From an optimization exercise on the open Yosys and OpenROAD flow, aimed at small area; shortcuts taken in it are not production practice.
Only simulation tests tie the RTL to the original design; equivalence was not proved.
The series may have gaps, and a smaller design here may also do less where the tests do not look.

File: flow/design.v
module demodulate (
    input  wire               clk,
    input  wire               rst_n,
    input  wire               valid_in,
    input  wire signed [31:0] real_in,
    input  wire signed [31:0] imag_in,
    output reg                valid_out,
    output wire signed [31:0] demod_out
);
    localparam [9:0] CUT = 10'b0001001001;
    reg signed [13:0] a, b;
    wire signed [13:0] c = real_in[13:0];
    wire signed [13:0] d = imag_in[13:0];
    always @(posedge clk or negedge rst_n)
        if (!rst_n) begin a <= 14'sd0; b <= 14'sd0; end
        else if (valid_in) begin a <= c; b <= d; end
  wire eaone1 = a[0] ^ 1'b0;
  wire eatwo2 = (a[1] & ~a[0] & ~1'b0) | (~a[1] & a[0] & 1'b0);
  wire eaone3 = a[2] ^ a[1];
  wire eatwo4 = (a[3] & ~a[2] & ~a[1]) | (~a[3] & a[2] & a[1]);
  wire eaone5 = a[4] ^ a[3];
  wire eatwo6 = (a[5] & ~a[4] & ~a[3]) | (~a[5] & a[4] & a[3]);
  wire eaone7 = a[6] ^ a[5];
  wire eatwo8 = (a[7] & ~a[6] & ~a[5]) | (~a[7] & a[6] & a[5]);
  wire eaone9 = a[8] ^ a[7];
  wire eatwo10 = (a[9] & ~a[8] & ~a[7]) | (~a[9] & a[8] & a[7]);
  wire eaone11 = a[10] ^ a[9];
  wire eatwo12 = (a[11] & ~a[10] & ~a[9]) | (~a[11] & a[10] & a[9]);
  wire eaone13 = a[12] ^ a[11];
  wire eatwo14 = (a[13] & ~a[12] & ~a[11]) | (~a[13] & a[12] & a[11]);
  wire ebone15 = b[0] ^ 1'b0;
  wire ebtwo16 = (b[1] & ~b[0] & ~1'b0) | (~b[1] & b[0] & 1'b0);
  wire ebone17 = b[2] ^ b[1];
  wire ebtwo18 = (b[3] & ~b[2] & ~b[1]) | (~b[3] & b[2] & b[1]);
  wire ebone19 = b[4] ^ b[3];
  wire ebtwo20 = (b[5] & ~b[4] & ~b[3]) | (~b[5] & b[4] & b[3]);
  wire ebone21 = b[6] ^ b[5];
  wire ebtwo22 = (b[7] & ~b[6] & ~b[5]) | (~b[7] & b[6] & b[5]);
  wire ebone23 = b[8] ^ b[7];
  wire ebtwo24 = (b[9] & ~b[8] & ~b[7]) | (~b[9] & b[8] & b[7]);
  wire ebone25 = b[10] ^ b[9];
  wire ebtwo26 = (b[11] & ~b[10] & ~b[9]) | (~b[11] & b[10] & b[9]);
  wire ebone27 = b[12] ^ b[11];
  wire ebtwo28 = (b[13] & ~b[12] & ~b[11]) | (~b[13] & b[12] & b[11]);
  wire nac = a[13] ^ c[13];
  wire nbd = b[13] ^ d[13];
  wire nad = a[13] ^ d[13];
  wire nbc = ~(b[13] ^ c[13]);
  wire ng29 = a[1];
  wire pp30 = (eaone1 & c[0]) ^ ng29;
  wire pp31 = ((eaone1 & c[1]) | (eatwo2 & c[0])) ^ ng29;
  wire pp32 = ((eaone1 & c[2]) | (eatwo2 & c[1])) ^ ng29;
  wire pp33 = ((eaone1 & c[3]) | (eatwo2 & c[2])) ^ ng29;
  wire pp34 = ((eaone1 & c[4]) | (eatwo2 & c[3])) ^ ng29;
  wire pp35 = ((eaone1 & c[5]) | (eatwo2 & c[4])) ^ ng29;
  wire pp36 = ((eaone1 & c[6]) | (eatwo2 & c[5])) ^ ng29;
  wire pp37 = ((eaone1 & c[7]) | (eatwo2 & c[6])) ^ ng29;
  wire pp38 = ((eaone1 & c[8]) | (eatwo2 & c[7])) ^ ng29;
  wire pp39 = ((eaone1 & c[9]) | (eatwo2 & c[8])) ^ ng29;
  wire pp40 = ((eaone1 & c[10]) | (eatwo2 & c[9])) ^ ng29;
  wire pp41 = ((eaone1 & c[11]) | (eatwo2 & c[10])) ^ ng29;
  wire pp42 = ((eaone1 & c[12]) | (eatwo2 & c[11])) ^ ng29;
  wire pp43 = ((eaone1 & c[13]) | (eatwo2 & c[12])) ^ ng29;
  wire pp44 = ((eaone1 & c[13]) | (eatwo2 & c[13])) ^ ng29;
  wire pp45 = ~(((eaone1 & c[13]) | (eatwo2 & c[13])) ^ ng29);
  wire ng46 = a[3];
  wire pp47 = (eaone3 & c[0]) ^ ng46;
  wire pp48 = ((eaone3 & c[1]) | (eatwo4 & c[0])) ^ ng46;
  wire pp49 = ((eaone3 & c[2]) | (eatwo4 & c[1])) ^ ng46;
  wire pp50 = ((eaone3 & c[3]) | (eatwo4 & c[2])) ^ ng46;
  wire pp51 = ((eaone3 & c[4]) | (eatwo4 & c[3])) ^ ng46;
  wire pp52 = ((eaone3 & c[5]) | (eatwo4 & c[4])) ^ ng46;
  wire pp53 = ((eaone3 & c[6]) | (eatwo4 & c[5])) ^ ng46;
  wire pp54 = ((eaone3 & c[7]) | (eatwo4 & c[6])) ^ ng46;
  wire pp55 = ((eaone3 & c[8]) | (eatwo4 & c[7])) ^ ng46;
  wire pp56 = ((eaone3 & c[9]) | (eatwo4 & c[8])) ^ ng46;
  wire pp57 = ((eaone3 & c[10]) | (eatwo4 & c[9])) ^ ng46;
  wire pp58 = ((eaone3 & c[11]) | (eatwo4 & c[10])) ^ ng46;
  wire pp59 = ((eaone3 & c[12]) | (eatwo4 & c[11])) ^ ng46;
  wire pp60 = ((eaone3 & c[13]) | (eatwo4 & c[12])) ^ ng46;
  wire pp61 = ((eaone3 & c[13]) | (eatwo4 & c[13])) ^ ng46;
  wire pp62 = ~(((eaone3 & c[13]) | (eatwo4 & c[13])) ^ ng46);
  wire ng63 = a[5];
  wire pp64 = (eaone5 & c[0]) ^ ng63;
  wire pp65 = ((eaone5 & c[1]) | (eatwo6 & c[0])) ^ ng63;
  wire pp66 = ((eaone5 & c[2]) | (eatwo6 & c[1])) ^ ng63;
  wire pp67 = ((eaone5 & c[3]) | (eatwo6 & c[2])) ^ ng63;
  wire pp68 = ((eaone5 & c[4]) | (eatwo6 & c[3])) ^ ng63;
  wire pp69 = ((eaone5 & c[5]) | (eatwo6 & c[4])) ^ ng63;
  wire pp70 = ((eaone5 & c[6]) | (eatwo6 & c[5])) ^ ng63;
  wire pp71 = ((eaone5 & c[7]) | (eatwo6 & c[6])) ^ ng63;
  wire pp72 = ((eaone5 & c[8]) | (eatwo6 & c[7])) ^ ng63;
  wire pp73 = ((eaone5 & c[9]) | (eatwo6 & c[8])) ^ ng63;
  wire pp74 = ((eaone5 & c[10]) | (eatwo6 & c[9])) ^ ng63;
  wire pp75 = ((eaone5 & c[11]) | (eatwo6 & c[10])) ^ ng63;
  wire pp76 = ((eaone5 & c[12]) | (eatwo6 & c[11])) ^ ng63;
  wire pp77 = ((eaone5 & c[13]) | (eatwo6 & c[12])) ^ ng63;
  wire pp78 = ((eaone5 & c[13]) | (eatwo6 & c[13])) ^ ng63;
  wire pp79 = ~(((eaone5 & c[13]) | (eatwo6 & c[13])) ^ ng63);
  wire ng80 = a[7];
  wire pp81 = (eaone7 & c[0]) ^ ng80;
  wire pp82 = ((eaone7 & c[1]) | (eatwo8 & c[0])) ^ ng80;
  wire pp83 = ((eaone7 & c[2]) | (eatwo8 & c[1])) ^ ng80;
  wire pp84 = ((eaone7 & c[3]) | (eatwo8 & c[2])) ^ ng80;
  wire pp85 = ((eaone7 & c[4]) | (eatwo8 & c[3])) ^ ng80;
  wire pp86 = ((eaone7 & c[5]) | (eatwo8 & c[4])) ^ ng80;
  wire pp87 = ((eaone7 & c[6]) | (eatwo8 & c[5])) ^ ng80;
  wire pp88 = ((eaone7 & c[7]) | (eatwo8 & c[6])) ^ ng80;
  wire pp89 = ((eaone7 & c[8]) | (eatwo8 & c[7])) ^ ng80;
  wire pp90 = ((eaone7 & c[9]) | (eatwo8 & c[8])) ^ ng80;
  wire pp91 = ((eaone7 & c[10]) | (eatwo8 & c[9])) ^ ng80;
  wire pp92 = ((eaone7 & c[11]) | (eatwo8 & c[10])) ^ ng80;
  wire pp93 = ((eaone7 & c[12]) | (eatwo8 & c[11])) ^ ng80;
  wire pp94 = ((eaone7 & c[13]) | (eatwo8 & c[12])) ^ ng80;
  wire pp95 = ((eaone7 & c[13]) | (eatwo8 & c[13])) ^ ng80;
  wire pp96 = ~(((eaone7 & c[13]) | (eatwo8 & c[13])) ^ ng80);
  wire ng97 = a[9];
  wire pp98 = (eaone9 & c[0]) ^ ng97;
  wire pp99 = ((eaone9 & c[1]) | (eatwo10 & c[0])) ^ ng97;
  wire pp100 = ((eaone9 & c[2]) | (eatwo10 & c[1])) ^ ng97;
  wire pp101 = ((eaone9 & c[3]) | (eatwo10 & c[2])) ^ ng97;
  wire pp102 = ((eaone9 & c[4]) | (eatwo10 & c[3])) ^ ng97;
  wire pp103 = ((eaone9 & c[5]) | (eatwo10 & c[4])) ^ ng97;
  wire pp104 = ((eaone9 & c[6]) | (eatwo10 & c[5])) ^ ng97;
  wire pp105 = ((eaone9 & c[7]) | (eatwo10 & c[6])) ^ ng97;
  wire pp106 = ((eaone9 & c[8]) | (eatwo10 & c[7])) ^ ng97;
  wire pp107 = ((eaone9 & c[9]) | (eatwo10 & c[8])) ^ ng97;
  wire pp108 = ((eaone9 & c[10]) | (eatwo10 & c[9])) ^ ng97;
  wire pp109 = ((eaone9 & c[11]) | (eatwo10 & c[10])) ^ ng97;
  wire pp110 = ((eaone9 & c[12]) | (eatwo10 & c[11])) ^ ng97;
  wire pp111 = ((eaone9 & c[13]) | (eatwo10 & c[12])) ^ ng97;
  wire pp112 = ((eaone9 & c[13]) | (eatwo10 & c[13])) ^ ng97;
  wire pp113 = ~(((eaone9 & c[13]) | (eatwo10 & c[13])) ^ ng97);
  wire ng114 = a[11];
  wire pp115 = (eaone11 & c[0]) ^ ng114;
  wire pp116 = ((eaone11 & c[1]) | (eatwo12 & c[0])) ^ ng114;
  wire pp117 = ((eaone11 & c[2]) | (eatwo12 & c[1])) ^ ng114;
  wire pp118 = ((eaone11 & c[3]) | (eatwo12 & c[2])) ^ ng114;
  wire pp119 = ((eaone11 & c[4]) | (eatwo12 & c[3])) ^ ng114;
  wire pp120 = ((eaone11 & c[5]) | (eatwo12 & c[4])) ^ ng114;
  wire pp121 = ((eaone11 & c[6]) | (eatwo12 & c[5])) ^ ng114;
  wire pp122 = ((eaone11 & c[7]) | (eatwo12 & c[6])) ^ ng114;
  wire pp123 = ((eaone11 & c[8]) | (eatwo12 & c[7])) ^ ng114;
  wire pp124 = ((eaone11 & c[9]) | (eatwo12 & c[8])) ^ ng114;
  wire pp125 = ((eaone11 & c[10]) | (eatwo12 & c[9])) ^ ng114;
  wire pp126 = ((eaone11 & c[11]) | (eatwo12 & c[10])) ^ ng114;
  wire pp127 = ((eaone11 & c[12]) | (eatwo12 & c[11])) ^ ng114;
  wire pp128 = ((eaone11 & c[13]) | (eatwo12 & c[12])) ^ ng114;
  wire pp129 = ((eaone11 & c[13]) | (eatwo12 & c[13])) ^ ng114;
  wire pp130 = ~(((eaone11 & c[13]) | (eatwo12 & c[13])) ^ ng114);
  wire ng131 = a[13];
  wire pp132 = (eaone13 & c[0]) ^ ng131;
  wire pp133 = ((eaone13 & c[1]) | (eatwo14 & c[0])) ^ ng131;
  wire pp134 = ((eaone13 & c[2]) | (eatwo14 & c[1])) ^ ng131;
  wire pp135 = ((eaone13 & c[3]) | (eatwo14 & c[2])) ^ ng131;
  wire pp136 = ((eaone13 & c[4]) | (eatwo14 & c[3])) ^ ng131;
  wire pp137 = ((eaone13 & c[5]) | (eatwo14 & c[4])) ^ ng131;
  wire pp138 = ((eaone13 & c[6]) | (eatwo14 & c[5])) ^ ng131;
  wire pp139 = ((eaone13 & c[7]) | (eatwo14 & c[6])) ^ ng131;
  wire pp140 = ((eaone13 & c[8]) | (eatwo14 & c[7])) ^ ng131;
  wire pp141 = ((eaone13 & c[9]) | (eatwo14 & c[8])) ^ ng131;
  wire pp142 = ((eaone13 & c[10]) | (eatwo14 & c[9])) ^ ng131;
  wire pp143 = ((eaone13 & c[11]) | (eatwo14 & c[10])) ^ ng131;
  wire pp144 = ((eaone13 & c[12]) | (eatwo14 & c[11])) ^ ng131;
  wire pp145 = ((eaone13 & c[13]) | (eatwo14 & c[12])) ^ ng131;
  wire pp146 = ((eaone13 & c[13]) | (eatwo14 & c[13])) ^ ng131;
  wire pp147 = ~(((eaone13 & c[13]) | (eatwo14 & c[13])) ^ ng131);
  wire s148 = ng29 ^ nac;
  wire c149 = ng29 & nac;
  wire s150 = nac ^ c149;
  wire c151 = nac & c149;
  wire s152 = ng46 ^ nac ^ pp32;
  wire c153 = (ng46 & nac) | (ng46 & pp32) | (nac & pp32);
  wire s154 = pp47 ^ c151;
  wire c155 = pp47 & c151;
  wire s156 = nac ^ pp33 ^ pp48;
  wire c157 = (nac & pp33) | (nac & pp48) | (pp33 & pp48);
  wire s158 = c153 ^ c155;
  wire c159 = c153 & c155;
  wire s160 = ng63 ^ nac ^ pp34;
  wire c161 = (ng63 & nac) | (ng63 & pp34) | (nac & pp34);
  wire s162 = pp49 ^ pp64 ^ c157;
  wire c163 = (pp49 & pp64) | (pp49 & c157) | (pp64 & c157);
  wire s164 = s160 ^ c159;
  wire c165 = s160 & c159;
  wire s166 = nac ^ pp35 ^ pp50;
  wire c167 = (nac & pp35) | (nac & pp50) | (pp35 & pp50);
  wire s168 = pp65 ^ c161 ^ s166;
  wire c169 = (pp65 & c161) | (pp65 & s166) | (c161 & s166);
  wire s170 = c163 ^ s168;
  wire c171 = c163 & s168;
  wire s172 = ng80 ^ nac ^ pp36;
  wire c173 = (ng80 & nac) | (ng80 & pp36) | (nac & pp36);
  wire s174 = pp51 ^ pp66 ^ pp81;
  wire c175 = (pp51 & pp66) | (pp51 & pp81) | (pp66 & pp81);
  wire s176 = c167 ^ s172 ^ s174;
  wire c177 = (c167 & s172) | (c167 & s174) | (s172 & s174);
  wire s178 = c169 ^ s176;
  wire c179 = c169 & s176;
  wire s180 = nac ^ pp37 ^ pp52;
  wire c181 = (nac & pp37) | (nac & pp52) | (pp37 & pp52);
  wire s182 = pp67 ^ pp82 ^ c173;
  wire c183 = (pp67 & pp82) | (pp67 & c173) | (pp82 & c173);
  wire s184 = c175 ^ s180 ^ c177;
  wire c185 = (c175 & s180) | (c175 & c177) | (s180 & c177);
  wire s186 = s182 ^ c179;
  wire c187 = s182 & c179;
  wire s188 = ng97 ^ nac ^ pp38;
  wire c189 = (ng97 & nac) | (ng97 & pp38) | (nac & pp38);
  wire s190 = pp53 ^ pp68 ^ pp83;
  wire c191 = (pp53 & pp68) | (pp53 & pp83) | (pp68 & pp83);
  wire s192 = pp98 ^ c181 ^ s188;
  wire c193 = (pp98 & c181) | (pp98 & s188) | (c181 & s188);
  wire s194 = s190 ^ c183 ^ s192;
  wire c195 = (s190 & c183) | (s190 & s192) | (c183 & s192);
  wire s196 = c185 ^ s194;
  wire c197 = c185 & s194;
  wire s198 = nac ^ pp39 ^ pp54;
  wire c199 = (nac & pp39) | (nac & pp54) | (pp39 & pp54);
  wire s200 = pp69 ^ pp84 ^ pp99;
  wire c201 = (pp69 & pp84) | (pp69 & pp99) | (pp84 & pp99);
  wire s202 = c189 ^ c191 ^ s198;
  wire c203 = (c189 & c191) | (c189 & s198) | (c191 & s198);
  wire s204 = s200 ^ c193 ^ s202;
  wire c205 = (s200 & c193) | (s200 & s202) | (c193 & s202);
  wire s206 = c195 ^ s204;
  wire c207 = c195 & s204;
  wire [10:0] lo208 = {1'b0, c197, c187, s184, c171, c165, s162, s156, s154, pp31, s148} + {1'b0, s206, s196, s186, s178, s170, s164, s158, s152, s150, pp30};
  wire ng209 = b[1];
  wire pp210 = (ebone15 & d[0]) ^ ng209;
  wire pp211 = ((ebone15 & d[1]) | (ebtwo16 & d[0])) ^ ng209;
  wire pp212 = ((ebone15 & d[2]) | (ebtwo16 & d[1])) ^ ng209;
  wire pp213 = ((ebone15 & d[3]) | (ebtwo16 & d[2])) ^ ng209;
  wire pp214 = ((ebone15 & d[4]) | (ebtwo16 & d[3])) ^ ng209;
  wire pp215 = ((ebone15 & d[5]) | (ebtwo16 & d[4])) ^ ng209;
  wire pp216 = ((ebone15 & d[6]) | (ebtwo16 & d[5])) ^ ng209;
  wire pp217 = ((ebone15 & d[7]) | (ebtwo16 & d[6])) ^ ng209;
  wire pp218 = ((ebone15 & d[8]) | (ebtwo16 & d[7])) ^ ng209;
  wire pp219 = ((ebone15 & d[9]) | (ebtwo16 & d[8])) ^ ng209;
  wire pp220 = ((ebone15 & d[10]) | (ebtwo16 & d[9])) ^ ng209;
  wire pp221 = ((ebone15 & d[11]) | (ebtwo16 & d[10])) ^ ng209;
  wire pp222 = ((ebone15 & d[12]) | (ebtwo16 & d[11])) ^ ng209;
  wire pp223 = ((ebone15 & d[13]) | (ebtwo16 & d[12])) ^ ng209;
  wire pp224 = ((ebone15 & d[13]) | (ebtwo16 & d[13])) ^ ng209;
  wire pp225 = ~(((ebone15 & d[13]) | (ebtwo16 & d[13])) ^ ng209);
  wire ng226 = b[3];
  wire pp227 = (ebone17 & d[0]) ^ ng226;
  wire pp228 = ((ebone17 & d[1]) | (ebtwo18 & d[0])) ^ ng226;
  wire pp229 = ((ebone17 & d[2]) | (ebtwo18 & d[1])) ^ ng226;
  wire pp230 = ((ebone17 & d[3]) | (ebtwo18 & d[2])) ^ ng226;
  wire pp231 = ((ebone17 & d[4]) | (ebtwo18 & d[3])) ^ ng226;
  wire pp232 = ((ebone17 & d[5]) | (ebtwo18 & d[4])) ^ ng226;
  wire pp233 = ((ebone17 & d[6]) | (ebtwo18 & d[5])) ^ ng226;
  wire pp234 = ((ebone17 & d[7]) | (ebtwo18 & d[6])) ^ ng226;
  wire pp235 = ((ebone17 & d[8]) | (ebtwo18 & d[7])) ^ ng226;
  wire pp236 = ((ebone17 & d[9]) | (ebtwo18 & d[8])) ^ ng226;
  wire pp237 = ((ebone17 & d[10]) | (ebtwo18 & d[9])) ^ ng226;
  wire pp238 = ((ebone17 & d[11]) | (ebtwo18 & d[10])) ^ ng226;
  wire pp239 = ((ebone17 & d[12]) | (ebtwo18 & d[11])) ^ ng226;
  wire pp240 = ((ebone17 & d[13]) | (ebtwo18 & d[12])) ^ ng226;
  wire pp241 = ((ebone17 & d[13]) | (ebtwo18 & d[13])) ^ ng226;
  wire pp242 = ~(((ebone17 & d[13]) | (ebtwo18 & d[13])) ^ ng226);
  wire ng243 = b[5];
  wire pp244 = (ebone19 & d[0]) ^ ng243;
  wire pp245 = ((ebone19 & d[1]) | (ebtwo20 & d[0])) ^ ng243;
  wire pp246 = ((ebone19 & d[2]) | (ebtwo20 & d[1])) ^ ng243;
  wire pp247 = ((ebone19 & d[3]) | (ebtwo20 & d[2])) ^ ng243;
  wire pp248 = ((ebone19 & d[4]) | (ebtwo20 & d[3])) ^ ng243;
  wire pp249 = ((ebone19 & d[5]) | (ebtwo20 & d[4])) ^ ng243;
  wire pp250 = ((ebone19 & d[6]) | (ebtwo20 & d[5])) ^ ng243;
  wire pp251 = ((ebone19 & d[7]) | (ebtwo20 & d[6])) ^ ng243;
  wire pp252 = ((ebone19 & d[8]) | (ebtwo20 & d[7])) ^ ng243;
  wire pp253 = ((ebone19 & d[9]) | (ebtwo20 & d[8])) ^ ng243;
  wire pp254 = ((ebone19 & d[10]) | (ebtwo20 & d[9])) ^ ng243;
  wire pp255 = ((ebone19 & d[11]) | (ebtwo20 & d[10])) ^ ng243;
  wire pp256 = ((ebone19 & d[12]) | (ebtwo20 & d[11])) ^ ng243;
  wire pp257 = ((ebone19 & d[13]) | (ebtwo20 & d[12])) ^ ng243;
  wire pp258 = ((ebone19 & d[13]) | (ebtwo20 & d[13])) ^ ng243;
  wire pp259 = ~(((ebone19 & d[13]) | (ebtwo20 & d[13])) ^ ng243);
  wire ng260 = b[7];
  wire pp261 = (ebone21 & d[0]) ^ ng260;
  wire pp262 = ((ebone21 & d[1]) | (ebtwo22 & d[0])) ^ ng260;
  wire pp263 = ((ebone21 & d[2]) | (ebtwo22 & d[1])) ^ ng260;
  wire pp264 = ((ebone21 & d[3]) | (ebtwo22 & d[2])) ^ ng260;
  wire pp265 = ((ebone21 & d[4]) | (ebtwo22 & d[3])) ^ ng260;
  wire pp266 = ((ebone21 & d[5]) | (ebtwo22 & d[4])) ^ ng260;
  wire pp267 = ((ebone21 & d[6]) | (ebtwo22 & d[5])) ^ ng260;
  wire pp268 = ((ebone21 & d[7]) | (ebtwo22 & d[6])) ^ ng260;
  wire pp269 = ((ebone21 & d[8]) | (ebtwo22 & d[7])) ^ ng260;
  wire pp270 = ((ebone21 & d[9]) | (ebtwo22 & d[8])) ^ ng260;
  wire pp271 = ((ebone21 & d[10]) | (ebtwo22 & d[9])) ^ ng260;
  wire pp272 = ((ebone21 & d[11]) | (ebtwo22 & d[10])) ^ ng260;
  wire pp273 = ((ebone21 & d[12]) | (ebtwo22 & d[11])) ^ ng260;
  wire pp274 = ((ebone21 & d[13]) | (ebtwo22 & d[12])) ^ ng260;
  wire pp275 = ((ebone21 & d[13]) | (ebtwo22 & d[13])) ^ ng260;
  wire pp276 = ~(((ebone21 & d[13]) | (ebtwo22 & d[13])) ^ ng260);
  wire ng277 = b[9];
  wire pp278 = (ebone23 & d[0]) ^ ng277;
  wire pp279 = ((ebone23 & d[1]) | (ebtwo24 & d[0])) ^ ng277;
  wire pp280 = ((ebone23 & d[2]) | (ebtwo24 & d[1])) ^ ng277;
  wire pp281 = ((ebone23 & d[3]) | (ebtwo24 & d[2])) ^ ng277;
  wire pp282 = ((ebone23 & d[4]) | (ebtwo24 & d[3])) ^ ng277;
  wire pp283 = ((ebone23 & d[5]) | (ebtwo24 & d[4])) ^ ng277;
  wire pp284 = ((ebone23 & d[6]) | (ebtwo24 & d[5])) ^ ng277;
  wire pp285 = ((ebone23 & d[7]) | (ebtwo24 & d[6])) ^ ng277;
  wire pp286 = ((ebone23 & d[8]) | (ebtwo24 & d[7])) ^ ng277;
  wire pp287 = ((ebone23 & d[9]) | (ebtwo24 & d[8])) ^ ng277;
  wire pp288 = ((ebone23 & d[10]) | (ebtwo24 & d[9])) ^ ng277;
  wire pp289 = ((ebone23 & d[11]) | (ebtwo24 & d[10])) ^ ng277;
  wire pp290 = ((ebone23 & d[12]) | (ebtwo24 & d[11])) ^ ng277;
  wire pp291 = ((ebone23 & d[13]) | (ebtwo24 & d[12])) ^ ng277;
  wire pp292 = ((ebone23 & d[13]) | (ebtwo24 & d[13])) ^ ng277;
  wire pp293 = ~(((ebone23 & d[13]) | (ebtwo24 & d[13])) ^ ng277);
  wire ng294 = b[11];
  wire pp295 = (ebone25 & d[0]) ^ ng294;
  wire pp296 = ((ebone25 & d[1]) | (ebtwo26 & d[0])) ^ ng294;
  wire pp297 = ((ebone25 & d[2]) | (ebtwo26 & d[1])) ^ ng294;
  wire pp298 = ((ebone25 & d[3]) | (ebtwo26 & d[2])) ^ ng294;
  wire pp299 = ((ebone25 & d[4]) | (ebtwo26 & d[3])) ^ ng294;
  wire pp300 = ((ebone25 & d[5]) | (ebtwo26 & d[4])) ^ ng294;
  wire pp301 = ((ebone25 & d[6]) | (ebtwo26 & d[5])) ^ ng294;
  wire pp302 = ((ebone25 & d[7]) | (ebtwo26 & d[6])) ^ ng294;
  wire pp303 = ((ebone25 & d[8]) | (ebtwo26 & d[7])) ^ ng294;
  wire pp304 = ((ebone25 & d[9]) | (ebtwo26 & d[8])) ^ ng294;
  wire pp305 = ((ebone25 & d[10]) | (ebtwo26 & d[9])) ^ ng294;
  wire pp306 = ((ebone25 & d[11]) | (ebtwo26 & d[10])) ^ ng294;
  wire pp307 = ((ebone25 & d[12]) | (ebtwo26 & d[11])) ^ ng294;
  wire pp308 = ((ebone25 & d[13]) | (ebtwo26 & d[12])) ^ ng294;
  wire pp309 = ((ebone25 & d[13]) | (ebtwo26 & d[13])) ^ ng294;
  wire pp310 = ~(((ebone25 & d[13]) | (ebtwo26 & d[13])) ^ ng294);
  wire ng311 = b[13];
  wire pp312 = (ebone27 & d[0]) ^ ng311;
  wire pp313 = ((ebone27 & d[1]) | (ebtwo28 & d[0])) ^ ng311;
  wire pp314 = ((ebone27 & d[2]) | (ebtwo28 & d[1])) ^ ng311;
  wire pp315 = ((ebone27 & d[3]) | (ebtwo28 & d[2])) ^ ng311;
  wire pp316 = ((ebone27 & d[4]) | (ebtwo28 & d[3])) ^ ng311;
  wire pp317 = ((ebone27 & d[5]) | (ebtwo28 & d[4])) ^ ng311;
  wire pp318 = ((ebone27 & d[6]) | (ebtwo28 & d[5])) ^ ng311;
  wire pp319 = ((ebone27 & d[7]) | (ebtwo28 & d[6])) ^ ng311;
  wire pp320 = ((ebone27 & d[8]) | (ebtwo28 & d[7])) ^ ng311;
  wire pp321 = ((ebone27 & d[9]) | (ebtwo28 & d[8])) ^ ng311;
  wire pp322 = ((ebone27 & d[10]) | (ebtwo28 & d[9])) ^ ng311;
  wire pp323 = ((ebone27 & d[11]) | (ebtwo28 & d[10])) ^ ng311;
  wire pp324 = ((ebone27 & d[12]) | (ebtwo28 & d[11])) ^ ng311;
  wire pp325 = ((ebone27 & d[13]) | (ebtwo28 & d[12])) ^ ng311;
  wire pp326 = ((ebone27 & d[13]) | (ebtwo28 & d[13])) ^ ng311;
  wire pp327 = ~(((ebone27 & d[13]) | (ebtwo28 & d[13])) ^ ng311);
  wire s328 = ng209 ^ nbd;
  wire c329 = ng209 & nbd;
  wire s330 = nbd ^ c329;
  wire c331 = nbd & c329;
  wire s332 = ng226 ^ nbd ^ pp212;
  wire c333 = (ng226 & nbd) | (ng226 & pp212) | (nbd & pp212);
  wire s334 = pp227 ^ c331;
  wire c335 = pp227 & c331;
  wire s336 = nbd ^ pp213 ^ pp228;
  wire c337 = (nbd & pp213) | (nbd & pp228) | (pp213 & pp228);
  wire s338 = c333 ^ c335;
  wire c339 = c333 & c335;
  wire s340 = ng243 ^ nbd ^ pp214;
  wire c341 = (ng243 & nbd) | (ng243 & pp214) | (nbd & pp214);
  wire s342 = pp229 ^ pp244 ^ c337;
  wire c343 = (pp229 & pp244) | (pp229 & c337) | (pp244 & c337);
  wire s344 = s340 ^ c339;
  wire c345 = s340 & c339;
  wire s346 = nbd ^ pp215 ^ pp230;
  wire c347 = (nbd & pp215) | (nbd & pp230) | (pp215 & pp230);
  wire s348 = pp245 ^ c341 ^ s346;
  wire c349 = (pp245 & c341) | (pp245 & s346) | (c341 & s346);
  wire s350 = c343 ^ s348;
  wire c351 = c343 & s348;
  wire s352 = ng260 ^ nbd ^ pp216;
  wire c353 = (ng260 & nbd) | (ng260 & pp216) | (nbd & pp216);
  wire s354 = pp231 ^ pp246 ^ pp261;
  wire c355 = (pp231 & pp246) | (pp231 & pp261) | (pp246 & pp261);
  wire s356 = c347 ^ s352 ^ s354;
  wire c357 = (c347 & s352) | (c347 & s354) | (s352 & s354);
  wire s358 = c349 ^ s356;
  wire c359 = c349 & s356;
  wire s360 = nbd ^ pp217 ^ pp232;
  wire c361 = (nbd & pp217) | (nbd & pp232) | (pp217 & pp232);
  wire s362 = pp247 ^ pp262 ^ c353;
  wire c363 = (pp247 & pp262) | (pp247 & c353) | (pp262 & c353);
  wire s364 = c355 ^ s360 ^ c357;
  wire c365 = (c355 & s360) | (c355 & c357) | (s360 & c357);
  wire s366 = s362 ^ c359;
  wire c367 = s362 & c359;
  wire s368 = ng277 ^ nbd ^ pp218;
  wire c369 = (ng277 & nbd) | (ng277 & pp218) | (nbd & pp218);
  wire s370 = pp233 ^ pp248 ^ pp263;
  wire c371 = (pp233 & pp248) | (pp233 & pp263) | (pp248 & pp263);
  wire s372 = pp278 ^ c361 ^ s368;
  wire c373 = (pp278 & c361) | (pp278 & s368) | (c361 & s368);
  wire s374 = s370 ^ c363 ^ s372;
  wire c375 = (s370 & c363) | (s370 & s372) | (c363 & s372);
  wire s376 = c365 ^ s374;
  wire c377 = c365 & s374;
  wire s378 = nbd ^ pp219 ^ pp234;
  wire c379 = (nbd & pp219) | (nbd & pp234) | (pp219 & pp234);
  wire s380 = pp249 ^ pp264 ^ pp279;
  wire c381 = (pp249 & pp264) | (pp249 & pp279) | (pp264 & pp279);
  wire s382 = c369 ^ c371 ^ s378;
  wire c383 = (c369 & c371) | (c369 & s378) | (c371 & s378);
  wire s384 = s380 ^ c373 ^ s382;
  wire c385 = (s380 & c373) | (s380 & s382) | (c373 & s382);
  wire s386 = c375 ^ s384;
  wire c387 = c375 & s384;
  wire [10:0] lo388 = {1'b0, c377, c367, s364, c351, c345, s342, s336, s334, pp211, s328} + {1'b0, s386, s376, s366, s358, s350, s344, s338, s332, s330, pp210};
  wire s389 = ng114 ^ ng294 ^ pp40;
  wire c390 = (ng114 & ng294) | (ng114 & pp40) | (ng294 & pp40);
  wire s391 = pp55 ^ pp70 ^ pp85;
  wire c392 = (pp55 & pp70) | (pp55 & pp85) | (pp70 & pp85);
  wire s393 = pp100 ^ pp115 ^ pp220;
  wire c394 = (pp100 & pp115) | (pp100 & pp220) | (pp115 & pp220);
  wire s395 = pp235 ^ pp250 ^ pp265;
  wire c396 = (pp235 & pp250) | (pp235 & pp265) | (pp250 & pp265);
  wire s397 = pp280 ^ pp295 ^ c199;
  wire c398 = (pp280 & pp295) | (pp280 & c199) | (pp295 & c199);
  wire s399 = c201 ^ c379 ^ c381;
  wire c400 = (c201 & c379) | (c201 & c381) | (c379 & c381);
  wire s401 = s389 ^ s391 ^ s393;
  wire c402 = (s389 & s391) | (s389 & s393) | (s391 & s393);
  wire s403 = s395 ^ c203 ^ c383;
  wire c404 = (s395 & c203) | (s395 & c383) | (c203 & c383);
  wire s405 = s397 ^ s399 ^ s401;
  wire c406 = (s397 & s399) | (s397 & s401) | (s399 & s401);
  wire s407 = c205 ^ c385 ^ s403;
  wire c408 = (c205 & c385) | (c205 & s403) | (c385 & s403);
  wire s409 = s405 ^ c207 ^ c387;
  wire c410 = (s405 & c207) | (s405 & c387) | (c207 & c387);
  wire s411 = s407 ^ s409;
  wire c412 = s407 & s409;
  wire s413 = pp41 ^ pp56 ^ pp71;
  wire c414 = (pp41 & pp56) | (pp41 & pp71) | (pp56 & pp71);
  wire s415 = pp86 ^ pp101 ^ pp116;
  wire c416 = (pp86 & pp101) | (pp86 & pp116) | (pp101 & pp116);
  wire s417 = pp221 ^ pp236 ^ pp251;
  wire c418 = (pp221 & pp236) | (pp221 & pp251) | (pp236 & pp251);
  wire s419 = pp266 ^ pp281 ^ pp296;
  wire c420 = (pp266 & pp281) | (pp266 & pp296) | (pp281 & pp296);
  wire s421 = c390 ^ c392 ^ c394;
  wire c422 = (c390 & c392) | (c390 & c394) | (c392 & c394);
  wire s423 = c396 ^ s413 ^ s415;
  wire c424 = (c396 & s413) | (c396 & s415) | (s413 & s415);
  wire s425 = s417 ^ s419 ^ c398;
  wire c426 = (s417 & s419) | (s417 & c398) | (s419 & c398);
  wire s427 = c400 ^ c402 ^ s421;
  wire c428 = (c400 & c402) | (c400 & s421) | (c402 & s421);
  wire s429 = s423 ^ c404 ^ s425;
  wire c430 = (s423 & c404) | (s423 & s425) | (c404 & s425);
  wire s431 = c406 ^ s427 ^ c408;
  wire c432 = (c406 & s427) | (c406 & c408) | (s427 & c408);
  wire s433 = s429 ^ c410 ^ s431;
  wire c434 = (s429 & c410) | (s429 & s431) | (c410 & s431);
  wire s435 = ng131 ^ ng311 ^ pp42;
  wire c436 = (ng131 & ng311) | (ng131 & pp42) | (ng311 & pp42);
  wire s437 = pp57 ^ pp72 ^ pp87;
  wire c438 = (pp57 & pp72) | (pp57 & pp87) | (pp72 & pp87);
  wire s439 = pp102 ^ pp117 ^ pp132;
  wire c440 = (pp102 & pp117) | (pp102 & pp132) | (pp117 & pp132);
  wire s441 = pp222 ^ pp237 ^ pp252;
  wire c442 = (pp222 & pp237) | (pp222 & pp252) | (pp237 & pp252);
  wire s443 = pp267 ^ pp282 ^ pp297;
  wire c444 = (pp267 & pp282) | (pp267 & pp297) | (pp282 & pp297);
  wire s445 = pp312 ^ c414 ^ c416;
  wire c446 = (pp312 & c414) | (pp312 & c416) | (c414 & c416);
  wire s447 = c418 ^ c420 ^ s435;
  wire c448 = (c418 & c420) | (c418 & s435) | (c420 & s435);
  wire s449 = s437 ^ s439 ^ s441;
  wire c450 = (s437 & s439) | (s437 & s441) | (s439 & s441);
  wire s451 = s443 ^ c422 ^ c424;
  wire c452 = (s443 & c422) | (s443 & c424) | (c422 & c424);
  wire s453 = s445 ^ s447 ^ s449;
  wire c454 = (s445 & s447) | (s445 & s449) | (s447 & s449);
  wire s455 = c426 ^ c428 ^ s451;
  wire c456 = (c426 & c428) | (c426 & s451) | (c428 & s451);
  wire s457 = s453 ^ c430 ^ s455;
  wire c458 = (s453 & c430) | (s453 & s455) | (c430 & s455);
  wire s459 = c432 ^ s457;
  wire c460 = c432 & s457;
  wire s461 = pp43 ^ pp58 ^ pp73;
  wire c462 = (pp43 & pp58) | (pp43 & pp73) | (pp58 & pp73);
  wire s463 = pp88 ^ pp103 ^ pp118;
  wire c464 = (pp88 & pp103) | (pp88 & pp118) | (pp103 & pp118);
  wire s465 = pp133 ^ pp223 ^ pp238;
  wire c466 = (pp133 & pp223) | (pp133 & pp238) | (pp223 & pp238);
  wire s467 = pp253 ^ pp268 ^ pp283;
  wire c468 = (pp253 & pp268) | (pp253 & pp283) | (pp268 & pp283);
  wire s469 = pp298 ^ pp313 ^ c436;
  wire c470 = (pp298 & pp313) | (pp298 & c436) | (pp313 & c436);
  wire s471 = c438 ^ c440 ^ c442;
  wire c472 = (c438 & c440) | (c438 & c442) | (c440 & c442);
  wire s473 = c444 ^ s461 ^ s463;
  wire c474 = (c444 & s461) | (c444 & s463) | (s461 & s463);
  wire s475 = s465 ^ s467 ^ c446;
  wire c476 = (s465 & s467) | (s465 & c446) | (s467 & c446);
  wire s477 = c448 ^ c450 ^ s469;
  wire c478 = (c448 & c450) | (c448 & s469) | (c450 & s469);
  wire s479 = s471 ^ s473 ^ c452;
  wire c480 = (s471 & s473) | (s471 & c452) | (s473 & c452);
  wire s481 = s475 ^ c454 ^ s477;
  wire c482 = (s475 & c454) | (s475 & s477) | (c454 & s477);
  wire s483 = c456 ^ s479 ^ s481;
  wire c484 = (c456 & s479) | (c456 & s481) | (s479 & s481);
  wire s485 = c458 ^ s483;
  wire c486 = c458 & s483;
  wire s487 = pp44 ^ pp59 ^ pp74;
  wire c488 = (pp44 & pp59) | (pp44 & pp74) | (pp59 & pp74);
  wire s489 = pp89 ^ pp104 ^ pp119;
  wire c490 = (pp89 & pp104) | (pp89 & pp119) | (pp104 & pp119);
  wire s491 = pp134 ^ pp224 ^ pp239;
  wire c492 = (pp134 & pp224) | (pp134 & pp239) | (pp224 & pp239);
  wire s493 = pp254 ^ pp269 ^ pp284;
  wire c494 = (pp254 & pp269) | (pp254 & pp284) | (pp269 & pp284);
  wire s495 = pp299 ^ pp314 ^ c462;
  wire c496 = (pp299 & pp314) | (pp299 & c462) | (pp314 & c462);
  wire s497 = c464 ^ c466 ^ c468;
  wire c498 = (c464 & c466) | (c464 & c468) | (c466 & c468);
  wire s499 = s487 ^ s489 ^ s491;
  wire c500 = (s487 & s489) | (s487 & s491) | (s489 & s491);
  wire s501 = s493 ^ c470 ^ c472;
  wire c502 = (s493 & c470) | (s493 & c472) | (c470 & c472);
  wire s503 = c474 ^ s495 ^ s497;
  wire c504 = (c474 & s495) | (c474 & s497) | (s495 & s497);
  wire s505 = s499 ^ c476 ^ c478;
  wire c506 = (s499 & c476) | (s499 & c478) | (c476 & c478);
  wire s507 = s501 ^ s503 ^ c480;
  wire c508 = (s501 & s503) | (s501 & c480) | (s503 & c480);
  wire s509 = c482 ^ s505 ^ s507;
  wire c510 = (c482 & s505) | (c482 & s507) | (s505 & s507);
  wire s511 = c484 ^ c486;
  wire c512 = c484 & c486;
  wire s513 = pp45 ^ pp60 ^ pp75;
  wire c514 = (pp45 & pp60) | (pp45 & pp75) | (pp60 & pp75);
  wire s515 = pp90 ^ pp105 ^ pp120;
  wire c516 = (pp90 & pp105) | (pp90 & pp120) | (pp105 & pp120);
  wire s517 = pp135 ^ pp225 ^ pp240;
  wire c518 = (pp135 & pp225) | (pp135 & pp240) | (pp225 & pp240);
  wire s519 = pp255 ^ pp270 ^ pp285;
  wire c520 = (pp255 & pp270) | (pp255 & pp285) | (pp270 & pp285);
  wire s521 = pp300 ^ pp315 ^ c488;
  wire c522 = (pp300 & pp315) | (pp300 & c488) | (pp315 & c488);
  wire s523 = c490 ^ c492 ^ c494;
  wire c524 = (c490 & c492) | (c490 & c494) | (c492 & c494);
  wire s525 = s513 ^ s515 ^ s517;
  wire c526 = (s513 & s515) | (s513 & s517) | (s515 & s517);
  wire s527 = s519 ^ c496 ^ c498;
  wire c528 = (s519 & c496) | (s519 & c498) | (c496 & c498);
  wire s529 = c500 ^ s521 ^ s523;
  wire c530 = (c500 & s521) | (c500 & s523) | (s521 & s523);
  wire s531 = s525 ^ c502 ^ c504;
  wire c532 = (s525 & c502) | (s525 & c504) | (c502 & c504);
  wire s533 = s527 ^ s529 ^ c506;
  wire c534 = (s527 & s529) | (s527 & c506) | (s529 & c506);
  wire s535 = s531 ^ c508 ^ s533;
  wire c536 = (s531 & c508) | (s531 & s533) | (c508 & s533);
  wire s537 = c510 ^ s535;
  wire c538 = c510 & s535;
  wire s539 = 1'b1 ^ pp61 ^ pp76;
  wire c540 = (1'b1 & pp61) | (1'b1 & pp76) | (pp61 & pp76);
  wire s541 = pp91 ^ pp106 ^ pp121;
  wire c542 = (pp91 & pp106) | (pp91 & pp121) | (pp106 & pp121);
  wire s543 = pp136 ^ pp241 ^ pp256;
  wire c544 = (pp136 & pp241) | (pp136 & pp256) | (pp241 & pp256);
  wire s545 = pp271 ^ pp286 ^ pp301;
  wire c546 = (pp271 & pp286) | (pp271 & pp301) | (pp286 & pp301);
  wire s547 = pp316 ^ c514 ^ c516;
  wire c548 = (pp316 & c514) | (pp316 & c516) | (c514 & c516);
  wire s549 = c518 ^ c520 ^ s539;
  wire c550 = (c518 & c520) | (c518 & s539) | (c520 & s539);
  wire s551 = s541 ^ s543 ^ s545;
  wire c552 = (s541 & s543) | (s541 & s545) | (s543 & s545);
  wire s553 = c522 ^ c524 ^ c526;
  wire c554 = (c522 & c524) | (c522 & c526) | (c524 & c526);
  wire s555 = s547 ^ s549 ^ s551;
  wire c556 = (s547 & s549) | (s547 & s551) | (s549 & s551);
  wire s557 = c528 ^ c530 ^ s553;
  wire c558 = (c528 & c530) | (c528 & s553) | (c530 & s553);
  wire s559 = s555 ^ c532 ^ s557;
  wire c560 = (s555 & c532) | (s555 & s557) | (c532 & s557);
  wire s561 = c534 ^ s559 ^ c536;
  wire c562 = (c534 & s559) | (c534 & c536) | (s559 & c536);
  wire s563 = 1'b1 ^ pp62 ^ pp77;
  wire c564 = (1'b1 & pp62) | (1'b1 & pp77) | (pp62 & pp77);
  wire s565 = pp92 ^ pp107 ^ pp122;
  wire c566 = (pp92 & pp107) | (pp92 & pp122) | (pp107 & pp122);
  wire s567 = pp137 ^ pp242 ^ pp257;
  wire c568 = (pp137 & pp242) | (pp137 & pp257) | (pp242 & pp257);
  wire s569 = pp272 ^ pp287 ^ pp302;
  wire c570 = (pp272 & pp287) | (pp272 & pp302) | (pp287 & pp302);
  wire s571 = pp317 ^ c540 ^ c542;
  wire c572 = (pp317 & c540) | (pp317 & c542) | (c540 & c542);
  wire s573 = c544 ^ c546 ^ s563;
  wire c574 = (c544 & c546) | (c544 & s563) | (c546 & s563);
  wire s575 = s565 ^ s567 ^ s569;
  wire c576 = (s565 & s567) | (s565 & s569) | (s567 & s569);
  wire s577 = c548 ^ c550 ^ c552;
  wire c578 = (c548 & c550) | (c548 & c552) | (c550 & c552);
  wire s579 = s571 ^ s573 ^ s575;
  wire c580 = (s571 & s573) | (s571 & s575) | (s573 & s575);
  wire s581 = c554 ^ c556 ^ s577;
  wire c582 = (c554 & c556) | (c554 & s577) | (c556 & s577);
  wire s583 = s579 ^ c558 ^ s581;
  wire c584 = (s579 & c558) | (s579 & s581) | (c558 & s581);
  wire s585 = c560 ^ s583;
  wire c586 = c560 & s583;
  wire s587 = pp78 ^ pp93 ^ pp108;
  wire c588 = (pp78 & pp93) | (pp78 & pp108) | (pp93 & pp108);
  wire s589 = pp123 ^ pp138 ^ pp258;
  wire c590 = (pp123 & pp138) | (pp123 & pp258) | (pp138 & pp258);
  wire s591 = pp273 ^ pp288 ^ pp303;
  wire c592 = (pp273 & pp288) | (pp273 & pp303) | (pp288 & pp303);
  wire s593 = pp318 ^ c564 ^ c566;
  wire c594 = (pp318 & c564) | (pp318 & c566) | (c564 & c566);
  wire s595 = c568 ^ c570 ^ s587;
  wire c596 = (c568 & c570) | (c568 & s587) | (c570 & s587);
  wire s597 = s589 ^ s591 ^ c572;
  wire c598 = (s589 & s591) | (s589 & c572) | (s591 & c572);
  wire s599 = c574 ^ c576 ^ s593;
  wire c600 = (c574 & c576) | (c574 & s593) | (c576 & s593);
  wire s601 = s595 ^ c578 ^ s597;
  wire c602 = (s595 & c578) | (s595 & s597) | (c578 & s597);
  wire s603 = c580 ^ s599 ^ c582;
  wire c604 = (c580 & s599) | (c580 & c582) | (s599 & c582);
  wire s605 = s601 ^ c584 ^ s603;
  wire c606 = (s601 & c584) | (s601 & s603) | (c584 & s603);
  wire s607 = 1'b1 ^ pp79 ^ pp94;
  wire c608 = (1'b1 & pp79) | (1'b1 & pp94) | (pp79 & pp94);
  wire s609 = pp109 ^ pp124 ^ pp139;
  wire c610 = (pp109 & pp124) | (pp109 & pp139) | (pp124 & pp139);
  wire s611 = pp259 ^ pp274 ^ pp289;
  wire c612 = (pp259 & pp274) | (pp259 & pp289) | (pp274 & pp289);
  wire s613 = pp304 ^ pp319 ^ c588;
  wire c614 = (pp304 & pp319) | (pp304 & c588) | (pp319 & c588);
  wire s615 = c590 ^ c592 ^ s607;
  wire c616 = (c590 & c592) | (c590 & s607) | (c592 & s607);
  wire s617 = s609 ^ s611 ^ c594;
  wire c618 = (s609 & s611) | (s609 & c594) | (s611 & c594);
  wire s619 = c596 ^ s613 ^ s615;
  wire c620 = (c596 & s613) | (c596 & s615) | (s613 & s615);
  wire s621 = c598 ^ c600 ^ s617;
  wire c622 = (c598 & c600) | (c598 & s617) | (c600 & s617);
  wire s623 = s619 ^ c602 ^ s621;
  wire c624 = (s619 & c602) | (s619 & s621) | (c602 & s621);
  wire s625 = c604 ^ s623;
  wire c626 = c604 & s623;
  wire s627 = pp95 ^ pp110 ^ pp125;
  wire c628 = (pp95 & pp110) | (pp95 & pp125) | (pp110 & pp125);
  wire s629 = pp140 ^ pp275 ^ pp290;
  wire c630 = (pp140 & pp275) | (pp140 & pp290) | (pp275 & pp290);
  wire s631 = pp305 ^ pp320 ^ c608;
  wire c632 = (pp305 & pp320) | (pp305 & c608) | (pp320 & c608);
  wire s633 = c610 ^ c612 ^ s627;
  wire c634 = (c610 & c612) | (c610 & s627) | (c612 & s627);
  wire s635 = s629 ^ c614 ^ c616;
  wire c636 = (s629 & c614) | (s629 & c616) | (c614 & c616);
  wire s637 = s631 ^ s633 ^ c618;
  wire c638 = (s631 & s633) | (s631 & c618) | (s633 & c618);
  wire s639 = c620 ^ s635 ^ c622;
  wire c640 = (c620 & s635) | (c620 & c622) | (s635 & c622);
  wire s641 = s637 ^ c624 ^ s639;
  wire c642 = (s637 & c624) | (s637 & s639) | (c624 & s639);
  wire s643 = 1'b1 ^ pp96 ^ pp111;
  wire c644 = (1'b1 & pp96) | (1'b1 & pp111) | (pp96 & pp111);
  wire s645 = pp126 ^ pp141 ^ pp276;
  wire c646 = (pp126 & pp141) | (pp126 & pp276) | (pp141 & pp276);
  wire s647 = pp291 ^ pp306 ^ pp321;
  wire c648 = (pp291 & pp306) | (pp291 & pp321) | (pp306 & pp321);
  wire s649 = c628 ^ c630 ^ s643;
  wire c650 = (c628 & c630) | (c628 & s643) | (c630 & s643);
  wire s651 = s645 ^ s647 ^ c632;
  wire c652 = (s645 & s647) | (s645 & c632) | (s647 & c632);
  wire s653 = c634 ^ s649 ^ c636;
  wire c654 = (c634 & s649) | (c634 & c636) | (s649 & c636);
  wire s655 = s651 ^ c638 ^ s653;
  wire c656 = (s651 & c638) | (s651 & s653) | (c638 & s653);
  wire s657 = c640 ^ s655;
  wire c658 = c640 & s655;
  wire s659 = pp112 ^ pp127 ^ pp142;
  wire c660 = (pp112 & pp127) | (pp112 & pp142) | (pp127 & pp142);
  wire s661 = pp292 ^ pp307 ^ pp322;
  wire c662 = (pp292 & pp307) | (pp292 & pp322) | (pp307 & pp322);
  wire s663 = c644 ^ c646 ^ c648;
  wire c664 = (c644 & c646) | (c644 & c648) | (c646 & c648);
  wire s665 = s659 ^ s661 ^ c650;
  wire c666 = (s659 & s661) | (s659 & c650) | (s661 & c650);
  wire s667 = s663 ^ c652 ^ s665;
  wire c668 = (s663 & c652) | (s663 & s665) | (c652 & s665);
  wire s669 = c654 ^ s667 ^ c656;
  wire c670 = (c654 & s667) | (c654 & c656) | (s667 & c656);
  wire s671 = 1'b1 ^ pp113 ^ pp128;
  wire c672 = (1'b1 & pp113) | (1'b1 & pp128) | (pp113 & pp128);
  wire s673 = pp143 ^ pp293 ^ pp308;
  wire c674 = (pp143 & pp293) | (pp143 & pp308) | (pp293 & pp308);
  wire s675 = pp323 ^ c660 ^ c662;
  wire c676 = (pp323 & c660) | (pp323 & c662) | (c660 & c662);
  wire s677 = s671 ^ s673 ^ c664;
  wire c678 = (s671 & s673) | (s671 & c664) | (s673 & c664);
  wire s679 = s675 ^ c666 ^ s677;
  wire c680 = (s675 & c666) | (s675 & s677) | (c666 & s677);
  wire s681 = c668 ^ s679;
  wire c682 = c668 & s679;
  wire s683 = pp129 ^ pp144 ^ pp309;
  wire c684 = (pp129 & pp144) | (pp129 & pp309) | (pp144 & pp309);
  wire s685 = pp324 ^ c672 ^ c674;
  wire c686 = (pp324 & c672) | (pp324 & c674) | (c672 & c674);
  wire s687 = s683 ^ c676 ^ s685;
  wire c688 = (s683 & c676) | (s683 & s685) | (c676 & s685);
  wire s689 = c678 ^ s687 ^ c680;
  wire c690 = (c678 & s687) | (c678 & c680) | (s687 & c680);
  wire s691 = 1'b1 ^ pp130 ^ pp145;
  wire c692 = (1'b1 & pp130) | (1'b1 & pp145) | (pp130 & pp145);
  wire s693 = pp310 ^ pp325 ^ c684;
  wire c694 = (pp310 & pp325) | (pp310 & c684) | (pp325 & c684);
  wire s695 = s691 ^ c686 ^ s693;
  wire c696 = (s691 & c686) | (s691 & s693) | (c686 & s693);
  wire s697 = c688 ^ s695;
  wire c698 = c688 & s695;
  wire s699 = pp146 ^ pp326 ^ c692;
  wire c700 = (pp146 & pp326) | (pp146 & c692) | (pp326 & c692);
  wire s701 = c694 ^ s699 ^ c696;
  wire c702 = (c694 & s699) | (c694 & c696) | (s699 & c696);
  wire s703 = 1'b1 ^ pp147 ^ pp327;
  wire c704 = (1'b1 & pp147) | (1'b1 & pp327) | (pp147 & pp327);
  wire s705 = s703 ^ c700;
  wire c706 = s703 & c700;
  wire [18:0] r_w = {c704, s705, c698, s697, c682, s681, c658, s657, c626, s625, c586, s585, c538, c512, s509, c460, s459, c412, s411} + {c706, c702, s701, c690, s689, c670, s669, c642, s641, c606, s605, c562, s561, s537, s511, s485, c434, s433, lo208[10]} + lo388[10];
  wire ng707 = a[1];
  wire pp708 = (eaone1 & d[0]) ^ ng707;
  wire pp709 = ((eaone1 & d[1]) | (eatwo2 & d[0])) ^ ng707;
  wire pp710 = ((eaone1 & d[2]) | (eatwo2 & d[1])) ^ ng707;
  wire pp711 = ((eaone1 & d[3]) | (eatwo2 & d[2])) ^ ng707;
  wire pp712 = ((eaone1 & d[4]) | (eatwo2 & d[3])) ^ ng707;
  wire pp713 = ((eaone1 & d[5]) | (eatwo2 & d[4])) ^ ng707;
  wire pp714 = ((eaone1 & d[6]) | (eatwo2 & d[5])) ^ ng707;
  wire pp715 = ((eaone1 & d[7]) | (eatwo2 & d[6])) ^ ng707;
  wire pp716 = ((eaone1 & d[8]) | (eatwo2 & d[7])) ^ ng707;
  wire pp717 = ((eaone1 & d[9]) | (eatwo2 & d[8])) ^ ng707;
  wire pp718 = ((eaone1 & d[10]) | (eatwo2 & d[9])) ^ ng707;
  wire pp719 = ((eaone1 & d[11]) | (eatwo2 & d[10])) ^ ng707;
  wire pp720 = ((eaone1 & d[12]) | (eatwo2 & d[11])) ^ ng707;
  wire pp721 = ((eaone1 & d[13]) | (eatwo2 & d[12])) ^ ng707;
  wire pp722 = ((eaone1 & d[13]) | (eatwo2 & d[13])) ^ ng707;
  wire pp723 = ~(((eaone1 & d[13]) | (eatwo2 & d[13])) ^ ng707);
  wire ng724 = a[3];
  wire pp725 = (eaone3 & d[0]) ^ ng724;
  wire pp726 = ((eaone3 & d[1]) | (eatwo4 & d[0])) ^ ng724;
  wire pp727 = ((eaone3 & d[2]) | (eatwo4 & d[1])) ^ ng724;
  wire pp728 = ((eaone3 & d[3]) | (eatwo4 & d[2])) ^ ng724;
  wire pp729 = ((eaone3 & d[4]) | (eatwo4 & d[3])) ^ ng724;
  wire pp730 = ((eaone3 & d[5]) | (eatwo4 & d[4])) ^ ng724;
  wire pp731 = ((eaone3 & d[6]) | (eatwo4 & d[5])) ^ ng724;
  wire pp732 = ((eaone3 & d[7]) | (eatwo4 & d[6])) ^ ng724;
  wire pp733 = ((eaone3 & d[8]) | (eatwo4 & d[7])) ^ ng724;
  wire pp734 = ((eaone3 & d[9]) | (eatwo4 & d[8])) ^ ng724;
  wire pp735 = ((eaone3 & d[10]) | (eatwo4 & d[9])) ^ ng724;
  wire pp736 = ((eaone3 & d[11]) | (eatwo4 & d[10])) ^ ng724;
  wire pp737 = ((eaone3 & d[12]) | (eatwo4 & d[11])) ^ ng724;
  wire pp738 = ((eaone3 & d[13]) | (eatwo4 & d[12])) ^ ng724;
  wire pp739 = ((eaone3 & d[13]) | (eatwo4 & d[13])) ^ ng724;
  wire pp740 = ~(((eaone3 & d[13]) | (eatwo4 & d[13])) ^ ng724);
  wire ng741 = a[5];
  wire pp742 = (eaone5 & d[0]) ^ ng741;
  wire pp743 = ((eaone5 & d[1]) | (eatwo6 & d[0])) ^ ng741;
  wire pp744 = ((eaone5 & d[2]) | (eatwo6 & d[1])) ^ ng741;
  wire pp745 = ((eaone5 & d[3]) | (eatwo6 & d[2])) ^ ng741;
  wire pp746 = ((eaone5 & d[4]) | (eatwo6 & d[3])) ^ ng741;
  wire pp747 = ((eaone5 & d[5]) | (eatwo6 & d[4])) ^ ng741;
  wire pp748 = ((eaone5 & d[6]) | (eatwo6 & d[5])) ^ ng741;
  wire pp749 = ((eaone5 & d[7]) | (eatwo6 & d[6])) ^ ng741;
  wire pp750 = ((eaone5 & d[8]) | (eatwo6 & d[7])) ^ ng741;
  wire pp751 = ((eaone5 & d[9]) | (eatwo6 & d[8])) ^ ng741;
  wire pp752 = ((eaone5 & d[10]) | (eatwo6 & d[9])) ^ ng741;
  wire pp753 = ((eaone5 & d[11]) | (eatwo6 & d[10])) ^ ng741;
  wire pp754 = ((eaone5 & d[12]) | (eatwo6 & d[11])) ^ ng741;
  wire pp755 = ((eaone5 & d[13]) | (eatwo6 & d[12])) ^ ng741;
  wire pp756 = ((eaone5 & d[13]) | (eatwo6 & d[13])) ^ ng741;
  wire pp757 = ~(((eaone5 & d[13]) | (eatwo6 & d[13])) ^ ng741);
  wire ng758 = a[7];
  wire pp759 = (eaone7 & d[0]) ^ ng758;
  wire pp760 = ((eaone7 & d[1]) | (eatwo8 & d[0])) ^ ng758;
  wire pp761 = ((eaone7 & d[2]) | (eatwo8 & d[1])) ^ ng758;
  wire pp762 = ((eaone7 & d[3]) | (eatwo8 & d[2])) ^ ng758;
  wire pp763 = ((eaone7 & d[4]) | (eatwo8 & d[3])) ^ ng758;
  wire pp764 = ((eaone7 & d[5]) | (eatwo8 & d[4])) ^ ng758;
  wire pp765 = ((eaone7 & d[6]) | (eatwo8 & d[5])) ^ ng758;
  wire pp766 = ((eaone7 & d[7]) | (eatwo8 & d[6])) ^ ng758;
  wire pp767 = ((eaone7 & d[8]) | (eatwo8 & d[7])) ^ ng758;
  wire pp768 = ((eaone7 & d[9]) | (eatwo8 & d[8])) ^ ng758;
  wire pp769 = ((eaone7 & d[10]) | (eatwo8 & d[9])) ^ ng758;
  wire pp770 = ((eaone7 & d[11]) | (eatwo8 & d[10])) ^ ng758;
  wire pp771 = ((eaone7 & d[12]) | (eatwo8 & d[11])) ^ ng758;
  wire pp772 = ((eaone7 & d[13]) | (eatwo8 & d[12])) ^ ng758;
  wire pp773 = ((eaone7 & d[13]) | (eatwo8 & d[13])) ^ ng758;
  wire pp774 = ~(((eaone7 & d[13]) | (eatwo8 & d[13])) ^ ng758);
  wire ng775 = a[9];
  wire pp776 = (eaone9 & d[0]) ^ ng775;
  wire pp777 = ((eaone9 & d[1]) | (eatwo10 & d[0])) ^ ng775;
  wire pp778 = ((eaone9 & d[2]) | (eatwo10 & d[1])) ^ ng775;
  wire pp779 = ((eaone9 & d[3]) | (eatwo10 & d[2])) ^ ng775;
  wire pp780 = ((eaone9 & d[4]) | (eatwo10 & d[3])) ^ ng775;
  wire pp781 = ((eaone9 & d[5]) | (eatwo10 & d[4])) ^ ng775;
  wire pp782 = ((eaone9 & d[6]) | (eatwo10 & d[5])) ^ ng775;
  wire pp783 = ((eaone9 & d[7]) | (eatwo10 & d[6])) ^ ng775;
  wire pp784 = ((eaone9 & d[8]) | (eatwo10 & d[7])) ^ ng775;
  wire pp785 = ((eaone9 & d[9]) | (eatwo10 & d[8])) ^ ng775;
  wire pp786 = ((eaone9 & d[10]) | (eatwo10 & d[9])) ^ ng775;
  wire pp787 = ((eaone9 & d[11]) | (eatwo10 & d[10])) ^ ng775;
  wire pp788 = ((eaone9 & d[12]) | (eatwo10 & d[11])) ^ ng775;
  wire pp789 = ((eaone9 & d[13]) | (eatwo10 & d[12])) ^ ng775;
  wire pp790 = ((eaone9 & d[13]) | (eatwo10 & d[13])) ^ ng775;
  wire pp791 = ~(((eaone9 & d[13]) | (eatwo10 & d[13])) ^ ng775);
  wire ng792 = a[11];
  wire pp793 = (eaone11 & d[0]) ^ ng792;
  wire pp794 = ((eaone11 & d[1]) | (eatwo12 & d[0])) ^ ng792;
  wire pp795 = ((eaone11 & d[2]) | (eatwo12 & d[1])) ^ ng792;
  wire pp796 = ((eaone11 & d[3]) | (eatwo12 & d[2])) ^ ng792;
  wire pp797 = ((eaone11 & d[4]) | (eatwo12 & d[3])) ^ ng792;
  wire pp798 = ((eaone11 & d[5]) | (eatwo12 & d[4])) ^ ng792;
  wire pp799 = ((eaone11 & d[6]) | (eatwo12 & d[5])) ^ ng792;
  wire pp800 = ((eaone11 & d[7]) | (eatwo12 & d[6])) ^ ng792;
  wire pp801 = ((eaone11 & d[8]) | (eatwo12 & d[7])) ^ ng792;
  wire pp802 = ((eaone11 & d[9]) | (eatwo12 & d[8])) ^ ng792;
  wire pp803 = ((eaone11 & d[10]) | (eatwo12 & d[9])) ^ ng792;
  wire pp804 = ((eaone11 & d[11]) | (eatwo12 & d[10])) ^ ng792;
  wire pp805 = ((eaone11 & d[12]) | (eatwo12 & d[11])) ^ ng792;
  wire pp806 = ((eaone11 & d[13]) | (eatwo12 & d[12])) ^ ng792;
  wire pp807 = ((eaone11 & d[13]) | (eatwo12 & d[13])) ^ ng792;
  wire pp808 = ~(((eaone11 & d[13]) | (eatwo12 & d[13])) ^ ng792);
  wire ng809 = a[13];
  wire pp810 = (eaone13 & d[0]) ^ ng809;
  wire pp811 = ((eaone13 & d[1]) | (eatwo14 & d[0])) ^ ng809;
  wire pp812 = ((eaone13 & d[2]) | (eatwo14 & d[1])) ^ ng809;
  wire pp813 = ((eaone13 & d[3]) | (eatwo14 & d[2])) ^ ng809;
  wire pp814 = ((eaone13 & d[4]) | (eatwo14 & d[3])) ^ ng809;
  wire pp815 = ((eaone13 & d[5]) | (eatwo14 & d[4])) ^ ng809;
  wire pp816 = ((eaone13 & d[6]) | (eatwo14 & d[5])) ^ ng809;
  wire pp817 = ((eaone13 & d[7]) | (eatwo14 & d[6])) ^ ng809;
  wire pp818 = ((eaone13 & d[8]) | (eatwo14 & d[7])) ^ ng809;
  wire pp819 = ((eaone13 & d[9]) | (eatwo14 & d[8])) ^ ng809;
  wire pp820 = ((eaone13 & d[10]) | (eatwo14 & d[9])) ^ ng809;
  wire pp821 = ((eaone13 & d[11]) | (eatwo14 & d[10])) ^ ng809;
  wire pp822 = ((eaone13 & d[12]) | (eatwo14 & d[11])) ^ ng809;
  wire pp823 = ((eaone13 & d[13]) | (eatwo14 & d[12])) ^ ng809;
  wire pp824 = ((eaone13 & d[13]) | (eatwo14 & d[13])) ^ ng809;
  wire pp825 = ~(((eaone13 & d[13]) | (eatwo14 & d[13])) ^ ng809);
  wire s826 = ng707 ^ nad;
  wire c827 = ng707 & nad;
  wire s828 = nad ^ c827;
  wire c829 = nad & c827;
  wire s830 = ng724 ^ nad ^ pp710;
  wire c831 = (ng724 & nad) | (ng724 & pp710) | (nad & pp710);
  wire s832 = pp725 ^ c829;
  wire c833 = pp725 & c829;
  wire s834 = nad ^ pp711 ^ pp726;
  wire c835 = (nad & pp711) | (nad & pp726) | (pp711 & pp726);
  wire s836 = c831 ^ c833;
  wire c837 = c831 & c833;
  wire s838 = ng741 ^ nad ^ pp712;
  wire c839 = (ng741 & nad) | (ng741 & pp712) | (nad & pp712);
  wire s840 = pp727 ^ pp742 ^ c835;
  wire c841 = (pp727 & pp742) | (pp727 & c835) | (pp742 & c835);
  wire s842 = s838 ^ c837;
  wire c843 = s838 & c837;
  wire s844 = nad ^ pp713 ^ pp728;
  wire c845 = (nad & pp713) | (nad & pp728) | (pp713 & pp728);
  wire s846 = pp743 ^ c839 ^ s844;
  wire c847 = (pp743 & c839) | (pp743 & s844) | (c839 & s844);
  wire s848 = c841 ^ s846;
  wire c849 = c841 & s846;
  wire s850 = ng758 ^ nad ^ pp714;
  wire c851 = (ng758 & nad) | (ng758 & pp714) | (nad & pp714);
  wire s852 = pp729 ^ pp744 ^ pp759;
  wire c853 = (pp729 & pp744) | (pp729 & pp759) | (pp744 & pp759);
  wire s854 = c845 ^ s850 ^ s852;
  wire c855 = (c845 & s850) | (c845 & s852) | (s850 & s852);
  wire s856 = c847 ^ s854;
  wire c857 = c847 & s854;
  wire s858 = nad ^ pp715 ^ pp730;
  wire c859 = (nad & pp715) | (nad & pp730) | (pp715 & pp730);
  wire s860 = pp745 ^ pp760 ^ c851;
  wire c861 = (pp745 & pp760) | (pp745 & c851) | (pp760 & c851);
  wire s862 = c853 ^ s858 ^ c855;
  wire c863 = (c853 & s858) | (c853 & c855) | (s858 & c855);
  wire s864 = s860 ^ c857;
  wire c865 = s860 & c857;
  wire s866 = ng775 ^ nad ^ pp716;
  wire c867 = (ng775 & nad) | (ng775 & pp716) | (nad & pp716);
  wire s868 = pp731 ^ pp746 ^ pp761;
  wire c869 = (pp731 & pp746) | (pp731 & pp761) | (pp746 & pp761);
  wire s870 = pp776 ^ c859 ^ s866;
  wire c871 = (pp776 & c859) | (pp776 & s866) | (c859 & s866);
  wire s872 = s868 ^ c861 ^ s870;
  wire c873 = (s868 & c861) | (s868 & s870) | (c861 & s870);
  wire s874 = c863 ^ s872;
  wire c875 = c863 & s872;
  wire s876 = nad ^ pp717 ^ pp732;
  wire c877 = (nad & pp717) | (nad & pp732) | (pp717 & pp732);
  wire s878 = pp747 ^ pp762 ^ pp777;
  wire c879 = (pp747 & pp762) | (pp747 & pp777) | (pp762 & pp777);
  wire s880 = c867 ^ c869 ^ s876;
  wire c881 = (c867 & c869) | (c867 & s876) | (c869 & s876);
  wire s882 = s878 ^ c871 ^ s880;
  wire c883 = (s878 & c871) | (s878 & s880) | (c871 & s880);
  wire s884 = c873 ^ s882;
  wire c885 = c873 & s882;
  wire [10:0] lo886 = {1'b0, c875, c865, s862, c849, c843, s840, s834, s832, pp709, s826} + {1'b0, s884, s874, s864, s856, s848, s842, s836, s830, s828, pp708};
  wire ng887 = ~b[1];
  wire pp888 = (ebone15 & c[0]) ^ ng887;
  wire pp889 = ((ebone15 & c[1]) | (ebtwo16 & c[0])) ^ ng887;
  wire pp890 = ((ebone15 & c[2]) | (ebtwo16 & c[1])) ^ ng887;
  wire pp891 = ((ebone15 & c[3]) | (ebtwo16 & c[2])) ^ ng887;
  wire pp892 = ((ebone15 & c[4]) | (ebtwo16 & c[3])) ^ ng887;
  wire pp893 = ((ebone15 & c[5]) | (ebtwo16 & c[4])) ^ ng887;
  wire pp894 = ((ebone15 & c[6]) | (ebtwo16 & c[5])) ^ ng887;
  wire pp895 = ((ebone15 & c[7]) | (ebtwo16 & c[6])) ^ ng887;
  wire pp896 = ((ebone15 & c[8]) | (ebtwo16 & c[7])) ^ ng887;
  wire pp897 = ((ebone15 & c[9]) | (ebtwo16 & c[8])) ^ ng887;
  wire pp898 = ((ebone15 & c[10]) | (ebtwo16 & c[9])) ^ ng887;
  wire pp899 = ((ebone15 & c[11]) | (ebtwo16 & c[10])) ^ ng887;
  wire pp900 = ((ebone15 & c[12]) | (ebtwo16 & c[11])) ^ ng887;
  wire pp901 = ((ebone15 & c[13]) | (ebtwo16 & c[12])) ^ ng887;
  wire pp902 = ((ebone15 & c[13]) | (ebtwo16 & c[13])) ^ ng887;
  wire pp903 = ~(((ebone15 & c[13]) | (ebtwo16 & c[13])) ^ ng887);
  wire ng904 = ~b[3];
  wire pp905 = (ebone17 & c[0]) ^ ng904;
  wire pp906 = ((ebone17 & c[1]) | (ebtwo18 & c[0])) ^ ng904;
  wire pp907 = ((ebone17 & c[2]) | (ebtwo18 & c[1])) ^ ng904;
  wire pp908 = ((ebone17 & c[3]) | (ebtwo18 & c[2])) ^ ng904;
  wire pp909 = ((ebone17 & c[4]) | (ebtwo18 & c[3])) ^ ng904;
  wire pp910 = ((ebone17 & c[5]) | (ebtwo18 & c[4])) ^ ng904;
  wire pp911 = ((ebone17 & c[6]) | (ebtwo18 & c[5])) ^ ng904;
  wire pp912 = ((ebone17 & c[7]) | (ebtwo18 & c[6])) ^ ng904;
  wire pp913 = ((ebone17 & c[8]) | (ebtwo18 & c[7])) ^ ng904;
  wire pp914 = ((ebone17 & c[9]) | (ebtwo18 & c[8])) ^ ng904;
  wire pp915 = ((ebone17 & c[10]) | (ebtwo18 & c[9])) ^ ng904;
  wire pp916 = ((ebone17 & c[11]) | (ebtwo18 & c[10])) ^ ng904;
  wire pp917 = ((ebone17 & c[12]) | (ebtwo18 & c[11])) ^ ng904;
  wire pp918 = ((ebone17 & c[13]) | (ebtwo18 & c[12])) ^ ng904;
  wire pp919 = ((ebone17 & c[13]) | (ebtwo18 & c[13])) ^ ng904;
  wire pp920 = ~(((ebone17 & c[13]) | (ebtwo18 & c[13])) ^ ng904);
  wire ng921 = ~b[5];
  wire pp922 = (ebone19 & c[0]) ^ ng921;
  wire pp923 = ((ebone19 & c[1]) | (ebtwo20 & c[0])) ^ ng921;
  wire pp924 = ((ebone19 & c[2]) | (ebtwo20 & c[1])) ^ ng921;
  wire pp925 = ((ebone19 & c[3]) | (ebtwo20 & c[2])) ^ ng921;
  wire pp926 = ((ebone19 & c[4]) | (ebtwo20 & c[3])) ^ ng921;
  wire pp927 = ((ebone19 & c[5]) | (ebtwo20 & c[4])) ^ ng921;
  wire pp928 = ((ebone19 & c[6]) | (ebtwo20 & c[5])) ^ ng921;
  wire pp929 = ((ebone19 & c[7]) | (ebtwo20 & c[6])) ^ ng921;
  wire pp930 = ((ebone19 & c[8]) | (ebtwo20 & c[7])) ^ ng921;
  wire pp931 = ((ebone19 & c[9]) | (ebtwo20 & c[8])) ^ ng921;
  wire pp932 = ((ebone19 & c[10]) | (ebtwo20 & c[9])) ^ ng921;
  wire pp933 = ((ebone19 & c[11]) | (ebtwo20 & c[10])) ^ ng921;
  wire pp934 = ((ebone19 & c[12]) | (ebtwo20 & c[11])) ^ ng921;
  wire pp935 = ((ebone19 & c[13]) | (ebtwo20 & c[12])) ^ ng921;
  wire pp936 = ((ebone19 & c[13]) | (ebtwo20 & c[13])) ^ ng921;
  wire pp937 = ~(((ebone19 & c[13]) | (ebtwo20 & c[13])) ^ ng921);
  wire ng938 = ~b[7];
  wire pp939 = (ebone21 & c[0]) ^ ng938;
  wire pp940 = ((ebone21 & c[1]) | (ebtwo22 & c[0])) ^ ng938;
  wire pp941 = ((ebone21 & c[2]) | (ebtwo22 & c[1])) ^ ng938;
  wire pp942 = ((ebone21 & c[3]) | (ebtwo22 & c[2])) ^ ng938;
  wire pp943 = ((ebone21 & c[4]) | (ebtwo22 & c[3])) ^ ng938;
  wire pp944 = ((ebone21 & c[5]) | (ebtwo22 & c[4])) ^ ng938;
  wire pp945 = ((ebone21 & c[6]) | (ebtwo22 & c[5])) ^ ng938;
  wire pp946 = ((ebone21 & c[7]) | (ebtwo22 & c[6])) ^ ng938;
  wire pp947 = ((ebone21 & c[8]) | (ebtwo22 & c[7])) ^ ng938;
  wire pp948 = ((ebone21 & c[9]) | (ebtwo22 & c[8])) ^ ng938;
  wire pp949 = ((ebone21 & c[10]) | (ebtwo22 & c[9])) ^ ng938;
  wire pp950 = ((ebone21 & c[11]) | (ebtwo22 & c[10])) ^ ng938;
  wire pp951 = ((ebone21 & c[12]) | (ebtwo22 & c[11])) ^ ng938;
  wire pp952 = ((ebone21 & c[13]) | (ebtwo22 & c[12])) ^ ng938;
  wire pp953 = ((ebone21 & c[13]) | (ebtwo22 & c[13])) ^ ng938;
  wire pp954 = ~(((ebone21 & c[13]) | (ebtwo22 & c[13])) ^ ng938);
  wire ng955 = ~b[9];
  wire pp956 = (ebone23 & c[0]) ^ ng955;
  wire pp957 = ((ebone23 & c[1]) | (ebtwo24 & c[0])) ^ ng955;
  wire pp958 = ((ebone23 & c[2]) | (ebtwo24 & c[1])) ^ ng955;
  wire pp959 = ((ebone23 & c[3]) | (ebtwo24 & c[2])) ^ ng955;
  wire pp960 = ((ebone23 & c[4]) | (ebtwo24 & c[3])) ^ ng955;
  wire pp961 = ((ebone23 & c[5]) | (ebtwo24 & c[4])) ^ ng955;
  wire pp962 = ((ebone23 & c[6]) | (ebtwo24 & c[5])) ^ ng955;
  wire pp963 = ((ebone23 & c[7]) | (ebtwo24 & c[6])) ^ ng955;
  wire pp964 = ((ebone23 & c[8]) | (ebtwo24 & c[7])) ^ ng955;
  wire pp965 = ((ebone23 & c[9]) | (ebtwo24 & c[8])) ^ ng955;
  wire pp966 = ((ebone23 & c[10]) | (ebtwo24 & c[9])) ^ ng955;
  wire pp967 = ((ebone23 & c[11]) | (ebtwo24 & c[10])) ^ ng955;
  wire pp968 = ((ebone23 & c[12]) | (ebtwo24 & c[11])) ^ ng955;
  wire pp969 = ((ebone23 & c[13]) | (ebtwo24 & c[12])) ^ ng955;
  wire pp970 = ((ebone23 & c[13]) | (ebtwo24 & c[13])) ^ ng955;
  wire pp971 = ~(((ebone23 & c[13]) | (ebtwo24 & c[13])) ^ ng955);
  wire ng972 = ~b[11];
  wire pp973 = (ebone25 & c[0]) ^ ng972;
  wire pp974 = ((ebone25 & c[1]) | (ebtwo26 & c[0])) ^ ng972;
  wire pp975 = ((ebone25 & c[2]) | (ebtwo26 & c[1])) ^ ng972;
  wire pp976 = ((ebone25 & c[3]) | (ebtwo26 & c[2])) ^ ng972;
  wire pp977 = ((ebone25 & c[4]) | (ebtwo26 & c[3])) ^ ng972;
  wire pp978 = ((ebone25 & c[5]) | (ebtwo26 & c[4])) ^ ng972;
  wire pp979 = ((ebone25 & c[6]) | (ebtwo26 & c[5])) ^ ng972;
  wire pp980 = ((ebone25 & c[7]) | (ebtwo26 & c[6])) ^ ng972;
  wire pp981 = ((ebone25 & c[8]) | (ebtwo26 & c[7])) ^ ng972;
  wire pp982 = ((ebone25 & c[9]) | (ebtwo26 & c[8])) ^ ng972;
  wire pp983 = ((ebone25 & c[10]) | (ebtwo26 & c[9])) ^ ng972;
  wire pp984 = ((ebone25 & c[11]) | (ebtwo26 & c[10])) ^ ng972;
  wire pp985 = ((ebone25 & c[12]) | (ebtwo26 & c[11])) ^ ng972;
  wire pp986 = ((ebone25 & c[13]) | (ebtwo26 & c[12])) ^ ng972;
  wire pp987 = ((ebone25 & c[13]) | (ebtwo26 & c[13])) ^ ng972;
  wire pp988 = ~(((ebone25 & c[13]) | (ebtwo26 & c[13])) ^ ng972);
  wire ng989 = ~b[13];
  wire pp990 = (ebone27 & c[0]) ^ ng989;
  wire pp991 = ((ebone27 & c[1]) | (ebtwo28 & c[0])) ^ ng989;
  wire pp992 = ((ebone27 & c[2]) | (ebtwo28 & c[1])) ^ ng989;
  wire pp993 = ((ebone27 & c[3]) | (ebtwo28 & c[2])) ^ ng989;
  wire pp994 = ((ebone27 & c[4]) | (ebtwo28 & c[3])) ^ ng989;
  wire pp995 = ((ebone27 & c[5]) | (ebtwo28 & c[4])) ^ ng989;
  wire pp996 = ((ebone27 & c[6]) | (ebtwo28 & c[5])) ^ ng989;
  wire pp997 = ((ebone27 & c[7]) | (ebtwo28 & c[6])) ^ ng989;
  wire pp998 = ((ebone27 & c[8]) | (ebtwo28 & c[7])) ^ ng989;
  wire pp999 = ((ebone27 & c[9]) | (ebtwo28 & c[8])) ^ ng989;
  wire pp1000 = ((ebone27 & c[10]) | (ebtwo28 & c[9])) ^ ng989;
  wire pp1001 = ((ebone27 & c[11]) | (ebtwo28 & c[10])) ^ ng989;
  wire pp1002 = ((ebone27 & c[12]) | (ebtwo28 & c[11])) ^ ng989;
  wire pp1003 = ((ebone27 & c[13]) | (ebtwo28 & c[12])) ^ ng989;
  wire pp1004 = ((ebone27 & c[13]) | (ebtwo28 & c[13])) ^ ng989;
  wire pp1005 = ~(((ebone27 & c[13]) | (ebtwo28 & c[13])) ^ ng989);
  wire s1006 = ng887 ^ nbc;
  wire c1007 = ng887 & nbc;
  wire s1008 = nbc ^ c1007;
  wire c1009 = nbc & c1007;
  wire s1010 = ng904 ^ nbc ^ pp890;
  wire c1011 = (ng904 & nbc) | (ng904 & pp890) | (nbc & pp890);
  wire s1012 = pp905 ^ c1009;
  wire c1013 = pp905 & c1009;
  wire s1014 = nbc ^ pp891 ^ pp906;
  wire c1015 = (nbc & pp891) | (nbc & pp906) | (pp891 & pp906);
  wire s1016 = c1011 ^ c1013;
  wire c1017 = c1011 & c1013;
  wire s1018 = ng921 ^ nbc ^ pp892;
  wire c1019 = (ng921 & nbc) | (ng921 & pp892) | (nbc & pp892);
  wire s1020 = pp907 ^ pp922 ^ c1015;
  wire c1021 = (pp907 & pp922) | (pp907 & c1015) | (pp922 & c1015);
  wire s1022 = s1018 ^ c1017;
  wire c1023 = s1018 & c1017;
  wire s1024 = nbc ^ pp893 ^ pp908;
  wire c1025 = (nbc & pp893) | (nbc & pp908) | (pp893 & pp908);
  wire s1026 = pp923 ^ c1019 ^ s1024;
  wire c1027 = (pp923 & c1019) | (pp923 & s1024) | (c1019 & s1024);
  wire s1028 = c1021 ^ s1026;
  wire c1029 = c1021 & s1026;
  wire s1030 = ng938 ^ nbc ^ pp894;
  wire c1031 = (ng938 & nbc) | (ng938 & pp894) | (nbc & pp894);
  wire s1032 = pp909 ^ pp924 ^ pp939;
  wire c1033 = (pp909 & pp924) | (pp909 & pp939) | (pp924 & pp939);
  wire s1034 = c1025 ^ s1030 ^ s1032;
  wire c1035 = (c1025 & s1030) | (c1025 & s1032) | (s1030 & s1032);
  wire s1036 = c1027 ^ s1034;
  wire c1037 = c1027 & s1034;
  wire s1038 = nbc ^ pp895 ^ pp910;
  wire c1039 = (nbc & pp895) | (nbc & pp910) | (pp895 & pp910);
  wire s1040 = pp925 ^ pp940 ^ c1031;
  wire c1041 = (pp925 & pp940) | (pp925 & c1031) | (pp940 & c1031);
  wire s1042 = c1033 ^ s1038 ^ c1035;
  wire c1043 = (c1033 & s1038) | (c1033 & c1035) | (s1038 & c1035);
  wire s1044 = s1040 ^ c1037;
  wire c1045 = s1040 & c1037;
  wire s1046 = ng955 ^ nbc ^ pp896;
  wire c1047 = (ng955 & nbc) | (ng955 & pp896) | (nbc & pp896);
  wire s1048 = pp911 ^ pp926 ^ pp941;
  wire c1049 = (pp911 & pp926) | (pp911 & pp941) | (pp926 & pp941);
  wire s1050 = pp956 ^ c1039 ^ s1046;
  wire c1051 = (pp956 & c1039) | (pp956 & s1046) | (c1039 & s1046);
  wire s1052 = s1048 ^ c1041 ^ s1050;
  wire c1053 = (s1048 & c1041) | (s1048 & s1050) | (c1041 & s1050);
  wire s1054 = c1043 ^ s1052;
  wire c1055 = c1043 & s1052;
  wire s1056 = nbc ^ pp897 ^ pp912;
  wire c1057 = (nbc & pp897) | (nbc & pp912) | (pp897 & pp912);
  wire s1058 = pp927 ^ pp942 ^ pp957;
  wire c1059 = (pp927 & pp942) | (pp927 & pp957) | (pp942 & pp957);
  wire s1060 = c1047 ^ c1049 ^ s1056;
  wire c1061 = (c1047 & c1049) | (c1047 & s1056) | (c1049 & s1056);
  wire s1062 = s1058 ^ c1051 ^ s1060;
  wire c1063 = (s1058 & c1051) | (s1058 & s1060) | (c1051 & s1060);
  wire s1064 = c1053 ^ s1062;
  wire c1065 = c1053 & s1062;
  wire [10:0] lo1066 = {1'b0, c1055, c1045, s1042, c1029, c1023, s1020, s1014, s1012, pp889, s1006} + {1'b0, s1064, s1054, s1044, s1036, s1028, s1022, s1016, s1010, s1008, pp888};
  wire s1067 = ng792 ^ ng972 ^ pp718;
  wire c1068 = (ng792 & ng972) | (ng792 & pp718) | (ng972 & pp718);
  wire s1069 = pp733 ^ pp748 ^ pp763;
  wire c1070 = (pp733 & pp748) | (pp733 & pp763) | (pp748 & pp763);
  wire s1071 = pp778 ^ pp793 ^ pp898;
  wire c1072 = (pp778 & pp793) | (pp778 & pp898) | (pp793 & pp898);
  wire s1073 = pp913 ^ pp928 ^ pp943;
  wire c1074 = (pp913 & pp928) | (pp913 & pp943) | (pp928 & pp943);
  wire s1075 = pp958 ^ pp973 ^ c877;
  wire c1076 = (pp958 & pp973) | (pp958 & c877) | (pp973 & c877);
  wire s1077 = c879 ^ c1057 ^ c1059;
  wire c1078 = (c879 & c1057) | (c879 & c1059) | (c1057 & c1059);
  wire s1079 = s1067 ^ s1069 ^ s1071;
  wire c1080 = (s1067 & s1069) | (s1067 & s1071) | (s1069 & s1071);
  wire s1081 = s1073 ^ c881 ^ c1061;
  wire c1082 = (s1073 & c881) | (s1073 & c1061) | (c881 & c1061);
  wire s1083 = s1075 ^ s1077 ^ s1079;
  wire c1084 = (s1075 & s1077) | (s1075 & s1079) | (s1077 & s1079);
  wire s1085 = c883 ^ c1063 ^ s1081;
  wire c1086 = (c883 & c1063) | (c883 & s1081) | (c1063 & s1081);
  wire s1087 = s1083 ^ c885 ^ c1065;
  wire c1088 = (s1083 & c885) | (s1083 & c1065) | (c885 & c1065);
  wire s1089 = s1085 ^ s1087;
  wire c1090 = s1085 & s1087;
  wire s1091 = pp719 ^ pp734 ^ pp749;
  wire c1092 = (pp719 & pp734) | (pp719 & pp749) | (pp734 & pp749);
  wire s1093 = pp764 ^ pp779 ^ pp794;
  wire c1094 = (pp764 & pp779) | (pp764 & pp794) | (pp779 & pp794);
  wire s1095 = pp899 ^ pp914 ^ pp929;
  wire c1096 = (pp899 & pp914) | (pp899 & pp929) | (pp914 & pp929);
  wire s1097 = pp944 ^ pp959 ^ pp974;
  wire c1098 = (pp944 & pp959) | (pp944 & pp974) | (pp959 & pp974);
  wire s1099 = c1068 ^ c1070 ^ c1072;
  wire c1100 = (c1068 & c1070) | (c1068 & c1072) | (c1070 & c1072);
  wire s1101 = c1074 ^ s1091 ^ s1093;
  wire c1102 = (c1074 & s1091) | (c1074 & s1093) | (s1091 & s1093);
  wire s1103 = s1095 ^ s1097 ^ c1076;
  wire c1104 = (s1095 & s1097) | (s1095 & c1076) | (s1097 & c1076);
  wire s1105 = c1078 ^ c1080 ^ s1099;
  wire c1106 = (c1078 & c1080) | (c1078 & s1099) | (c1080 & s1099);
  wire s1107 = s1101 ^ c1082 ^ s1103;
  wire c1108 = (s1101 & c1082) | (s1101 & s1103) | (c1082 & s1103);
  wire s1109 = c1084 ^ s1105 ^ c1086;
  wire c1110 = (c1084 & s1105) | (c1084 & c1086) | (s1105 & c1086);
  wire s1111 = s1107 ^ c1088 ^ s1109;
  wire c1112 = (s1107 & c1088) | (s1107 & s1109) | (c1088 & s1109);
  wire s1113 = ng809 ^ ng989 ^ pp720;
  wire c1114 = (ng809 & ng989) | (ng809 & pp720) | (ng989 & pp720);
  wire s1115 = pp735 ^ pp750 ^ pp765;
  wire c1116 = (pp735 & pp750) | (pp735 & pp765) | (pp750 & pp765);
  wire s1117 = pp780 ^ pp795 ^ pp810;
  wire c1118 = (pp780 & pp795) | (pp780 & pp810) | (pp795 & pp810);
  wire s1119 = pp900 ^ pp915 ^ pp930;
  wire c1120 = (pp900 & pp915) | (pp900 & pp930) | (pp915 & pp930);
  wire s1121 = pp945 ^ pp960 ^ pp975;
  wire c1122 = (pp945 & pp960) | (pp945 & pp975) | (pp960 & pp975);
  wire s1123 = pp990 ^ c1092 ^ c1094;
  wire c1124 = (pp990 & c1092) | (pp990 & c1094) | (c1092 & c1094);
  wire s1125 = c1096 ^ c1098 ^ s1113;
  wire c1126 = (c1096 & c1098) | (c1096 & s1113) | (c1098 & s1113);
  wire s1127 = s1115 ^ s1117 ^ s1119;
  wire c1128 = (s1115 & s1117) | (s1115 & s1119) | (s1117 & s1119);
  wire s1129 = s1121 ^ c1100 ^ c1102;
  wire c1130 = (s1121 & c1100) | (s1121 & c1102) | (c1100 & c1102);
  wire s1131 = s1123 ^ s1125 ^ s1127;
  wire c1132 = (s1123 & s1125) | (s1123 & s1127) | (s1125 & s1127);
  wire s1133 = c1104 ^ c1106 ^ s1129;
  wire c1134 = (c1104 & c1106) | (c1104 & s1129) | (c1106 & s1129);
  wire s1135 = s1131 ^ c1108 ^ s1133;
  wire c1136 = (s1131 & c1108) | (s1131 & s1133) | (c1108 & s1133);
  wire s1137 = c1110 ^ s1135;
  wire c1138 = c1110 & s1135;
  wire s1139 = pp721 ^ pp736 ^ pp751;
  wire c1140 = (pp721 & pp736) | (pp721 & pp751) | (pp736 & pp751);
  wire s1141 = pp766 ^ pp781 ^ pp796;
  wire c1142 = (pp766 & pp781) | (pp766 & pp796) | (pp781 & pp796);
  wire s1143 = pp811 ^ pp901 ^ pp916;
  wire c1144 = (pp811 & pp901) | (pp811 & pp916) | (pp901 & pp916);
  wire s1145 = pp931 ^ pp946 ^ pp961;
  wire c1146 = (pp931 & pp946) | (pp931 & pp961) | (pp946 & pp961);
  wire s1147 = pp976 ^ pp991 ^ c1114;
  wire c1148 = (pp976 & pp991) | (pp976 & c1114) | (pp991 & c1114);
  wire s1149 = c1116 ^ c1118 ^ c1120;
  wire c1150 = (c1116 & c1118) | (c1116 & c1120) | (c1118 & c1120);
  wire s1151 = c1122 ^ s1139 ^ s1141;
  wire c1152 = (c1122 & s1139) | (c1122 & s1141) | (s1139 & s1141);
  wire s1153 = s1143 ^ s1145 ^ c1124;
  wire c1154 = (s1143 & s1145) | (s1143 & c1124) | (s1145 & c1124);
  wire s1155 = c1126 ^ c1128 ^ s1147;
  wire c1156 = (c1126 & c1128) | (c1126 & s1147) | (c1128 & s1147);
  wire s1157 = s1149 ^ s1151 ^ c1130;
  wire c1158 = (s1149 & s1151) | (s1149 & c1130) | (s1151 & c1130);
  wire s1159 = s1153 ^ c1132 ^ s1155;
  wire c1160 = (s1153 & c1132) | (s1153 & s1155) | (c1132 & s1155);
  wire s1161 = c1134 ^ s1157 ^ s1159;
  wire c1162 = (c1134 & s1157) | (c1134 & s1159) | (s1157 & s1159);
  wire s1163 = c1136 ^ s1161;
  wire c1164 = c1136 & s1161;
  wire s1165 = pp722 ^ pp737 ^ pp752;
  wire c1166 = (pp722 & pp737) | (pp722 & pp752) | (pp737 & pp752);
  wire s1167 = pp767 ^ pp782 ^ pp797;
  wire c1168 = (pp767 & pp782) | (pp767 & pp797) | (pp782 & pp797);
  wire s1169 = pp812 ^ pp902 ^ pp917;
  wire c1170 = (pp812 & pp902) | (pp812 & pp917) | (pp902 & pp917);
  wire s1171 = pp932 ^ pp947 ^ pp962;
  wire c1172 = (pp932 & pp947) | (pp932 & pp962) | (pp947 & pp962);
  wire s1173 = pp977 ^ pp992 ^ c1140;
  wire c1174 = (pp977 & pp992) | (pp977 & c1140) | (pp992 & c1140);
  wire s1175 = c1142 ^ c1144 ^ c1146;
  wire c1176 = (c1142 & c1144) | (c1142 & c1146) | (c1144 & c1146);
  wire s1177 = s1165 ^ s1167 ^ s1169;
  wire c1178 = (s1165 & s1167) | (s1165 & s1169) | (s1167 & s1169);
  wire s1179 = s1171 ^ c1148 ^ c1150;
  wire c1180 = (s1171 & c1148) | (s1171 & c1150) | (c1148 & c1150);
  wire s1181 = c1152 ^ s1173 ^ s1175;
  wire c1182 = (c1152 & s1173) | (c1152 & s1175) | (s1173 & s1175);
  wire s1183 = s1177 ^ c1154 ^ c1156;
  wire c1184 = (s1177 & c1154) | (s1177 & c1156) | (c1154 & c1156);
  wire s1185 = s1179 ^ s1181 ^ c1158;
  wire c1186 = (s1179 & s1181) | (s1179 & c1158) | (s1181 & c1158);
  wire s1187 = c1160 ^ s1183 ^ s1185;
  wire c1188 = (c1160 & s1183) | (c1160 & s1185) | (s1183 & s1185);
  wire s1189 = c1162 ^ c1164;
  wire c1190 = c1162 & c1164;
  wire s1191 = pp723 ^ pp738 ^ pp753;
  wire c1192 = (pp723 & pp738) | (pp723 & pp753) | (pp738 & pp753);
  wire s1193 = pp768 ^ pp783 ^ pp798;
  wire c1194 = (pp768 & pp783) | (pp768 & pp798) | (pp783 & pp798);
  wire s1195 = pp813 ^ pp903 ^ pp918;
  wire c1196 = (pp813 & pp903) | (pp813 & pp918) | (pp903 & pp918);
  wire s1197 = pp933 ^ pp948 ^ pp963;
  wire c1198 = (pp933 & pp948) | (pp933 & pp963) | (pp948 & pp963);
  wire s1199 = pp978 ^ pp993 ^ c1166;
  wire c1200 = (pp978 & pp993) | (pp978 & c1166) | (pp993 & c1166);
  wire s1201 = c1168 ^ c1170 ^ c1172;
  wire c1202 = (c1168 & c1170) | (c1168 & c1172) | (c1170 & c1172);
  wire s1203 = s1191 ^ s1193 ^ s1195;
  wire c1204 = (s1191 & s1193) | (s1191 & s1195) | (s1193 & s1195);
  wire s1205 = s1197 ^ c1174 ^ c1176;
  wire c1206 = (s1197 & c1174) | (s1197 & c1176) | (c1174 & c1176);
  wire s1207 = c1178 ^ s1199 ^ s1201;
  wire c1208 = (c1178 & s1199) | (c1178 & s1201) | (s1199 & s1201);
  wire s1209 = s1203 ^ c1180 ^ c1182;
  wire c1210 = (s1203 & c1180) | (s1203 & c1182) | (c1180 & c1182);
  wire s1211 = s1205 ^ s1207 ^ c1184;
  wire c1212 = (s1205 & s1207) | (s1205 & c1184) | (s1207 & c1184);
  wire s1213 = s1209 ^ c1186 ^ s1211;
  wire c1214 = (s1209 & c1186) | (s1209 & s1211) | (c1186 & s1211);
  wire s1215 = c1188 ^ s1213;
  wire c1216 = c1188 & s1213;
  wire s1217 = 1'b1 ^ pp739 ^ pp754;
  wire c1218 = (1'b1 & pp739) | (1'b1 & pp754) | (pp739 & pp754);
  wire s1219 = pp769 ^ pp784 ^ pp799;
  wire c1220 = (pp769 & pp784) | (pp769 & pp799) | (pp784 & pp799);
  wire s1221 = pp814 ^ pp919 ^ pp934;
  wire c1222 = (pp814 & pp919) | (pp814 & pp934) | (pp919 & pp934);
  wire s1223 = pp949 ^ pp964 ^ pp979;
  wire c1224 = (pp949 & pp964) | (pp949 & pp979) | (pp964 & pp979);
  wire s1225 = pp994 ^ c1192 ^ c1194;
  wire c1226 = (pp994 & c1192) | (pp994 & c1194) | (c1192 & c1194);
  wire s1227 = c1196 ^ c1198 ^ s1217;
  wire c1228 = (c1196 & c1198) | (c1196 & s1217) | (c1198 & s1217);
  wire s1229 = s1219 ^ s1221 ^ s1223;
  wire c1230 = (s1219 & s1221) | (s1219 & s1223) | (s1221 & s1223);
  wire s1231 = c1200 ^ c1202 ^ c1204;
  wire c1232 = (c1200 & c1202) | (c1200 & c1204) | (c1202 & c1204);
  wire s1233 = s1225 ^ s1227 ^ s1229;
  wire c1234 = (s1225 & s1227) | (s1225 & s1229) | (s1227 & s1229);
  wire s1235 = c1206 ^ c1208 ^ s1231;
  wire c1236 = (c1206 & c1208) | (c1206 & s1231) | (c1208 & s1231);
  wire s1237 = s1233 ^ c1210 ^ s1235;
  wire c1238 = (s1233 & c1210) | (s1233 & s1235) | (c1210 & s1235);
  wire s1239 = c1212 ^ s1237 ^ c1214;
  wire c1240 = (c1212 & s1237) | (c1212 & c1214) | (s1237 & c1214);
  wire s1241 = 1'b1 ^ pp740 ^ pp755;
  wire c1242 = (1'b1 & pp740) | (1'b1 & pp755) | (pp740 & pp755);
  wire s1243 = pp770 ^ pp785 ^ pp800;
  wire c1244 = (pp770 & pp785) | (pp770 & pp800) | (pp785 & pp800);
  wire s1245 = pp815 ^ pp920 ^ pp935;
  wire c1246 = (pp815 & pp920) | (pp815 & pp935) | (pp920 & pp935);
  wire s1247 = pp950 ^ pp965 ^ pp980;
  wire c1248 = (pp950 & pp965) | (pp950 & pp980) | (pp965 & pp980);
  wire s1249 = pp995 ^ c1218 ^ c1220;
  wire c1250 = (pp995 & c1218) | (pp995 & c1220) | (c1218 & c1220);
  wire s1251 = c1222 ^ c1224 ^ s1241;
  wire c1252 = (c1222 & c1224) | (c1222 & s1241) | (c1224 & s1241);
  wire s1253 = s1243 ^ s1245 ^ s1247;
  wire c1254 = (s1243 & s1245) | (s1243 & s1247) | (s1245 & s1247);
  wire s1255 = c1226 ^ c1228 ^ c1230;
  wire c1256 = (c1226 & c1228) | (c1226 & c1230) | (c1228 & c1230);
  wire s1257 = s1249 ^ s1251 ^ s1253;
  wire c1258 = (s1249 & s1251) | (s1249 & s1253) | (s1251 & s1253);
  wire s1259 = c1232 ^ c1234 ^ s1255;
  wire c1260 = (c1232 & c1234) | (c1232 & s1255) | (c1234 & s1255);
  wire s1261 = s1257 ^ c1236 ^ s1259;
  wire c1262 = (s1257 & c1236) | (s1257 & s1259) | (c1236 & s1259);
  wire s1263 = c1238 ^ s1261;
  wire c1264 = c1238 & s1261;
  wire s1265 = pp756 ^ pp771 ^ pp786;
  wire c1266 = (pp756 & pp771) | (pp756 & pp786) | (pp771 & pp786);
  wire s1267 = pp801 ^ pp816 ^ pp936;
  wire c1268 = (pp801 & pp816) | (pp801 & pp936) | (pp816 & pp936);
  wire s1269 = pp951 ^ pp966 ^ pp981;
  wire c1270 = (pp951 & pp966) | (pp951 & pp981) | (pp966 & pp981);
  wire s1271 = pp996 ^ c1242 ^ c1244;
  wire c1272 = (pp996 & c1242) | (pp996 & c1244) | (c1242 & c1244);
  wire s1273 = c1246 ^ c1248 ^ s1265;
  wire c1274 = (c1246 & c1248) | (c1246 & s1265) | (c1248 & s1265);
  wire s1275 = s1267 ^ s1269 ^ c1250;
  wire c1276 = (s1267 & s1269) | (s1267 & c1250) | (s1269 & c1250);
  wire s1277 = c1252 ^ c1254 ^ s1271;
  wire c1278 = (c1252 & c1254) | (c1252 & s1271) | (c1254 & s1271);
  wire s1279 = s1273 ^ c1256 ^ s1275;
  wire c1280 = (s1273 & c1256) | (s1273 & s1275) | (c1256 & s1275);
  wire s1281 = c1258 ^ s1277 ^ c1260;
  wire c1282 = (c1258 & s1277) | (c1258 & c1260) | (s1277 & c1260);
  wire s1283 = s1279 ^ c1262 ^ s1281;
  wire c1284 = (s1279 & c1262) | (s1279 & s1281) | (c1262 & s1281);
  wire s1285 = 1'b1 ^ pp757 ^ pp772;
  wire c1286 = (1'b1 & pp757) | (1'b1 & pp772) | (pp757 & pp772);
  wire s1287 = pp787 ^ pp802 ^ pp817;
  wire c1288 = (pp787 & pp802) | (pp787 & pp817) | (pp802 & pp817);
  wire s1289 = pp937 ^ pp952 ^ pp967;
  wire c1290 = (pp937 & pp952) | (pp937 & pp967) | (pp952 & pp967);
  wire s1291 = pp982 ^ pp997 ^ c1266;
  wire c1292 = (pp982 & pp997) | (pp982 & c1266) | (pp997 & c1266);
  wire s1293 = c1268 ^ c1270 ^ s1285;
  wire c1294 = (c1268 & c1270) | (c1268 & s1285) | (c1270 & s1285);
  wire s1295 = s1287 ^ s1289 ^ c1272;
  wire c1296 = (s1287 & s1289) | (s1287 & c1272) | (s1289 & c1272);
  wire s1297 = c1274 ^ s1291 ^ s1293;
  wire c1298 = (c1274 & s1291) | (c1274 & s1293) | (s1291 & s1293);
  wire s1299 = c1276 ^ c1278 ^ s1295;
  wire c1300 = (c1276 & c1278) | (c1276 & s1295) | (c1278 & s1295);
  wire s1301 = s1297 ^ c1280 ^ s1299;
  wire c1302 = (s1297 & c1280) | (s1297 & s1299) | (c1280 & s1299);
  wire s1303 = c1282 ^ s1301;
  wire c1304 = c1282 & s1301;
  wire s1305 = pp773 ^ pp788 ^ pp803;
  wire c1306 = (pp773 & pp788) | (pp773 & pp803) | (pp788 & pp803);
  wire s1307 = pp818 ^ pp953 ^ pp968;
  wire c1308 = (pp818 & pp953) | (pp818 & pp968) | (pp953 & pp968);
  wire s1309 = pp983 ^ pp998 ^ c1286;
  wire c1310 = (pp983 & pp998) | (pp983 & c1286) | (pp998 & c1286);
  wire s1311 = c1288 ^ c1290 ^ s1305;
  wire c1312 = (c1288 & c1290) | (c1288 & s1305) | (c1290 & s1305);
  wire s1313 = s1307 ^ c1292 ^ c1294;
  wire c1314 = (s1307 & c1292) | (s1307 & c1294) | (c1292 & c1294);
  wire s1315 = s1309 ^ s1311 ^ c1296;
  wire c1316 = (s1309 & s1311) | (s1309 & c1296) | (s1311 & c1296);
  wire s1317 = c1298 ^ s1313 ^ c1300;
  wire c1318 = (c1298 & s1313) | (c1298 & c1300) | (s1313 & c1300);
  wire s1319 = s1315 ^ c1302 ^ s1317;
  wire c1320 = (s1315 & c1302) | (s1315 & s1317) | (c1302 & s1317);
  wire s1321 = 1'b1 ^ pp774 ^ pp789;
  wire c1322 = (1'b1 & pp774) | (1'b1 & pp789) | (pp774 & pp789);
  wire s1323 = pp804 ^ pp819 ^ pp954;
  wire c1324 = (pp804 & pp819) | (pp804 & pp954) | (pp819 & pp954);
  wire s1325 = pp969 ^ pp984 ^ pp999;
  wire c1326 = (pp969 & pp984) | (pp969 & pp999) | (pp984 & pp999);
  wire s1327 = c1306 ^ c1308 ^ s1321;
  wire c1328 = (c1306 & c1308) | (c1306 & s1321) | (c1308 & s1321);
  wire s1329 = s1323 ^ s1325 ^ c1310;
  wire c1330 = (s1323 & s1325) | (s1323 & c1310) | (s1325 & c1310);
  wire s1331 = c1312 ^ s1327 ^ c1314;
  wire c1332 = (c1312 & s1327) | (c1312 & c1314) | (s1327 & c1314);
  wire s1333 = s1329 ^ c1316 ^ s1331;
  wire c1334 = (s1329 & c1316) | (s1329 & s1331) | (c1316 & s1331);
  wire s1335 = c1318 ^ s1333;
  wire c1336 = c1318 & s1333;
  wire s1337 = pp790 ^ pp805 ^ pp820;
  wire c1338 = (pp790 & pp805) | (pp790 & pp820) | (pp805 & pp820);
  wire s1339 = pp970 ^ pp985 ^ pp1000;
  wire c1340 = (pp970 & pp985) | (pp970 & pp1000) | (pp985 & pp1000);
  wire s1341 = c1322 ^ c1324 ^ c1326;
  wire c1342 = (c1322 & c1324) | (c1322 & c1326) | (c1324 & c1326);
  wire s1343 = s1337 ^ s1339 ^ c1328;
  wire c1344 = (s1337 & s1339) | (s1337 & c1328) | (s1339 & c1328);
  wire s1345 = s1341 ^ c1330 ^ s1343;
  wire c1346 = (s1341 & c1330) | (s1341 & s1343) | (c1330 & s1343);
  wire s1347 = c1332 ^ s1345 ^ c1334;
  wire c1348 = (c1332 & s1345) | (c1332 & c1334) | (s1345 & c1334);
  wire s1349 = 1'b1 ^ pp791 ^ pp806;
  wire c1350 = (1'b1 & pp791) | (1'b1 & pp806) | (pp791 & pp806);
  wire s1351 = pp821 ^ pp971 ^ pp986;
  wire c1352 = (pp821 & pp971) | (pp821 & pp986) | (pp971 & pp986);
  wire s1353 = pp1001 ^ c1338 ^ c1340;
  wire c1354 = (pp1001 & c1338) | (pp1001 & c1340) | (c1338 & c1340);
  wire s1355 = s1349 ^ s1351 ^ c1342;
  wire c1356 = (s1349 & s1351) | (s1349 & c1342) | (s1351 & c1342);
  wire s1357 = s1353 ^ c1344 ^ s1355;
  wire c1358 = (s1353 & c1344) | (s1353 & s1355) | (c1344 & s1355);
  wire s1359 = c1346 ^ s1357;
  wire c1360 = c1346 & s1357;
  wire s1361 = pp807 ^ pp822 ^ pp987;
  wire c1362 = (pp807 & pp822) | (pp807 & pp987) | (pp822 & pp987);
  wire s1363 = pp1002 ^ c1350 ^ c1352;
  wire c1364 = (pp1002 & c1350) | (pp1002 & c1352) | (c1350 & c1352);
  wire s1365 = s1361 ^ c1354 ^ s1363;
  wire c1366 = (s1361 & c1354) | (s1361 & s1363) | (c1354 & s1363);
  wire s1367 = c1356 ^ s1365 ^ c1358;
  wire c1368 = (c1356 & s1365) | (c1356 & c1358) | (s1365 & c1358);
  wire s1369 = 1'b1 ^ pp808 ^ pp823;
  wire c1370 = (1'b1 & pp808) | (1'b1 & pp823) | (pp808 & pp823);
  wire s1371 = pp988 ^ pp1003 ^ c1362;
  wire c1372 = (pp988 & pp1003) | (pp988 & c1362) | (pp1003 & c1362);
  wire s1373 = s1369 ^ c1364 ^ s1371;
  wire c1374 = (s1369 & c1364) | (s1369 & s1371) | (c1364 & s1371);
  wire s1375 = c1366 ^ s1373;
  wire c1376 = c1366 & s1373;
  wire s1377 = pp824 ^ pp1004 ^ c1370;
  wire c1378 = (pp824 & pp1004) | (pp824 & c1370) | (pp1004 & c1370);
  wire s1379 = c1372 ^ s1377 ^ c1374;
  wire c1380 = (c1372 & s1377) | (c1372 & c1374) | (s1377 & c1374);
  wire s1381 = 1'b1 ^ pp825 ^ pp1005;
  wire c1382 = (1'b1 & pp825) | (1'b1 & pp1005) | (pp825 & pp1005);
  wire s1383 = s1381 ^ c1378;
  wire c1384 = s1381 & c1378;
  wire [18:0] i_w = {c1382, s1383, c1376, s1375, c1360, s1359, c1336, s1335, c1304, s1303, c1264, s1263, c1216, c1190, s1187, c1138, s1137, c1090, s1089} + {c1384, c1380, s1379, c1368, s1367, c1348, s1347, c1320, s1319, c1284, s1283, c1240, s1239, s1215, s1189, s1163, c1112, s1111, lo886[10]} + lo1066[10];
    reg signed [18:0] r1, i1;
    reg v1;
    always @(posedge clk) begin r1 <= r_w; i1 <= i_w; end
    wire        sr = r1[18];
    wire        si = i1[18];
    wire [17:0] R  = sr ? -r1[17:0] : r1[17:0];
    wire [17:0] Y  = (si ? -i1[17:0] : i1[17:0]) + 18'd1;
    wire [18:0] df = {1'b0, R} - {1'b0, Y};
    wire        t  = ~df[18];
    wire [17:0] An = t ? df[17:0] : -df[17:0];
    wire [17:0] D  = R + Y;
    wire        rz = (R == 18'd0);
    wire [17:0] rem [0:10];
    wire [17:0] den [0:10];
    wire [9:0]  qb  [0:10];
    wire [3:0]  fl  [0:10];    
    wire        vv  [0:10];
    assign rem[0] = An;
    assign den[0] = D;
    assign qb[0]  = 10'd0;
    assign fl[0]  = {rz, si, sr, t};
    assign vv[0]  = v1;
    genvar k;
    generate
        for (k = 0; k < 10; k = k + 1) begin : dv
            wire [18:0] r2 = {rem[k], 1'b0};
            wire [19:0] sb = {1'b0, r2} - {2'b0, den[k]};
            wire        ge = ~sb[19];
            wire [17:0] nr = ge ? sb[17:0] : r2[17:0];
            wire [9:0]  nq = {qb[k][8:0], ge};
            if (CUT[k]) begin : rg
                reg [17:0] rem_r, den_r;
                reg [9:0]  q_r;
                reg [3:0]  f_r;
                always @(posedge clk) begin
                    rem_r <= nr; den_r <= den[k]; q_r <= nq; f_r <= fl[k];
                end
                assign rem[k+1] = rem_r;
                assign den[k+1] = den_r;
                assign qb[k+1]  = q_r;
                assign fl[k+1]  = f_r;
            end else begin : cb
                assign rem[k+1] = nr;
                assign den[k+1] = den[k];
                assign qb[k+1]  = nq;
                assign fl[k+1]  = fl[k];
            end
        end
    endgenerate
    localparam integer NV = (CUT[0]+CUT[1]+CUT[2]+CUT[3]+CUT[4]+CUT[5]+CUT[6]+CUT[7]+CUT[8]+CUT[9]);
    reg [NV:0] vp;
    always @(posedge clk or negedge rst_n)
        if (!rst_n) begin v1 <= 1'b0; vp <= 0; valid_out <= 1'b0; end
        else begin v1 <= valid_in; vp <= {vp[NV-1:0], v1}; valid_out <= vp[NV-1]; end
    reg [10:0] qf;
    reg [2:0]  ff;   
    always @(posedge clk) begin
        qf <= fl[10][3] ? 11'd1024 : {1'b0, qb[10]};
        ff <= fl[10][2:0];
    end
    wire [17:0] m201  = {qf, 7'd0} + {qf, 6'd0} + {qf, 3'd0} + qf;
    wire [9:0]  m     = m201[17:8];
    wire [11:0] base  = ff[1] ? 12'd2412 : 12'd804;
    wire [11:0] angle = (ff[1] == ff[0]) ? base + m : base - m;
    wire [20:0] g379  = {angle, 8'd0} + {angle, 7'd0} - {angle, 2'd0} - angle;
    wire [11:0] mag   = g379[20:9];
    wire [12:0] smag  = ff[2] ? -{1'b0, mag} : {1'b0, mag};
    assign demod_out = {{19{smag[12]}}, smag};
endmodule
File: flow/run.sh
#!/bin/bash
# synth_recipe.tcl (not shown) runs the flow's synth.tcl, then flattens the netlist and writes it again
# the make line also repeats each setting of config.mk as NAME=value (left out here)
make -C /OpenROAD-flow-scripts/flow DESIGN_CONFIG=/design/flow/config.mk WORK_HOME=/design/flow/orfs CLKGATE_MAP_FILE= SYNTH_SCRIPT=/design/flow/synth_recipe.tcl finish
File: flow/config.mk
export PLATFORM = sky130hd
export DESIGN_NAME = demodulate
export DESIGN_NICKNAME = demodulate
export VERILOG_FILES = /design/flow/design.v
export SDC_FILE = /design/flow/constraint.sdc
export NUM_CORES = 4
export LEC_CHECK = 0
export ABC_AREA = 1
export CAP_MARGIN = 20
export CORE_MARGIN = 2
export CORE_UTILIZATION = 40
export SLEW_MARGIN = 20
File: flow/constraint.sdc
create_clock -name core_clock -period 10.0 [get_ports {clk}]
set_input_delay 2.0000 -clock core_clock [delete_from_list [all_inputs] [get_ports {clk}]]
set_output_delay 2.0000 -clock core_clock [all_outputs]
set_load 0.01 [all_outputs]
==> run_1/m2.png <==
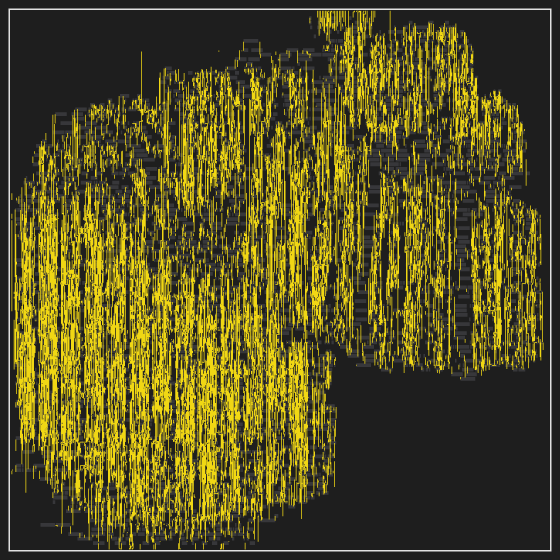
- nets with wire on the layer: 5,049
- wire length on this layer: 58.6 mm
- share of all routed wire: 46%
Vias: 36,429
GR met2 Demand/Resource: 0.418
wirelength, routed: 127,000 um

==> run_1/top_view.png <==
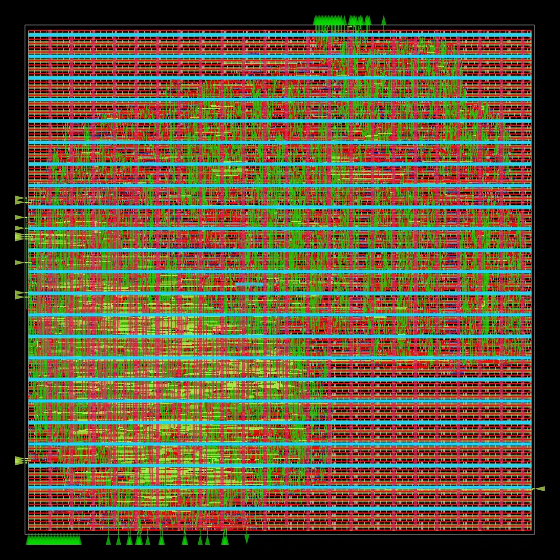
row count: 116
chip width: 322 um

==> results.json, run 1 <==
{
  "relSlewSlack": 0.264,
  "tightest_slew_ns": 1.10,
  "diodes": 0,
  "gp_congestion": 0.953,
  "worstHoldPathCells": 0,
  "synthSimpleGateAreaFrac": 0.149,
  "syn_area_sq_um": 40400,
  "cts_root_buf": "clkbuf_16",
  "syn_avg_cell_area_sq_um": 7.51,
  "synth_compound_area_frac": 0.158,
  "n_all_buffers": 240,
  "ios": 100,
  "cp.arrival_ns": 7.68,
  "area_delta_synth_final_pct": 10.5,
  "finClkSkew_ns": 0.0376,
  "multi_input_area_share": 0.720,
  "inverters": 923,
  "drv_cap": 0,
  "synth_common_cells": "inv_1, nand2_1, xor2_1",
  "synth-edff-count": 0,
  "initial_core_util": 0.403,
  "viasPerCell": 5.42,
  "synthMostInstantiatedCell": "inv_1",
  "grt_overflow": 0,
  "clkbuf_count": 37,
  "first_pass_iters": 6,
  "avgRoutedWirePerCell_um": 18.9,
  "yosysWarnings": 1,
  "cts_resized": 84,
  "clock_sinks": 217,
  "synth_cell_type_count": 67,
  "syn_nets": 6252,
  "biggestCellCategory": "multi-input gates",
  "cts.path.max_buffers": 3,
  "start_kind": "register",
  "outcome": "complete, no violations",
  "final.fill_count": 10081,
  "grt_max_degree": 58,
  "crit_required_ns": 8.00,
  "ant_nets": 0,
  "crit_slowest_cell": "fa_1",
  "synth_xor_area_frac": 0.145,
  "yosysSeqAreaShare": 0.112,
  "synth_top_area_share": 0.195,
  "crit_path_max_fanout": 5,
  "period_needed_ns": 9.68,
  "portBuffers": 63,
  "nNetsFinal": 6283,
  "synth_top_area_cell": "fa_1",
  "yosys-top-cells-area": "fa_1, ha_1, xor2_1",
  "cp-end-kind": "primary output",
  "critPathKind": "reg -> out",
  "cts_made_buffers": 29,
  "r2r-start": "b[3]",
  "grt_pass1_wl_um": 202000,
  "hold_slack_ns": 0.325,
  "crit_path_max_incr_delay_ns": 0.56,
  "buffer_area_frac": 0.0429,
  "cts_setup_buffers": 5,
  "max_freq_ghz": 0.103,
  "synth_adder_area_share": 0.324,
  "multi_input_cells": 3995,
  "clk_share": 0.0213,
  "min-delay-start": "dv[3].rg.f_r[1]",
  "drc": 0,
  "cpLargestDelayFamily": "adder cells",
  "track_usage": 0.246,
  "worst-path-buf-inv": 10,
  "drt_iter0_drc": 2845,
  "rr_worst_depth": 32,
  "ys_ff_latch": 217,
  "hold_class": "reg -> reg"
}
==> run_1/ff_map.png <==
Other sequential cells in the stronger grey, the rest of the logic in the fainter grey.
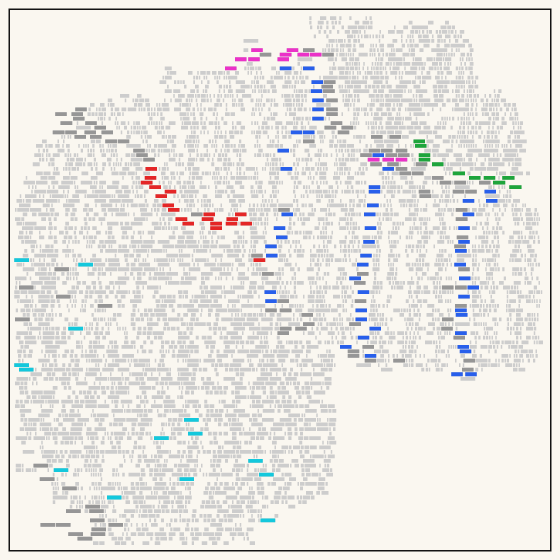
- green: qf (sequential cells 11)
- magenta: dv.rg.f_r (sequential cells 12; where top centre)
- cyan: b (sequential cells 14)
- blue: dv.rg.rem_r (sequential cells 54)
- red: r1 (sequential cells 19)
- not coloured: 107
register area: 4510 sq um
Final Util: 0.446
sequential cell area share: 0.101

==> run 1: per-stage QoR <==
stage / cells / util / setup TNS, ns
final: 6726 / 0.446 / 0
after global routing: 6726 / 0.446 / -0.541
after CTS: 6710 / 0.439 / 0
after detailed placement: 6650 / 0.428 / 0
after global placement: 6650 / 0.428 / 0
after floorplan: 5375 / - / 0
==> run 1: per-layer routing <==
metal  global-route usage  share of wire
met3               0.0385          0.072
met2                0.418           0.46
met1                0.296           0.40
met5                    0        0.00012
met4                0.139          0.067
==> run 1: worst max path at each step <==
stage / startpoint / depth (start not counted) / to
after floorplan: qf[4] / 34 / demod_out[13]
after global placement: qf[4] / 37 / demod_out[19]
after detailed placement: qf[5] / 37 / demod_out[19]
after CTS: qf[4] / 46 / demod_out[24]
after global routing: qf[1] / 42 / demod_out[1]
final: qf[1] / 45 / demod_out[16]
==> run 1: state kept, by name, indices dropped and copies added, names as in the netlist <==
signal and count:
dv.rg.den_r 54, dv.rg.rem_r 54, i1 19, r1 19, a 14, b 14, dv.rg.f_r 12, dv.rg.q_r 12
qf 11, ff 3, vp 3, v1 1, valid_out 1
==> run_1/layers.png <==
Only two layers are drawn.
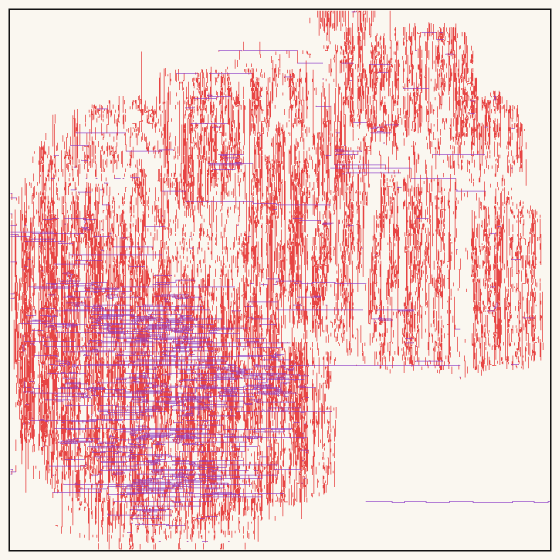

==> run 2, diff against run 1 <==
--- a/flow/design.v
+++ b/flow/design.v
@@ -7,12 +7,11 @@
     output reg                valid_out,
     output wire signed [31:0] demod_out
 );
-    localparam [9:0] CUT = 10'b0001001001;
-    reg signed [13:0] a, b;
-    wire signed [13:0] c = real_in[13:0];
-    wire signed [13:0] d = imag_in[13:0];
+    reg [13:0] a, b;
+    wire [13:0] c = real_in[13:0];
+    wire [13:0] d = imag_in[13:0];
     always @(posedge clk or negedge rst_n)
-        if (!rst_n) begin a <= 14'sd0; b <= 14'sd0; end
+        if (!rst_n) begin a <= 14'd0; b <= 14'd0; end
         else if (valid_in) begin a <= c; b <= d; end
   wire eaone1 = a[0] ^ 1'b0;
   wire eatwo2 = (a[1] & ~a[0] & ~1'b0) | (~a[1] & a[0] & 1'b0);
@@ -1404,72 +1403,495 @@
   wire s1383 = s1381 ^ c1378;
   wire c1384 = s1381 & c1378;
   wire [18:0] i_w = {c1382, s1383, c1376, s1375, c1360, s1359, c1336, s1335, c1304, s1303, c1264, s1263, c1216, c1190, s1187, c1138, s1137, c1090, s1089} + {c1384, c1380, s1379, c1368, s1367, c1348, s1347, c1320, s1319, c1284, s1283, c1240, s1239, s1215, s1189, s1163, c1112, s1111, lo886[10]} + lo1066[10];
-    reg signed [18:0] r1, i1;
-    reg v1;
+    reg [18:0] r1, i1;
     always @(posedge clk) begin r1 <= r_w; i1 <= i_w; end
     wire        sr = r1[18];
     wire        si = i1[18];
-    wire [17:0] R  = sr ? -r1[17:0] : r1[17:0];
-    wire [17:0] Y  = (si ? -i1[17:0] : i1[17:0]) + 18'd1;
-    wire [18:0] df = {1'b0, R} - {1'b0, Y};
-    wire        t  = ~df[18];
-    wire [17:0] An = t ? df[17:0] : -df[17:0];
-    wire [17:0] D  = R + Y;
-    wire        rz = (R == 18'd0);
-    wire [17:0] rem [0:10];
-    wire [17:0] den [0:10];
-    wire [9:0]  qb  [0:10];
-    wire [3:0]  fl  [0:10];    
-    wire        vv  [0:10];
-    assign rem[0] = An;
-    assign den[0] = D;
-    assign qb[0]  = 10'd0;
-    assign fl[0]  = {rz, si, sr, t};
-    assign vv[0]  = v1;
-    genvar k;
-    generate
-        for (k = 0; k < 10; k = k + 1) begin : dv
-            wire [18:0] r2 = {rem[k], 1'b0};
-            wire [19:0] sb = {1'b0, r2} - {2'b0, den[k]};
-            wire        ge = ~sb[19];
-            wire [17:0] nr = ge ? sb[17:0] : r2[17:0];
-            wire [9:0]  nq = {qb[k][8:0], ge};
-            if (CUT[k]) begin : rg
-                reg [17:0] rem_r, den_r;
-                reg [9:0]  q_r;
-                reg [3:0]  f_r;
-                always @(posedge clk) begin
-                    rem_r <= nr; den_r <= den[k]; q_r <= nq; f_r <= fl[k];
-                end
-                assign rem[k+1] = rem_r;
-                assign den[k+1] = den_r;
-                assign qb[k+1]  = q_r;
-                assign fl[k+1]  = f_r;
-            end else begin : cb
-                assign rem[k+1] = nr;
-                assign den[k+1] = den[k];
-                assign qb[k+1]  = nq;
-                assign fl[k+1]  = fl[k];
-            end
-        end
-    endgenerate
-    localparam integer NV = (CUT[0]+CUT[1]+CUT[2]+CUT[3]+CUT[4]+CUT[5]+CUT[6]+CUT[7]+CUT[8]+CUT[9]);
-    reg [NV:0] vp;
-    always @(posedge clk or negedge rst_n)
-        if (!rst_n) begin v1 <= 1'b0; vp <= 0; valid_out <= 1'b0; end
-        else begin v1 <= valid_in; vp <= {vp[NV-1:0], v1}; valid_out <= vp[NV-1]; end
+    wire [17:0] u  = r1[17:0] ^ {18{sr}};
+    wire [17:0] v  = i1[17:0] ^ {18{si}};
+    wire [17:0] D  = u + v + sr + si + 1'b1;
+    wire [18:0] g  = {1'b0, v} + {1'b1, ~u} + {18'd0, si} + {18'd0, ~sr} + 19'd1;
+    wire        t  = g[18];
+    wire [17:0] An = (g[17:0] ^ {18{t}}) + t;
+    wire        rz = ~|r1;
+    wire [17:0] nD = ~D;
+    wire [17:0] rem0 = An;
+    wire [17:0] nd0 = nD;
+    wire [3:0] fl0 = {rz, si, sr, t};
+    wire [9:0] q0 = 10'd0;
+    wire [18:0] a_0 = {rem0, 1'b0};
+    wire [18:0] n_0 = {1'b1, nd0};
+    wire [18:0] g_0 = a_0 & n_0;
+    wire [18:0] p_0 = a_0 ^ n_0;
+    wire [19:0] c_0;
+    assign c_0[0] = 1'b1;
+    assign c_0[1] = g_0[0] | (p_0[0] & c_0[0]);
+    assign c_0[2] = g_0[1] | (p_0[1] & g_0[0]) | (p_0[1] & p_0[0] & c_0[0]);
+    assign c_0[3] = g_0[2] | (p_0[2] & c_0[2]);
+    assign c_0[4] = g_0[3] | (p_0[3] & g_0[2]) | (p_0[3] & p_0[2] & c_0[2]);
+    assign c_0[5] = g_0[4] | (p_0[4] & c_0[4]);
+    assign c_0[6] = g_0[5] | (p_0[5] & g_0[4]) | (p_0[5] & p_0[4] & c_0[4]);
+    assign c_0[7] = g_0[6] | (p_0[6] & c_0[6]);
+    assign c_0[8] = g_0[7] | (p_0[7] & g_0[6]) | (p_0[7] & p_0[6] & c_0[6]);
+    assign c_0[9] = g_0[8] | (p_0[8] & c_0[8]);
+    assign c_0[10] = g_0[9] | (p_0[9] & g_0[8]) | (p_0[9] & p_0[8] & c_0[8]);
+    assign c_0[11] = g_0[10] | (p_0[10] & c_0[10]);
+    assign c_0[12] = g_0[11] | (p_0[11] & g_0[10]) | (p_0[11] & p_0[10] & c_0[10]);
+    assign c_0[13] = g_0[12] | (p_0[12] & c_0[12]);
+    assign c_0[14] = g_0[13] | (p_0[13] & g_0[12]) | (p_0[13] & p_0[12] & c_0[12]);
+    assign c_0[15] = g_0[14] | (p_0[14] & c_0[14]);
+    assign c_0[16] = g_0[15] | (p_0[15] & g_0[14]) | (p_0[15] & p_0[14] & c_0[14]);
+    assign c_0[17] = g_0[16] | (p_0[16] & c_0[16]);
+    assign c_0[18] = g_0[17] | (p_0[17] & g_0[16]) | (p_0[17] & p_0[16] & c_0[16]);
+    assign c_0[19] = g_0[18] | (p_0[18] & c_0[18]);
+    wire ge_0 = c_0[19];
+    wire [17:0] nr_0 = ge_0 ? (p_0[17:0] ^ c_0[17:0]) : a_0[17:0];
+    wire [9:0] nq_0 = {q0[8:0], ge_0};
+    reg [17:0] rem1, nd1; reg [0:0] qr1; reg [3:0] fl1;
+    always @(posedge clk) begin rem1 <= nr_0; nd1 <= nd0; qr1 <= nq_0[0:0]; fl1 <= fl0; end
+    wire [9:0] q1 = {9'd0, qr1};
+    wire [18:0] a_1 = {rem1, 1'b0};
+    wire [18:0] n_1 = {1'b1, nd1};
+    wire [18:0] g_1 = a_1 & n_1;
+    wire [18:0] p_1 = a_1 ^ n_1;
+    wire [19:0] c_1;
+    assign c_1[0] = 1'b1;
+    assign c_1[1] = g_1[0] | (p_1[0] & c_1[0]);
+    assign c_1[2] = g_1[1] | (p_1[1] & g_1[0]) | (p_1[1] & p_1[0] & c_1[0]);
+    assign c_1[3] = g_1[2] | (p_1[2] & c_1[2]);
+    assign c_1[4] = g_1[3] | (p_1[3] & g_1[2]) | (p_1[3] & p_1[2] & c_1[2]);
+    assign c_1[5] = g_1[4] | (p_1[4] & c_1[4]);
+    assign c_1[6] = g_1[5] | (p_1[5] & g_1[4]) | (p_1[5] & p_1[4] & c_1[4]);
+    assign c_1[7] = g_1[6] | (p_1[6] & c_1[6]);
+    assign c_1[8] = g_1[7] | (p_1[7] & g_1[6]) | (p_1[7] & p_1[6] & c_1[6]);
+    assign c_1[9] = g_1[8] | (p_1[8] & c_1[8]);
+    assign c_1[10] = g_1[9] | (p_1[9] & g_1[8]) | (p_1[9] & p_1[8] & c_1[8]);
+    assign c_1[11] = g_1[10] | (p_1[10] & c_1[10]);
+    assign c_1[12] = g_1[11] | (p_1[11] & g_1[10]) | (p_1[11] & p_1[10] & c_1[10]);
+    assign c_1[13] = g_1[12] | (p_1[12] & c_1[12]);
+    assign c_1[14] = g_1[13] | (p_1[13] & g_1[12]) | (p_1[13] & p_1[12] & c_1[12]);
+    assign c_1[15] = g_1[14] | (p_1[14] & c_1[14]);
+    assign c_1[16] = g_1[15] | (p_1[15] & g_1[14]) | (p_1[15] & p_1[14] & c_1[14]);
+    assign c_1[17] = g_1[16] | (p_1[16] & c_1[16]);
+    assign c_1[18] = g_1[17] | (p_1[17] & g_1[16]) | (p_1[17] & p_1[16] & c_1[16]);
+    assign c_1[19] = g_1[18] | (p_1[18] & c_1[18]);
+    wire ge_1 = c_1[19];
+    wire [17:0] nr_1 = ge_1 ? (p_1[17:0] ^ c_1[17:0]) : a_1[17:0];
+    wire [9:0] nq_1 = {q1[8:0], ge_1};
+    wire [17:0] rem2 = nr_1; wire [17:0] nd2 = nd1; wire [9:0] q2 = nq_1; wire [3:0] fl2 = fl1;
+    wire [18:0] a_2 = {rem2, 1'b0};
+    wire [18:0] n_2 = {1'b1, nd2};
+    wire [18:0] g_2 = a_2 & n_2;
+    wire [18:0] p_2 = a_2 ^ n_2;
+    wire [19:0] c_2;
+    assign c_2[0] = 1'b1;
+    assign c_2[1] = g_2[0] | (p_2[0] & c_2[0]);
+    assign c_2[2] = g_2[1] | (p_2[1] & g_2[0]) | (p_2[1] & p_2[0] & c_2[0]);
+    assign c_2[3] = g_2[2] | (p_2[2] & c_2[2]);
+    assign c_2[4] = g_2[3] | (p_2[3] & g_2[2]) | (p_2[3] & p_2[2] & c_2[2]);
+    assign c_2[5] = g_2[4] | (p_2[4] & c_2[4]);
+    assign c_2[6] = g_2[5] | (p_2[5] & g_2[4]) | (p_2[5] & p_2[4] & c_2[4]);
+    assign c_2[7] = g_2[6] | (p_2[6] & c_2[6]);
+    assign c_2[8] = g_2[7] | (p_2[7] & g_2[6]) | (p_2[7] & p_2[6] & c_2[6]);
+    assign c_2[9] = g_2[8] | (p_2[8] & c_2[8]);
+    assign c_2[10] = g_2[9] | (p_2[9] & g_2[8]) | (p_2[9] & p_2[8] & c_2[8]);
+    assign c_2[11] = g_2[10] | (p_2[10] & c_2[10]);
+    assign c_2[12] = g_2[11] | (p_2[11] & g_2[10]) | (p_2[11] & p_2[10] & c_2[10]);
+    assign c_2[13] = g_2[12] | (p_2[12] & c_2[12]);
+    assign c_2[14] = g_2[13] | (p_2[13] & g_2[12]) | (p_2[13] & p_2[12] & c_2[12]);
+    assign c_2[15] = g_2[14] | (p_2[14] & c_2[14]);
+    assign c_2[16] = g_2[15] | (p_2[15] & g_2[14]) | (p_2[15] & p_2[14] & c_2[14]);
+    assign c_2[17] = g_2[16] | (p_2[16] & c_2[16]);
+    assign c_2[18] = g_2[17] | (p_2[17] & g_2[16]) | (p_2[17] & p_2[16] & c_2[16]);
+    assign c_2[19] = g_2[18] | (p_2[18] & c_2[18]);
+    wire ge_2 = c_2[19];
+    wire [17:0] nr_2 = ge_2 ? (p_2[17:0] ^ c_2[17:0]) : a_2[17:0];
+    wire [9:0] nq_2 = {q2[8:0], ge_2};
+    wire [17:0] rem3 = nr_2; wire [17:0] nd3 = nd2; wire [9:0] q3 = nq_2; wire [3:0] fl3 = fl2;
+    wire [18:0] a_3 = {rem3, 1'b0};
+    wire [18:0] n_3 = {1'b1, nd3};
+    wire [18:0] g_3 = a_3 & n_3;
+    wire [18:0] p_3 = a_3 ^ n_3;
+    wire [19:0] c_3;
+    assign c_3[0] = 1'b1;
+    assign c_3[1] = g_3[0] | (p_3[0] & c_3[0]);
+    assign c_3[2] = g_3[1] | (p_3[1] & g_3[0]) | (p_3[1] & p_3[0] & c_3[0]);
+    assign c_3[3] = g_3[2] | (p_3[2] & c_3[2]);
+    assign c_3[4] = g_3[3] | (p_3[3] & g_3[2]) | (p_3[3] & p_3[2] & c_3[2]);
+    assign c_3[5] = g_3[4] | (p_3[4] & c_3[4]);
+    assign c_3[6] = g_3[5] | (p_3[5] & g_3[4]) | (p_3[5] & p_3[4] & c_3[4]);
+    assign c_3[7] = g_3[6] | (p_3[6] & c_3[6]);
+    assign c_3[8] = g_3[7] | (p_3[7] & g_3[6]) | (p_3[7] & p_3[6] & c_3[6]);
+    assign c_3[9] = g_3[8] | (p_3[8] & c_3[8]);
+    assign c_3[10] = g_3[9] | (p_3[9] & g_3[8]) | (p_3[9] & p_3[8] & c_3[8]);
+    assign c_3[11] = g_3[10] | (p_3[10] & c_3[10]);
+    assign c_3[12] = g_3[11] | (p_3[11] & g_3[10]) | (p_3[11] & p_3[10] & c_3[10]);
+    assign c_3[13] = g_3[12] | (p_3[12] & c_3[12]);
+    assign c_3[14] = g_3[13] | (p_3[13] & g_3[12]) | (p_3[13] & p_3[12] & c_3[12]);
+    assign c_3[15] = g_3[14] | (p_3[14] & c_3[14]);
+    assign c_3[16] = g_3[15] | (p_3[15] & g_3[14]) | (p_3[15] & p_3[14] & c_3[14]);
+    assign c_3[17] = g_3[16] | (p_3[16] & c_3[16]);
+    assign c_3[18] = g_3[17] | (p_3[17] & g_3[16]) | (p_3[17] & p_3[16] & c_3[16]);
+    assign c_3[19] = g_3[18] | (p_3[18] & c_3[18]);
+    wire ge_3 = c_3[19];
+    wire [17:0] nr_3 = ge_3 ? (p_3[17:0] ^ c_3[17:0]) : a_3[17:0];
+    wire [9:0] nq_3 = {q3[8:0], ge_3};
+    reg [17:0] rem4, nd4; reg [3:0] qr4; reg [3:0] fl4;
+    always @(posedge clk) begin rem4 <= nr_3; nd4 <= nd3; qr4 <= nq_3[3:0]; fl4 <= fl3; end
+    wire [9:0] q4 = {6'd0, qr4};
+    wire [18:0] a_4 = {rem4, 1'b0};
+    wire [18:0] n_4 = {1'b1, nd4};
+    wire [18:0] g_4 = a_4 & n_4;
+    wire [18:0] p_4 = a_4 ^ n_4;
+    wire [19:0] c_4;
+    assign c_4[0] = 1'b1;
+    assign c_4[1] = g_4[0] | (p_4[0] & c_4[0]);
+    assign c_4[2] = g_4[1] | (p_4[1] & g_4[0]) | (p_4[1] & p_4[0] & c_4[0]);
+    assign c_4[3] = g_4[2] | (p_4[2] & c_4[2]);
+    assign c_4[4] = g_4[3] | (p_4[3] & g_4[2]) | (p_4[3] & p_4[2] & c_4[2]);
+    assign c_4[5] = g_4[4] | (p_4[4] & c_4[4]);
+    assign c_4[6] = g_4[5] | (p_4[5] & g_4[4]) | (p_4[5] & p_4[4] & c_4[4]);
+    assign c_4[7] = g_4[6] | (p_4[6] & c_4[6]);
+    assign c_4[8] = g_4[7] | (p_4[7] & g_4[6]) | (p_4[7] & p_4[6] & c_4[6]);
+    assign c_4[9] = g_4[8] | (p_4[8] & c_4[8]);
+    assign c_4[10] = g_4[9] | (p_4[9] & g_4[8]) | (p_4[9] & p_4[8] & c_4[8]);
+    assign c_4[11] = g_4[10] | (p_4[10] & c_4[10]);
+    assign c_4[12] = g_4[11] | (p_4[11] & g_4[10]) | (p_4[11] & p_4[10] & c_4[10]);
+    assign c_4[13] = g_4[12] | (p_4[12] & c_4[12]);
+    assign c_4[14] = g_4[13] | (p_4[13] & g_4[12]) | (p_4[13] & p_4[12] & c_4[12]);
+    assign c_4[15] = g_4[14] | (p_4[14] & c_4[14]);
+    assign c_4[16] = g_4[15] | (p_4[15] & g_4[14]) | (p_4[15] & p_4[14] & c_4[14]);
+    assign c_4[17] = g_4[16] | (p_4[16] & c_4[16]);
+    assign c_4[18] = g_4[17] | (p_4[17] & g_4[16]) | (p_4[17] & p_4[16] & c_4[16]);
+    assign c_4[19] = g_4[18] | (p_4[18] & c_4[18]);
+    wire ge_4 = c_4[19];
+    wire [17:0] nr_4 = ge_4 ? (p_4[17:0] ^ c_4[17:0]) : a_4[17:0];
+    wire [9:0] nq_4 = {q4[8:0], ge_4};
+    wire [17:0] rem5 = nr_4; wire [17:0] nd5 = nd4; wire [9:0] q5 = nq_4; wire [3:0] fl5 = fl4;
+    wire [18:0] a_5 = {rem5, 1'b0};
+    wire [18:0] n_5 = {1'b1, nd5};
+    wire [18:0] g_5 = a_5 & n_5;
+    wire [18:0] p_5 = a_5 ^ n_5;
+    wire [19:0] c_5;
+    assign c_5[0] = 1'b1;
+    assign c_5[1] = g_5[0] | (p_5[0] & c_5[0]);
+    assign c_5[2] = g_5[1] | (p_5[1] & g_5[0]) | (p_5[1] & p_5[0] & c_5[0]);
+    assign c_5[3] = g_5[2] | (p_5[2] & c_5[2]);
+    assign c_5[4] = g_5[3] | (p_5[3] & g_5[2]) | (p_5[3] & p_5[2] & c_5[2]);
+    assign c_5[5] = g_5[4] | (p_5[4] & c_5[4]);
+    assign c_5[6] = g_5[5] | (p_5[5] & g_5[4]) | (p_5[5] & p_5[4] & c_5[4]);
+    assign c_5[7] = g_5[6] | (p_5[6] & c_5[6]);
+    assign c_5[8] = g_5[7] | (p_5[7] & g_5[6]) | (p_5[7] & p_5[6] & c_5[6]);
+    assign c_5[9] = g_5[8] | (p_5[8] & c_5[8]);
+    assign c_5[10] = g_5[9] | (p_5[9] & g_5[8]) | (p_5[9] & p_5[8] & c_5[8]);
+    assign c_5[11] = g_5[10] | (p_5[10] & c_5[10]);
+    assign c_5[12] = g_5[11] | (p_5[11] & g_5[10]) | (p_5[11] & p_5[10] & c_5[10]);
+    assign c_5[13] = g_5[12] | (p_5[12] & c_5[12]);
+    assign c_5[14] = g_5[13] | (p_5[13] & g_5[12]) | (p_5[13] & p_5[12] & c_5[12]);
+    assign c_5[15] = g_5[14] | (p_5[14] & c_5[14]);
+    assign c_5[16] = g_5[15] | (p_5[15] & g_5[14]) | (p_5[15] & p_5[14] & c_5[14]);
+    assign c_5[17] = g_5[16] | (p_5[16] & c_5[16]);
+    assign c_5[18] = g_5[17] | (p_5[17] & g_5[16]) | (p_5[17] & p_5[16] & c_5[16]);
+    assign c_5[19] = g_5[18] | (p_5[18] & c_5[18]);
+    wire ge_5 = c_5[19];
+    wire [17:0] nr_5 = ge_5 ? (p_5[17:0] ^ c_5[17:0]) : a_5[17:0];
+    wire [9:0] nq_5 = {q5[8:0], ge_5};
+    wire [17:0] rem6 = nr_5; wire [17:0] nd6 = nd5; wire [9:0] q6 = nq_5; wire [3:0] fl6 = fl5;
+    wire [18:0] a_6 = {rem6, 1'b0};
+    wire [18:0] n_6 = {1'b1, nd6};
+    wire [18:0] g_6 = a_6 & n_6;
+    wire [18:0] p_6 = a_6 ^ n_6;
+    wire [19:0] c_6;
+    assign c_6[0] = 1'b1;
+    assign c_6[1] = g_6[0] | (p_6[0] & c_6[0]);
+    assign c_6[2] = g_6[1] | (p_6[1] & g_6[0]) | (p_6[1] & p_6[0] & c_6[0]);
+    assign c_6[3] = g_6[2] | (p_6[2] & c_6[2]);
+    assign c_6[4] = g_6[3] | (p_6[3] & g_6[2]) | (p_6[3] & p_6[2] & c_6[2]);
+    assign c_6[5] = g_6[4] | (p_6[4] & c_6[4]);
+    assign c_6[6] = g_6[5] | (p_6[5] & g_6[4]) | (p_6[5] & p_6[4] & c_6[4]);
+    assign c_6[7] = g_6[6] | (p_6[6] & c_6[6]);
+    assign c_6[8] = g_6[7] | (p_6[7] & g_6[6]) | (p_6[7] & p_6[6] & c_6[6]);
+    assign c_6[9] = g_6[8] | (p_6[8] & c_6[8]);
+    assign c_6[10] = g_6[9] | (p_6[9] & g_6[8]) | (p_6[9] & p_6[8] & c_6[8]);
+    assign c_6[11] = g_6[10] | (p_6[10] & c_6[10]);
+    assign c_6[12] = g_6[11] | (p_6[11] & g_6[10]) | (p_6[11] & p_6[10] & c_6[10]);
+    assign c_6[13] = g_6[12] | (p_6[12] & c_6[12]);
+    assign c_6[14] = g_6[13] | (p_6[13] & g_6[12]) | (p_6[13] & p_6[12] & c_6[12]);
+    assign c_6[15] = g_6[14] | (p_6[14] & c_6[14]);
+    assign c_6[16] = g_6[15] | (p_6[15] & g_6[14]) | (p_6[15] & p_6[14] & c_6[14]);
+    assign c_6[17] = g_6[16] | (p_6[16] & c_6[16]);
+    assign c_6[18] = g_6[17] | (p_6[17] & g_6[16]) | (p_6[17] & p_6[16] & c_6[16]);
+    assign c_6[19] = g_6[18] | (p_6[18] & c_6[18]);
+    wire ge_6 = c_6[19];
+    wire [17:0] nr_6 = ge_6 ? (p_6[17:0] ^ c_6[17:0]) : a_6[17:0];
+    wire [9:0] nq_6 = {q6[8:0], ge_6};
+    reg [17:0] rem7, nd7; reg [6:0] qr7; reg [3:0] fl7;
+    always @(posedge clk) begin rem7 <= nr_6; nd7 <= nd6; qr7 <= nq_6[6:0]; fl7 <= fl6; end
+    wire [9:0] q7 = {3'd0, qr7};
+    wire [18:0] a_7 = {rem7, 1'b0};
+    wire [18:0] n_7 = {1'b1, nd7};
+    wire [18:0] g_7 = a_7 & n_7;
+    wire [18:0] p_7 = a_7 ^ n_7;
+    wire [19:0] c_7;
+    assign c_7[0] = 1'b1;
+    assign c_7[1] = g_7[0] | (p_7[0] & c_7[0]);
+    assign c_7[2] = g_7[1] | (p_7[1] & g_7[0]) | (p_7[1] & p_7[0] & c_7[0]);
+    assign c_7[3] = g_7[2] | (p_7[2] & c_7[2]);
+    assign c_7[4] = g_7[3] | (p_7[3] & g_7[2]) | (p_7[3] & p_7[2] & c_7[2]);
+    assign c_7[5] = g_7[4] | (p_7[4] & c_7[4]);
+    assign c_7[6] = g_7[5] | (p_7[5] & g_7[4]) | (p_7[5] & p_7[4] & c_7[4]);
+    assign c_7[7] = g_7[6] | (p_7[6] & c_7[6]);
+    assign c_7[8] = g_7[7] | (p_7[7] & g_7[6]) | (p_7[7] & p_7[6] & c_7[6]);
+    assign c_7[9] = g_7[8] | (p_7[8] & c_7[8]);
+    assign c_7[10] = g_7[9] | (p_7[9] & g_7[8]) | (p_7[9] & p_7[8] & c_7[8]);
+    assign c_7[11] = g_7[10] | (p_7[10] & c_7[10]);
+    assign c_7[12] = g_7[11] | (p_7[11] & g_7[10]) | (p_7[11] & p_7[10] & c_7[10]);
+    assign c_7[13] = g_7[12] | (p_7[12] & c_7[12]);
+    assign c_7[14] = g_7[13] | (p_7[13] & g_7[12]) | (p_7[13] & p_7[12] & c_7[12]);
+    assign c_7[15] = g_7[14] | (p_7[14] & c_7[14]);
+    assign c_7[16] = g_7[15] | (p_7[15] & g_7[14]) | (p_7[15] & p_7[14] & c_7[14]);
+    assign c_7[17] = g_7[16] | (p_7[16] & c_7[16]);
+    assign c_7[18] = g_7[17] | (p_7[17] & g_7[16]) | (p_7[17] & p_7[16] & c_7[16]);
+    assign c_7[19] = g_7[18] | (p_7[18] & c_7[18]);
+    wire ge_7 = c_7[19];
+    wire [17:0] nr_7 = ge_7 ? (p_7[17:0] ^ c_7[17:0]) : a_7[17:0];
+    wire [9:0] nq_7 = {q7[8:0], ge_7};
+    wire [17:0] rem8 = nr_7; wire [17:0] nd8 = nd7; wire [9:0] q8 = nq_7; wire [3:0] fl8 = fl7;
+    wire [18:0] a_8 = {rem8, 1'b0};
+    wire [18:0] n_8 = {1'b1, nd8};
+    wire [18:0] g_8 = a_8 & n_8;
+    wire [18:0] p_8 = a_8 ^ n_8;
+    wire [19:0] c_8;
+    assign c_8[0] = 1'b1;
+    assign c_8[1] = g_8[0] | (p_8[0] & c_8[0]);
+    assign c_8[2] = g_8[1] | (p_8[1] & g_8[0]) | (p_8[1] & p_8[0] & c_8[0]);
+    assign c_8[3] = g_8[2] | (p_8[2] & c_8[2]);
+    assign c_8[4] = g_8[3] | (p_8[3] & g_8[2]) | (p_8[3] & p_8[2] & c_8[2]);
+    assign c_8[5] = g_8[4] | (p_8[4] & c_8[4]);
+    assign c_8[6] = g_8[5] | (p_8[5] & g_8[4]) | (p_8[5] & p_8[4] & c_8[4]);
+    assign c_8[7] = g_8[6] | (p_8[6] & c_8[6]);
+    assign c_8[8] = g_8[7] | (p_8[7] & g_8[6]) | (p_8[7] & p_8[6] & c_8[6]);
+    assign c_8[9] = g_8[8] | (p_8[8] & c_8[8]);
+    assign c_8[10] = g_8[9] | (p_8[9] & g_8[8]) | (p_8[9] & p_8[8] & c_8[8]);
+    assign c_8[11] = g_8[10] | (p_8[10] & c_8[10]);
+    assign c_8[12] = g_8[11] | (p_8[11] & g_8[10]) | (p_8[11] & p_8[10] & c_8[10]);
+    assign c_8[13] = g_8[12] | (p_8[12] & c_8[12]);
+    assign c_8[14] = g_8[13] | (p_8[13] & g_8[12]) | (p_8[13] & p_8[12] & c_8[12]);
+    assign c_8[15] = g_8[14] | (p_8[14] & c_8[14]);
+    assign c_8[16] = g_8[15] | (p_8[15] & g_8[14]) | (p_8[15] & p_8[14] & c_8[14]);
+    assign c_8[17] = g_8[16] | (p_8[16] & c_8[16]);
+    assign c_8[18] = g_8[17] | (p_8[17] & g_8[16]) | (p_8[17] & p_8[16] & c_8[16]);
+    assign c_8[19] = g_8[18] | (p_8[18] & c_8[18]);
+    wire ge_8 = c_8[19];
+    wire [17:0] nr_8 = ge_8 ? (p_8[17:0] ^ c_8[17:0]) : a_8[17:0];
+    wire [9:0] nq_8 = {q8[8:0], ge_8};
+    wire [17:0] rem9 = nr_8; wire [17:0] nd9 = nd8; wire [9:0] q9 = nq_8; wire [3:0] fl9 = fl8;
+    wire [18:0] a_9 = {rem9, 1'b0};
+    wire [18:0] n_9 = {1'b1, nd9};
+    wire [18:0] g_9 = a_9 & n_9;
+    wire [18:0] p_9 = a_9 ^ n_9;
+    wire [19:0] c_9;
+    assign c_9[0] = 1'b1;
+    assign c_9[1] = g_9[0] | (p_9[0] & c_9[0]);
+    assign c_9[2] = g_9[1] | (p_9[1] & g_9[0]) | (p_9[1] & p_9[0] & c_9[0]);
+    assign c_9[3] = g_9[2] | (p_9[2] & c_9[2]);
+    assign c_9[4] = g_9[3] | (p_9[3] & g_9[2]) | (p_9[3] & p_9[2] & c_9[2]);
+    assign c_9[5] = g_9[4] | (p_9[4] & c_9[4]);
+    assign c_9[6] = g_9[5] | (p_9[5] & g_9[4]) | (p_9[5] & p_9[4] & c_9[4]);
+    assign c_9[7] = g_9[6] | (p_9[6] & c_9[6]);
+    assign c_9[8] = g_9[7] | (p_9[7] & g_9[6]) | (p_9[7] & p_9[6] & c_9[6]);
+    assign c_9[9] = g_9[8] | (p_9[8] & c_9[8]);
+    assign c_9[10] = g_9[9] | (p_9[9] & g_9[8]) | (p_9[9] & p_9[8] & c_9[8]);
+    assign c_9[11] = g_9[10] | (p_9[10] & c_9[10]);
+    assign c_9[12] = g_9[11] | (p_9[11] & g_9[10]) | (p_9[11] & p_9[10] & c_9[10]);
+    assign c_9[13] = g_9[12] | (p_9[12] & c_9[12]);
+    assign c_9[14] = g_9[13] | (p_9[13] & g_9[12]) | (p_9[13] & p_9[12] & c_9[12]);
+    assign c_9[15] = g_9[14] | (p_9[14] & c_9[14]);
+    assign c_9[16] = g_9[15] | (p_9[15] & g_9[14]) | (p_9[15] & p_9[14] & c_9[14]);
+    assign c_9[17] = g_9[16] | (p_9[16] & c_9[16]);
+    assign c_9[18] = g_9[17] | (p_9[17] & g_9[16]) | (p_9[17] & p_9[16] & c_9[16]);
+    assign c_9[19] = g_9[18] | (p_9[18] & c_9[18]);
+    wire ge_9 = c_9[19];
+    wire [17:0] nr_9 = ge_9 ? (p_9[17:0] ^ c_9[17:0]) : a_9[17:0];
+    wire [9:0] nq_9 = {q9[8:0], ge_9};
+    wire [17:0] rem10 = nr_9; wire [17:0] nd10 = nd9; wire [9:0] q10 = nq_9; wire [3:0] fl10 = fl9;
     reg [10:0] qf;
-    reg [2:0]  ff;   
+    reg [2:0]  ff;
     always @(posedge clk) begin
-        qf <= fl[10][3] ? 11'd1024 : {1'b0, qb[10]};
-        ff <= fl[10][2:0];
+        qf <= fl10[3] ? 11'd1024 : {1'b0, q10};
+        ff <= fl10[2:0];
     end
-    wire [17:0] m201  = {qf, 7'd0} + {qf, 6'd0} + {qf, 3'd0} + qf;
-    wire [9:0]  m     = m201[17:8];
-    wire [11:0] base  = ff[1] ? 12'd2412 : 12'd804;
-    wire [11:0] angle = (ff[1] == ff[0]) ? base + m : base - m;
-    wire [20:0] g379  = {angle, 8'd0} + {angle, 7'd0} - {angle, 2'd0} - angle;
-    wire [11:0] mag   = g379[20:9];
-    wire [12:0] smag  = ff[2] ? -{1'b0, mag} : {1'b0, mag};
+    localparam integer NV = 6;
+    reg [NV-2:0] vp;
+    always @(posedge clk or negedge rst_n)
+        if (!rst_n) begin vp <= 0; valid_out <= 1'b0; end
+        else begin vp <= {vp[NV-3:0], valid_in}; valid_out <= vp[NV-2]; end
+  wire s3385 = qf[0] ^ qf[3];
+  wire c3386 = qf[0] & qf[3];
+  wire s3387 = qf[0] ^ qf[1] ^ qf[4];
+  wire c3388 = (qf[0] & qf[1]) | (qf[0] & qf[4]) | (qf[1] & qf[4]);
+  wire s3389 = qf[7] ^ c3386;
+  wire c3390 = qf[7] & c3386;
+  wire s3391 = qf[1] ^ qf[2] ^ qf[5];
+  wire c3392 = (qf[1] & qf[2]) | (qf[1] & qf[5]) | (qf[2] & qf[5]);
+  wire s3393 = qf[8] ^ c3388 ^ s3391;
+  wire c3394 = (qf[8] & c3388) | (qf[8] & s3391) | (c3388 & s3391);
+  wire s3395 = qf[2] ^ qf[3] ^ qf[6];
+  wire c3396 = (qf[2] & qf[3]) | (qf[2] & qf[6]) | (qf[3] & qf[6]);
+  wire s3397 = qf[9] ^ c3392 ^ s3395;
+  wire c3398 = (qf[9] & c3392) | (qf[9] & s3395) | (c3392 & s3395);
+  wire s3399 = qf[3] ^ qf[4] ^ qf[7];
+  wire c3400 = (qf[3] & qf[4]) | (qf[3] & qf[7]) | (qf[4] & qf[7]);
+  wire s3401 = qf[10] ^ c3396 ^ s3399;
+  wire c3402 = (qf[10] & c3396) | (qf[10] & s3399) | (c3396 & s3399);
+  wire s3403 = qf[4] ^ qf[5] ^ qf[8];
+  wire c3404 = (qf[4] & qf[5]) | (qf[4] & qf[8]) | (qf[5] & qf[8]);
+  wire s3405 = c3400 ^ s3403;
+  wire c3406 = c3400 & s3403;
+  wire s3407 = qf[5] ^ qf[6] ^ qf[9];
+  wire c3408 = (qf[5] & qf[6]) | (qf[5] & qf[9]) | (qf[6] & qf[9]);
+  wire s3409 = c3404 ^ s3407;
+  wire c3410 = c3404 & s3407;
+  wire s3411 = qf[6] ^ qf[7] ^ qf[10];
+  wire c3412 = (qf[6] & qf[7]) | (qf[6] & qf[10]) | (qf[7] & qf[10]);
+  wire s3413 = c3408 ^ s3411;
+  wire c3414 = c3408 & s3411;
+  wire s3415 = qf[7] ^ qf[8] ^ c3412;
+  wire c3416 = (qf[7] & qf[8]) | (qf[7] & c3412) | (qf[8] & c3412);
+  wire s3417 = qf[8] ^ qf[9];
+  wire c3418 = qf[8] & qf[9];
+  wire s3419 = qf[9] ^ qf[10];
+  wire c3420 = qf[9] & qf[10];
+  wire [17:0] m201 = {qf[10], c3418, s3417, c3414, c3410, c3406, s3405, c3398, c3394, c3390, s3387, qf[6], qf[2], qf[1], qf[0], qf[2], qf[1], qf[0]} + {c3420, s3419, c3416, s3415, s3413, s3409, c3402, s3401, s3397, s3393, s3389, s3385, qf[5], qf[4], qf[3], 1'b0, 1'b0, 1'b0};
+  reg [9:0] mm; reg tn, srm, sim;
+  always @(posedge clk) begin mm <= m201[17:8]; tn <= ff[2] ^ ff[1] ^ ff[0]; srm <= ff[1]; sim <= ff[2]; end
+  wire iv3421 = tn;
+  wire mb3422 = mm[0] ^ iv3421;
+  wire mb3423 = mm[1] ^ iv3421;
+  wire mb3424 = mm[2] ^ iv3421;
+  wire mb3425 = mm[3] ^ iv3421;
+  wire mb3426 = mm[4] ^ iv3421;
+  wire mb3427 = mm[5] ^ iv3421;
+  wire mb3428 = mm[6] ^ iv3421;
+  wire mb3429 = mm[7] ^ iv3421;
+  wire mb3430 = mm[8] ^ iv3421;
+  wire mb3431 = mm[9] ^ iv3421;
+  wire iv3432 = tn;
+  wire mb3433 = mm[0] ^ iv3432;
+  wire mb3434 = mm[1] ^ iv3432;
+  wire mb3435 = mm[2] ^ iv3432;
+  wire mb3436 = mm[3] ^ iv3432;
+  wire mb3437 = mm[4] ^ iv3432;
+  wire mb3438 = mm[5] ^ iv3432;
+  wire mb3439 = mm[6] ^ iv3432;
+  wire mb3440 = mm[7] ^ iv3432;
+  wire mb3441 = mm[8] ^ iv3432;
+  wire mb3442 = mm[9] ^ iv3432;
+  wire iv3443 = ~tn;
+  wire mb3444 = mm[0] ^ iv3443;
+  wire mb3445 = mm[1] ^ iv3443;
+  wire mb3446 = mm[2] ^ iv3443;
+  wire mb3447 = mm[3] ^ iv3443;
+  wire mb3448 = mm[4] ^ iv3443;
+  wire mb3449 = mm[5] ^ iv3443;
+  wire mb3450 = mm[6] ^ iv3443;
+  wire mb3451 = mm[7] ^ iv3443;
+  wire mb3452 = mm[8] ^ iv3443;
+  wire mb3453 = mm[9] ^ iv3443;
+  wire iv3454 = ~tn;
+  wire mb3455 = mm[0] ^ iv3454;
+  wire mb3456 = mm[1] ^ iv3454;
+  wire mb3457 = mm[2] ^ iv3454;
+  wire mb3458 = mm[3] ^ iv3454;
+  wire mb3459 = mm[4] ^ iv3454;
+  wire mb3460 = mm[5] ^ iv3454;
+  wire mb3461 = mm[6] ^ iv3454;
+  wire mb3462 = mm[7] ^ iv3454;
+  wire mb3463 = mm[8] ^ iv3454;
+  wire mb3464 = mm[9] ^ iv3454;
+  wire kb3465 = (~srm & ~sim & ~tn) | (~srm & sim & tn) | (srm & ~sim & ~tn) | (srm & sim & tn);
+  wire kb3466 = (~srm & sim & tn) | (srm & sim & tn);
+  wire kb3467 = (~srm & ~sim & tn) | (srm & ~sim & tn);
+  wire kb3468 = (~srm & ~sim & tn) | (~srm & sim & ~tn) | (srm & ~sim & ~tn) | (srm & sim & tn);
+  wire kb3469 = (~srm & ~sim & ~tn) | (~srm & sim & ~tn) | (~srm & sim & tn) | (srm & sim & tn);
+  wire kb3470 = (~srm & sim & ~tn) | (~srm & sim & tn) | (srm & ~sim & ~tn) | (srm & ~sim & tn) | (srm & sim & ~tn);
+  wire kb3471 = (~srm & ~sim & ~tn) | (~srm & ~sim & tn) | (srm & ~sim & ~tn) | (srm & ~sim & tn);
+  wire kb3472 = (~srm & ~sim & tn) | (~srm & sim & ~tn) | (srm & ~sim & ~tn) | (srm & sim & tn);
+  wire kb3473 = (~srm & ~sim & tn) | (~srm & sim & ~tn) | (~srm & sim & tn) | (srm & sim & ~tn);
+  wire kb3474 = (~srm & ~sim & ~tn) | (~srm & ~sim & tn) | (~srm & sim & ~tn) | (srm & ~sim & ~tn) | (srm & sim & ~tn);
+  wire kb3475 = (~srm & ~sim & tn) | (~srm & sim & ~tn) | (~srm & sim & tn) | (srm & ~sim & ~tn) | (srm & ~sim & tn);
+  wire kb3476 = (~srm & sim & tn) | (srm & ~sim & ~tn) | (srm & sim & ~tn);
+  wire kb3477 = (~srm & ~sim & ~tn) | (~srm & sim & tn) | (srm & ~sim & ~tn) | (srm & ~sim & tn) | (srm & sim & ~tn) | (srm & sim & tn);
+  wire kb3478 = (~srm & ~sim & tn) | (srm & ~sim & tn) | (srm & sim & ~tn);
+  wire kb3479 = (~srm & sim & ~tn) | (~srm & sim & tn) | (srm & ~sim & ~tn) | (srm & ~sim & tn) | (srm & sim & ~tn);
+  wire kb3480 = (~srm & ~sim & ~tn) | (~srm & ~sim & tn) | (srm & ~sim & ~tn) | (srm & ~sim & tn) | (srm & sim & ~tn);
+  wire kb3481 = (~srm & sim & ~tn) | (~srm & sim & tn) | (srm & ~sim & ~tn) | (srm & ~sim & tn) | (srm & sim & ~tn);
+  wire kb3482 = (~srm & ~sim & tn) | (~srm & sim & ~tn) | (srm & ~sim & tn);
+  wire kb3483 = (~srm & ~sim & ~tn) | (~srm & ~sim & tn) | (~srm & sim & tn) | (srm & ~sim & ~tn) | (srm & ~sim & tn) | (srm & sim & tn);
+  wire kb3484 = (~srm & ~sim & tn) | (~srm & sim & ~tn) | (srm & ~sim & ~tn) | (srm & sim & tn);
+  wire kb3485 = (~srm & ~sim & tn) | (~srm & sim & ~tn) | (~srm & sim & tn) | (srm & sim & ~tn);
+  wire kb3486 = (~srm & ~sim & tn) | (~srm & sim & ~tn) | (~srm & sim & tn) | (srm & sim & ~tn) | (srm & sim & tn);
+  wire s3487 = kb3467 ^ mb3444;
+  wire c3488 = kb3467 & mb3444;
+  wire s3489 = kb3468 ^ mb3445 ^ mb3458;
+  wire c3490 = (kb3468 & mb3445) | (kb3468 & mb3458) | (mb3445 & mb3458);
+  wire s3491 = kb3469 ^ mb3446 ^ mb3459;
+  wire c3492 = (kb3469 & mb3446) | (kb3469 & mb3459) | (mb3446 & mb3459);
+  wire s3493 = kb3470 ^ mb3447 ^ mb3460;
+  wire c3494 = (kb3470 & mb3447) | (kb3470 & mb3460) | (mb3447 & mb3460);
+  wire s3495 = kb3471 ^ mb3448 ^ mb3461;
+  wire c3496 = (kb3471 & mb3448) | (kb3471 & mb3461) | (mb3448 & mb3461);
+  wire s3497 = kb3472 ^ mb3433 ^ mb3449;
+  wire c3498 = (kb3472 & mb3433) | (kb3472 & mb3449) | (mb3433 & mb3449);
+  wire s3499 = mb3462 ^ c3496;
+  wire c3500 = mb3462 & c3496;
+  wire s3501 = kb3473 ^ mb3422 ^ mb3434;
+  wire c3502 = (kb3473 & mb3422) | (kb3473 & mb3434) | (mb3422 & mb3434);
+  wire s3503 = mb3450 ^ mb3463 ^ c3498;
+  wire c3504 = (mb3450 & mb3463) | (mb3450 & c3498) | (mb3463 & c3498);
+  wire s3505 = s3501 ^ c3500;
+  wire c3506 = s3501 & c3500;
+  wire s3507 = kb3474 ^ mb3423 ^ mb3435;
+  wire c3508 = (kb3474 & mb3423) | (kb3474 & mb3435) | (mb3423 & mb3435);
+  wire s3509 = mb3451 ^ mb3464 ^ c3502;
+  wire c3510 = (mb3451 & mb3464) | (mb3451 & c3502) | (mb3464 & c3502);
+  wire s3511 = s3507 ^ c3504 ^ s3509;
+  wire c3512 = (s3507 & c3504) | (s3507 & s3509) | (c3504 & s3509);
+  wire s3513 = kb3475 ^ mb3424 ^ mb3436;
+  wire c3514 = (kb3475 & mb3424) | (kb3475 & mb3436) | (mb3424 & mb3436);
+  wire s3515 = mb3452 ^ c3508 ^ s3513;
+  wire c3516 = (mb3452 & c3508) | (mb3452 & s3513) | (c3508 & s3513);
+  wire s3517 = c3510 ^ s3515;
+  wire c3518 = c3510 & s3515;
+  wire s3519 = kb3476 ^ mb3425 ^ mb3437;
+  wire c3520 = (kb3476 & mb3425) | (kb3476 & mb3437) | (mb3425 & mb3437);
+  wire s3521 = mb3453 ^ c3514 ^ s3519;
+  wire c3522 = (mb3453 & c3514) | (mb3453 & s3519) | (c3514 & s3519);
+  wire s3523 = c3516 ^ s3521;
+  wire c3524 = c3516 & s3521;
+  wire s3525 = kb3477 ^ mb3426 ^ mb3438;
+  wire c3526 = (kb3477 & mb3426) | (kb3477 & mb3438) | (mb3426 & mb3438);
+  wire s3527 = c3520 ^ s3525 ^ c3522;
+  wire c3528 = (c3520 & s3525) | (c3520 & c3522) | (s3525 & c3522);
+  wire s3529 = kb3478 ^ mb3427 ^ mb3439;
+  wire c3530 = (kb3478 & mb3427) | (kb3478 & mb3439) | (mb3427 & mb3439);
+  wire s3531 = c3526 ^ s3529;
+  wire c3532 = c3526 & s3529;
+  wire s3533 = kb3479 ^ mb3428 ^ mb3440;
+  wire c3534 = (kb3479 & mb3428) | (kb3479 & mb3440) | (mb3428 & mb3440);
+  wire s3535 = c3530 ^ s3533;
+  wire c3536 = c3530 & s3533;
+  wire s3537 = kb3480 ^ mb3429 ^ mb3441;
+  wire c3538 = (kb3480 & mb3429) | (kb3480 & mb3441) | (mb3429 & mb3441);
+  wire s3539 = c3534 ^ s3537;
+  wire c3540 = c3534 & s3537;
+  wire s3541 = kb3481 ^ mb3430 ^ mb3442;
+  wire c3542 = (kb3481 & mb3430) | (kb3481 & mb3442) | (mb3430 & mb3442);
+  wire s3543 = c3538 ^ s3541;
+  wire c3544 = c3538 & s3541;
+  wire s3545 = kb3482 ^ mb3431 ^ c3542;
+  wire c3546 = (kb3482 & mb3431) | (kb3482 & c3542) | (mb3431 & c3542);
+  wire [21:0] wsum = {kb3486, kb3485, kb3484, kb3483, c3544, c3540, c3536, c3532, s3531, c3524, c3518, s3517, c3506, s3503, s3497, c3494, c3492, c3490, c3488, mb3457, kb3466, kb3465} + {1'b0, 1'b0, 1'b0, c3546, s3545, s3543, s3539, s3535, c3528, s3527, s3523, c3512, s3511, s3505, s3499, s3495, s3493, s3491, s3489, s3487, mb3456, mb3455};
+  wire [12:0] smag = wsum[21:9];
     assign demod_out = {{19{smag[12]}}, smag};
 endmodule
--- a/flow/config.mk
+++ b/flow/config.mk
@@ -8,5 +8,6 @@
 export ABC_AREA = 1
 export CAP_MARGIN = 20
 export CORE_MARGIN = 2
-export CORE_UTILIZATION = 40
+export CORE_UTILIZATION = 60
+export PLACE_DENSITY = 0.7
 export SLEW_MARGIN = 20
==> run_2/layers.png <==
Only two layers are drawn.
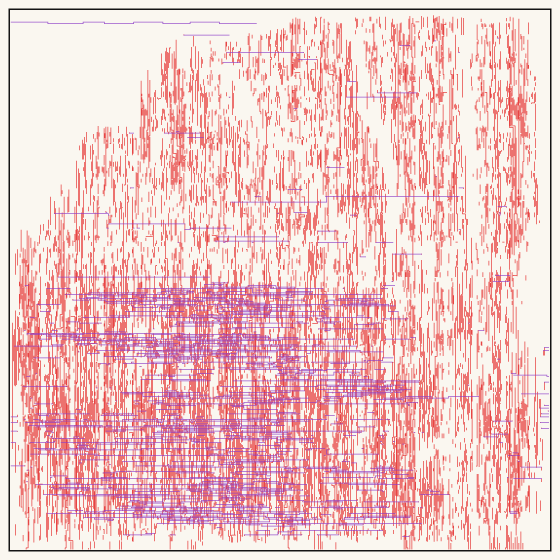
- red: M2 (wire length 42.9 mm)
- purple: M3 (wire length 9,930 um)
wirelength, routed: 97,700 um
drt wl/cell: 18.4 um
Vias: 30,101
overall routing resource usage: 0.313

==> run_2/gates.png <==
The bar under the picture is 100 um long.
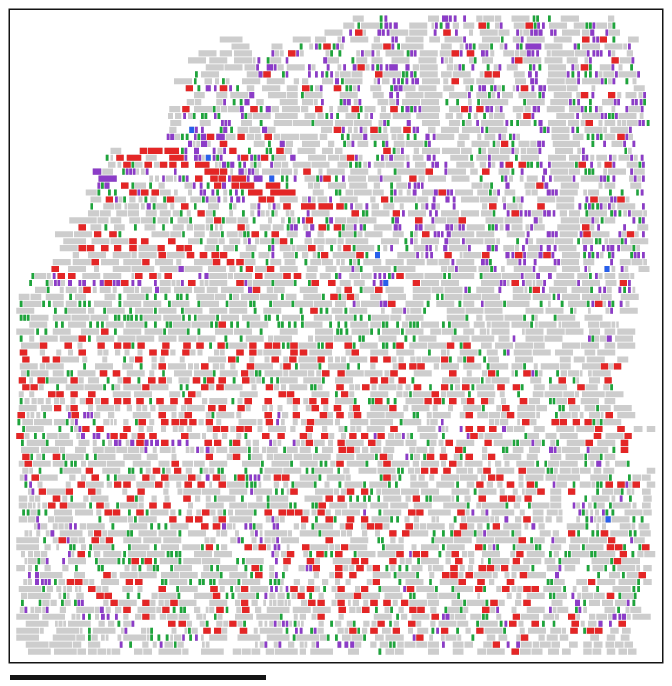
- red: xor and xnor cells (cells 625; most used xor2_1; where spread over the die)
- green: inv cells (cells 872; most used inv_1; where spread over the die)
- blue: and/or cells (cells 7; most used or2_2)
- purple: nand cells (cells 667; most used nand2_1; where spread over the die)
most common cell after layout, fill and taps aside: inv_1
multi-input combinational area share: 0.714
fin cells: 5,314

==> results.json, run 2 <==
{
  "finalSetupViolCount": 0,
  "cp_common_cell": "nand2_1",
  "multi_input_area_sq_um": 28700,
  "clkbuf_count": 35,
  "worst_slack_ns": 1.06,
  "drc": 0,
  "place_area_sq_um": 39300,
  "outcome": "complete, no violations",
  "hold_violations": 0,
  "clk_pin_slew_worst_paths_ns": 0.06,
  "yosys-top-cells-area": "fa_1, ha_1, xor2_1",
  "taps": 846,
  "synth_adder_area_share": 0.393,
  "first_global_vias": 30531,
  "synth_xor_area_frac": 0.148,
  "cts_made_buffers": 27,
  "synthFlopType": "dfxtp_1",
  "viasPerCell": 5.66,
  "cts_tree": "yes",
  "r2r-start": "nd1[0]",
  "synth_top_area_share": 0.253,
  "critPathKind": "reg -> reg",
  "antenna_found_initial": 0,
  "drt_iter0_drc": 2410,
  "worstHoldPathCells": 0,
  "synth_top_family_by_area": "adder cells",
  "dpl.hpwl_um": 75700,
  "tightest_slew_ns": 1.10,
  "cts_root_buf": "clkbuf_16",
  "fp.dieH_um": 255,
  "final.fill_count": 5468,
  "min-delay-start": "qr1",
  "relSlewSlack": 0.265,
  "rows": 92,
  "post-route-period-util": 0.894,
  "multi_input_cells": 3149,
  "rsz0062_at_grt": "no",
  "final_cell_mix": "inv_1, xor2_1, nand2_1",
  "synth_common_cells": "inv_1, xor2_1, nand2_1",
  "ios": 100,
  "clk_share": 0.0245,
  "gp_congestion": 1.01,
  "cp.arrival_ns": 9.41,
  "syn_area_sq_um": 37800,
  "drv_cap": 0,
  "crit_slowest_cell": "fa_1",
  "seq_cell_count": 231,
  "die_area_sq_um": 65000,
  "diodes": 0,
  "biggestCellCategory": "multi-input gates",
  "ant_nets": 0,
  "portBuffers": 63,
  "fin_area_sq_um": 40300,
  "crit_end": "rem4[11]",
  "setup-tns-final_ns": 0,
  "reg2reg_to": "rem4[11]",
  "grt_max_degree": 58,
  "finClkSkew_ns": 0.0452,
  "buffer_area_frac": 0.0351,
  "synthArstFlopShare": 0.147,
  "synth_cell_type_count": 56,
  "initial_core_util": 0.604,
  "grt_overflow": 0,
  "cp-end-kind": "register",
  "yosysWarnings": 1,
  "worstHoldEndpoint": "qr4[3]",
  "synth_top_area_cell": "fa_1",
  "nNetsFinal": 5416,
  "area_delta_synth_final_pct": 6.55,
  "start_kind": "register",
  "crit_path_max_fanout": 32,
  "period_needed_ns": 8.94,
  "place_ws_ns": 0.965,
  "critPathLaunch": "nd1[0]",
  "max_freq_ghz": 0.112,
  "clock_sinks": 231,
  "inverters": 872,
  "yosysSeqAreaShare": 0.127,
  "muxShareOfSynthArea": 0,
  "grt_pass1_wl_um": 160000,
  "ff2ff_setup_slack_ns": 1.06,
  "syn_inst": 4492,
  "cts.path.max_buffers": 3,
  "ys_ff_latch": 231,
  "hold_buffers": 0,
  "slew_violations": 0,
  "synth-edff-count": 0,
  "syn_avg_cell_area_sq_um": 8.41,
  "top_regs": "i1: 19 flops, r1: 19 flops",
  "synthSimpleGateAreaFrac": 0.0882,
  "dpl.cell_count": 5265,
  "synth_compound_area_frac": 0.130,
  "crit_path_max_incr_delay_ns": 0.43,
  "first_pass_iters": 8,
  "hold_class": "reg -> reg",
  "crit_required_ns": 10.47,
  "drive_gt1_frac": 0.0568,
  "hold_slack_ns": 0.310,
  "die_x_um": 255,
  "synthMostInstantiatedCell": "inv_1",
  "htreeDepth": 1,
  "n_all_buffers": 167,
  "clock_latency_ns": 0.61,
  "core_area_sq_um": 62600,
  "rr_worst_depth": 56,
  "syn_nets": 5460
}
==> run_2/ff_map.png <==
Other sequential cells in the stronger grey, the rest of the logic in the fainter grey.
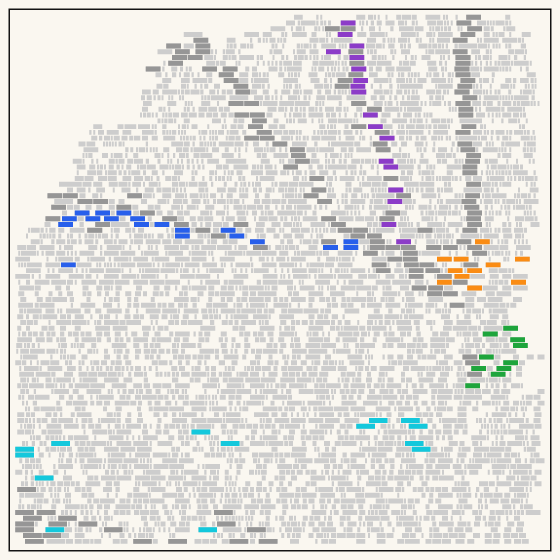
register area: 4790 sq um
sequential cell area share: 0.119
Final Util: 0.643

run 2: cell count changes after synthesis, moves of 78 or more:
cell | previous run | this run
nand2_1 | 818 | 529
nand3_1 | 191 | 113
nor2_1 | 276 | 115
fa_1 | 394 | 478
o21ai_0 | 235 | 148
a21oi_1 | 289 | 152
run 2: critical path, delay by kind of cell (launching register included):
family | cells | cell delay (ns)
flops | 1 | 0.40
buf+inv | 8 | 1.33
fa+ha+maj | 3 | 1.05
compound gates | 14 | 2.93
simple gates | 31 | 3.08
run 2: per-layer routing:
layer | part of all wire | wire [um] | GRT usage | up-vias
met5 | 0 | 0 | 0 | -
met1 | 0.40 | 39400 | 0.410 | 14220
met3 | 0.10 | 9930 | 0.0695 | 317
met4 | 0.056 | 5430 | 0.142 | 0
li1 | - | - | - | 14211
met2 | 0.44 | 42900 | 0.496 | 1353
run 2: repair_timing:
item                       in CTS  in global routing
setup endpoints to repair       0                 18
buffers inserted                0                  0
gates resized for setup         0                  1
==> run_2/m2.png <==
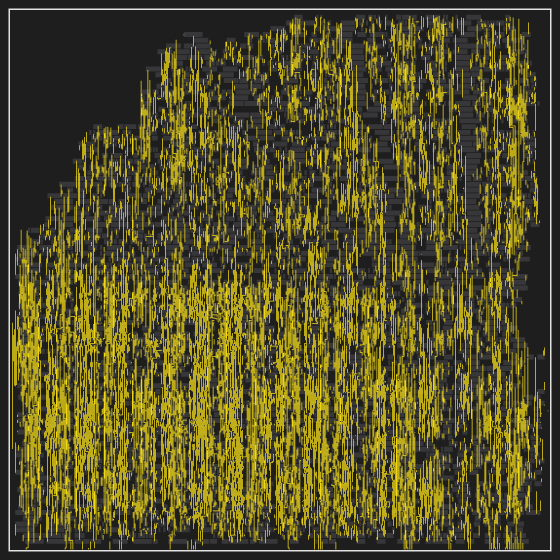

==> run 3, diff against run 2 <==
--- a/flow/config.mk
+++ b/flow/config.mk
@@ -8,6 +8,5 @@
 export ABC_AREA = 1
 export CAP_MARGIN = 20
 export CORE_MARGIN = 2
-export CORE_UTILIZATION = 60
-export PLACE_DENSITY = 0.7
+export CORE_UTILIZATION = 40
 export SLEW_MARGIN = 20
==> run_3/m2.png <==
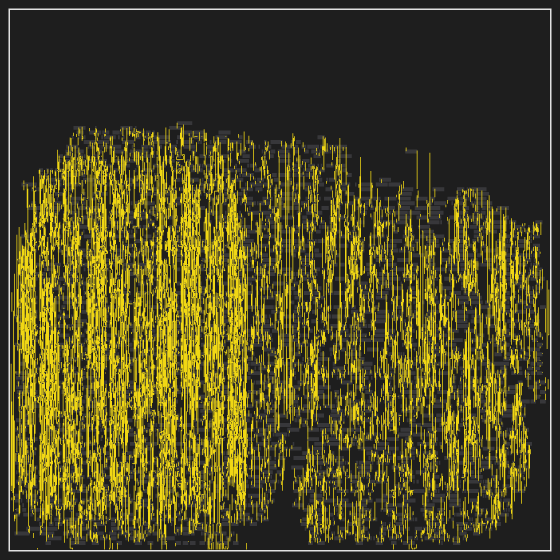
GR met2 Demand/Resource: 0.380
Vias: 30,001

==> run_3/top_view.png <==
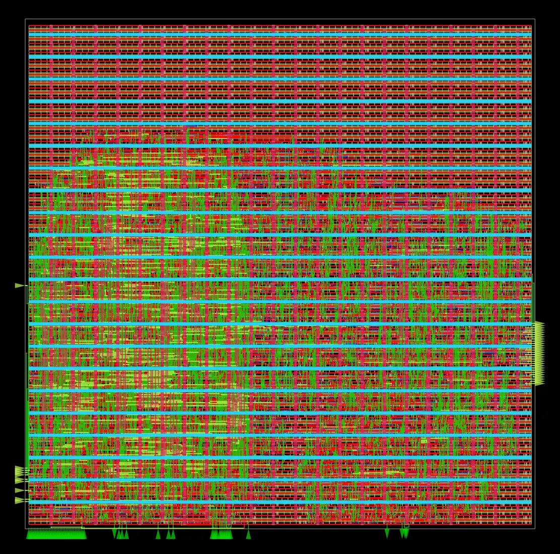
fin cells: 5,733
Die ar.: 97,000 sq um
chip width: 311 um

==> results.json, run 3 <==
{
  "slew_violations": 0,
  "synth_top_family_by_area": "adder cells",
  "initial_core_util": 0.404,
  "synth_compound_area_frac": 0.130,
  "syn_area_sq_um": 37800,
  "crit_path_max_fanout": 32,
  "cp.arrival_ns": 9.34,
  "portBuffers": 63,
  "hold_buffers": 0,
  "cp_common_cell": "nand2_1",
  "drive_gt1_frac": 0.0596,
  "synth_adder_area_share": 0.393,
  "viasPerCell": 5.23,
  "synth_common_cells": "inv_1, xor2_1, nand2_1",
  "finalSetupViolCount": 0,
  "synthMostInstantiatedCell": "inv_1",
  "crit_slowest_cell": "dfxtp_1",
  "area_delta_synth_final_pct": 8.14,
  "syn_nets": 5460,
  "finClkSkew_ns": 0.0489,
  "synth_top_area_cell": "fa_1",
  "cts.path.max_buffers": 3,
  "cts_root_buf": "clkbuf_16",
  "rsz0062_at_grt": "no",
  "cts_made_buffers": 29,
  "syn_avg_cell_area_sq_um": 8.41,
  "yosys-top-cells-area": "fa_1, ha_1, xor2_1",
  "cts_setup_buffers": 0,
  "critPathKind": "reg -> reg",
  "syn_inst": 4492,
  "crit_path_max_incr_delay_ns": 0.53,
  "clk_pin_slew_worst_paths_ns": 0.06,
  "diodes": 0,
  "crit_required_ns": 10.48,
  "rows": 112,
  "antenna_found_initial": 0,
  "mostFrequentLayoutCell": "inv_1",
  "post-route-period-util": 0.886,
  "relSlewSlack": 0.297,
  "outcome": "complete, no violations",
  "fin_area_sq_um": 40900,
  "synthSimpleGateAreaFrac": 0.0882,
  "start_kind": "register",
  "clock_latency_ns": 0.64,
  "hold_class": "reg -> reg",
  "setup-tns-final_ns": 0,
  "cts_tree": "yes",
  "wl_um": 106000,
  "first_pass_iters": 6,
  "worst_slack_ns": 1.14,
  "place_area_sq_um": 39800,
  "drt_iter0_drc": 1993
}
==> run_3/ff_map.png <==
Other sequential cells in the stronger grey, the rest of the logic in the fainter grey.
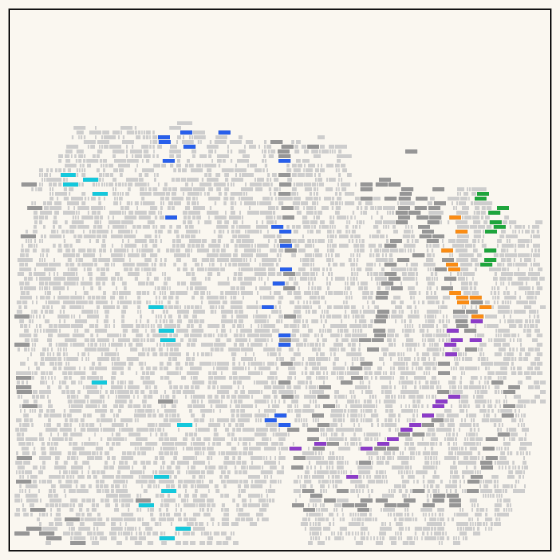
- cyan: b (sequential cells 14)
- purple: rem4 (sequential cells 18; where lower right)
- blue: r1 (sequential cells 19)
- orange: qf (sequential cells 11; where middle right)
- green: mm (sequential cells 10; where middle right)
- not coloured: 159
Final Util: 0.437

-- run 3: worst paths after layout --
path,start,endpoint,slack (ns),cells after the start
setup / recovery,nd1[2],rem4[13],1.14,55
hold / removal,qr1,qr4[3],0.32,0
setup reg to reg,nd1[2],rem4[13],1.14,55
hold reg to reg,qr1,qr4[3],0.32,0
max in group asynchronous,rst_n,b[8],7.80,1
min in group asynchronous,rst_n,b[1],1.55,1
-- run 3: layer usage --
layer	vias to the layer above	routed length, um	part of all wire	global-route usage
met3	347	7400	0.070	0.0325
li1	14209	-	-	-
met4	0	5630	0.053	0.0991
met1	14290	42500	0.40	0.266
met2	1155	50200	0.47	0.380
met5	-	0	0	0
-- run 3: final cells by class --
cell class | count | area [sq um] | area share
inverter | 872 | 3270 | 0.0801
timing repair buffer | 174 | 1460 | 0.0356
tap | 1254 | 1570 | 0.0384
multi-input combinational | 3149 | 28800 | 0.704
clock inverter | 18 | 225 | 0.00551
clock buffer | 35 | 790 | 0.0193
sequential | 231 | 4790 | 0.117
-- run 3: critical path: cells and delay by family, from the launching register on --
family	cells	cell delay, ns
DFF	1	0.53
buffers and inverters	7	1.03
and+or+nand+nor	31	3.21
adders and majority gates	3	0.91
AOI/OAI and AO/OA	14	3.00
==> run_3/layers.png <==
Only two layers are drawn.
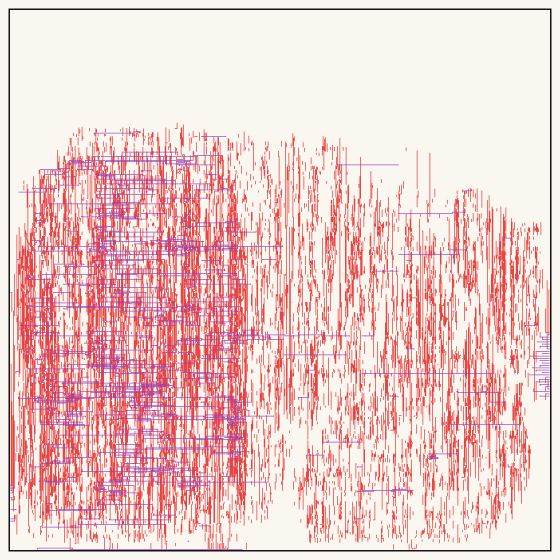

==> run 4, diff against run 3 <==
--- a/flow/config.mk
+++ b/flow/config.mk
@@ -6,7 +6,8 @@
 export NUM_CORES = 4
 export LEC_CHECK = 0
 export ABC_AREA = 1
-export CAP_MARGIN = 20
+export CAP_MARGIN = 5
 export CORE_MARGIN = 2
 export CORE_UTILIZATION = 40
-export SLEW_MARGIN = 20
+export CTS_BUF_LIST = sky130_fd_sc_hd__clkbuf_4 sky130_fd_sc_hd__clkbuf_8
+export SLEW_MARGIN = 5
==> run_4/layers.png <==
Only two layers are drawn.
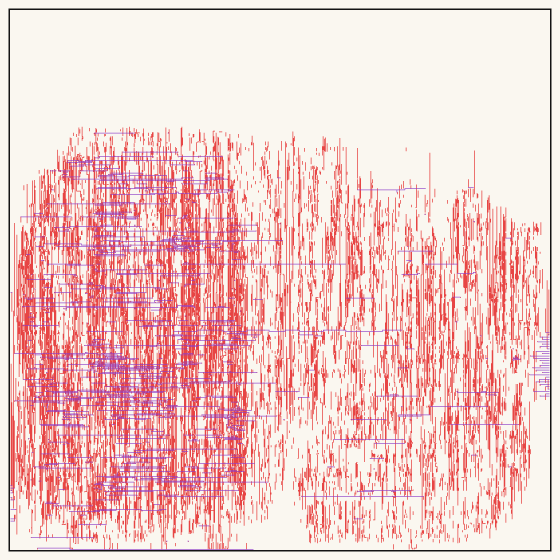
Vias: 30,121
overall routing resource usage: 0.220
wirelength, routed: 106,000 um
drt wl/cell: 18.4 um

==> run_4/gates.png <==
The bar under the picture is 100 um long.
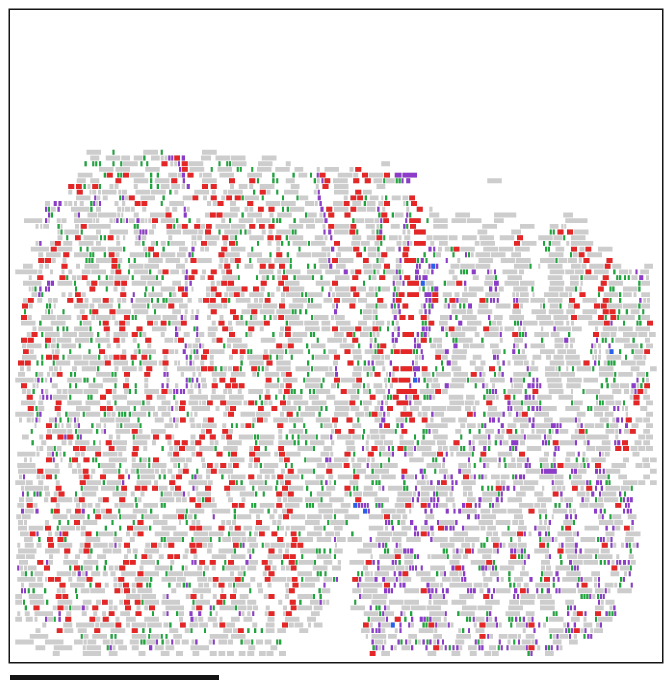
- red: xor and xnor cells (cells 625; most used xor2_1)
- green: inv cells (cells 872; most used inv_1)
- purple: nand cells (cells 667; most used nand2_1)
- blue: and/or cells (cells 7; most used or2_2)

==> results.json, run 4 <==
{
  "worst-path-buf-inv": 7,
  "yosys-top-cells-area": "fa_1, ha_1, xor2_1",
  "viasPerCell": 5.22,
  "drive_gt1_frac": 0.0667,
  "portBuffers": 63,
  "yosysWarnings": 1,
  "cpLargestDelayFamily": "simple AND/OR/NAND/NOR gates",
  "worst_slack_ns": 1.09,
  "synth_compound_area_frac": 0.130,
  "critPathLaunch": "nd1[2]",
  "cts_tree": "yes",
  "synth-edff-count": 0,
  "grt_overflow": 0,
  "synth_cell_type_count": 56,
  "yosysSeqAreaShare": 0.127,
  "worstHoldEndpoint": "qr4[3]",
  "cts_setup_buffers": 0,
  "setup-tns-final_ns": 0,
  "syn_avg_cell_area_sq_um": 8.41,
  "ant_nets": 0,
  "finClkSkew_ns": 0.0755,
  "slew_violations": 0,
  "die_area_sq_um": 97000,
  "core_area_sq_um": 93500,
  "synth_common_cells": "inv_1, xor2_1, nand2_1",
  "synth_xor_area_frac": 0.148,
  "dpl.hpwl_um": 82500,
  "syn_area_sq_um": 37800,
  "crit_path_max_fanout": 32,
  "ys_ff_latch": 231,
  "start_kind": "register",
  "cts_root_buf": "clkbuf_8",
  "r2r-start": "nd1[2]",
  "clock_latency_ns": 0.67,
  "crit_required_ns": 10.49,
  "outcome": "complete, no violations",
  "finalSetupViolCount": 0,
  "drt_iter0_drc": 2118,
  "cp_common_cell": "nand2_1",
  "hold_slack_ns": 0.326,
  "hold_class": "reg -> reg",
  "syn_inst": 4492,
  "period_needed_ns": 8.91,
  "synth_top_area_share": 0.253,
  "post-route-period-util": 0.891,
  "cts_made_buffers": 46,
  "synth_top_family_by_area": "adder cells",
  "hold_violations": 0,
  "muxShareOfSynthArea": 0,
  "place_ws_ns": 0.951,
  "synth_top_area_cell": "fa_1",
  "synthArstFlopShare": 0.147,
  "min-delay-start": "qr1",
  "nNetsFinal": 5442,
  "crit_cells": 55,
  "clk_pin_slew_worst_paths_ns": 0.06,
  "die_x_um": 311,
  "place_area_sq_um": 39800,
  "htreeDepth": 2,
  "first_pass_iters": 6,
  "cp-end-kind": "register",
  "initial_core_util": 0.404,
  "rsz0062_at_grt": "no",
  "top_regs": "i1: 19 flops, r1: 19 flops",
  "reg2reg_to": "rem4[14]",
  "relSlewSlack": 0.238,
  "cts.path.max_buffers": 3,
  "synthFlopType": "dfxtp_1",
  "crit_path_max_incr_delay_ns": 0.53,
  "grt_max_degree": 58,
  "gp_congestion": 0.942,
  "max_freq_ghz": 0.112,
  "drc": 0,
  "tightest_slew_ns": 1.14,
  "drv_cap": 0,
  "synth_adder_area_share": 0.393,
  "synthSimpleGateAreaFrac": 0.0882,
  "crit_slowest_cell": "dfxtp_1",
  "rr_worst_depth": 55
}
==> run_4/top_view.png <==
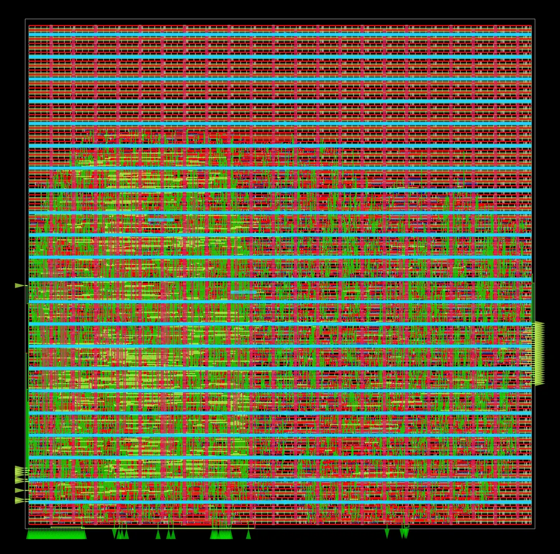
row count: 112
Die Height: 311 um
fin cells: 5,765
Final Util: 0.439
Final Cell Area: 41,000 sq um

[run 4: worst max path at each step]
| stage | to | slack, ns |
|---|---|---|
| global placement | i1[18] | 1.00 |
| finish | rem4[14] | 1.09 |
| detailed placement | i1[18] | 0.95 |
| CTS | rem7[3] | 0.93 |
| global route | rem4[12] | 0.1 |
| floorplan | r1[17] | 2.00 |
[run 4: repair_timing]
action | 4_1_cts | 5_1_grt
hold buffers | 0 | 0
resized for setup | 0 | 1
setup endpoints to repair | 0 | 19
endpoints found under the hold margin | 0 | 0
[run 4: per-layer routing]
metal | GRT usage | part of all wire | routed length (um)
met3 | 0.0362 | 0.071 | 7490
met4 | 0.103 | 0.049 | 5210
met5 | 0 | 0.00025 | 27
met1 | 0.265 | 0.40 | 42500
met2 | 0.381 | 0.48 | 50900
[run 4: area by class of cell]
type                            instances  area [sq um]
Clock buffer                           60           776
Timing Repair Buffer                  174          1450
Sequential cell                       231          4790
Fill cell                            9340         52500
Clock inverter                         24           367
Inverter                              872          3270
Antenna cell                            1          2.50
Tap cell                             1254          1570
Multi-Input combinational cell       3149         28800
==> run_4/m2.png <==
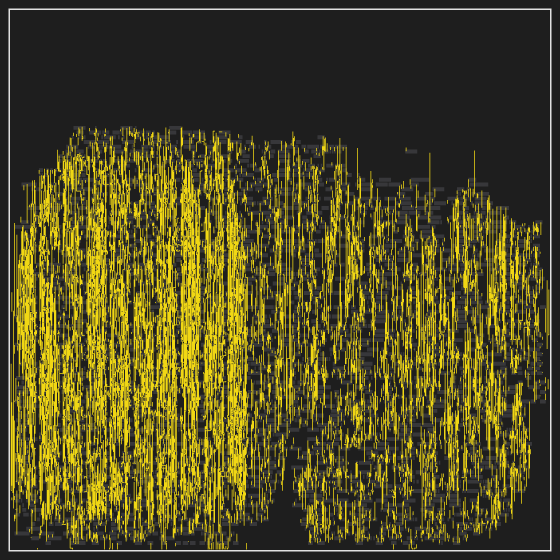

==> run 5, diff against run 4 <==
==> flow/flow/run.sh (new file) <==
#!/bin/bash
# Own flow: the standard synthesis, then flow/invopt.py removes inverters around
# full adders and xor gates (a full adder is self-dual), then the standard layout
# of the modified netlist. Registers, their names and cell types are unchanged.
set -euo pipefail
W=$(pwd)
R=$W/orfs/results/$FLOW_PLATFORM/demodulate/base
bash standard.sh synth > "$W/flow_synth.log" 2>&1
cp "$R/1_2_yosys.v" "$W/1_2_yosys.standard.v"
python3 "$W/flow/invopt.py" "$W/1_2_yosys.standard.v" "$W/1_2_yosys.invopt.v" > "$W/flow_invopt.log" 2>&1
cp "$W/1_2_yosys.invopt.v" "$R/1_2_yosys.v"
rm -f "$R/1_synth.odb" "$R/1_synth.sdc"
bash standard.sh > "$W/flow_layout.log" 2>&1
==> flow/flow/invopt.py (new file) <==
#!/usr/bin/env python3
"""Remove inverters around full adders and xor gates in a Yosys-written sky130 netlist.

A full adder is self-dual: FA(~a,~b,~c) = (~sum, ~cout), so each full adder may be
'flipped' (fed complemented inputs; its outputs then carry complemented values).
An xor2/xnor2 gate takes its inputs in whichever polarity is at hand and picks
xor2 or xnor2 (same area) to give its output the polarity wanted. Flips are chosen
greedily to minimise inverters; then every inverter not driving a port is rebuilt:
at most one inv_1 per signal that some load needs complemented. Registers and all
other cells keep their names, types and connections.
usage: invopt.py in.v out.v [report]
"""
import re, sys, collections

OUT_PINS = {'X', 'Y', 'Q', 'Q_N', 'SUM', 'COUT', 'HI', 'LO'}
src = open(sys.argv[1]).read()
m = re.search(r'^module\s+(\S+)\s*\((.*?)\);', src, re.M | re.S)
body_start = m.end()
endm = src.rindex('endmodule')
body = src[body_start:endm]
cell_re = re.compile(r'^\s*(sky130_fd_sc_hd__\w+)\s+(\S+)\s*\((.*?)\);', re.M | re.S)
pin_re = re.compile(r'\.(\w+)\(([^()]*)\)')
cells = []
first_cell = None
for cm in cell_re.finditer(body):
    if first_cell is None:
        first_cell = cm.start()
    typ, name, conns = cm.group(1), cm.group(2), cm.group(3)
    pins = [[p, n.strip()] for p, n in pin_re.findall(conns)]
    cells.append([typ, name, pins])
decls = body[:first_cell]
rest = body[first_cell:]
if cell_re.sub('', rest).strip():
    sys.stderr.write("unexpected non-cell statements\n")
    sys.exit(2)
ports = set()
for pm in re.finditer(r'^\s*(input|output)\s+(\[\d+:\d+\]\s+)?(\S+);', decls, re.M):
    rng, nm = pm.group(2), pm.group(3)
    if rng:
        hi, lo = map(int, re.findall(r'\d+', rng))
        for k in range(min(hi, lo), max(hi, lo) + 1):
            ports.add(f"{nm}[{k}]")
    ports.add(nm)

def is_inv(t): return re.match(r'sky130_fd_sc_hd__(clk)?inv_\d+$', t) is not None
def is_fa(t): return re.match(r'sky130_fd_sc_hd__fa_\d+$', t) is not None
XT = {'sky130_fd_sc_hd__xor2_1': ('sky130_fd_sc_hd__xnor2_1', 'X', 'Y'),
      'sky130_fd_sc_hd__xnor2_1': ('sky130_fd_sc_hd__xor2_1', 'Y', 'X')}
def is_x(t): return t in XT

driver = {}
for ci, (t, n, pins) in enumerate(cells):
    for p, net in pins:
        if p in OUT_PINS and net:
            driver[net] = (ci, p)
removable = set()
for ci, (t, n, pins) in enumerate(cells):
    if is_inv(t) and dict(pins)['Y'] not in ports:
        removable.add(ci)
memo = {}
def resolve(net):
    if net in memo:
        return memo[net]
    d = driver.get(net)
    if d is not None and d[0] in removable:
        b, par = resolve(dict(cells[d[0]][2])['A'])
        r = (b, par ^ 1)
    else:
        r = (net, 0)
    memo[net] = r
    return r

flex = {}          # cell index -> kind ('fa' or 'x')
for ci, (t, n, pins) in enumerate(cells):
    if is_fa(t): flex[ci] = 'fa'
    elif is_x(t): flex[ci] = 'x'
fixed0 = set()
out_of = {}        # base net -> flexible cell driving it
for ci in flex:
    for p, net in cells[ci][2]:
        if p in OUT_PINS and net:
            out_of[net] = ci
            if net in ports:
                fixed0.add(ci)
loads = []         # [cell, pin index, base, parity]
base_loads = collections.defaultdict(list)
in_bases = collections.defaultdict(list)
for ci, (t, n, pins) in enumerate(cells):
    if ci in removable:
        continue
    for pi, (p, net) in enumerate(pins):
        if p in OUT_PINS or not net or net.startswith("1'b") or net == 'clk':
            continue
        b, par = resolve(net)
        li = len(loads)
        loads.append((ci, pi, b, par))
        base_loads[b].append(li)
        in_bases[ci].append(b)
flip = collections.defaultdict(int)

def phi(b):
    return flip[out_of[b]] if b in out_of else 0
def req(li):
    ci, pi, b, par = loads[li]
    k = flex.get(ci)
    if k == 'x':
        return None
    return par ^ (flip[ci] if k == 'fa' else 0)
def need_inv(b):
    ph = phi(b)
    for li in base_loads[b]:
        r = req(li)
        if r is not None and r != ph:
            return 1
    return 0
def affected(ci):
    s = set(in_bases[ci]) if flex[ci] == 'fa' else set()
    for p, net in cells[ci][2]:
        if p in OUT_PINS and net:
            s.add(net)
    return s
before = sum(need_inv(b) for b in base_loads)
order = [ci for ci in flex if ci not in fixed0]
for it in range(30):
    changed = 0
    for ci in order:
        aff = affected(ci)
        c0 = sum(need_inv(b) for b in aff)
        flip[ci] ^= 1
        c1 = sum(need_inv(b) for b in aff)
        if c1 < c0 or (c1 == c0 and it % 2 == 1 and flex[ci] == 'x'):
            changed += 1 if c1 < c0 else 0
        else:
            flip[ci] ^= 1
    if not changed:
        break
after = sum(need_inv(b) for b in base_loads)
sys.stderr.write(f"inverters: {sum(1 for c in cells if is_inv(c[0]))} in netlist, {len(removable)} removable; "
                 f"needed before {before}, after {after}; flipped {sum(flip[c] for c in flex)} of {len(flex)}\n")
# rebuild
newwires, newcells, inv_of = [], [], {}
k = 0
for b in sorted(base_loads):
    if need_inv(b):
        k += 1
        nn = f"_invopt_n{k}_"
        inv_of[b] = nn
        newwires.append(nn)
        newcells.append(["sky130_fd_sc_hd__inv_1", f"_invopt_c{k}_", [["A", b], ["Y", nn]]])
xdelta = collections.defaultdict(int)
for li, (ci, pi, b, par) in enumerate(loads):
    r = req(li)
    if r is None:          # xor input: take the base as it physically is
        net = b
        xdelta[ci] ^= phi(b) ^ par
    else:
        net = b if r == phi(b) else inv_of[b]
    cells[ci][2][pi][1] = net
for ci, kind in flex.items():
    if kind == 'x' and (xdelta[ci] ^ flip[ci]):
        t = cells[ci][0]
        nt, op, np_ = XT[t]
        cells[ci][0] = nt
        for pin in cells[ci][2]:
            if pin[0] == op:
                pin[0] = np_
def fmt(net):
    return net + ' ' if net.startswith('\\') else net
out = [src[:body_start], decls]
for nn in newwires:
    out.append(f"  wire {nn};\n")
for ci, (t, n, pins) in enumerate(cells):
    if ci in removable:
        continue
    out.append(f"  {t} {n} (\n" + ",\n".join(f"    .{p}({fmt(net)})" for p, net in pins) + "\n  );\n")
for t, n, pins in newcells:
    out.append(f"  {t} {n} (\n" + ",\n".join(f"    .{p}({fmt(net)})" for p, net in pins) + "\n  );\n")
out.append("endmodule\n")
open(sys.argv[2], 'w').write("".join(out))
==> flow/standard.sh (new file) <==
#!/bin/bash
# synth_recipe.tcl (not shown) runs the flow's synth.tcl, then flattens the netlist and writes it again
# the make line also repeats each setting of config.mk as NAME=value (left out here)
make -C /OpenROAD-flow-scripts/flow DESIGN_CONFIG=/design/flow/config.mk WORK_HOME=/design/flow/orfs CLKGATE_MAP_FILE= SYNTH_SCRIPT=/design/flow/synth_recipe.tcl "${@:-finish}"
==> flow/config.mk (replaced) <==
export PLATFORM = sky130hd
export DESIGN_NAME = demodulate
export DESIGN_NICKNAME = demodulate
export VERILOG_FILES = /design/flow/design.v
export SDC_FILE = /design/flow/constraint.sdc
export NUM_CORES = 4
export LEC_CHECK = 0
export ABC_AREA = 1
export CAP_MARGIN = 20
export CORE_MARGIN = 2
export CORE_UTILIZATION = 40
export SLEW_MARGIN = 20
removed: flow/run.sh
==> run_5/m2.png <==
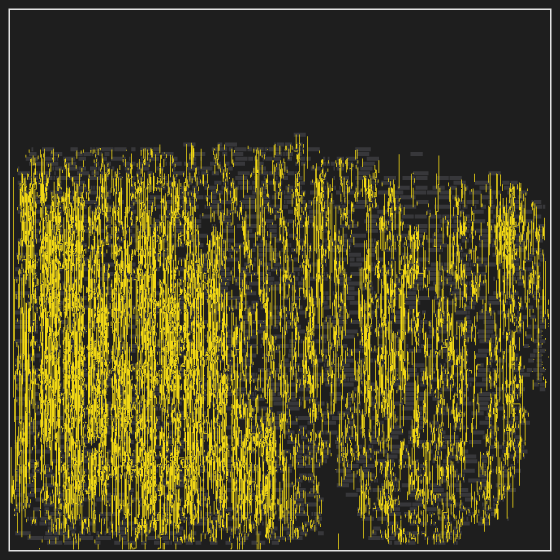
Vias: 29,204
GR met2 Demand/Resource: 0.379
wirelength, routed: 107,000 um

==> run_5/top_view.png <==
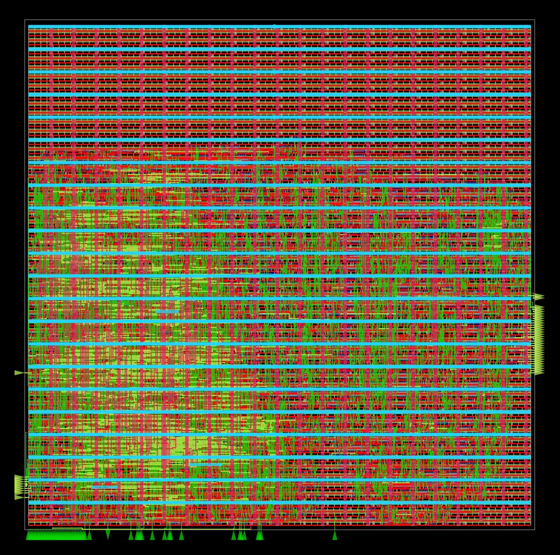
Final Cell Area: 39,400 sq um
Final Util: 0.438
chip width: 306 um
row count: 110
# IOs: 100

==> results.json, run 5 <==
{
  "grt_max_degree": 58,
  "cts.path.max_buffers": 3,
  "critPathKind": "reg -> reg",
  "diodes": 0,
  "crit_required_ns": 10.48,
  "grt_pass1_wl_um": 168000,
  "syn_avg_cell_area_sq_um": 8.81,
  "drc": 0,
  "crit_path_max_incr_delay_ns": 0.44,
  "cp_common_cell": "nand2_1",
  "cp-end-kind": "register",
  "area_delta_synth_final_pct": 8.10,
  "critPathLaunch": "nd4[0]",
  "hold_class": "reg -> reg",
  "place_area_sq_um": 38500,
  "track_usage": 0.230,
  "viasPerCell": 5.50,
  "max_freq_ghz": 0.112,
  "clock_sinks": 231,
  "rsz0062_at_grt": "no",
  "worst-path-buf-inv": 7,
  "syn_inst": 4143,
  "reg2reg_to": "rem7[5]",
  "yosysWarnings": 1,
  "period_needed_ns": 8.91,
  "register_area_sq_um": 4790,
  "clk_pin_slew_worst_paths_ns": 0.06,
  "stdcell_count": 5313,
  "syn_area_sq_um": 36500,
  "die_area_sq_um": 93700,
  "first_global_vias": 30015,
  "cp.arrival_ns": 9.39,
  "drive_gt1_frac": 0.0599,
  "crit_cells": 56,
  "setup-tns-final_ns": 0,
  "cts_setup_buffers": 0,
  "worst_slack_ns": 1.09,
  "dpl.cell_count": 5261,
  "cts_tree": "yes",
  "multi_input_area_sq_um": 28800,
  "grt_overflow": 0,
  "outcome": "complete, no violations",
  "finalSetupViolCount": 0,
  "antenna_found_initial": 4,
  "syn_nets": 5111,
  "nNetsFinal": 5084,
  "dpl.hpwl_um": 81200,
  "drt_iter0_drc": 2574,
  "drv_cap": 0,
  "hold_buffers": 0,
  "cts_made_buffers": 29,
  "core_area_sq_um": 90100,
  "mostFrequentLayoutCell": "nand2_1",
  "crit_path_max_fanout": 29,
  "hold_slack_ns": 0.321,
  "cpLargestDelayFamily": "compound AO/OA/AOI/OAI gates",
  "hold_violations": 0,
  "portBuffers": 63,
  "top_regs": "i1: 19 flops, r1: 19 flops",
  "cts_resized": 0,
  "final.fill_count": 8806,
  "rr_worst_depth": 56,
  "avgRoutedWirePerCell_um": 20.2,
  "initial_core_util": 0.405,
  "gp_congestion": 0.975,
  "r2r-start": "nd4[0]",
  "cts_root_buf": "clkbuf_16",
  "post-route-period-util": 0.891,
  "slew_violations": 0,
  "crit_end": "rem7[5]",
  "relSlewSlack": 0.206,
  "clock_latency_ns": 0.64,
  "final_cell_mix": "nand2_1, inv_1, fa_1",
  "place_ws_ns": 0.809
}
==> run_5/layers.png <==
Only two layers are drawn.
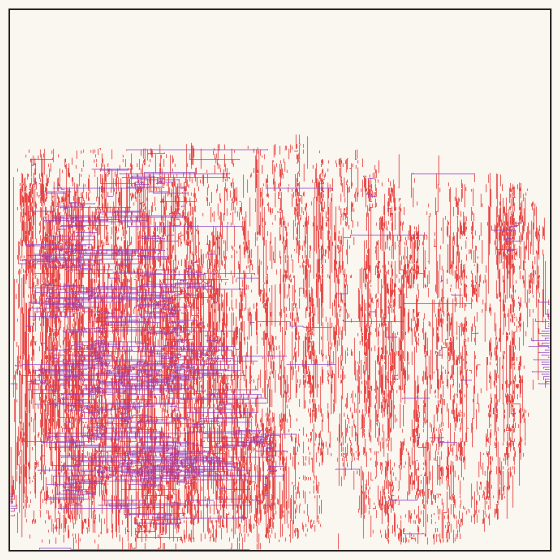
- red: M2 (wire length 48.4 mm)
- purple: M3 (wire length 10,700 um)

-- run 5: how the worst min path moves through the flow --
stage	start	to	slack (ns)	cells past startpoint
2_1_floorplan	fl7[0]	ff[0]	0.31	0
3_3_place_gp	qr4[2]	qr7[5]	0.31	0
3_5_place_dp	fl7[2]	ff[2]	0.31	0
4_1_cts	fl7[2]	ff[2]	0.32	0
5_1_grt	qr4[1]	qr7[4]	0.33	0
6_report	fl7[2]	ff[2]	0.32	0
-- run 5: layout make-up --
class | count | share of cell area
repair buffers | 182 | 0.0387
clock buffers | 42 | 0.0212
clock inverters | 10 | 0.00260
well taps | 1176 | 0.0373
inverters | 523 | 0.0498
flip-flops and latches | 231 | 0.122
multi-input cells | 3149 | 0.729
-- run 5: layer usage --
layer	track usage	routed length, um	vias to the layer above
met3	0.0558	10700	448
li1	-	-	13521
met5	0	43	-
met1	0.276	41100	13838
met2	0.379	48400	1391
met4	0.124	7210	6
==> run_5/gates.png <==
The bar under the picture is 100 um long.
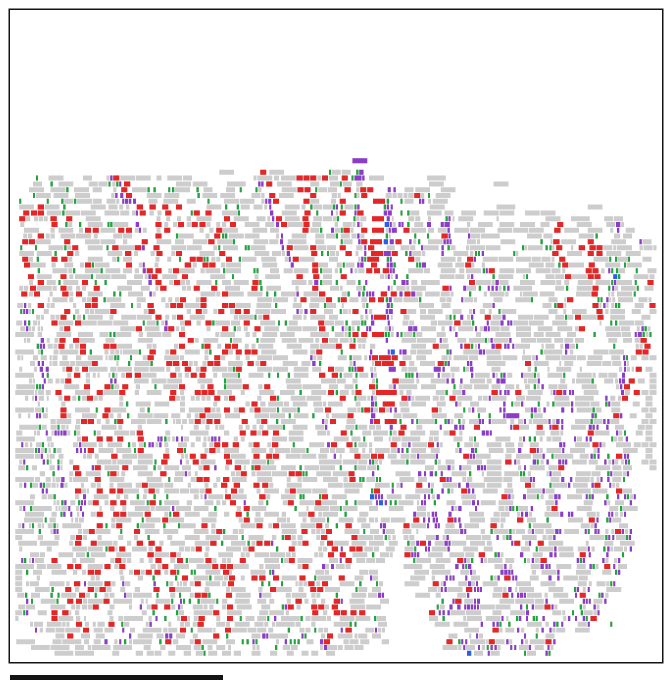

==> run 6, diff against run 5 <==
--- a/flow/flow/invopt.py
+++ b/flow/flow/invopt.py
@@ -5,7 +5,7 @@
 'flipped' (fed complemented inputs; its outputs then carry complemented values).
 An xor2/xnor2 gate takes its inputs in whichever polarity is at hand and picks
 xor2 or xnor2 (same area) to give its output the polarity wanted. Flips are chosen
-greedily to minimise inverters; then every inverter not driving a port is rebuilt:
+with greedy moves and simulated annealing (fixed seed) to minimise inverters; then every inverter not driving a port is rebuilt:
 at most one inv_1 per signal that some load needs complemented. Registers and all
 other cells keep their names, types and connections.
 usage: invopt.py in.v out.v [report]
@@ -121,19 +121,46 @@
     return s
 before = sum(need_inv(b) for b in base_loads)
 order = [ci for ci in flex if ci not in fixed0]
-for it in range(30):
-    changed = 0
-    for ci in order:
-        aff = affected(ci)
-        c0 = sum(need_inv(b) for b in aff)
+import random
+rng = random.Random(1)
+def greedy():
+    for it in range(30):
+        changed = 0
+        for ci in order:
+            aff = affected(ci)
+            c0 = sum(need_inv(b) for b in aff)
+            flip[ci] ^= 1
+            c1 = sum(need_inv(b) for b in aff)
+            if c1 < c0:
+                changed += 1
+            else:
+                flip[ci] ^= 1
+        if not changed:
+            break
+greedy()
+cur = sum(need_inv(b) for b in base_loads)
+best = cur
+best_flip = dict(flip)
+T = 1.0
+for step in range(2000000):
+    ci = order[rng.randrange(len(order))]
+    aff = affected(ci)
+    c0 = sum(need_inv(b) for b in aff)
+    flip[ci] ^= 1
+    c1 = sum(need_inv(b) for b in aff)
+    dlt = c1 - c0
+    if dlt <= 0 or rng.random() < pow(2.718, -dlt / T):
+        cur += dlt
+        if cur < best:
+            best = cur
+            best_flip = dict(flip)
+    else:
         flip[ci] ^= 1
-        c1 = sum(need_inv(b) for b in aff)
-        if c1 < c0 or (c1 == c0 and it % 2 == 1 and flex[ci] == 'x'):
-            changed += 1 if c1 < c0 else 0
-        else:
-            flip[ci] ^= 1
-    if not changed:
-        break
+    if step % 100000 == 99999:
+        T *= 0.8
+flip.clear()
+flip.update(best_flip)
+greedy()
 after = sum(need_inv(b) for b in base_loads)
 sys.stderr.write(f"inverters: {sum(1 for c in cells if is_inv(c[0]))} in netlist, {len(removable)} removable; "
                  f"needed before {before}, after {after}; flipped {sum(flip[c] for c in flex)} of {len(flex)}\n")
--- a/flow/config.mk
+++ b/flow/config.mk
@@ -9,4 +9,5 @@
 export CAP_MARGIN = 20
 export CORE_MARGIN = 2
 export CORE_UTILIZATION = 40
+export CTS_CLUSTER_SIZE = 20
 export SLEW_MARGIN = 20
==> run_6/gates.png <==
The bar under the picture is 100 um long.
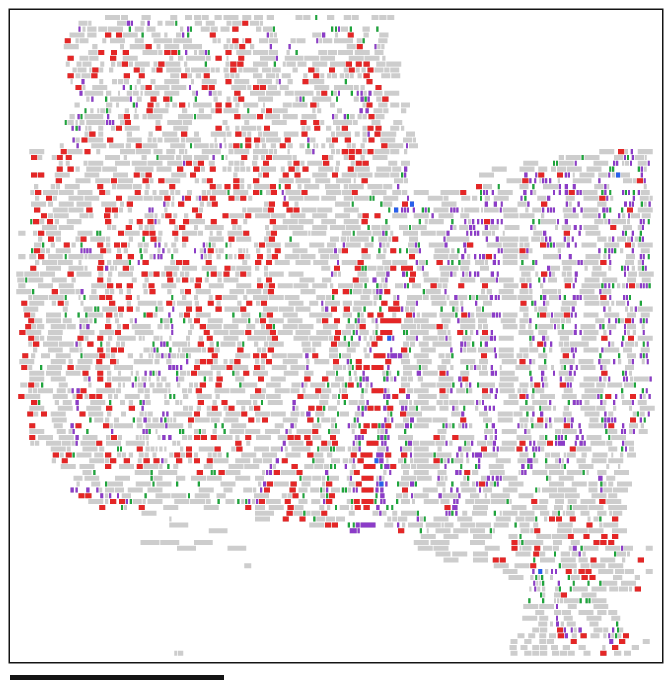
- purple: nand cells (cells 667; most used nand2_1)
- blue: and/or cells (cells 7; most used or2_2)
- red: xor and xnor cells (cells 625; most used xnor2_1)
- green: inv cells (cells 396; most used inv_1)
most common cell after layout, fill and taps aside: nand2_1
fin cells: 5,193
multi-input combinational area share: 0.736

==> run_6/m2.png <==
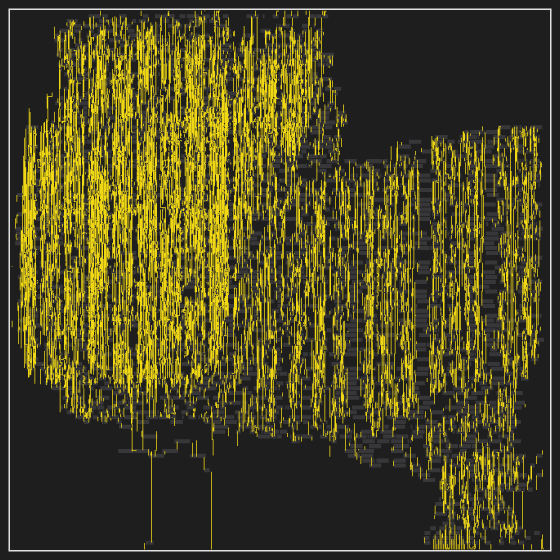
wirelength, routed: 99,000 um
Vias: 28,186
GR met2 Demand/Resource: 0.365

==> run_6/layers.png <==
Only two layers are drawn.
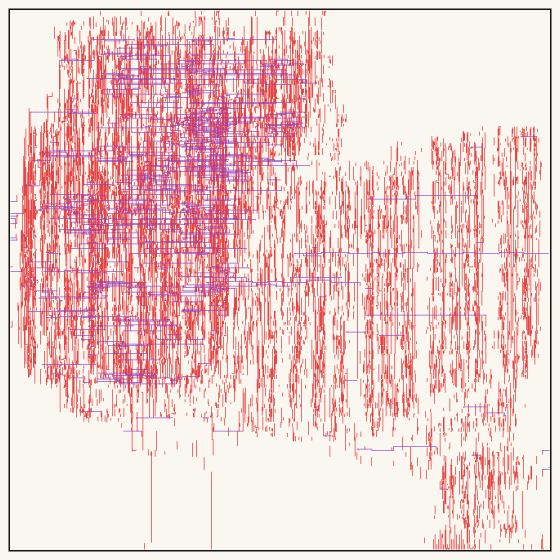
- purple: M3 (wire length 7,810 um)
- red: M2 (wire length 46.8 mm)

==> results.json, run 6 <==
{
  "final_cell_mix": "nand2_1, fa_1, ha_1",
  "crit_slowest_cell": "clkdlybuf4s50_1",
  "syn_area_sq_um": 36000,
  "tightest_slew_ns": 1.05,
  "syn_inst": 4016,
  "portBuffers": 63,
  "grt_pass1_wl_um": 158000,
  "setup-tns-final_ns": 0,
  "min-delay-start": "qr4[0]",
  "cts_root_buf": "clkbuf_16",
  "crit_required_ns": 10.50,
  "cts_setup_buffers": 0,
  "drt_iter0_drc": 2061,
  "rsz0062_at_grt": "no",
  "m1WireLength_um": 39300,
  "cp_common_cell": "fa_1",
  "period_needed_ns": 8.81,
  "fin_area_sq_um": 39100,
  "grt_max_degree": 58,
  "cts.path.max_buffers": 3,
  "cp-end-kind": "register",
  "wl_met2_um": 46800,
  "avgRoutedWirePerCell_um": 19.1,
  "ant_nets": 0,
  "max_freq_ghz": 0.113,
  "crit_end": "r1[17]",
  "clock_sinks": 231,
  "drv_cap": 0,
  "grt_overflow": 0,
  "routed.top_layer": "met5",
  "yosysWarnings": 1,
  "initial_core_util": 0.402,
  "hold_buffers": 0,
  "rr_worst_depth": 56,
  "busiest_layer": "met2",
  "track_usage": 0.214,
  "drive_gt1_frac": 0.0637,
  "crit_path_max_fanout": 9,
  "met3_usage": 0.0340,
  "rows": 110,
  "antenna_found_initial": 3,
  "diodes": 0,
  "clk_pin_slew_worst_paths_ns": 0.06,
  "dpl.cell_count": 5135,
  "core_area_sq_um": 89600,
  "wl_met3_um": 7810,
  "hold_violations": 0,
  "cts_resized": 0,
  "first_global_vias": 28789,
  "die_x_um": 304,
  "area_delta_synth_final_pct": 8.48,
  "worstHoldPathCells": 0,
  "gp_congestion": 0.986,
  "slew_violations": 0,
  "clock_latency_ns": 0.62,
  "ios": 100,
  "hold_class": "reg -> reg",
  "drc": 0,
  "utilization": 0.436,
  "outcome": "complete, no violations",
  "die_area_sq_um": 92400,
  "final.fill_count": 8738,
  "r2r-start": "nd1[0]",
  "htreeDepth": 1,
  "fp.dieH_um": 304,
  "worstHoldEndpoint": "qr7[3]",
  "start_kind": "input port",
  "critPathLaunch": "real_in[13]",
  "use_met1": 0.269,
  "nNetsFinal": 4960,
  "dpl.hpwl_um": 78200,
  "top_regs": "i1: 19 flops, r1: 19 flops",
  "relSlewSlack": 0.297,
  "syn_nets": 4984,
  "finClkSkew_ns": 0.0410,
  "cp.arrival_ns": 9.32,
  "viasPerCell": 5.43,
  "reg2reg_to": "rem4[13]",
  "post-route-period-util": 0.881,
  "ff2ff_setup_slack_ns": 1.23
}
## run 6: final cells by class
class,instances,area (sq um),area share
timing repair buffer,183,1520,0.0390
clock buffer,44,865,0.0221
multi-input combinational,3149,28800,0.736
sequential,231,4790,0.123
inverter,396,1490,0.0380
clock inverter,14,171,0.00439
tap,1176,1470,0.0377
## run 6: critical path, delay by kind of cell
| kind | cells | cell delay [ns] |
|---|---|---|
| adders and majority gates | 7 | 3.17 |
| AOI/OAI and AO/OA | 7 | 1.62 |
| and+or+nand+nor | 10 | 1.28 |
| buffers and inverters | 3 | 1.08 |
| xor gates and xnor gates | 1 | 0.15 |
## run 6: metrics by stage
step / hold WS [ns] / setup slack, ns
2_1_floorplan: 0.310 / 1.87
3_3_place_gp: 0.312 / 0.719
3_5_place_dp: 0.312 / 0.700
4_1_cts: 0.323 / 1.00
5_1_grt: 0.325 / 0.200
6_report: 0.325 / 1.19
==> run_6/top_view.png <==
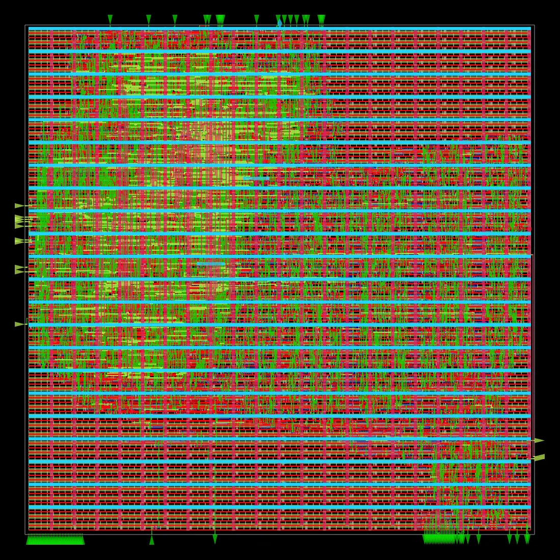

==> run 7, diff against run 6 <==
--- a/flow/config.mk
+++ b/flow/config.mk
@@ -9,5 +9,4 @@
 export CAP_MARGIN = 20
 export CORE_MARGIN = 2
 export CORE_UTILIZATION = 40
-export CTS_CLUSTER_SIZE = 20
 export SLEW_MARGIN = 20
==> run_7/top_view.png <==
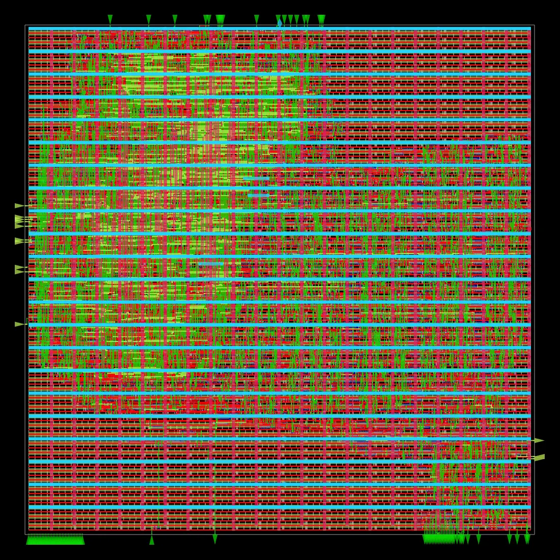
chip width: 304 um
Final Util: 0.436
Die Height: 304 um

==> run_7/layers.png <==
Only two layers are drawn.
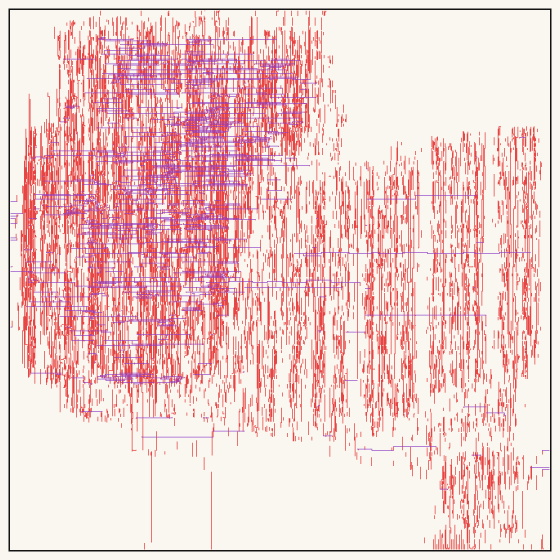
- purple: M3 (wire length 7,980 um)
- red: M2 (wire length 46.7 mm)
overall routing resource usage: 0.214
drt wl/cell: 19.1 um
wirelength, routed: 99,000 um
Vias: 28,230

==> run_7/gates.png <==
The bar under the picture is 100 um long.
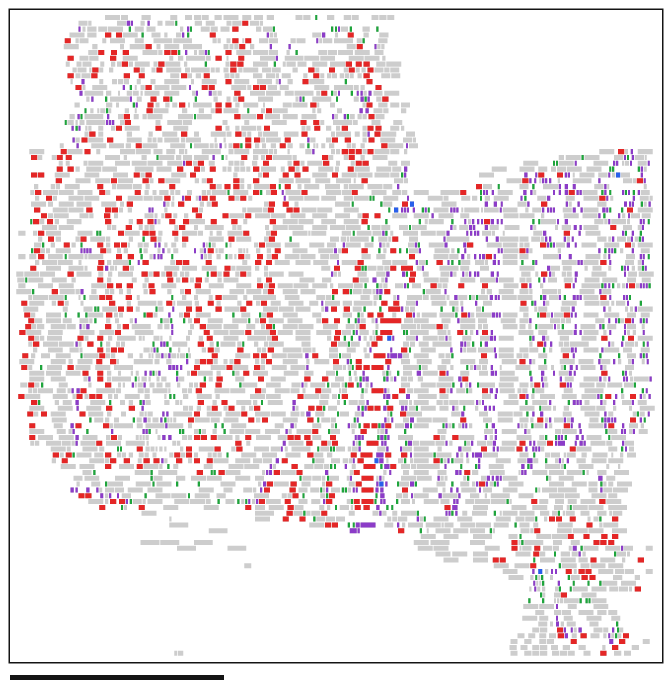
fin cells: 5,192
multi-input combinational area share: 0.737

==> results.json, run 7 <==
{
  "ios": 100,
  "syn_avg_cell_area_sq_um": 8.97,
  "place_area_sq_um": 38000,
  "dpl.cell_count": 5135,
  "cts.path.max_buffers": 3,
  "cp.arrival_ns": 9.27,
  "cts_resized": 0,
  "clock_sinks": 231,
  "cp-end-kind": "register",
  "dpl.hpwl_um": 78200,
  "tightest_slew_ns": 1.04,
  "crit_path_max_fanout": 29,
  "ant_nets": 0,
  "drv_cap": 0,
  "top_regs": "i1: 19 flops, r1: 19 flops",
  "crit_required_ns": 10.48,
  "drc": 0,
  "rows": 110,
  "register_area_sq_um": 4790,
  "nNetsFinal": 4959,
  "clk_pin_slew_worst_paths_ns": 0.06,
  "fin_area_sq_um": 39000,
  "grt_overflow": 0,
  "syn_inst": 4016,
  "worst_slack_ns": 1.21,
  "worst-path-buf-inv": 8,
  "gp_congestion": 0.986,
  "first_global_vias": 28768,
  "ff2ff_setup_slack_ns": 1.21,
  "viasPerCell": 5.44,
  "cts_setup_buffers": 0,
  "finalSetupViolCount": 0,
  "syn_nets": 4984,
  "post-route-period-util": 0.879,
  "worstHoldPathCells": 0,
  "htreeDepth": 1,
  "start_kind": "register",
  "cts_made_buffers": 30,
  "core_area_sq_um": 89600,
  "yosysWarnings": 1,
  "grt_max_degree": 58,
  "crit_path_max_incr_delay_ns": 0.44,
  "hold_buffers": 0,
  "hold_slack_ns": 0.325,
  "critPathLaunch": "nd1[0]",
  "period_needed_ns": 8.79,
  "crit_slowest_cell": "fa_1",
  "mostFrequentLayoutCell": "nand2_1",
  "relSlewSlack": 0.305,
  "cp_common_cell": "nand2_1",
  "outcome": "complete, no violations",
  "syn_area_sq_um": 36000,
  "cts_tree": "yes",
  "setup-tns-final_ns": 0,
  "r2r-start": "nd1[0]",
  "final_cell_mix": "nand2_1, fa_1, ha_1",
  "place_ws_ns": 0.700,
  "cts_root_buf": "clkbuf_16",
  "rr_worst_depth": 56,
  "area_delta_synth_final_pct": 8.38,
  "grt_pass1_wl_um": 158000,
  "critPathKind": "reg -> reg",
  "slew_violations": 0,
  "crit_cells": 56,
  "crit_end": "rem4[13]",
  "die_area_sq_um": 92400,
  "final.fill_count": 8746,
  "finClkSkew_ns": 0.0425,
  "multi_input_area_sq_um": 28800,
  "cpLargestDelayFamily": "simple AND/OR/NAND/NOR gates",
  "max_freq_ghz": 0.114,
  "min-delay-start": "qr4[0]",
  "hold_violations": 0,
  "first_pass_iters": 7,
  "initial_core_util": 0.402,
  "hold_class": "reg -> reg",
  "portBuffers": 63,
  "drive_gt1_frac": 0.0633,
  "rsz0062_at_grt": "no",
  "reg2reg_to": "rem4[13]",
  "antenna_found_initial": 4,
  "clock_latency_ns": 0.62,
  "drt_iter0_drc": 2130,
  "worstHoldEndpoint": "qr7[3]"
}
==> run 7: routing by layer <==
layer	part of all wire	vias to the layer above	global-route usage
met3	0.081	300	0.0345
met2	0.47	1118	0.366
met5	0.00037	-	0
li1	-	13274	-
met4	0.050	6	0.0899
met1	0.40	13532	0.269
==> run 7: worst register-to-register path, delay by kind of cell (launching register included) <==
kind / cells / cell delay (ns)
buffers and inverters: 8 / 1.32
adder cells (fa/ha/maj): 3 / 1.12
AND/OR/NAND/NOR: 31 / 3.27
AO/OA/AOI/OAI: 14 / 2.56
flip-flops: 1 / 0.39
==> run 7: final cells by class <==
cell class,instances,share of cell area
Multi-Input combinational cell,3149,0.737
Sequential cell,231,0.123
Timing Repair Buffer,183,0.0390
Inverter,396,0.0381
Tap cell,1176,0.0377
Clock buffer,44,0.0219
Clock inverter,12,0.00365
Antenna cell,1,0.0000641
==> run 8, diff against run 7 <==
--- a/flow/config.mk
+++ b/flow/config.mk
@@ -9,4 +9,5 @@
 export CAP_MARGIN = 20
 export CORE_MARGIN = 2
 export CORE_UTILIZATION = 40
+export CTS_CLUSTER_SIZE = 25
 export SLEW_MARGIN = 20
==> run_8/ff_map.png <==
Other sequential cells in the stronger grey, the rest of the logic in the fainter grey.
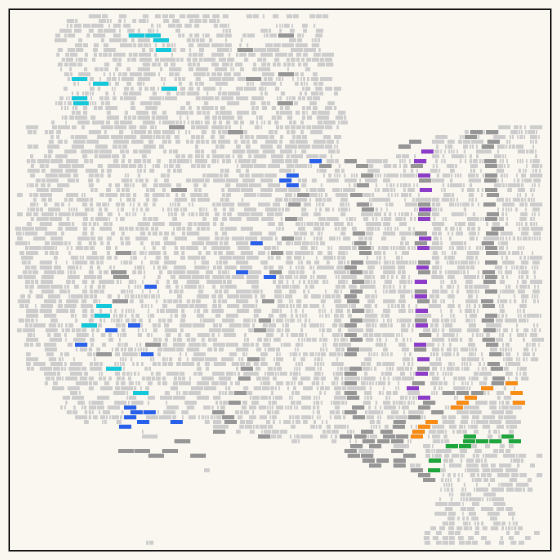
sequential cell area share: 0.123

==> run_8/m2.png <==
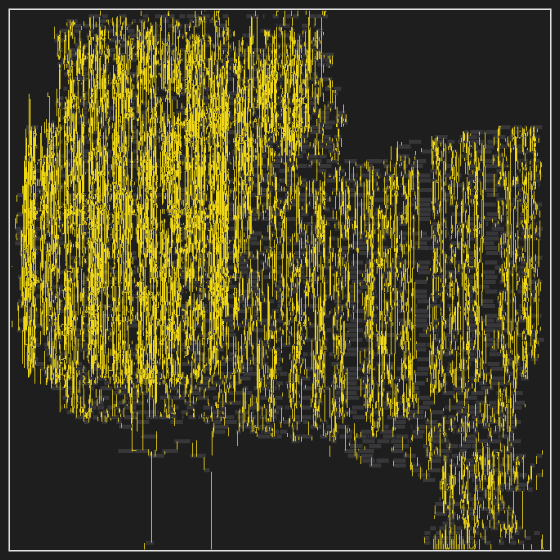
- nets with wire on the layer: 3,897
- longest straight run: 112 um
- share of all routed wire: 47%
- wire length on this layer: 46.7 mm
- main direction: vertical
GR met2 Demand/Resource: 0.366

==> results.json, run 8 <==
{
  "multi_input_area_sq_um": 28800,
  "drc": 0,
  "setup-tns-final_ns": 0,
  "yosysWarnings": 1,
  "post-route-period-util": 0.879,
  "cts_made_buffers": 30,
  "routed.top_layer": "met5",
  "ios": 100,
  "place_ws_ns": 0.700,
  "wl_um": 99000,
  "worst_slack_ns": 1.21,
  "syn_avg_cell_area_sq_um": 8.97,
  "utilization": 0.436,
  "portBuffers": 63,
  "core_area_sq_um": 89600,
  "syn_inst": 4016,
  "cts_root_buf": "clkbuf_16",
  "dpl.hpwl_um": 78200,
  "gp_congestion": 0.986,
  "grt_overflow": 0,
  "hold_slack_ns": 0.325,
  "first_pass_iters": 7,
  "fp.dieH_um": 304,
  "outcome": "complete, no violations",
  "fin_area_sq_um": 39000,
  "cts_setup_buffers": 0,
  "rows": 110,
  "relSlewSlack": 0.305,
  "cts.path.max_buffers": 3,
  "ff2ff_setup_slack_ns": 1.21,
  "drv_cap": 0,
  "crit_slowest_cell": "fa_1",
  "hold_class": "reg -> reg",
  "crit_path_max_fanout": 29,
  "clock_latency_ns": 0.62,
  "syn_nets": 4984,
  "area_delta_synth_final_pct": 8.38,
  "die_area_sq_um": 92400,
  "cp-end-kind": "register",
  "crit_required_ns": 10.48,
  "nNetsFinal": 4959,
  "wl_met3_um": 7980,
  "initial_core_util": 0.402,
  "slew_violations": 0,
  "final_cell_mix": "nand2_1, fa_1, ha_1",
  "top_regs": "i1: 19 flops, r1: 19 flops",
  "via_count": 28230,
  "finalSetupViolCount": 0,
  "finClkSkew_ns": 0.0425,
  "m1WireLength_um": 39400,
  "syn_area_sq_um": 36000,
  "cts_tree": "yes",
  "wl_met2_um": 46700,
  "crit_path_max_incr_delay_ns": 0.44,
  "dpl.cell_count": 5135,
  "die_x_um": 304,
  "cp_common_cell": "nand2_1",
  "first_global_vias": 28768,
  "hold_violations": 0,
  "period_needed_ns": 8.79,
  "max_freq_ghz": 0.114,
  "cts_resized": 0,
  "rsz0062_at_grt": "no",
  "drt_iter0_drc": 2130,
  "clock_sinks": 231,
  "ant_nets": 0,
  "antenna_found_initial": 4,
  "place_area_sq_um": 38000,
  "tightest_slew_ns": 1.04,
  "avgRoutedWirePerCell_um": 19.1,
  "track_usage": 0.214,
  "critPathKind": "reg -> reg",
  "final.fill_count": 8746,
  "start_kind": "register",
  "mostFrequentLayoutCell": "nand2_1",
  "htreeDepth": 1,
  "viasPerCell": 5.44
}
-- run 8: cell counts in the layout (fill, tap and decap cells not counted) --
Identical to the previous run, type by type.
-- run 8: cell type report --
cell class,instances,share of cell area
multi-input cells,3149,0.737
flip-flops and latches,231,0.123
repair buffers,183,0.0390
inverters,396,0.0381
well taps,1176,0.0377
clock buffers,44,0.0219
clock inverters,12,0.00365
diodes,1,0.0000641
-- run 8: worst paths after layout --
| path | depth (start not counted) | endpoint | startpoint |
|---|---|---|---|
| max reg2reg | 56 | rem4[13] | nd1[0] |
| min | 0 | qr7[3] | qr4[0] |
| min in group asynchronous | 1 | a[5] | rst_n |
| max in group asynchronous | 1 | vp[4] | rst_n |
| max | 56 | rem4[13] | nd1[0] |
| min reg2reg | 0 | qr7[3] | qr4[0] |
-- run 8: worst max-delay path, delay by kind of cell, from the launching register on --
| family | cells | cell delay, ns |
|---|---|---|
| simple gates | 31 | 3.26 |
| compound gates | 14 | 2.55 |
| buf+inv | 8 | 1.31 |
| fa+ha+maj | 3 | 1.12 |
| flops | 1 | 0.39 |
-- run 8: layer usage --
metal  vias up  GRT usage
met3       300     0.0345
met2      1118      0.366
met1     13532      0.269
li1      13274          -
met5         -          0
met4         6     0.0899
==> run 9, diff against run 8 <==
--- a/flow/config.mk
+++ b/flow/config.mk
@@ -9,5 +9,6 @@
 export CAP_MARGIN = 20
 export CORE_MARGIN = 2
 export CORE_UTILIZATION = 40
-export CTS_CLUSTER_SIZE = 25
+export CTS_CLUSTER_DIAMETER = 100
+export CTS_CLUSTER_SIZE = 30
 export SLEW_MARGIN = 20
==> run_9/top_view.png <==
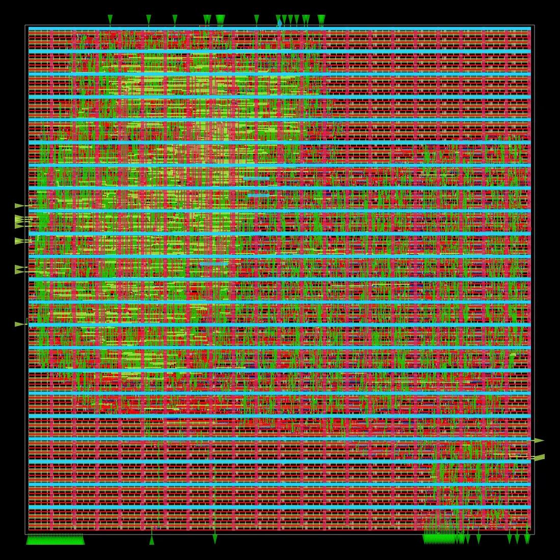
wirelength, routed: 98,600 um
Final Util: 0.431

==> run_9/gates.png <==
The bar under the picture is 100 um long.
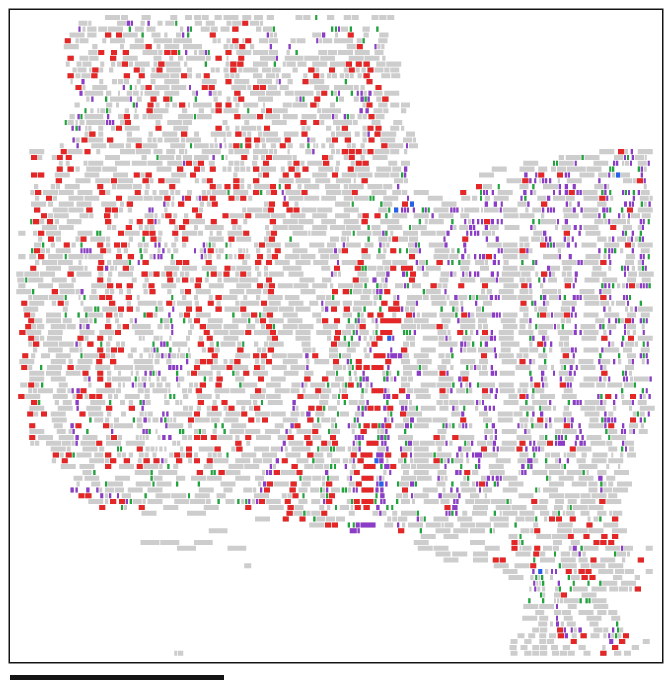
- green: inv cells (cells 396; most used inv_1)
- blue: and/or cells (cells 7; most used or2_2)
- red: xor and xnor cells (cells 625; most used xnor2_1)
- purple: nand cells (cells 667; most used nand2_1)

==> results.json, run 9 <==
{
  "grt_overflow": 0,
  "final.fill_count": 8773,
  "cts_tree": "yes",
  "cpLargestDelayFamily": "adder cells",
  "area_delta_synth_final_pct": 7.27,
  "viasPerCell": 5.46,
  "first_pass_iters": 6,
  "crit_end": "r1[17]",
  "fp.dieH_um": 304,
  "cts_made_buffers": 16,
  "critPathLaunch": "real_in[13]",
  "dpl.cell_count": 5135,
  "die_x_um": 304,
  "stdcell_count": 5164,
  "tightest_slew_ns": 1.08,
  "rows": 110,
  "die_area_sq_um": 92400,
  "hold_class": "reg -> reg",
  "portBuffers": 63,
  "period_needed_ns": 8.82,
  "clock_latency_ns": 0.55,
  "rsz0062_at_grt": "no",
  "rr_worst_depth": 56,
  "grt_max_degree": 58,
  "relSlewSlack": 0.279,
  "slew_violations": 0,
  "mostFrequentLayoutCell": "nand2_1",
  "cts_setup_buffers": 0,
  "crit_required_ns": 10.44,
  "cts.path.max_buffers": 3,
  "syn_nets": 4984,
  "first_global_vias": 28568,
  "final_cell_mix": "nand2_1, fa_1, ha_1",
  "worst-path-buf-inv": 3,
  "grt_pass1_wl_um": 158000,
  "drive_gt1_frac": 0.0589,
  "ff2ff_setup_slack_ns": 1.21,
  "via_count": 28175,
  "dpl.hpwl_um": 78200,
  "r2r-start": "nd1[0]",
  "htreeDepth": 1,
  "syn_inst": 4016,
  "top_regs": "i1: 19 flops, r1: 19 flops",
  "drt_iter0_drc": 2132,
  "cp.arrival_ns": 9.26,
  "start_kind": "input port",
  "reg2reg_to": "rem4[6]",
  "cp-end-kind": "register",
  "syn_area_sq_um": 36000,
  "ios": 100,
  "antenna_found_initial": 5,
  "place_ws_ns": 0.700,
  "cts_resized": 0,
  "clock_sinks": 231,
  "outcome": "complete, no violations",
  "finClkSkew_ns": 0.0219,
  "finalSetupViolCount": 0,
  "ant_nets": 0,
  "critPathKind": "in -> reg",
  "avgRoutedWirePerCell_um": 19.1,
  "cts_root_buf": "clkbuf_16",
  "hold_violations": 0,
  "drv_cap": 0,
  "crit_cells": 28,
  "hold_slack_ns": 0.331,
  "fin_area_sq_um": 38600,
  "crit_path_max_incr_delay_ns": 0.68,
  "hold_buffers": 0,
  "clk_pin_slew_worst_paths_ns": 0.10,
  "cp_common_cell": "fa_1",
  "initial_core_util": 0.402,
  "drc": 0,
  "crit_path_max_fanout": 9,
  "setup-tns-final_ns": 0,
  "crit_slowest_cell": "clkdlybuf4s50_1",
  "nNetsFinal": 4945,
  "post-route-period-util": 0.882,
  "syn_avg_cell_area_sq_um": 8.97,
  "track_usage": 0.213,
  "place_area_sq_um": 38000,
  "worst_slack_ns": 1.18,
  "max_freq_ghz": 0.113,
  "yosysWarnings": 1
}
==> run_9/layers.png <==
Only two layers are drawn.
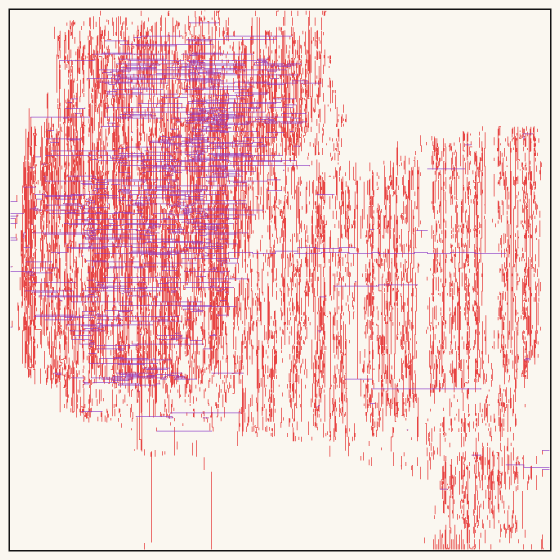
- purple: M3 (wire length 8,250 um)
- red: M2 (wire length 46.8 mm)

[run 9: worst min-delay path by stage]
stage / cells past startpoint / start / endpoint / slack [ns]
after global routing: 0 / fl7[2] / ff[2] / 0.34
after detailed placement: 0 / fl1[2] / fl4[2] / 0.31
final: 0 / fl4[1] / fl7[1] / 0.33
after global placement: 0 / qr4[0] / qr7[3] / 0.31
after CTS: 0 / fl4[1] / fl7[1] / 0.33
after floorplan: 0 / fl7[0] / ff[0] / 0.31
[run 9: area by class of cell]
type,instances,area (sq um),area share
diodes,1,2.50,0.0000648
repair buffers,183,1520,0.0395
flip-flops and latches,231,4790,0.124
clock inverters,9,143,0.00369
well taps,1176,1470,0.0381
inverters,396,1490,0.0385
clock buffers,19,453,0.0117
multi-input cells,3149,28800,0.744
[run 9: layer usage]
| metal | global-route usage | share of wire | up-vias | routed length, um |
|---|---|---|---|---|
| li1 | - | - | 13247 | - |
| met1 | 0.268 | 0.40 | 13512 | 39000 |
| met2 | 0.365 | 0.47 | 1119 | 46800 |
| met3 | 0.0349 | 0.084 | 291 | 8250 |
| met4 | 0.0857 | 0.046 | 6 | 4580 |
| met5 | 0 | 0.00040 | - | 39 |
==> run_9/m2.png <==
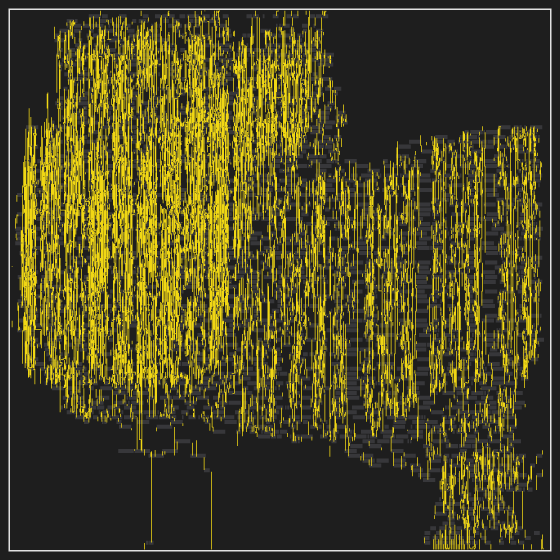

==> run 10, diff against run 9 <==
--- a/flow/config.mk
+++ b/flow/config.mk
@@ -10,5 +10,5 @@
 export CORE_MARGIN = 2
 export CORE_UTILIZATION = 40
 export CTS_CLUSTER_DIAMETER = 100
-export CTS_CLUSTER_SIZE = 30
+export CTS_CLUSTER_SIZE = 24
 export SLEW_MARGIN = 20
==> run_10/m2.png <==
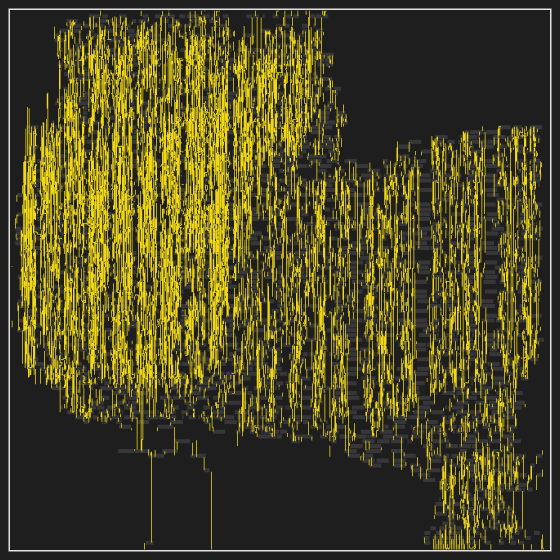
- share of all routed wire: 47%
- longest straight run: 112 um

==> run_10/ff_map.png <==
Other sequential cells in the stronger grey, the rest of the logic in the fainter grey.
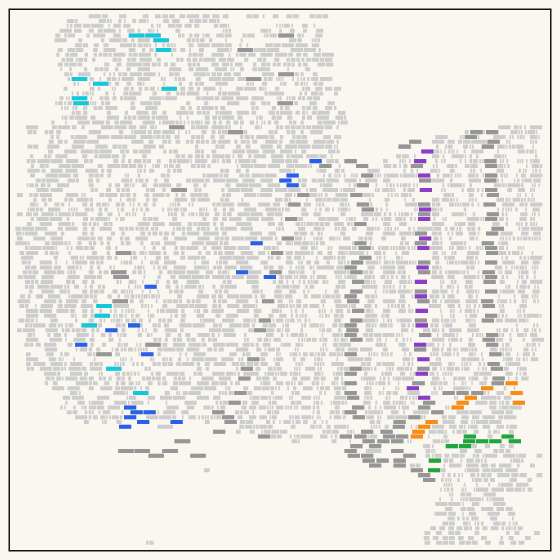
- green: mm (sequential cells 10; where lower right)
- purple: rem4 (sequential cells 18; where middle right)
- blue: r1 (sequential cells 19)
- cyan: b (sequential cells 14)
- orange: qf (sequential cells 11; where lower right)

==> results.json, run 10 <==
{
  "seq_cell_count": 231,
  "portBuffers": 63,
  "area_delta_synth_final_pct": 7.24,
  "clkbuf_count": 18,
  "taps": 1176,
  "hold_buffers": 0,
  "multi_input_area_share": 0.745,
  "r2r-start": "nd1[0]",
  "multi_input_cells": 3149,
  "final.fill_count": 8778,
  "cts_resized": 0,
  "crit_path_max_incr_delay_ns": 0.69,
  "drive_gt1_frac": 0.0589,
  "tightest_slew_ns": 1.07,
  "diodes": 2,
  "initial_core_util": 0.402,
  "first_global_vias": 28713,
  "rows": 110,
  "post-route-period-util": 0.888,
  "cts_tree": "yes",
  "min-delay-start": "fl4[3]",
  "track_usage": 0.214,
  "rr_worst_depth": 56,
  "relSlewSlack": 0.287,
  "core_area_sq_um": 89600,
  "final_cell_mix": "nand2_1, fa_1, ha_1",
  "max_freq_ghz": 0.113,
  "yosysWarnings": 1,
  "htreeDepth": 1,
  "cpLargestDelayFamily": "adder cells",
  "n_all_buffers": 183,
  "gp_congestion": 0.986,
  "clk_pin_slew_worst_paths_ns": 0.08,
  "ff2ff_setup_slack_ns": 1.22,
  "reg2reg_to": "rem4[17]",
  "buffer_area_frac": 0.0395,
  "syn_inst": 4016,
  "cts_root_buf": "clkbuf_16",
  "clk_share": 0.0151,
  "finClkSkew_ns": 0.0213,
  "worst-path-buf-inv": 3,
  "inverters": 396,
  "die_area_sq_um": 92400,
  "finalSetupViolCount": 0,
  "start_kind": "input port",
  "cp.arrival_ns": 9.32,
  "clock_sinks": 231,
  "ant_nets": 0,
  "cp-end-kind": "register",
  "avgRoutedWirePerCell_um": 19.1,
  "clock_latency_ns": 0.55,
  "crit_slowest_cell": "clkdlybuf4s50_1",
  "sh_seq_area": 0.124,
  "syn_area_sq_um": 36000,
  "critPathKind": "in -> reg",
  "viasPerCell": 5.44,
  "hold_violations": 0,
  "fp.dieH_um": 304,
  "die_x_um": 304,
  "outcome": "complete, no violations",
  "rsz0062_at_grt": "no",
  "top_regs": "i1: 19 flops, r1: 19 flops",
  "nNetsFinal": 4947,
  "cp_common_cell": "fa_1",
  "grt_overflow": 0,
  "dpl.hpwl_um": 78200,
  "drv_cap": 0,
  "cts_setup_buffers": 0,
  "period_needed_ns": 8.88,
  "via_count": 28110,
  "drt_iter0_drc": 2088,
  "multi_input_area_sq_um": 28800,
  "worstHoldPathCells": 0,
  "biggestCellCategory": "multi-input gates",
  "worstHoldEndpoint": "fl7[3]",
  "drc": 0,
  "crit_path_max_fanout": 9,
  "slew_violations": 0,
  "crit_required_ns": 10.44,
  "syn_avg_cell_area_sq_um": 8.97,
  "antenna_found_initial": 5,
  "register_area_sq_um": 4790,
  "setup-tns-final_ns": 0,
  "cts.path.max_buffers": 3,
  "mostFrequentLayoutCell": "nand2_1",
  "ios": 100,
  "grt_pass1_wl_um": 158000,
  "cts_made_buffers": 18,
  "hold_class": "reg -> reg",
  "first_pass_iters": 6,
  "grt_max_degree": 58,
  "syn_nets": 4984,
  "hold_slack_ns": 0.332
}
==> run_10/top_view.png <==
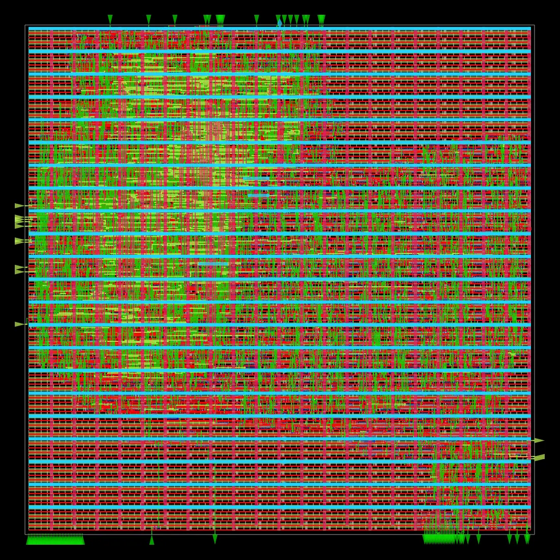
Final Util: 0.431
Final Cell Area: 38,600 sq um
wirelength, routed: 98,600 um
fin cells: 5,165

[run 10: metal layers]
layer | up-vias | part of all wire | GRT usage
met5 | - | 0.00041 | 0
met4 | 6 | 0.048 | 0.0886
met3 | 298 | 0.080 | 0.0361
met2 | 1092 | 0.47 | 0.365
met1 | 13472 | 0.40 | 0.267
li1 | 13242 | - | -
[run 10: worst max path at each step]
stage / endpoint / depth (start not counted) / slack [ns] / start
floorplan: r1[17] / 26 / 1.87 / imag_in[13]
CTS: rem4[17] / 56 / 1.03 / nd1[0]
global route: rem4[6] / 56 / 0.23 / nd1[2]
finish: r1[17] / 28 / 1.12 / real_in[13]
detailed placement: r1[17] / 28 / 0.70 / real_in[13]
global placement: r1[17] / 28 / 0.72 / real_in[13]
[run 10: per-stage QoR]
stage	cell area, sq um	setup slack (ns)	utilization	instances
after global routing	38600	0.227	0.431	5163
final	38600	1.12	0.431	5165
after CTS	38600	1.03	0.431	5163
after floorplan	36000	1.87	-	4016
after global placement	38000	0.719	0.424	5135
after detailed placement	38000	0.700	0.424	5135
==> run_10/gates.png <==
The bar under the picture is 100 um long.
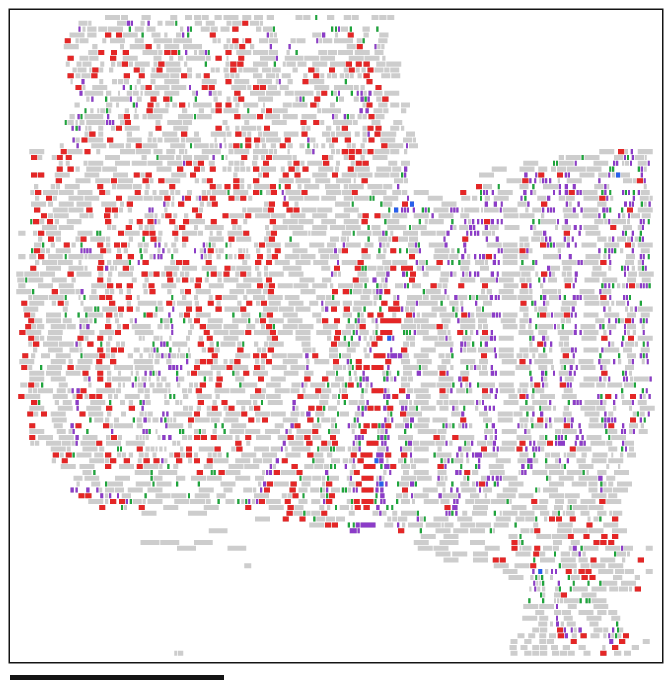

==> run 11, diff against run 10 <==
--- a/flow/config.mk
+++ b/flow/config.mk
@@ -6,9 +6,9 @@
 export NUM_CORES = 4
 export LEC_CHECK = 0
 export ABC_AREA = 1
-export CAP_MARGIN = 20
+export CAP_MARGIN = 10
 export CORE_MARGIN = 2
 export CORE_UTILIZATION = 40
 export CTS_CLUSTER_DIAMETER = 100
 export CTS_CLUSTER_SIZE = 24
-export SLEW_MARGIN = 20
+export SLEW_MARGIN = 10
==> run_11/gates.png <==
The bar under the picture is 100 um long.
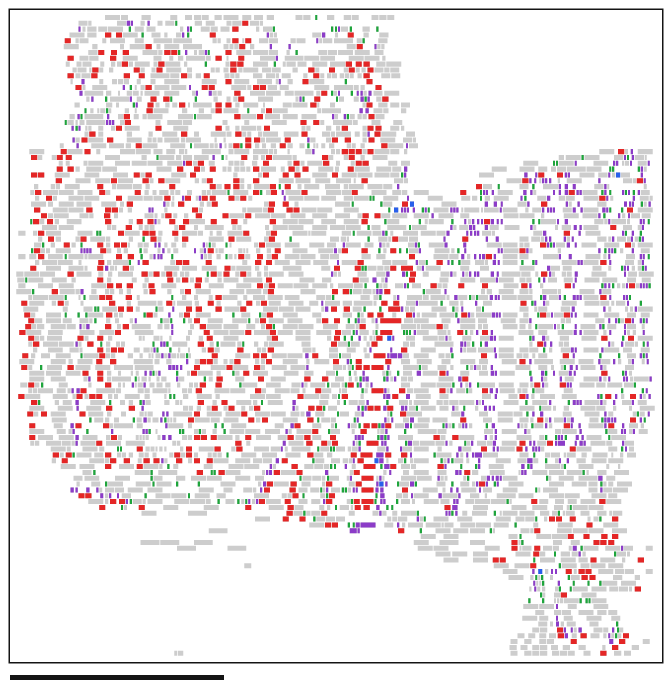
multi-input combinational area share: 0.745
fin cells: 5,164

==> run_11/m2.png <==
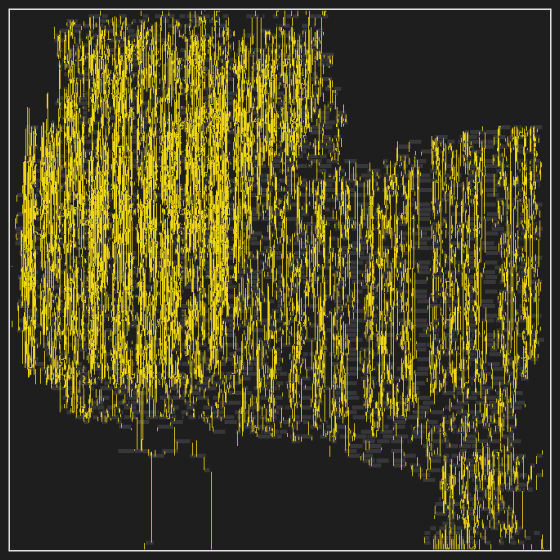
- longest straight run: 112 um
- nets with wire on the layer: 3,887
- wire length on this layer: 46.7 mm
- main direction: vertical
wirelength, routed: 98,700 um
Vias: 28,077

==> run_11/top_view.png <==
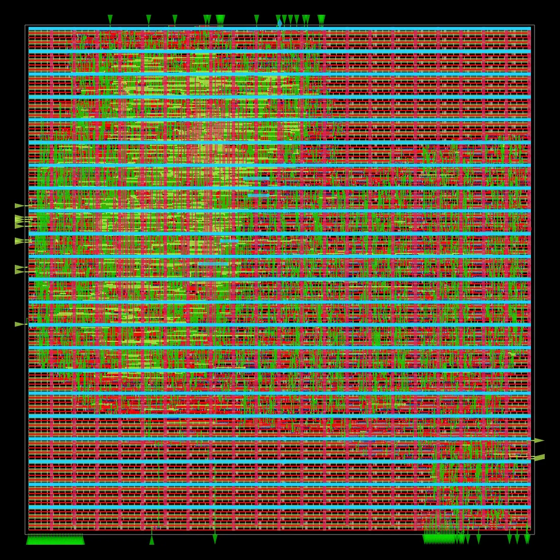
Final Cell Area: 38,600 sq um
Die ar.: 92,400 sq um
Final Util: 0.431

==> results.json, run 11 <==
{
  "grt_max_degree": 58,
  "tightest_slew_ns": 1.09,
  "grt_pass1_wl_um": 158000,
  "drv_cap": 0,
  "hold_buffers": 0,
  "cts_resized": 0,
  "mostFrequentLayoutCell": "nand2_1",
  "rsz0062_at_grt": "no",
  "core_area_sq_um": 89600,
  "relSlewSlack": 0.273,
  "first_pass_iters": 6,
  "top_regs": "i1: 19 flops, r1: 19 flops",
  "dpl.hpwl_um": 78200,
  "start_kind": "input port",
  "clock_latency_ns": 0.55,
  "finClkSkew_ns": 0.0213,
  "syn_avg_cell_area_sq_um": 8.97,
  "ios": 100,
  "syn_inst": 4016,
  "setup-tns-final_ns": 0,
  "finalSetupViolCount": 0,
  "period_needed_ns": 8.87,
  "critPathKind": "in -> reg",
  "crit_end": "r1[17]",
  "place_area_sq_um": 38000,
  "ant_nets": 0,
  "crit_cells": 28,
  "crit_required_ns": 10.44,
  "cpLargestDelayFamily": "adder cells",
  "cp-end-kind": "register",
  "slew_violations": 0,
  "rr_worst_depth": 56,
  "area_delta_synth_final_pct": 7.23,
  "drt_iter0_drc": 2098,
  "crit_slowest_cell": "clkdlybuf4s50_1",
  "htreeDepth": 1,
  "viasPerCell": 5.44,
  "avgRoutedWirePerCell_um": 19.1,
  "first_global_vias": 28713,
  "cts_setup_buffers": 0,
  "crit_path_max_incr_delay_ns": 0.68,
  "hold_violations": 0,
  "max_freq_ghz": 0.113,
  "cts_tree": "yes",
  "crit_path_max_fanout": 9,
  "fp.dieH_um": 304,
  "final.fill_count": 8780,
  "clk_pin_slew_worst_paths_ns": 0.08,
  "syn_nets": 4984,
  "ff2ff_setup_slack_ns": 1.22,
  "dpl.cell_count": 5135,
  "cp.arrival_ns": 9.31,
  "place_ws_ns": 0.700,
  "critPathLaunch": "real_in[13]",
  "cp_common_cell": "fa_1",
  "initial_core_util": 0.402,
  "rows": 110,
  "min-delay-start": "fl4[3]",
  "worst-path-buf-inv": 3,
  "antenna_found_initial": 5,
  "portBuffers": 63,
  "drc": 0,
  "syn_area_sq_um": 36000,
  "worstHoldPathCells": 0,
  "worst_slack_ns": 1.13,
  "hold_class": "reg -> reg",
  "die_x_um": 304,
  "drive_gt1_frac": 0.0589,
  "yosysWarnings": 1,
  "gp_congestion": 0.986,
  "cts_made_buffers": 18,
  "grt_overflow": 0,
  "hold_slack_ns": 0.332,
  "cts_root_buf": "clkbuf_16",
  "worstHoldEndpoint": "fl7[3]",
  "track_usage": 0.214,
  "final_cell_mix": "nand2_1, fa_1, ha_1",
  "clock_sinks": 231,
  "reg2reg_to": "rem4[17]",
  "r2r-start": "nd1[0]",
  "cts.path.max_buffers": 3,
  "nNetsFinal": 4947,
  "post-route-period-util": 0.887,
  "outcome": "complete, no violations"
}
## run 11: metal layers
| metal | GRT usage | wire [um] | vias up | share of wire |
|---|---|---|---|---|
| met5 | 0 | 49 | - | 0.00050 |
| met3 | 0.0361 | 8030 | 301 | 0.081 |
| met4 | 0.0886 | 4800 | 8 | 0.049 |
| li1 | - | - | 13238 | - |
| met2 | 0.365 | 46700 | 1103 | 0.47 |
| met1 | 0.267 | 39000 | 13427 | 0.40 |
## run 11: cell type report
type	instances	area, sq um	share of cell area
Antenna cell	1	2.50	0.0000648
Clock inverter	10	133	0.00343
Tap cell	1176	1470	0.0381
Timing Repair Buffer	183	1520	0.0394
Multi-Input combinational cell	3149	28800	0.745
Clock buffer	18	450	0.0117
Sequential cell	231	4790	0.124
Inverter	396	1490	0.0385
## run 11: worst reg2reg max path: cells and delay by family, from the launching register on
kind | cells | cell delay [ns]
compound gates | 14 | 2.56
fa+ha+maj | 3 | 1.12
buf+inv | 8 | 1.33
flops | 1 | 0.40
simple gates | 31 | 3.29
==> run_11/ff_map.png <==
Other sequential cells in the stronger grey, the rest of the logic in the fainter grey.
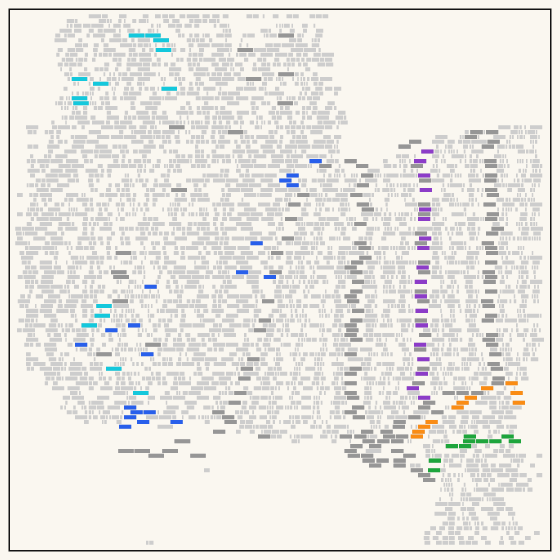

==> run 12, diff against run 11 <==
--- a/flow/config.mk
+++ b/flow/config.mk
@@ -6,9 +6,9 @@
 export NUM_CORES = 4
 export LEC_CHECK = 0
 export ABC_AREA = 1
-export CAP_MARGIN = 10
+export CAP_MARGIN = 5
 export CORE_MARGIN = 2
 export CORE_UTILIZATION = 40
 export CTS_CLUSTER_DIAMETER = 100
 export CTS_CLUSTER_SIZE = 24
-export SLEW_MARGIN = 10
+export SLEW_MARGIN = 5
==> run_12/ff_map.png <==
Other sequential cells in the stronger grey, the rest of the logic in the fainter grey.
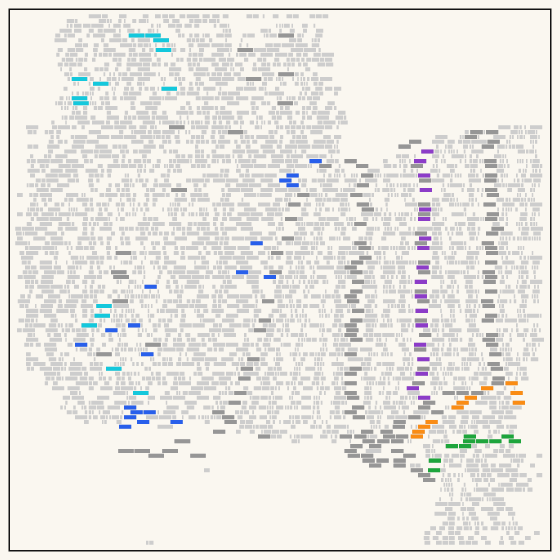
- orange: qf (sequential cells 11; where lower right)
- purple: rem4 (sequential cells 18; where middle right)
- green: mm (sequential cells 10; where lower right)
- cyan: b (sequential cells 14)
- blue: r1 (sequential cells 19)
sequential cell area share: 0.124
Final Util: 0.431

==> run_12/layers.png <==
Only two layers are drawn.
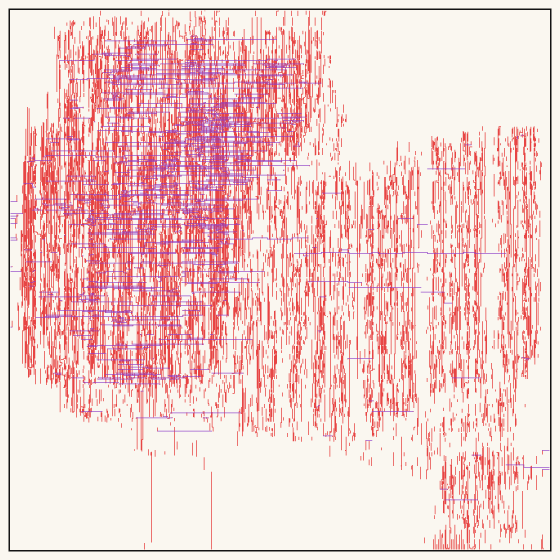
overall routing resource usage: 0.214
wirelength, routed: 98,600 um
drt wl/cell: 19.1 um
Vias: 28,081

==> results.json, run 12 <==
{
  "outcome": "complete, no violations",
  "drc": 0,
  "antenna_found_initial": 5,
  "rr_worst_depth": 56,
  "syn_avg_cell_area_sq_um": 8.97,
  "fp.dieH_um": 304,
  "final.fill_count": 8781,
  "reg2reg_to": "rem4[17]",
  "viasPerCell": 5.44,
  "hold_buffers": 0,
  "start_kind": "input port",
  "htreeDepth": 1,
  "ios": 100,
  "drt_iter0_drc": 2116,
  "worst-path-buf-inv": 3,
  "area_delta_synth_final_pct": 7.22,
  "grt_max_degree": 58,
  "cp-end-kind": "register",
  "final_cell_mix": "nand2_1, fa_1, ha_1",
  "dpl.hpwl_um": 78200,
  "die_area_sq_um": 92400,
  "crit_required_ns": 10.44,
  "place_area_sq_um": 38000,
  "portBuffers": 63,
  "core_area_sq_um": 89600,
  "syn_area_sq_um": 36000,
  "finClkSkew_ns": 0.0234,
  "rsz0062_at_grt": "no",
  "mostFrequentLayoutCell": "nand2_1",
  "first_pass_iters": 6,
  "period_needed_ns": 8.90,
  "finalSetupViolCount": 0,
  "tightest_slew_ns": 1.18,
  "drv_cap": 0,
  "crit_path_max_fanout": 9,
  "syn_nets": 4984,
  "cp.arrival_ns": 9.34,
  "hold_slack_ns": 0.332,
  "clk_pin_slew_worst_paths_ns": 0.08,
  "cp_common_cell": "fa_1",
  "place_ws_ns": 0.700,
  "ant_nets": 0,
  "post-route-period-util": 0.890,
  "hold_class": "reg -> reg",
  "grt_overflow": 0,
  "slew_violations": 0,
  "syn_inst": 4016,
  "dpl.cell_count": 5135,
  "cpLargestDelayFamily": "adder cells",
  "worstHoldEndpoint": "fl7[3]",
  "grt_pass1_wl_um": 158000,
  "clock_sinks": 231,
  "crit_slowest_cell": "clkdlybuf4s50_1",
  "cts_resized": 0,
  "cts_tree": "yes",
  "cts.path.max_buffers": 3,
  "drive_gt1_frac": 0.0587,
  "hold_violations": 0,
  "worstHoldPathCells": 0,
  "min-delay-start": "fl4[3]",
  "initial_core_util": 0.402,
  "critPathKind": "in -> reg",
  "ff2ff_setup_slack_ns": 1.22,
  "worst_slack_ns": 1.10,
  "crit_path_max_incr_delay_ns": 0.69,
  "cts_made_buffers": 18,
  "multi_input_area_sq_um": 28800,
  "nNetsFinal": 4947,
  "cts_root_buf": "clkbuf_16",
  "first_global_vias": 28713,
  "die_x_um": 304,
  "rows": 110,
  "max_freq_ghz": 0.112,
  "cts_setup_buffers": 0,
  "relSlewSlack": 0.212,
  "register_area_sq_um": 4790,
  "clock_latency_ns": 0.55,
  "yosysWarnings": 1,
  "gp_congestion": 0.986,
  "r2r-start": "nd1[0]"
}
==> run_12/top_view.png <==
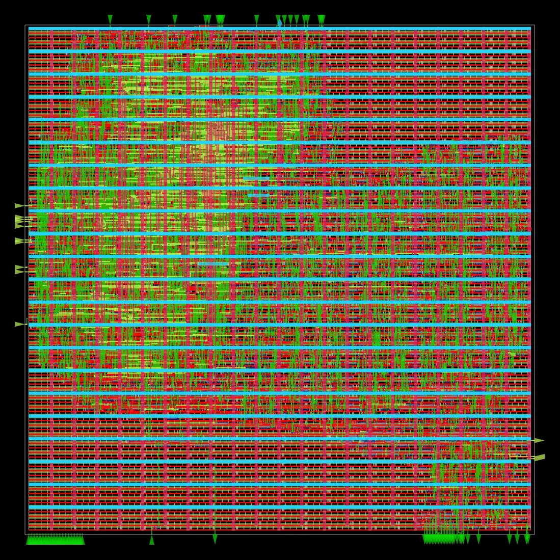
fin cells: 5,165
Final Cell Area: 38,600 sq um

[run 12: worst max path at each step]
stage | end | startpoint | cells after the start
finish | r1[17] | real_in[13] | 28
global route | rem4[6] | nd1[2] | 56
CTS | rem4[17] | nd1[0] | 56
detailed placement | r1[17] | real_in[13] | 28
global placement | r1[17] | real_in[13] | 28
floorplan | r1[17] | imag_in[13] | 26
[run 12: layer usage]
layer  track usage  vias to the layer above  wire, um
li1              -                    13240         -
met1         0.267                    13456     39000
met2         0.365                     1086     46800
met3        0.0361                      293      8050
met4        0.0886                        6      4740
met5             0                        -        40
[run 12: area by class of cell]
class,count,share of cell area
multi-input combinational,3149,0.745
clock buffer,18,0.0117
tap,1176,0.0381
sequential,231,0.124
clock inverter,10,0.00343
inverter,396,0.0385
antenna,2,0.000130
timing repair buffer,183,0.0394
[run 12: worst reg2reg max path: cells and delay by family, from the launching register on]
kind / cells / cell delay, ns
flops: 1 / 0.40
compound gates: 14 / 2.56
fa+ha+maj: 3 / 1.12
simple gates: 31 / 3.28
buf+inv: 8 / 1.33
==> run_12/m2.png <==
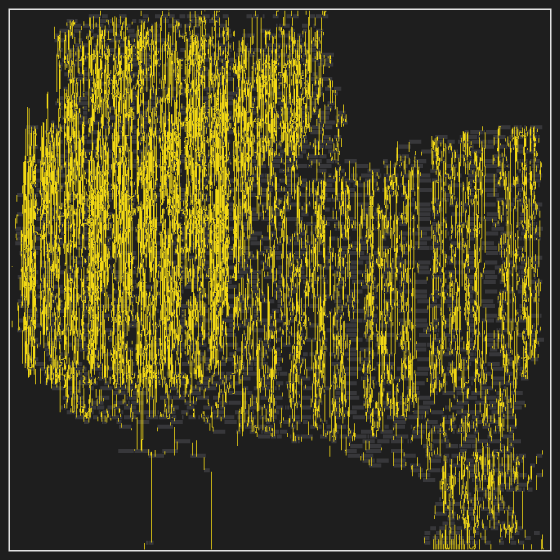

==> run 13, diff against run 12 <==
==> flow/flow/run.sh (replaced) <==
#!/bin/bash
# Own flow: the standard synthesis; then flow/invopt.py removes inverters around
# full adders and xor gates (a full adder is self-dual); then flow/resyn.sh lets ABC remap
# the stage-1 logic without those inverters; then the standard layout of that netlist.
# Registers, their names and cell types are unchanged.
set -euo pipefail
W=$(pwd)
R=$W/orfs/results/$FLOW_PLATFORM/demodulate/base
bash standard.sh synth > "$W/flow_synth.log" 2>&1
cp "$R/1_2_yosys.v" "$W/1_2_yosys.standard.v"
python3 "$W/flow/invopt.py" "$W/1_2_yosys.standard.v" "$W/1_2_yosys.invopt.v" > "$W/flow_invopt.log" 2>&1
bash "$W/flow/resyn.sh" "$W/1_2_yosys.invopt.v" "$W/1_2_yosys.resyn.v" "$W/flow_resyn" > "$W/flow_resyn_sh.log" 2>&1
cp "$W/1_2_yosys.resyn.v" "$R/1_2_yosys.v"
rm -f "$R/1_synth.odb" "$R/1_synth.sdc"
bash standard.sh > "$W/flow_layout.log" 2>&1
==> flow/flow/dont_use.txt (new file) <==
sky130_fd_sc_hd__buf_1
sky130_fd_sc_hd__buf_4
sky130_fd_sc_hd__conb_1
sky130_fd_sc_hd__fill_1
sky130_fd_sc_hd__fill_2
sky130_fd_sc_hd__fill_4
sky130_fd_sc_hd__fill_8
sky130_fd_sc_hd__lpflow_bleeder_1
sky130_fd_sc_hd__lpflow_clkbufkapwr_1
sky130_fd_sc_hd__lpflow_clkbufkapwr_16
sky130_fd_sc_hd__lpflow_clkbufkapwr_2
sky130_fd_sc_hd__lpflow_clkbufkapwr_4
sky130_fd_sc_hd__lpflow_clkbufkapwr_8
sky130_fd_sc_hd__lpflow_clkinvkapwr_1
sky130_fd_sc_hd__lpflow_clkinvkapwr_16
sky130_fd_sc_hd__lpflow_clkinvkapwr_2
sky130_fd_sc_hd__lpflow_clkinvkapwr_4
sky130_fd_sc_hd__lpflow_clkinvkapwr_8
sky130_fd_sc_hd__lpflow_decapkapwr_12
sky130_fd_sc_hd__lpflow_decapkapwr_3
sky130_fd_sc_hd__lpflow_decapkapwr_4
sky130_fd_sc_hd__lpflow_decapkapwr_6
sky130_fd_sc_hd__lpflow_decapkapwr_8
sky130_fd_sc_hd__lpflow_inputiso0n_1
sky130_fd_sc_hd__lpflow_inputiso0p_1
sky130_fd_sc_hd__lpflow_inputiso1n_1
sky130_fd_sc_hd__lpflow_inputiso1p_1
sky130_fd_sc_hd__lpflow_inputisolatch_1
sky130_fd_sc_hd__lpflow_isobufsrc_1
sky130_fd_sc_hd__lpflow_isobufsrc_16
sky130_fd_sc_hd__lpflow_isobufsrc_2
sky130_fd_sc_hd__lpflow_isobufsrc_4
sky130_fd_sc_hd__lpflow_isobufsrc_8
sky130_fd_sc_hd__lpflow_isobufsrckapwr_16
sky130_fd_sc_hd__lpflow_lsbuf_lh_hl_isowell_tap_1
sky130_fd_sc_hd__lpflow_lsbuf_lh_hl_isowell_tap_2
sky130_fd_sc_hd__lpflow_lsbuf_lh_hl_isowell_tap_4
sky130_fd_sc_hd__lpflow_lsbuf_lh_isowell_4
sky130_fd_sc_hd__lpflow_lsbuf_lh_isowell_tap_1
sky130_fd_sc_hd__lpflow_lsbuf_lh_isowell_tap_2
sky130_fd_sc_hd__lpflow_lsbuf_lh_isowell_tap_4
sky130_fd_sc_hd__probe_p_8
sky130_fd_sc_hd__probec_p_8
==> flow/flow/resyn.abc (new file) <==
strash
dch -f
map
topo
==> flow/flow/resyn.sh (new file) <==
#!/bin/bash
# resyn.sh in.v out.v log : remap with ABC (flow/resyn.abc) the combinational logic in the
# input cone of registers r1/i1 (stage 1), after invopt.py removed inverters there.
# Full adders, half adders and registers are kept as they are (same instances and names).
set -euo pipefail
DIR=$(cd "$(dirname "$0")" && pwd)
LIB=$FLOW_HOME/platforms/sky130hd/lib/sky130_fd_sc_hd__tt_025C_1v80.lib
YOSYS=${YOSYS_EXE:-$FLOW_HOME/../tools/install/yosys/bin/yosys}
DU=""
for c in $(cat "$DIR/dont_use.txt"); do DU="$DU -dont_use $c"; done
KEEP=$(grep -o '^ *sky130_fd_sc_hd__\(fa\|ha\|df\|conb\|edf\|sdf\)[a-z0-9_]*' "$1" | sort -u | tr '\n' ' ')
FF=$(grep -o '^ *sky130_fd_sc_hd__\(df\|edf\|sdf\)[a-z0-9_]*' "$1" | sort -u | tr '\n' ',' | sed 's/ //g; s/,$//')
KEEPSEL=""
for k in $KEEP; do KEEPSEL="$KEEPSEL t:$k"; done
cat > "$3.ys" <<E2
read_liberty -ignore_miss_func $LIB
read_verilog $1
hierarchy -top demodulate
cd demodulate
select -set cone c:r1* c:i1* %u %ci1:+sky130_fd_sc_hd__dfxtp_1[D] %ci*:-$FF
setattr -set keep_hierarchy 1 * @cone %d
setattr -set keep_hierarchy 1 $KEEPSEL
cd ..
flatten
opt_clean
cd demodulate
abc -liberty $LIB $DU -script $DIR/resyn.abc t:\$_*
opt_clean -purge
hilomap -singleton -hicell sky130_fd_sc_hd__conb_1 HI -locell sky130_fd_sc_hd__conb_1 LO
splitnets
opt_clean -purge
insbuf -buf sky130_fd_sc_hd__buf_4 A X
opt_clean -purge
cd ..
select demodulate
write_verilog -noattr -noexpr -nohex -nodec -selected $2
E2
"$YOSYS" -l "$3.log" -s "$3.ys" > /dev/null
--- a/flow/config.mk
+++ b/flow/config.mk
@@ -6,9 +6,7 @@
 export NUM_CORES = 4
 export LEC_CHECK = 0
 export ABC_AREA = 1
-export CAP_MARGIN = 5
+export CAP_MARGIN = 20
 export CORE_MARGIN = 2
 export CORE_UTILIZATION = 40
-export CTS_CLUSTER_DIAMETER = 100
-export CTS_CLUSTER_SIZE = 24
-export SLEW_MARGIN = 5
+export SLEW_MARGIN = 20
==> run_13/m2.png <==
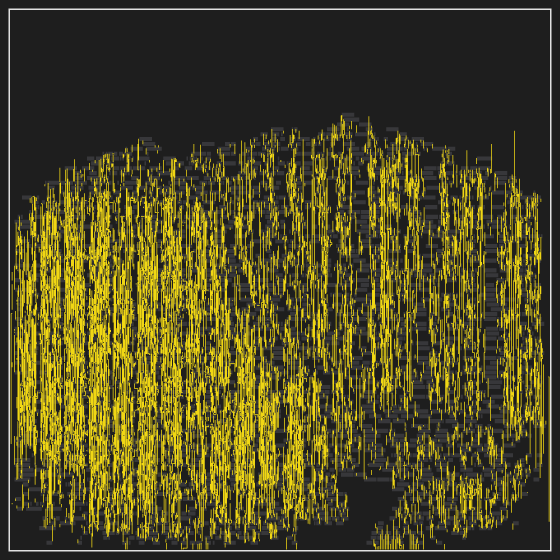
- longest straight run: 90.1 um
- nets with wire on the layer: 3,917
- main direction: vertical

==> run_13/ff_map.png <==
Other sequential cells in the stronger grey, the rest of the logic in the fainter grey.
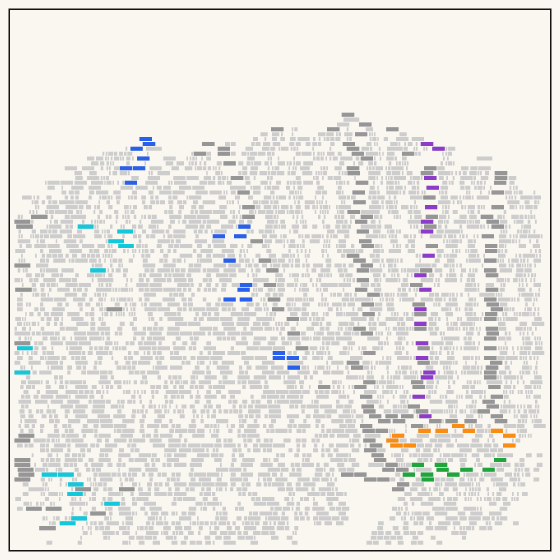
- purple: rem4 (sequential cells 18; where middle right)
- green: mm (sequential cells 10; where lower right)
- orange: qf (sequential cells 11; where lower right)
- cyan: b (sequential cells 14)
- blue: r1 (sequential cells 19)
- not coloured: 159

==> results.json, run 13 <==
{
  "place_ws_ns": 0.780,
  "syn_avg_cell_area_sq_um": 9.18,
  "hold_buffers": 0,
  "crit_path_max_incr_delay_ns": 0.43,
  "crit_required_ns": 10.47,
  "nNetsFinal": 4979,
  "cp_common_cell": "nand2_1",
  "clock_latency_ns": 0.62,
  "period_needed_ns": 8.83,
  "avgRoutedWirePerCell_um": 19.2,
  "finalSetupViolCount": 0,
  "dpl.cell_count": 5145,
  "rows": 109,
  "ant_nets": 0,
  "cp.arrival_ns": 9.29,
  "ios": 100,
  "cts_tree": "yes",
  "clk_pin_slew_worst_paths_ns": 0.06,
  "final_cell_mix": "nand2_1, xor2_1, fa_1",
  "die_x_um": 302,
  "cpLargestDelayFamily": "simple AND/OR/NAND/NOR gates",
  "syn_area_sq_um": 35500,
  "grt_max_degree": 58,
  "cts_resized": 0,
  "drive_gt1_frac": 0.0652,
  "critPathKind": "reg -> reg",
  "initial_core_util": 0.403,
  "outcome": "complete, no violations",
  "syn_nets": 4839,
  "grt_overflow": 0,
  "wl_um": 100000,
  "dpl.hpwl_um": 77100,
  "drc": 0,
  "via_count": 28488,
  "final.fill_count": 8613,
  "worst_slack_ns": 1.17
}
==> run_13/top_view.png <==
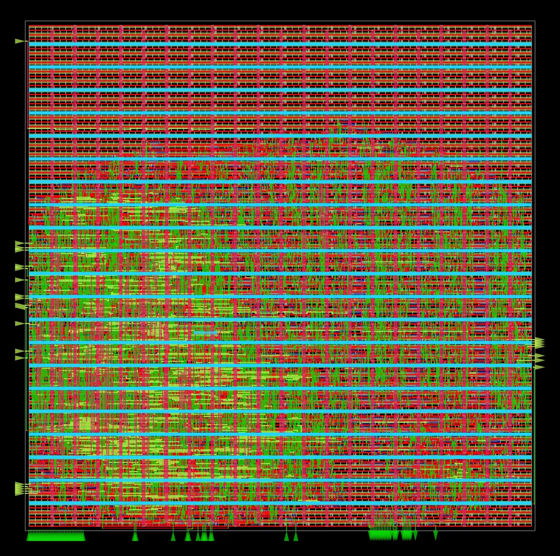
Die Height: 302 um
Die ar.: 91,200 sq um
Final Cell Area: 39,200 sq um
fin cells: 5,198

[run 13: metal layers]
metal  vias to the layer above  share of wire  track usage
li1                      13341              -            -
met4                         2          0.053        0.102
met3                       331          0.080       0.0410
met2                      1112           0.47        0.386
met1                     13702           0.40        0.275
met5                         -        0.00011            0
[run 13: path summary, 6_finish.rpt]
kind / slack, ns / depth (start not counted) / to / start
max: 1.17 / 56 / rem7[10] / nd4[0]
min: 0.32 / 0 / fl7[2] / fl4[2]
max reg2reg: 1.17 / 56 / rem7[10] / nd4[0]
min reg2reg: 0.32 / 0 / fl7[2] / fl4[2]
max in group asynchronous: 7.88 / 1 / a[3] / rst_n
min in group asynchronous: 1.49 / 1 / a[8] / rst_n
[run 13: cell type report]
type,instances,area share
Multi-Input combinational cell,3173,0.739
Sequential cell,231,0.123
Inverter,403,0.0386
Timing Repair Buffer,173,0.0376
Tap cell,1165,0.0372
Clock buffer,44,0.0226
Clock inverter,9,0.00243

-- port drivers added, routing unchanged --
In the flow no input, the clock included, has a driving cell. The finished layouts below were timed again as built, in two steps.
Step 1 assumes that a clkbuf_16 drives the clock port and a buf_2 every other input.
Step 2 also shifts input and output timing later by t, the mid clock arrival at the registers, as if the neighbouring blocks saw the same clock.
a / b / c = ideal ports / drivers / drivers and shift; a / b = the first two.
| run | t (ns) | setup slack, ns | hold WS [ns] | slew at the worst register clock pin (ns) | worst slew at a driven data input, ns |
|---|---|---|---|---|---|
| run 1 | 0.681 | 0.318 / 0.253 / 0.674 | 0.325 / 0.325 / 0.325 | 0.07 / 0.07 | 0.06 |
| run 2 | 0.650 | 1.055 / 1.055 / 0.742 | 0.310 / 0.310 / 0.310 | 0.07 / 0.07 | 0.04 |
| run 3 | 0.675 | 1.142 / 1.142 / 0.872 | 0.324 / 0.324 / 0.324 | 0.07 / 0.07 | 0.07 |
| run 4 | 0.694 | 1.094 / 1.094 / 0.917 | 0.326 / 0.326 / 0.326 | 0.08 / 0.08 | 0.07 |
| run 5 | 0.670 | 1.088 / 1.088 / 0.755 | 0.321 / 0.321 / 0.321 | 0.08 / 0.08 | 0.04 |
| run 6 | 0.671 | 1.187 / 1.225 / 0.554 | 0.325 / 0.325 / 0.325 | 0.07 / 0.07 | 0.05 |
| run 7 | 0.669 | 1.211 / 1.211 / 0.585 | 0.325 / 0.325 / 0.325 | 0.07 / 0.07 | 0.05 |
| run 8 | 0.669 | 1.211 / 1.211 / 0.585 | 0.325 / 0.325 / 0.325 | 0.07 / 0.07 | 0.05 |
| run 9 | 0.604 | 1.176 / 1.206 / 0.616 | 0.331 / 0.331 / 0.331 | 0.11 / 0.11 | 0.05 |
| run 10 | 0.611 | 1.118 / 1.162 / 0.550 | 0.332 / 0.332 / 0.332 | 0.09 / 0.09 | 0.05 |
| run 11 | 0.611 | 1.130 / 1.173 / 0.562 | 0.332 / 0.332 / 0.332 | 0.09 / 0.09 | 0.05 |
| run 12 | 0.613 | 1.098 / 1.141 / 0.529 | 0.332 / 0.332 / 0.332 | 0.09 / 0.09 | 0.05 |
| run 13 | 0.661 | 1.174 / 1.174 / 0.710 | 0.320 / 0.320 / 0.320 | 0.07 / 0.07 | 0.08 |
After both steps every run listed still meets setup and hold. For run 6, which loses most, drivers alone change the setup slack by +0.038 ns; drivers and shift together by -0.633 ns.
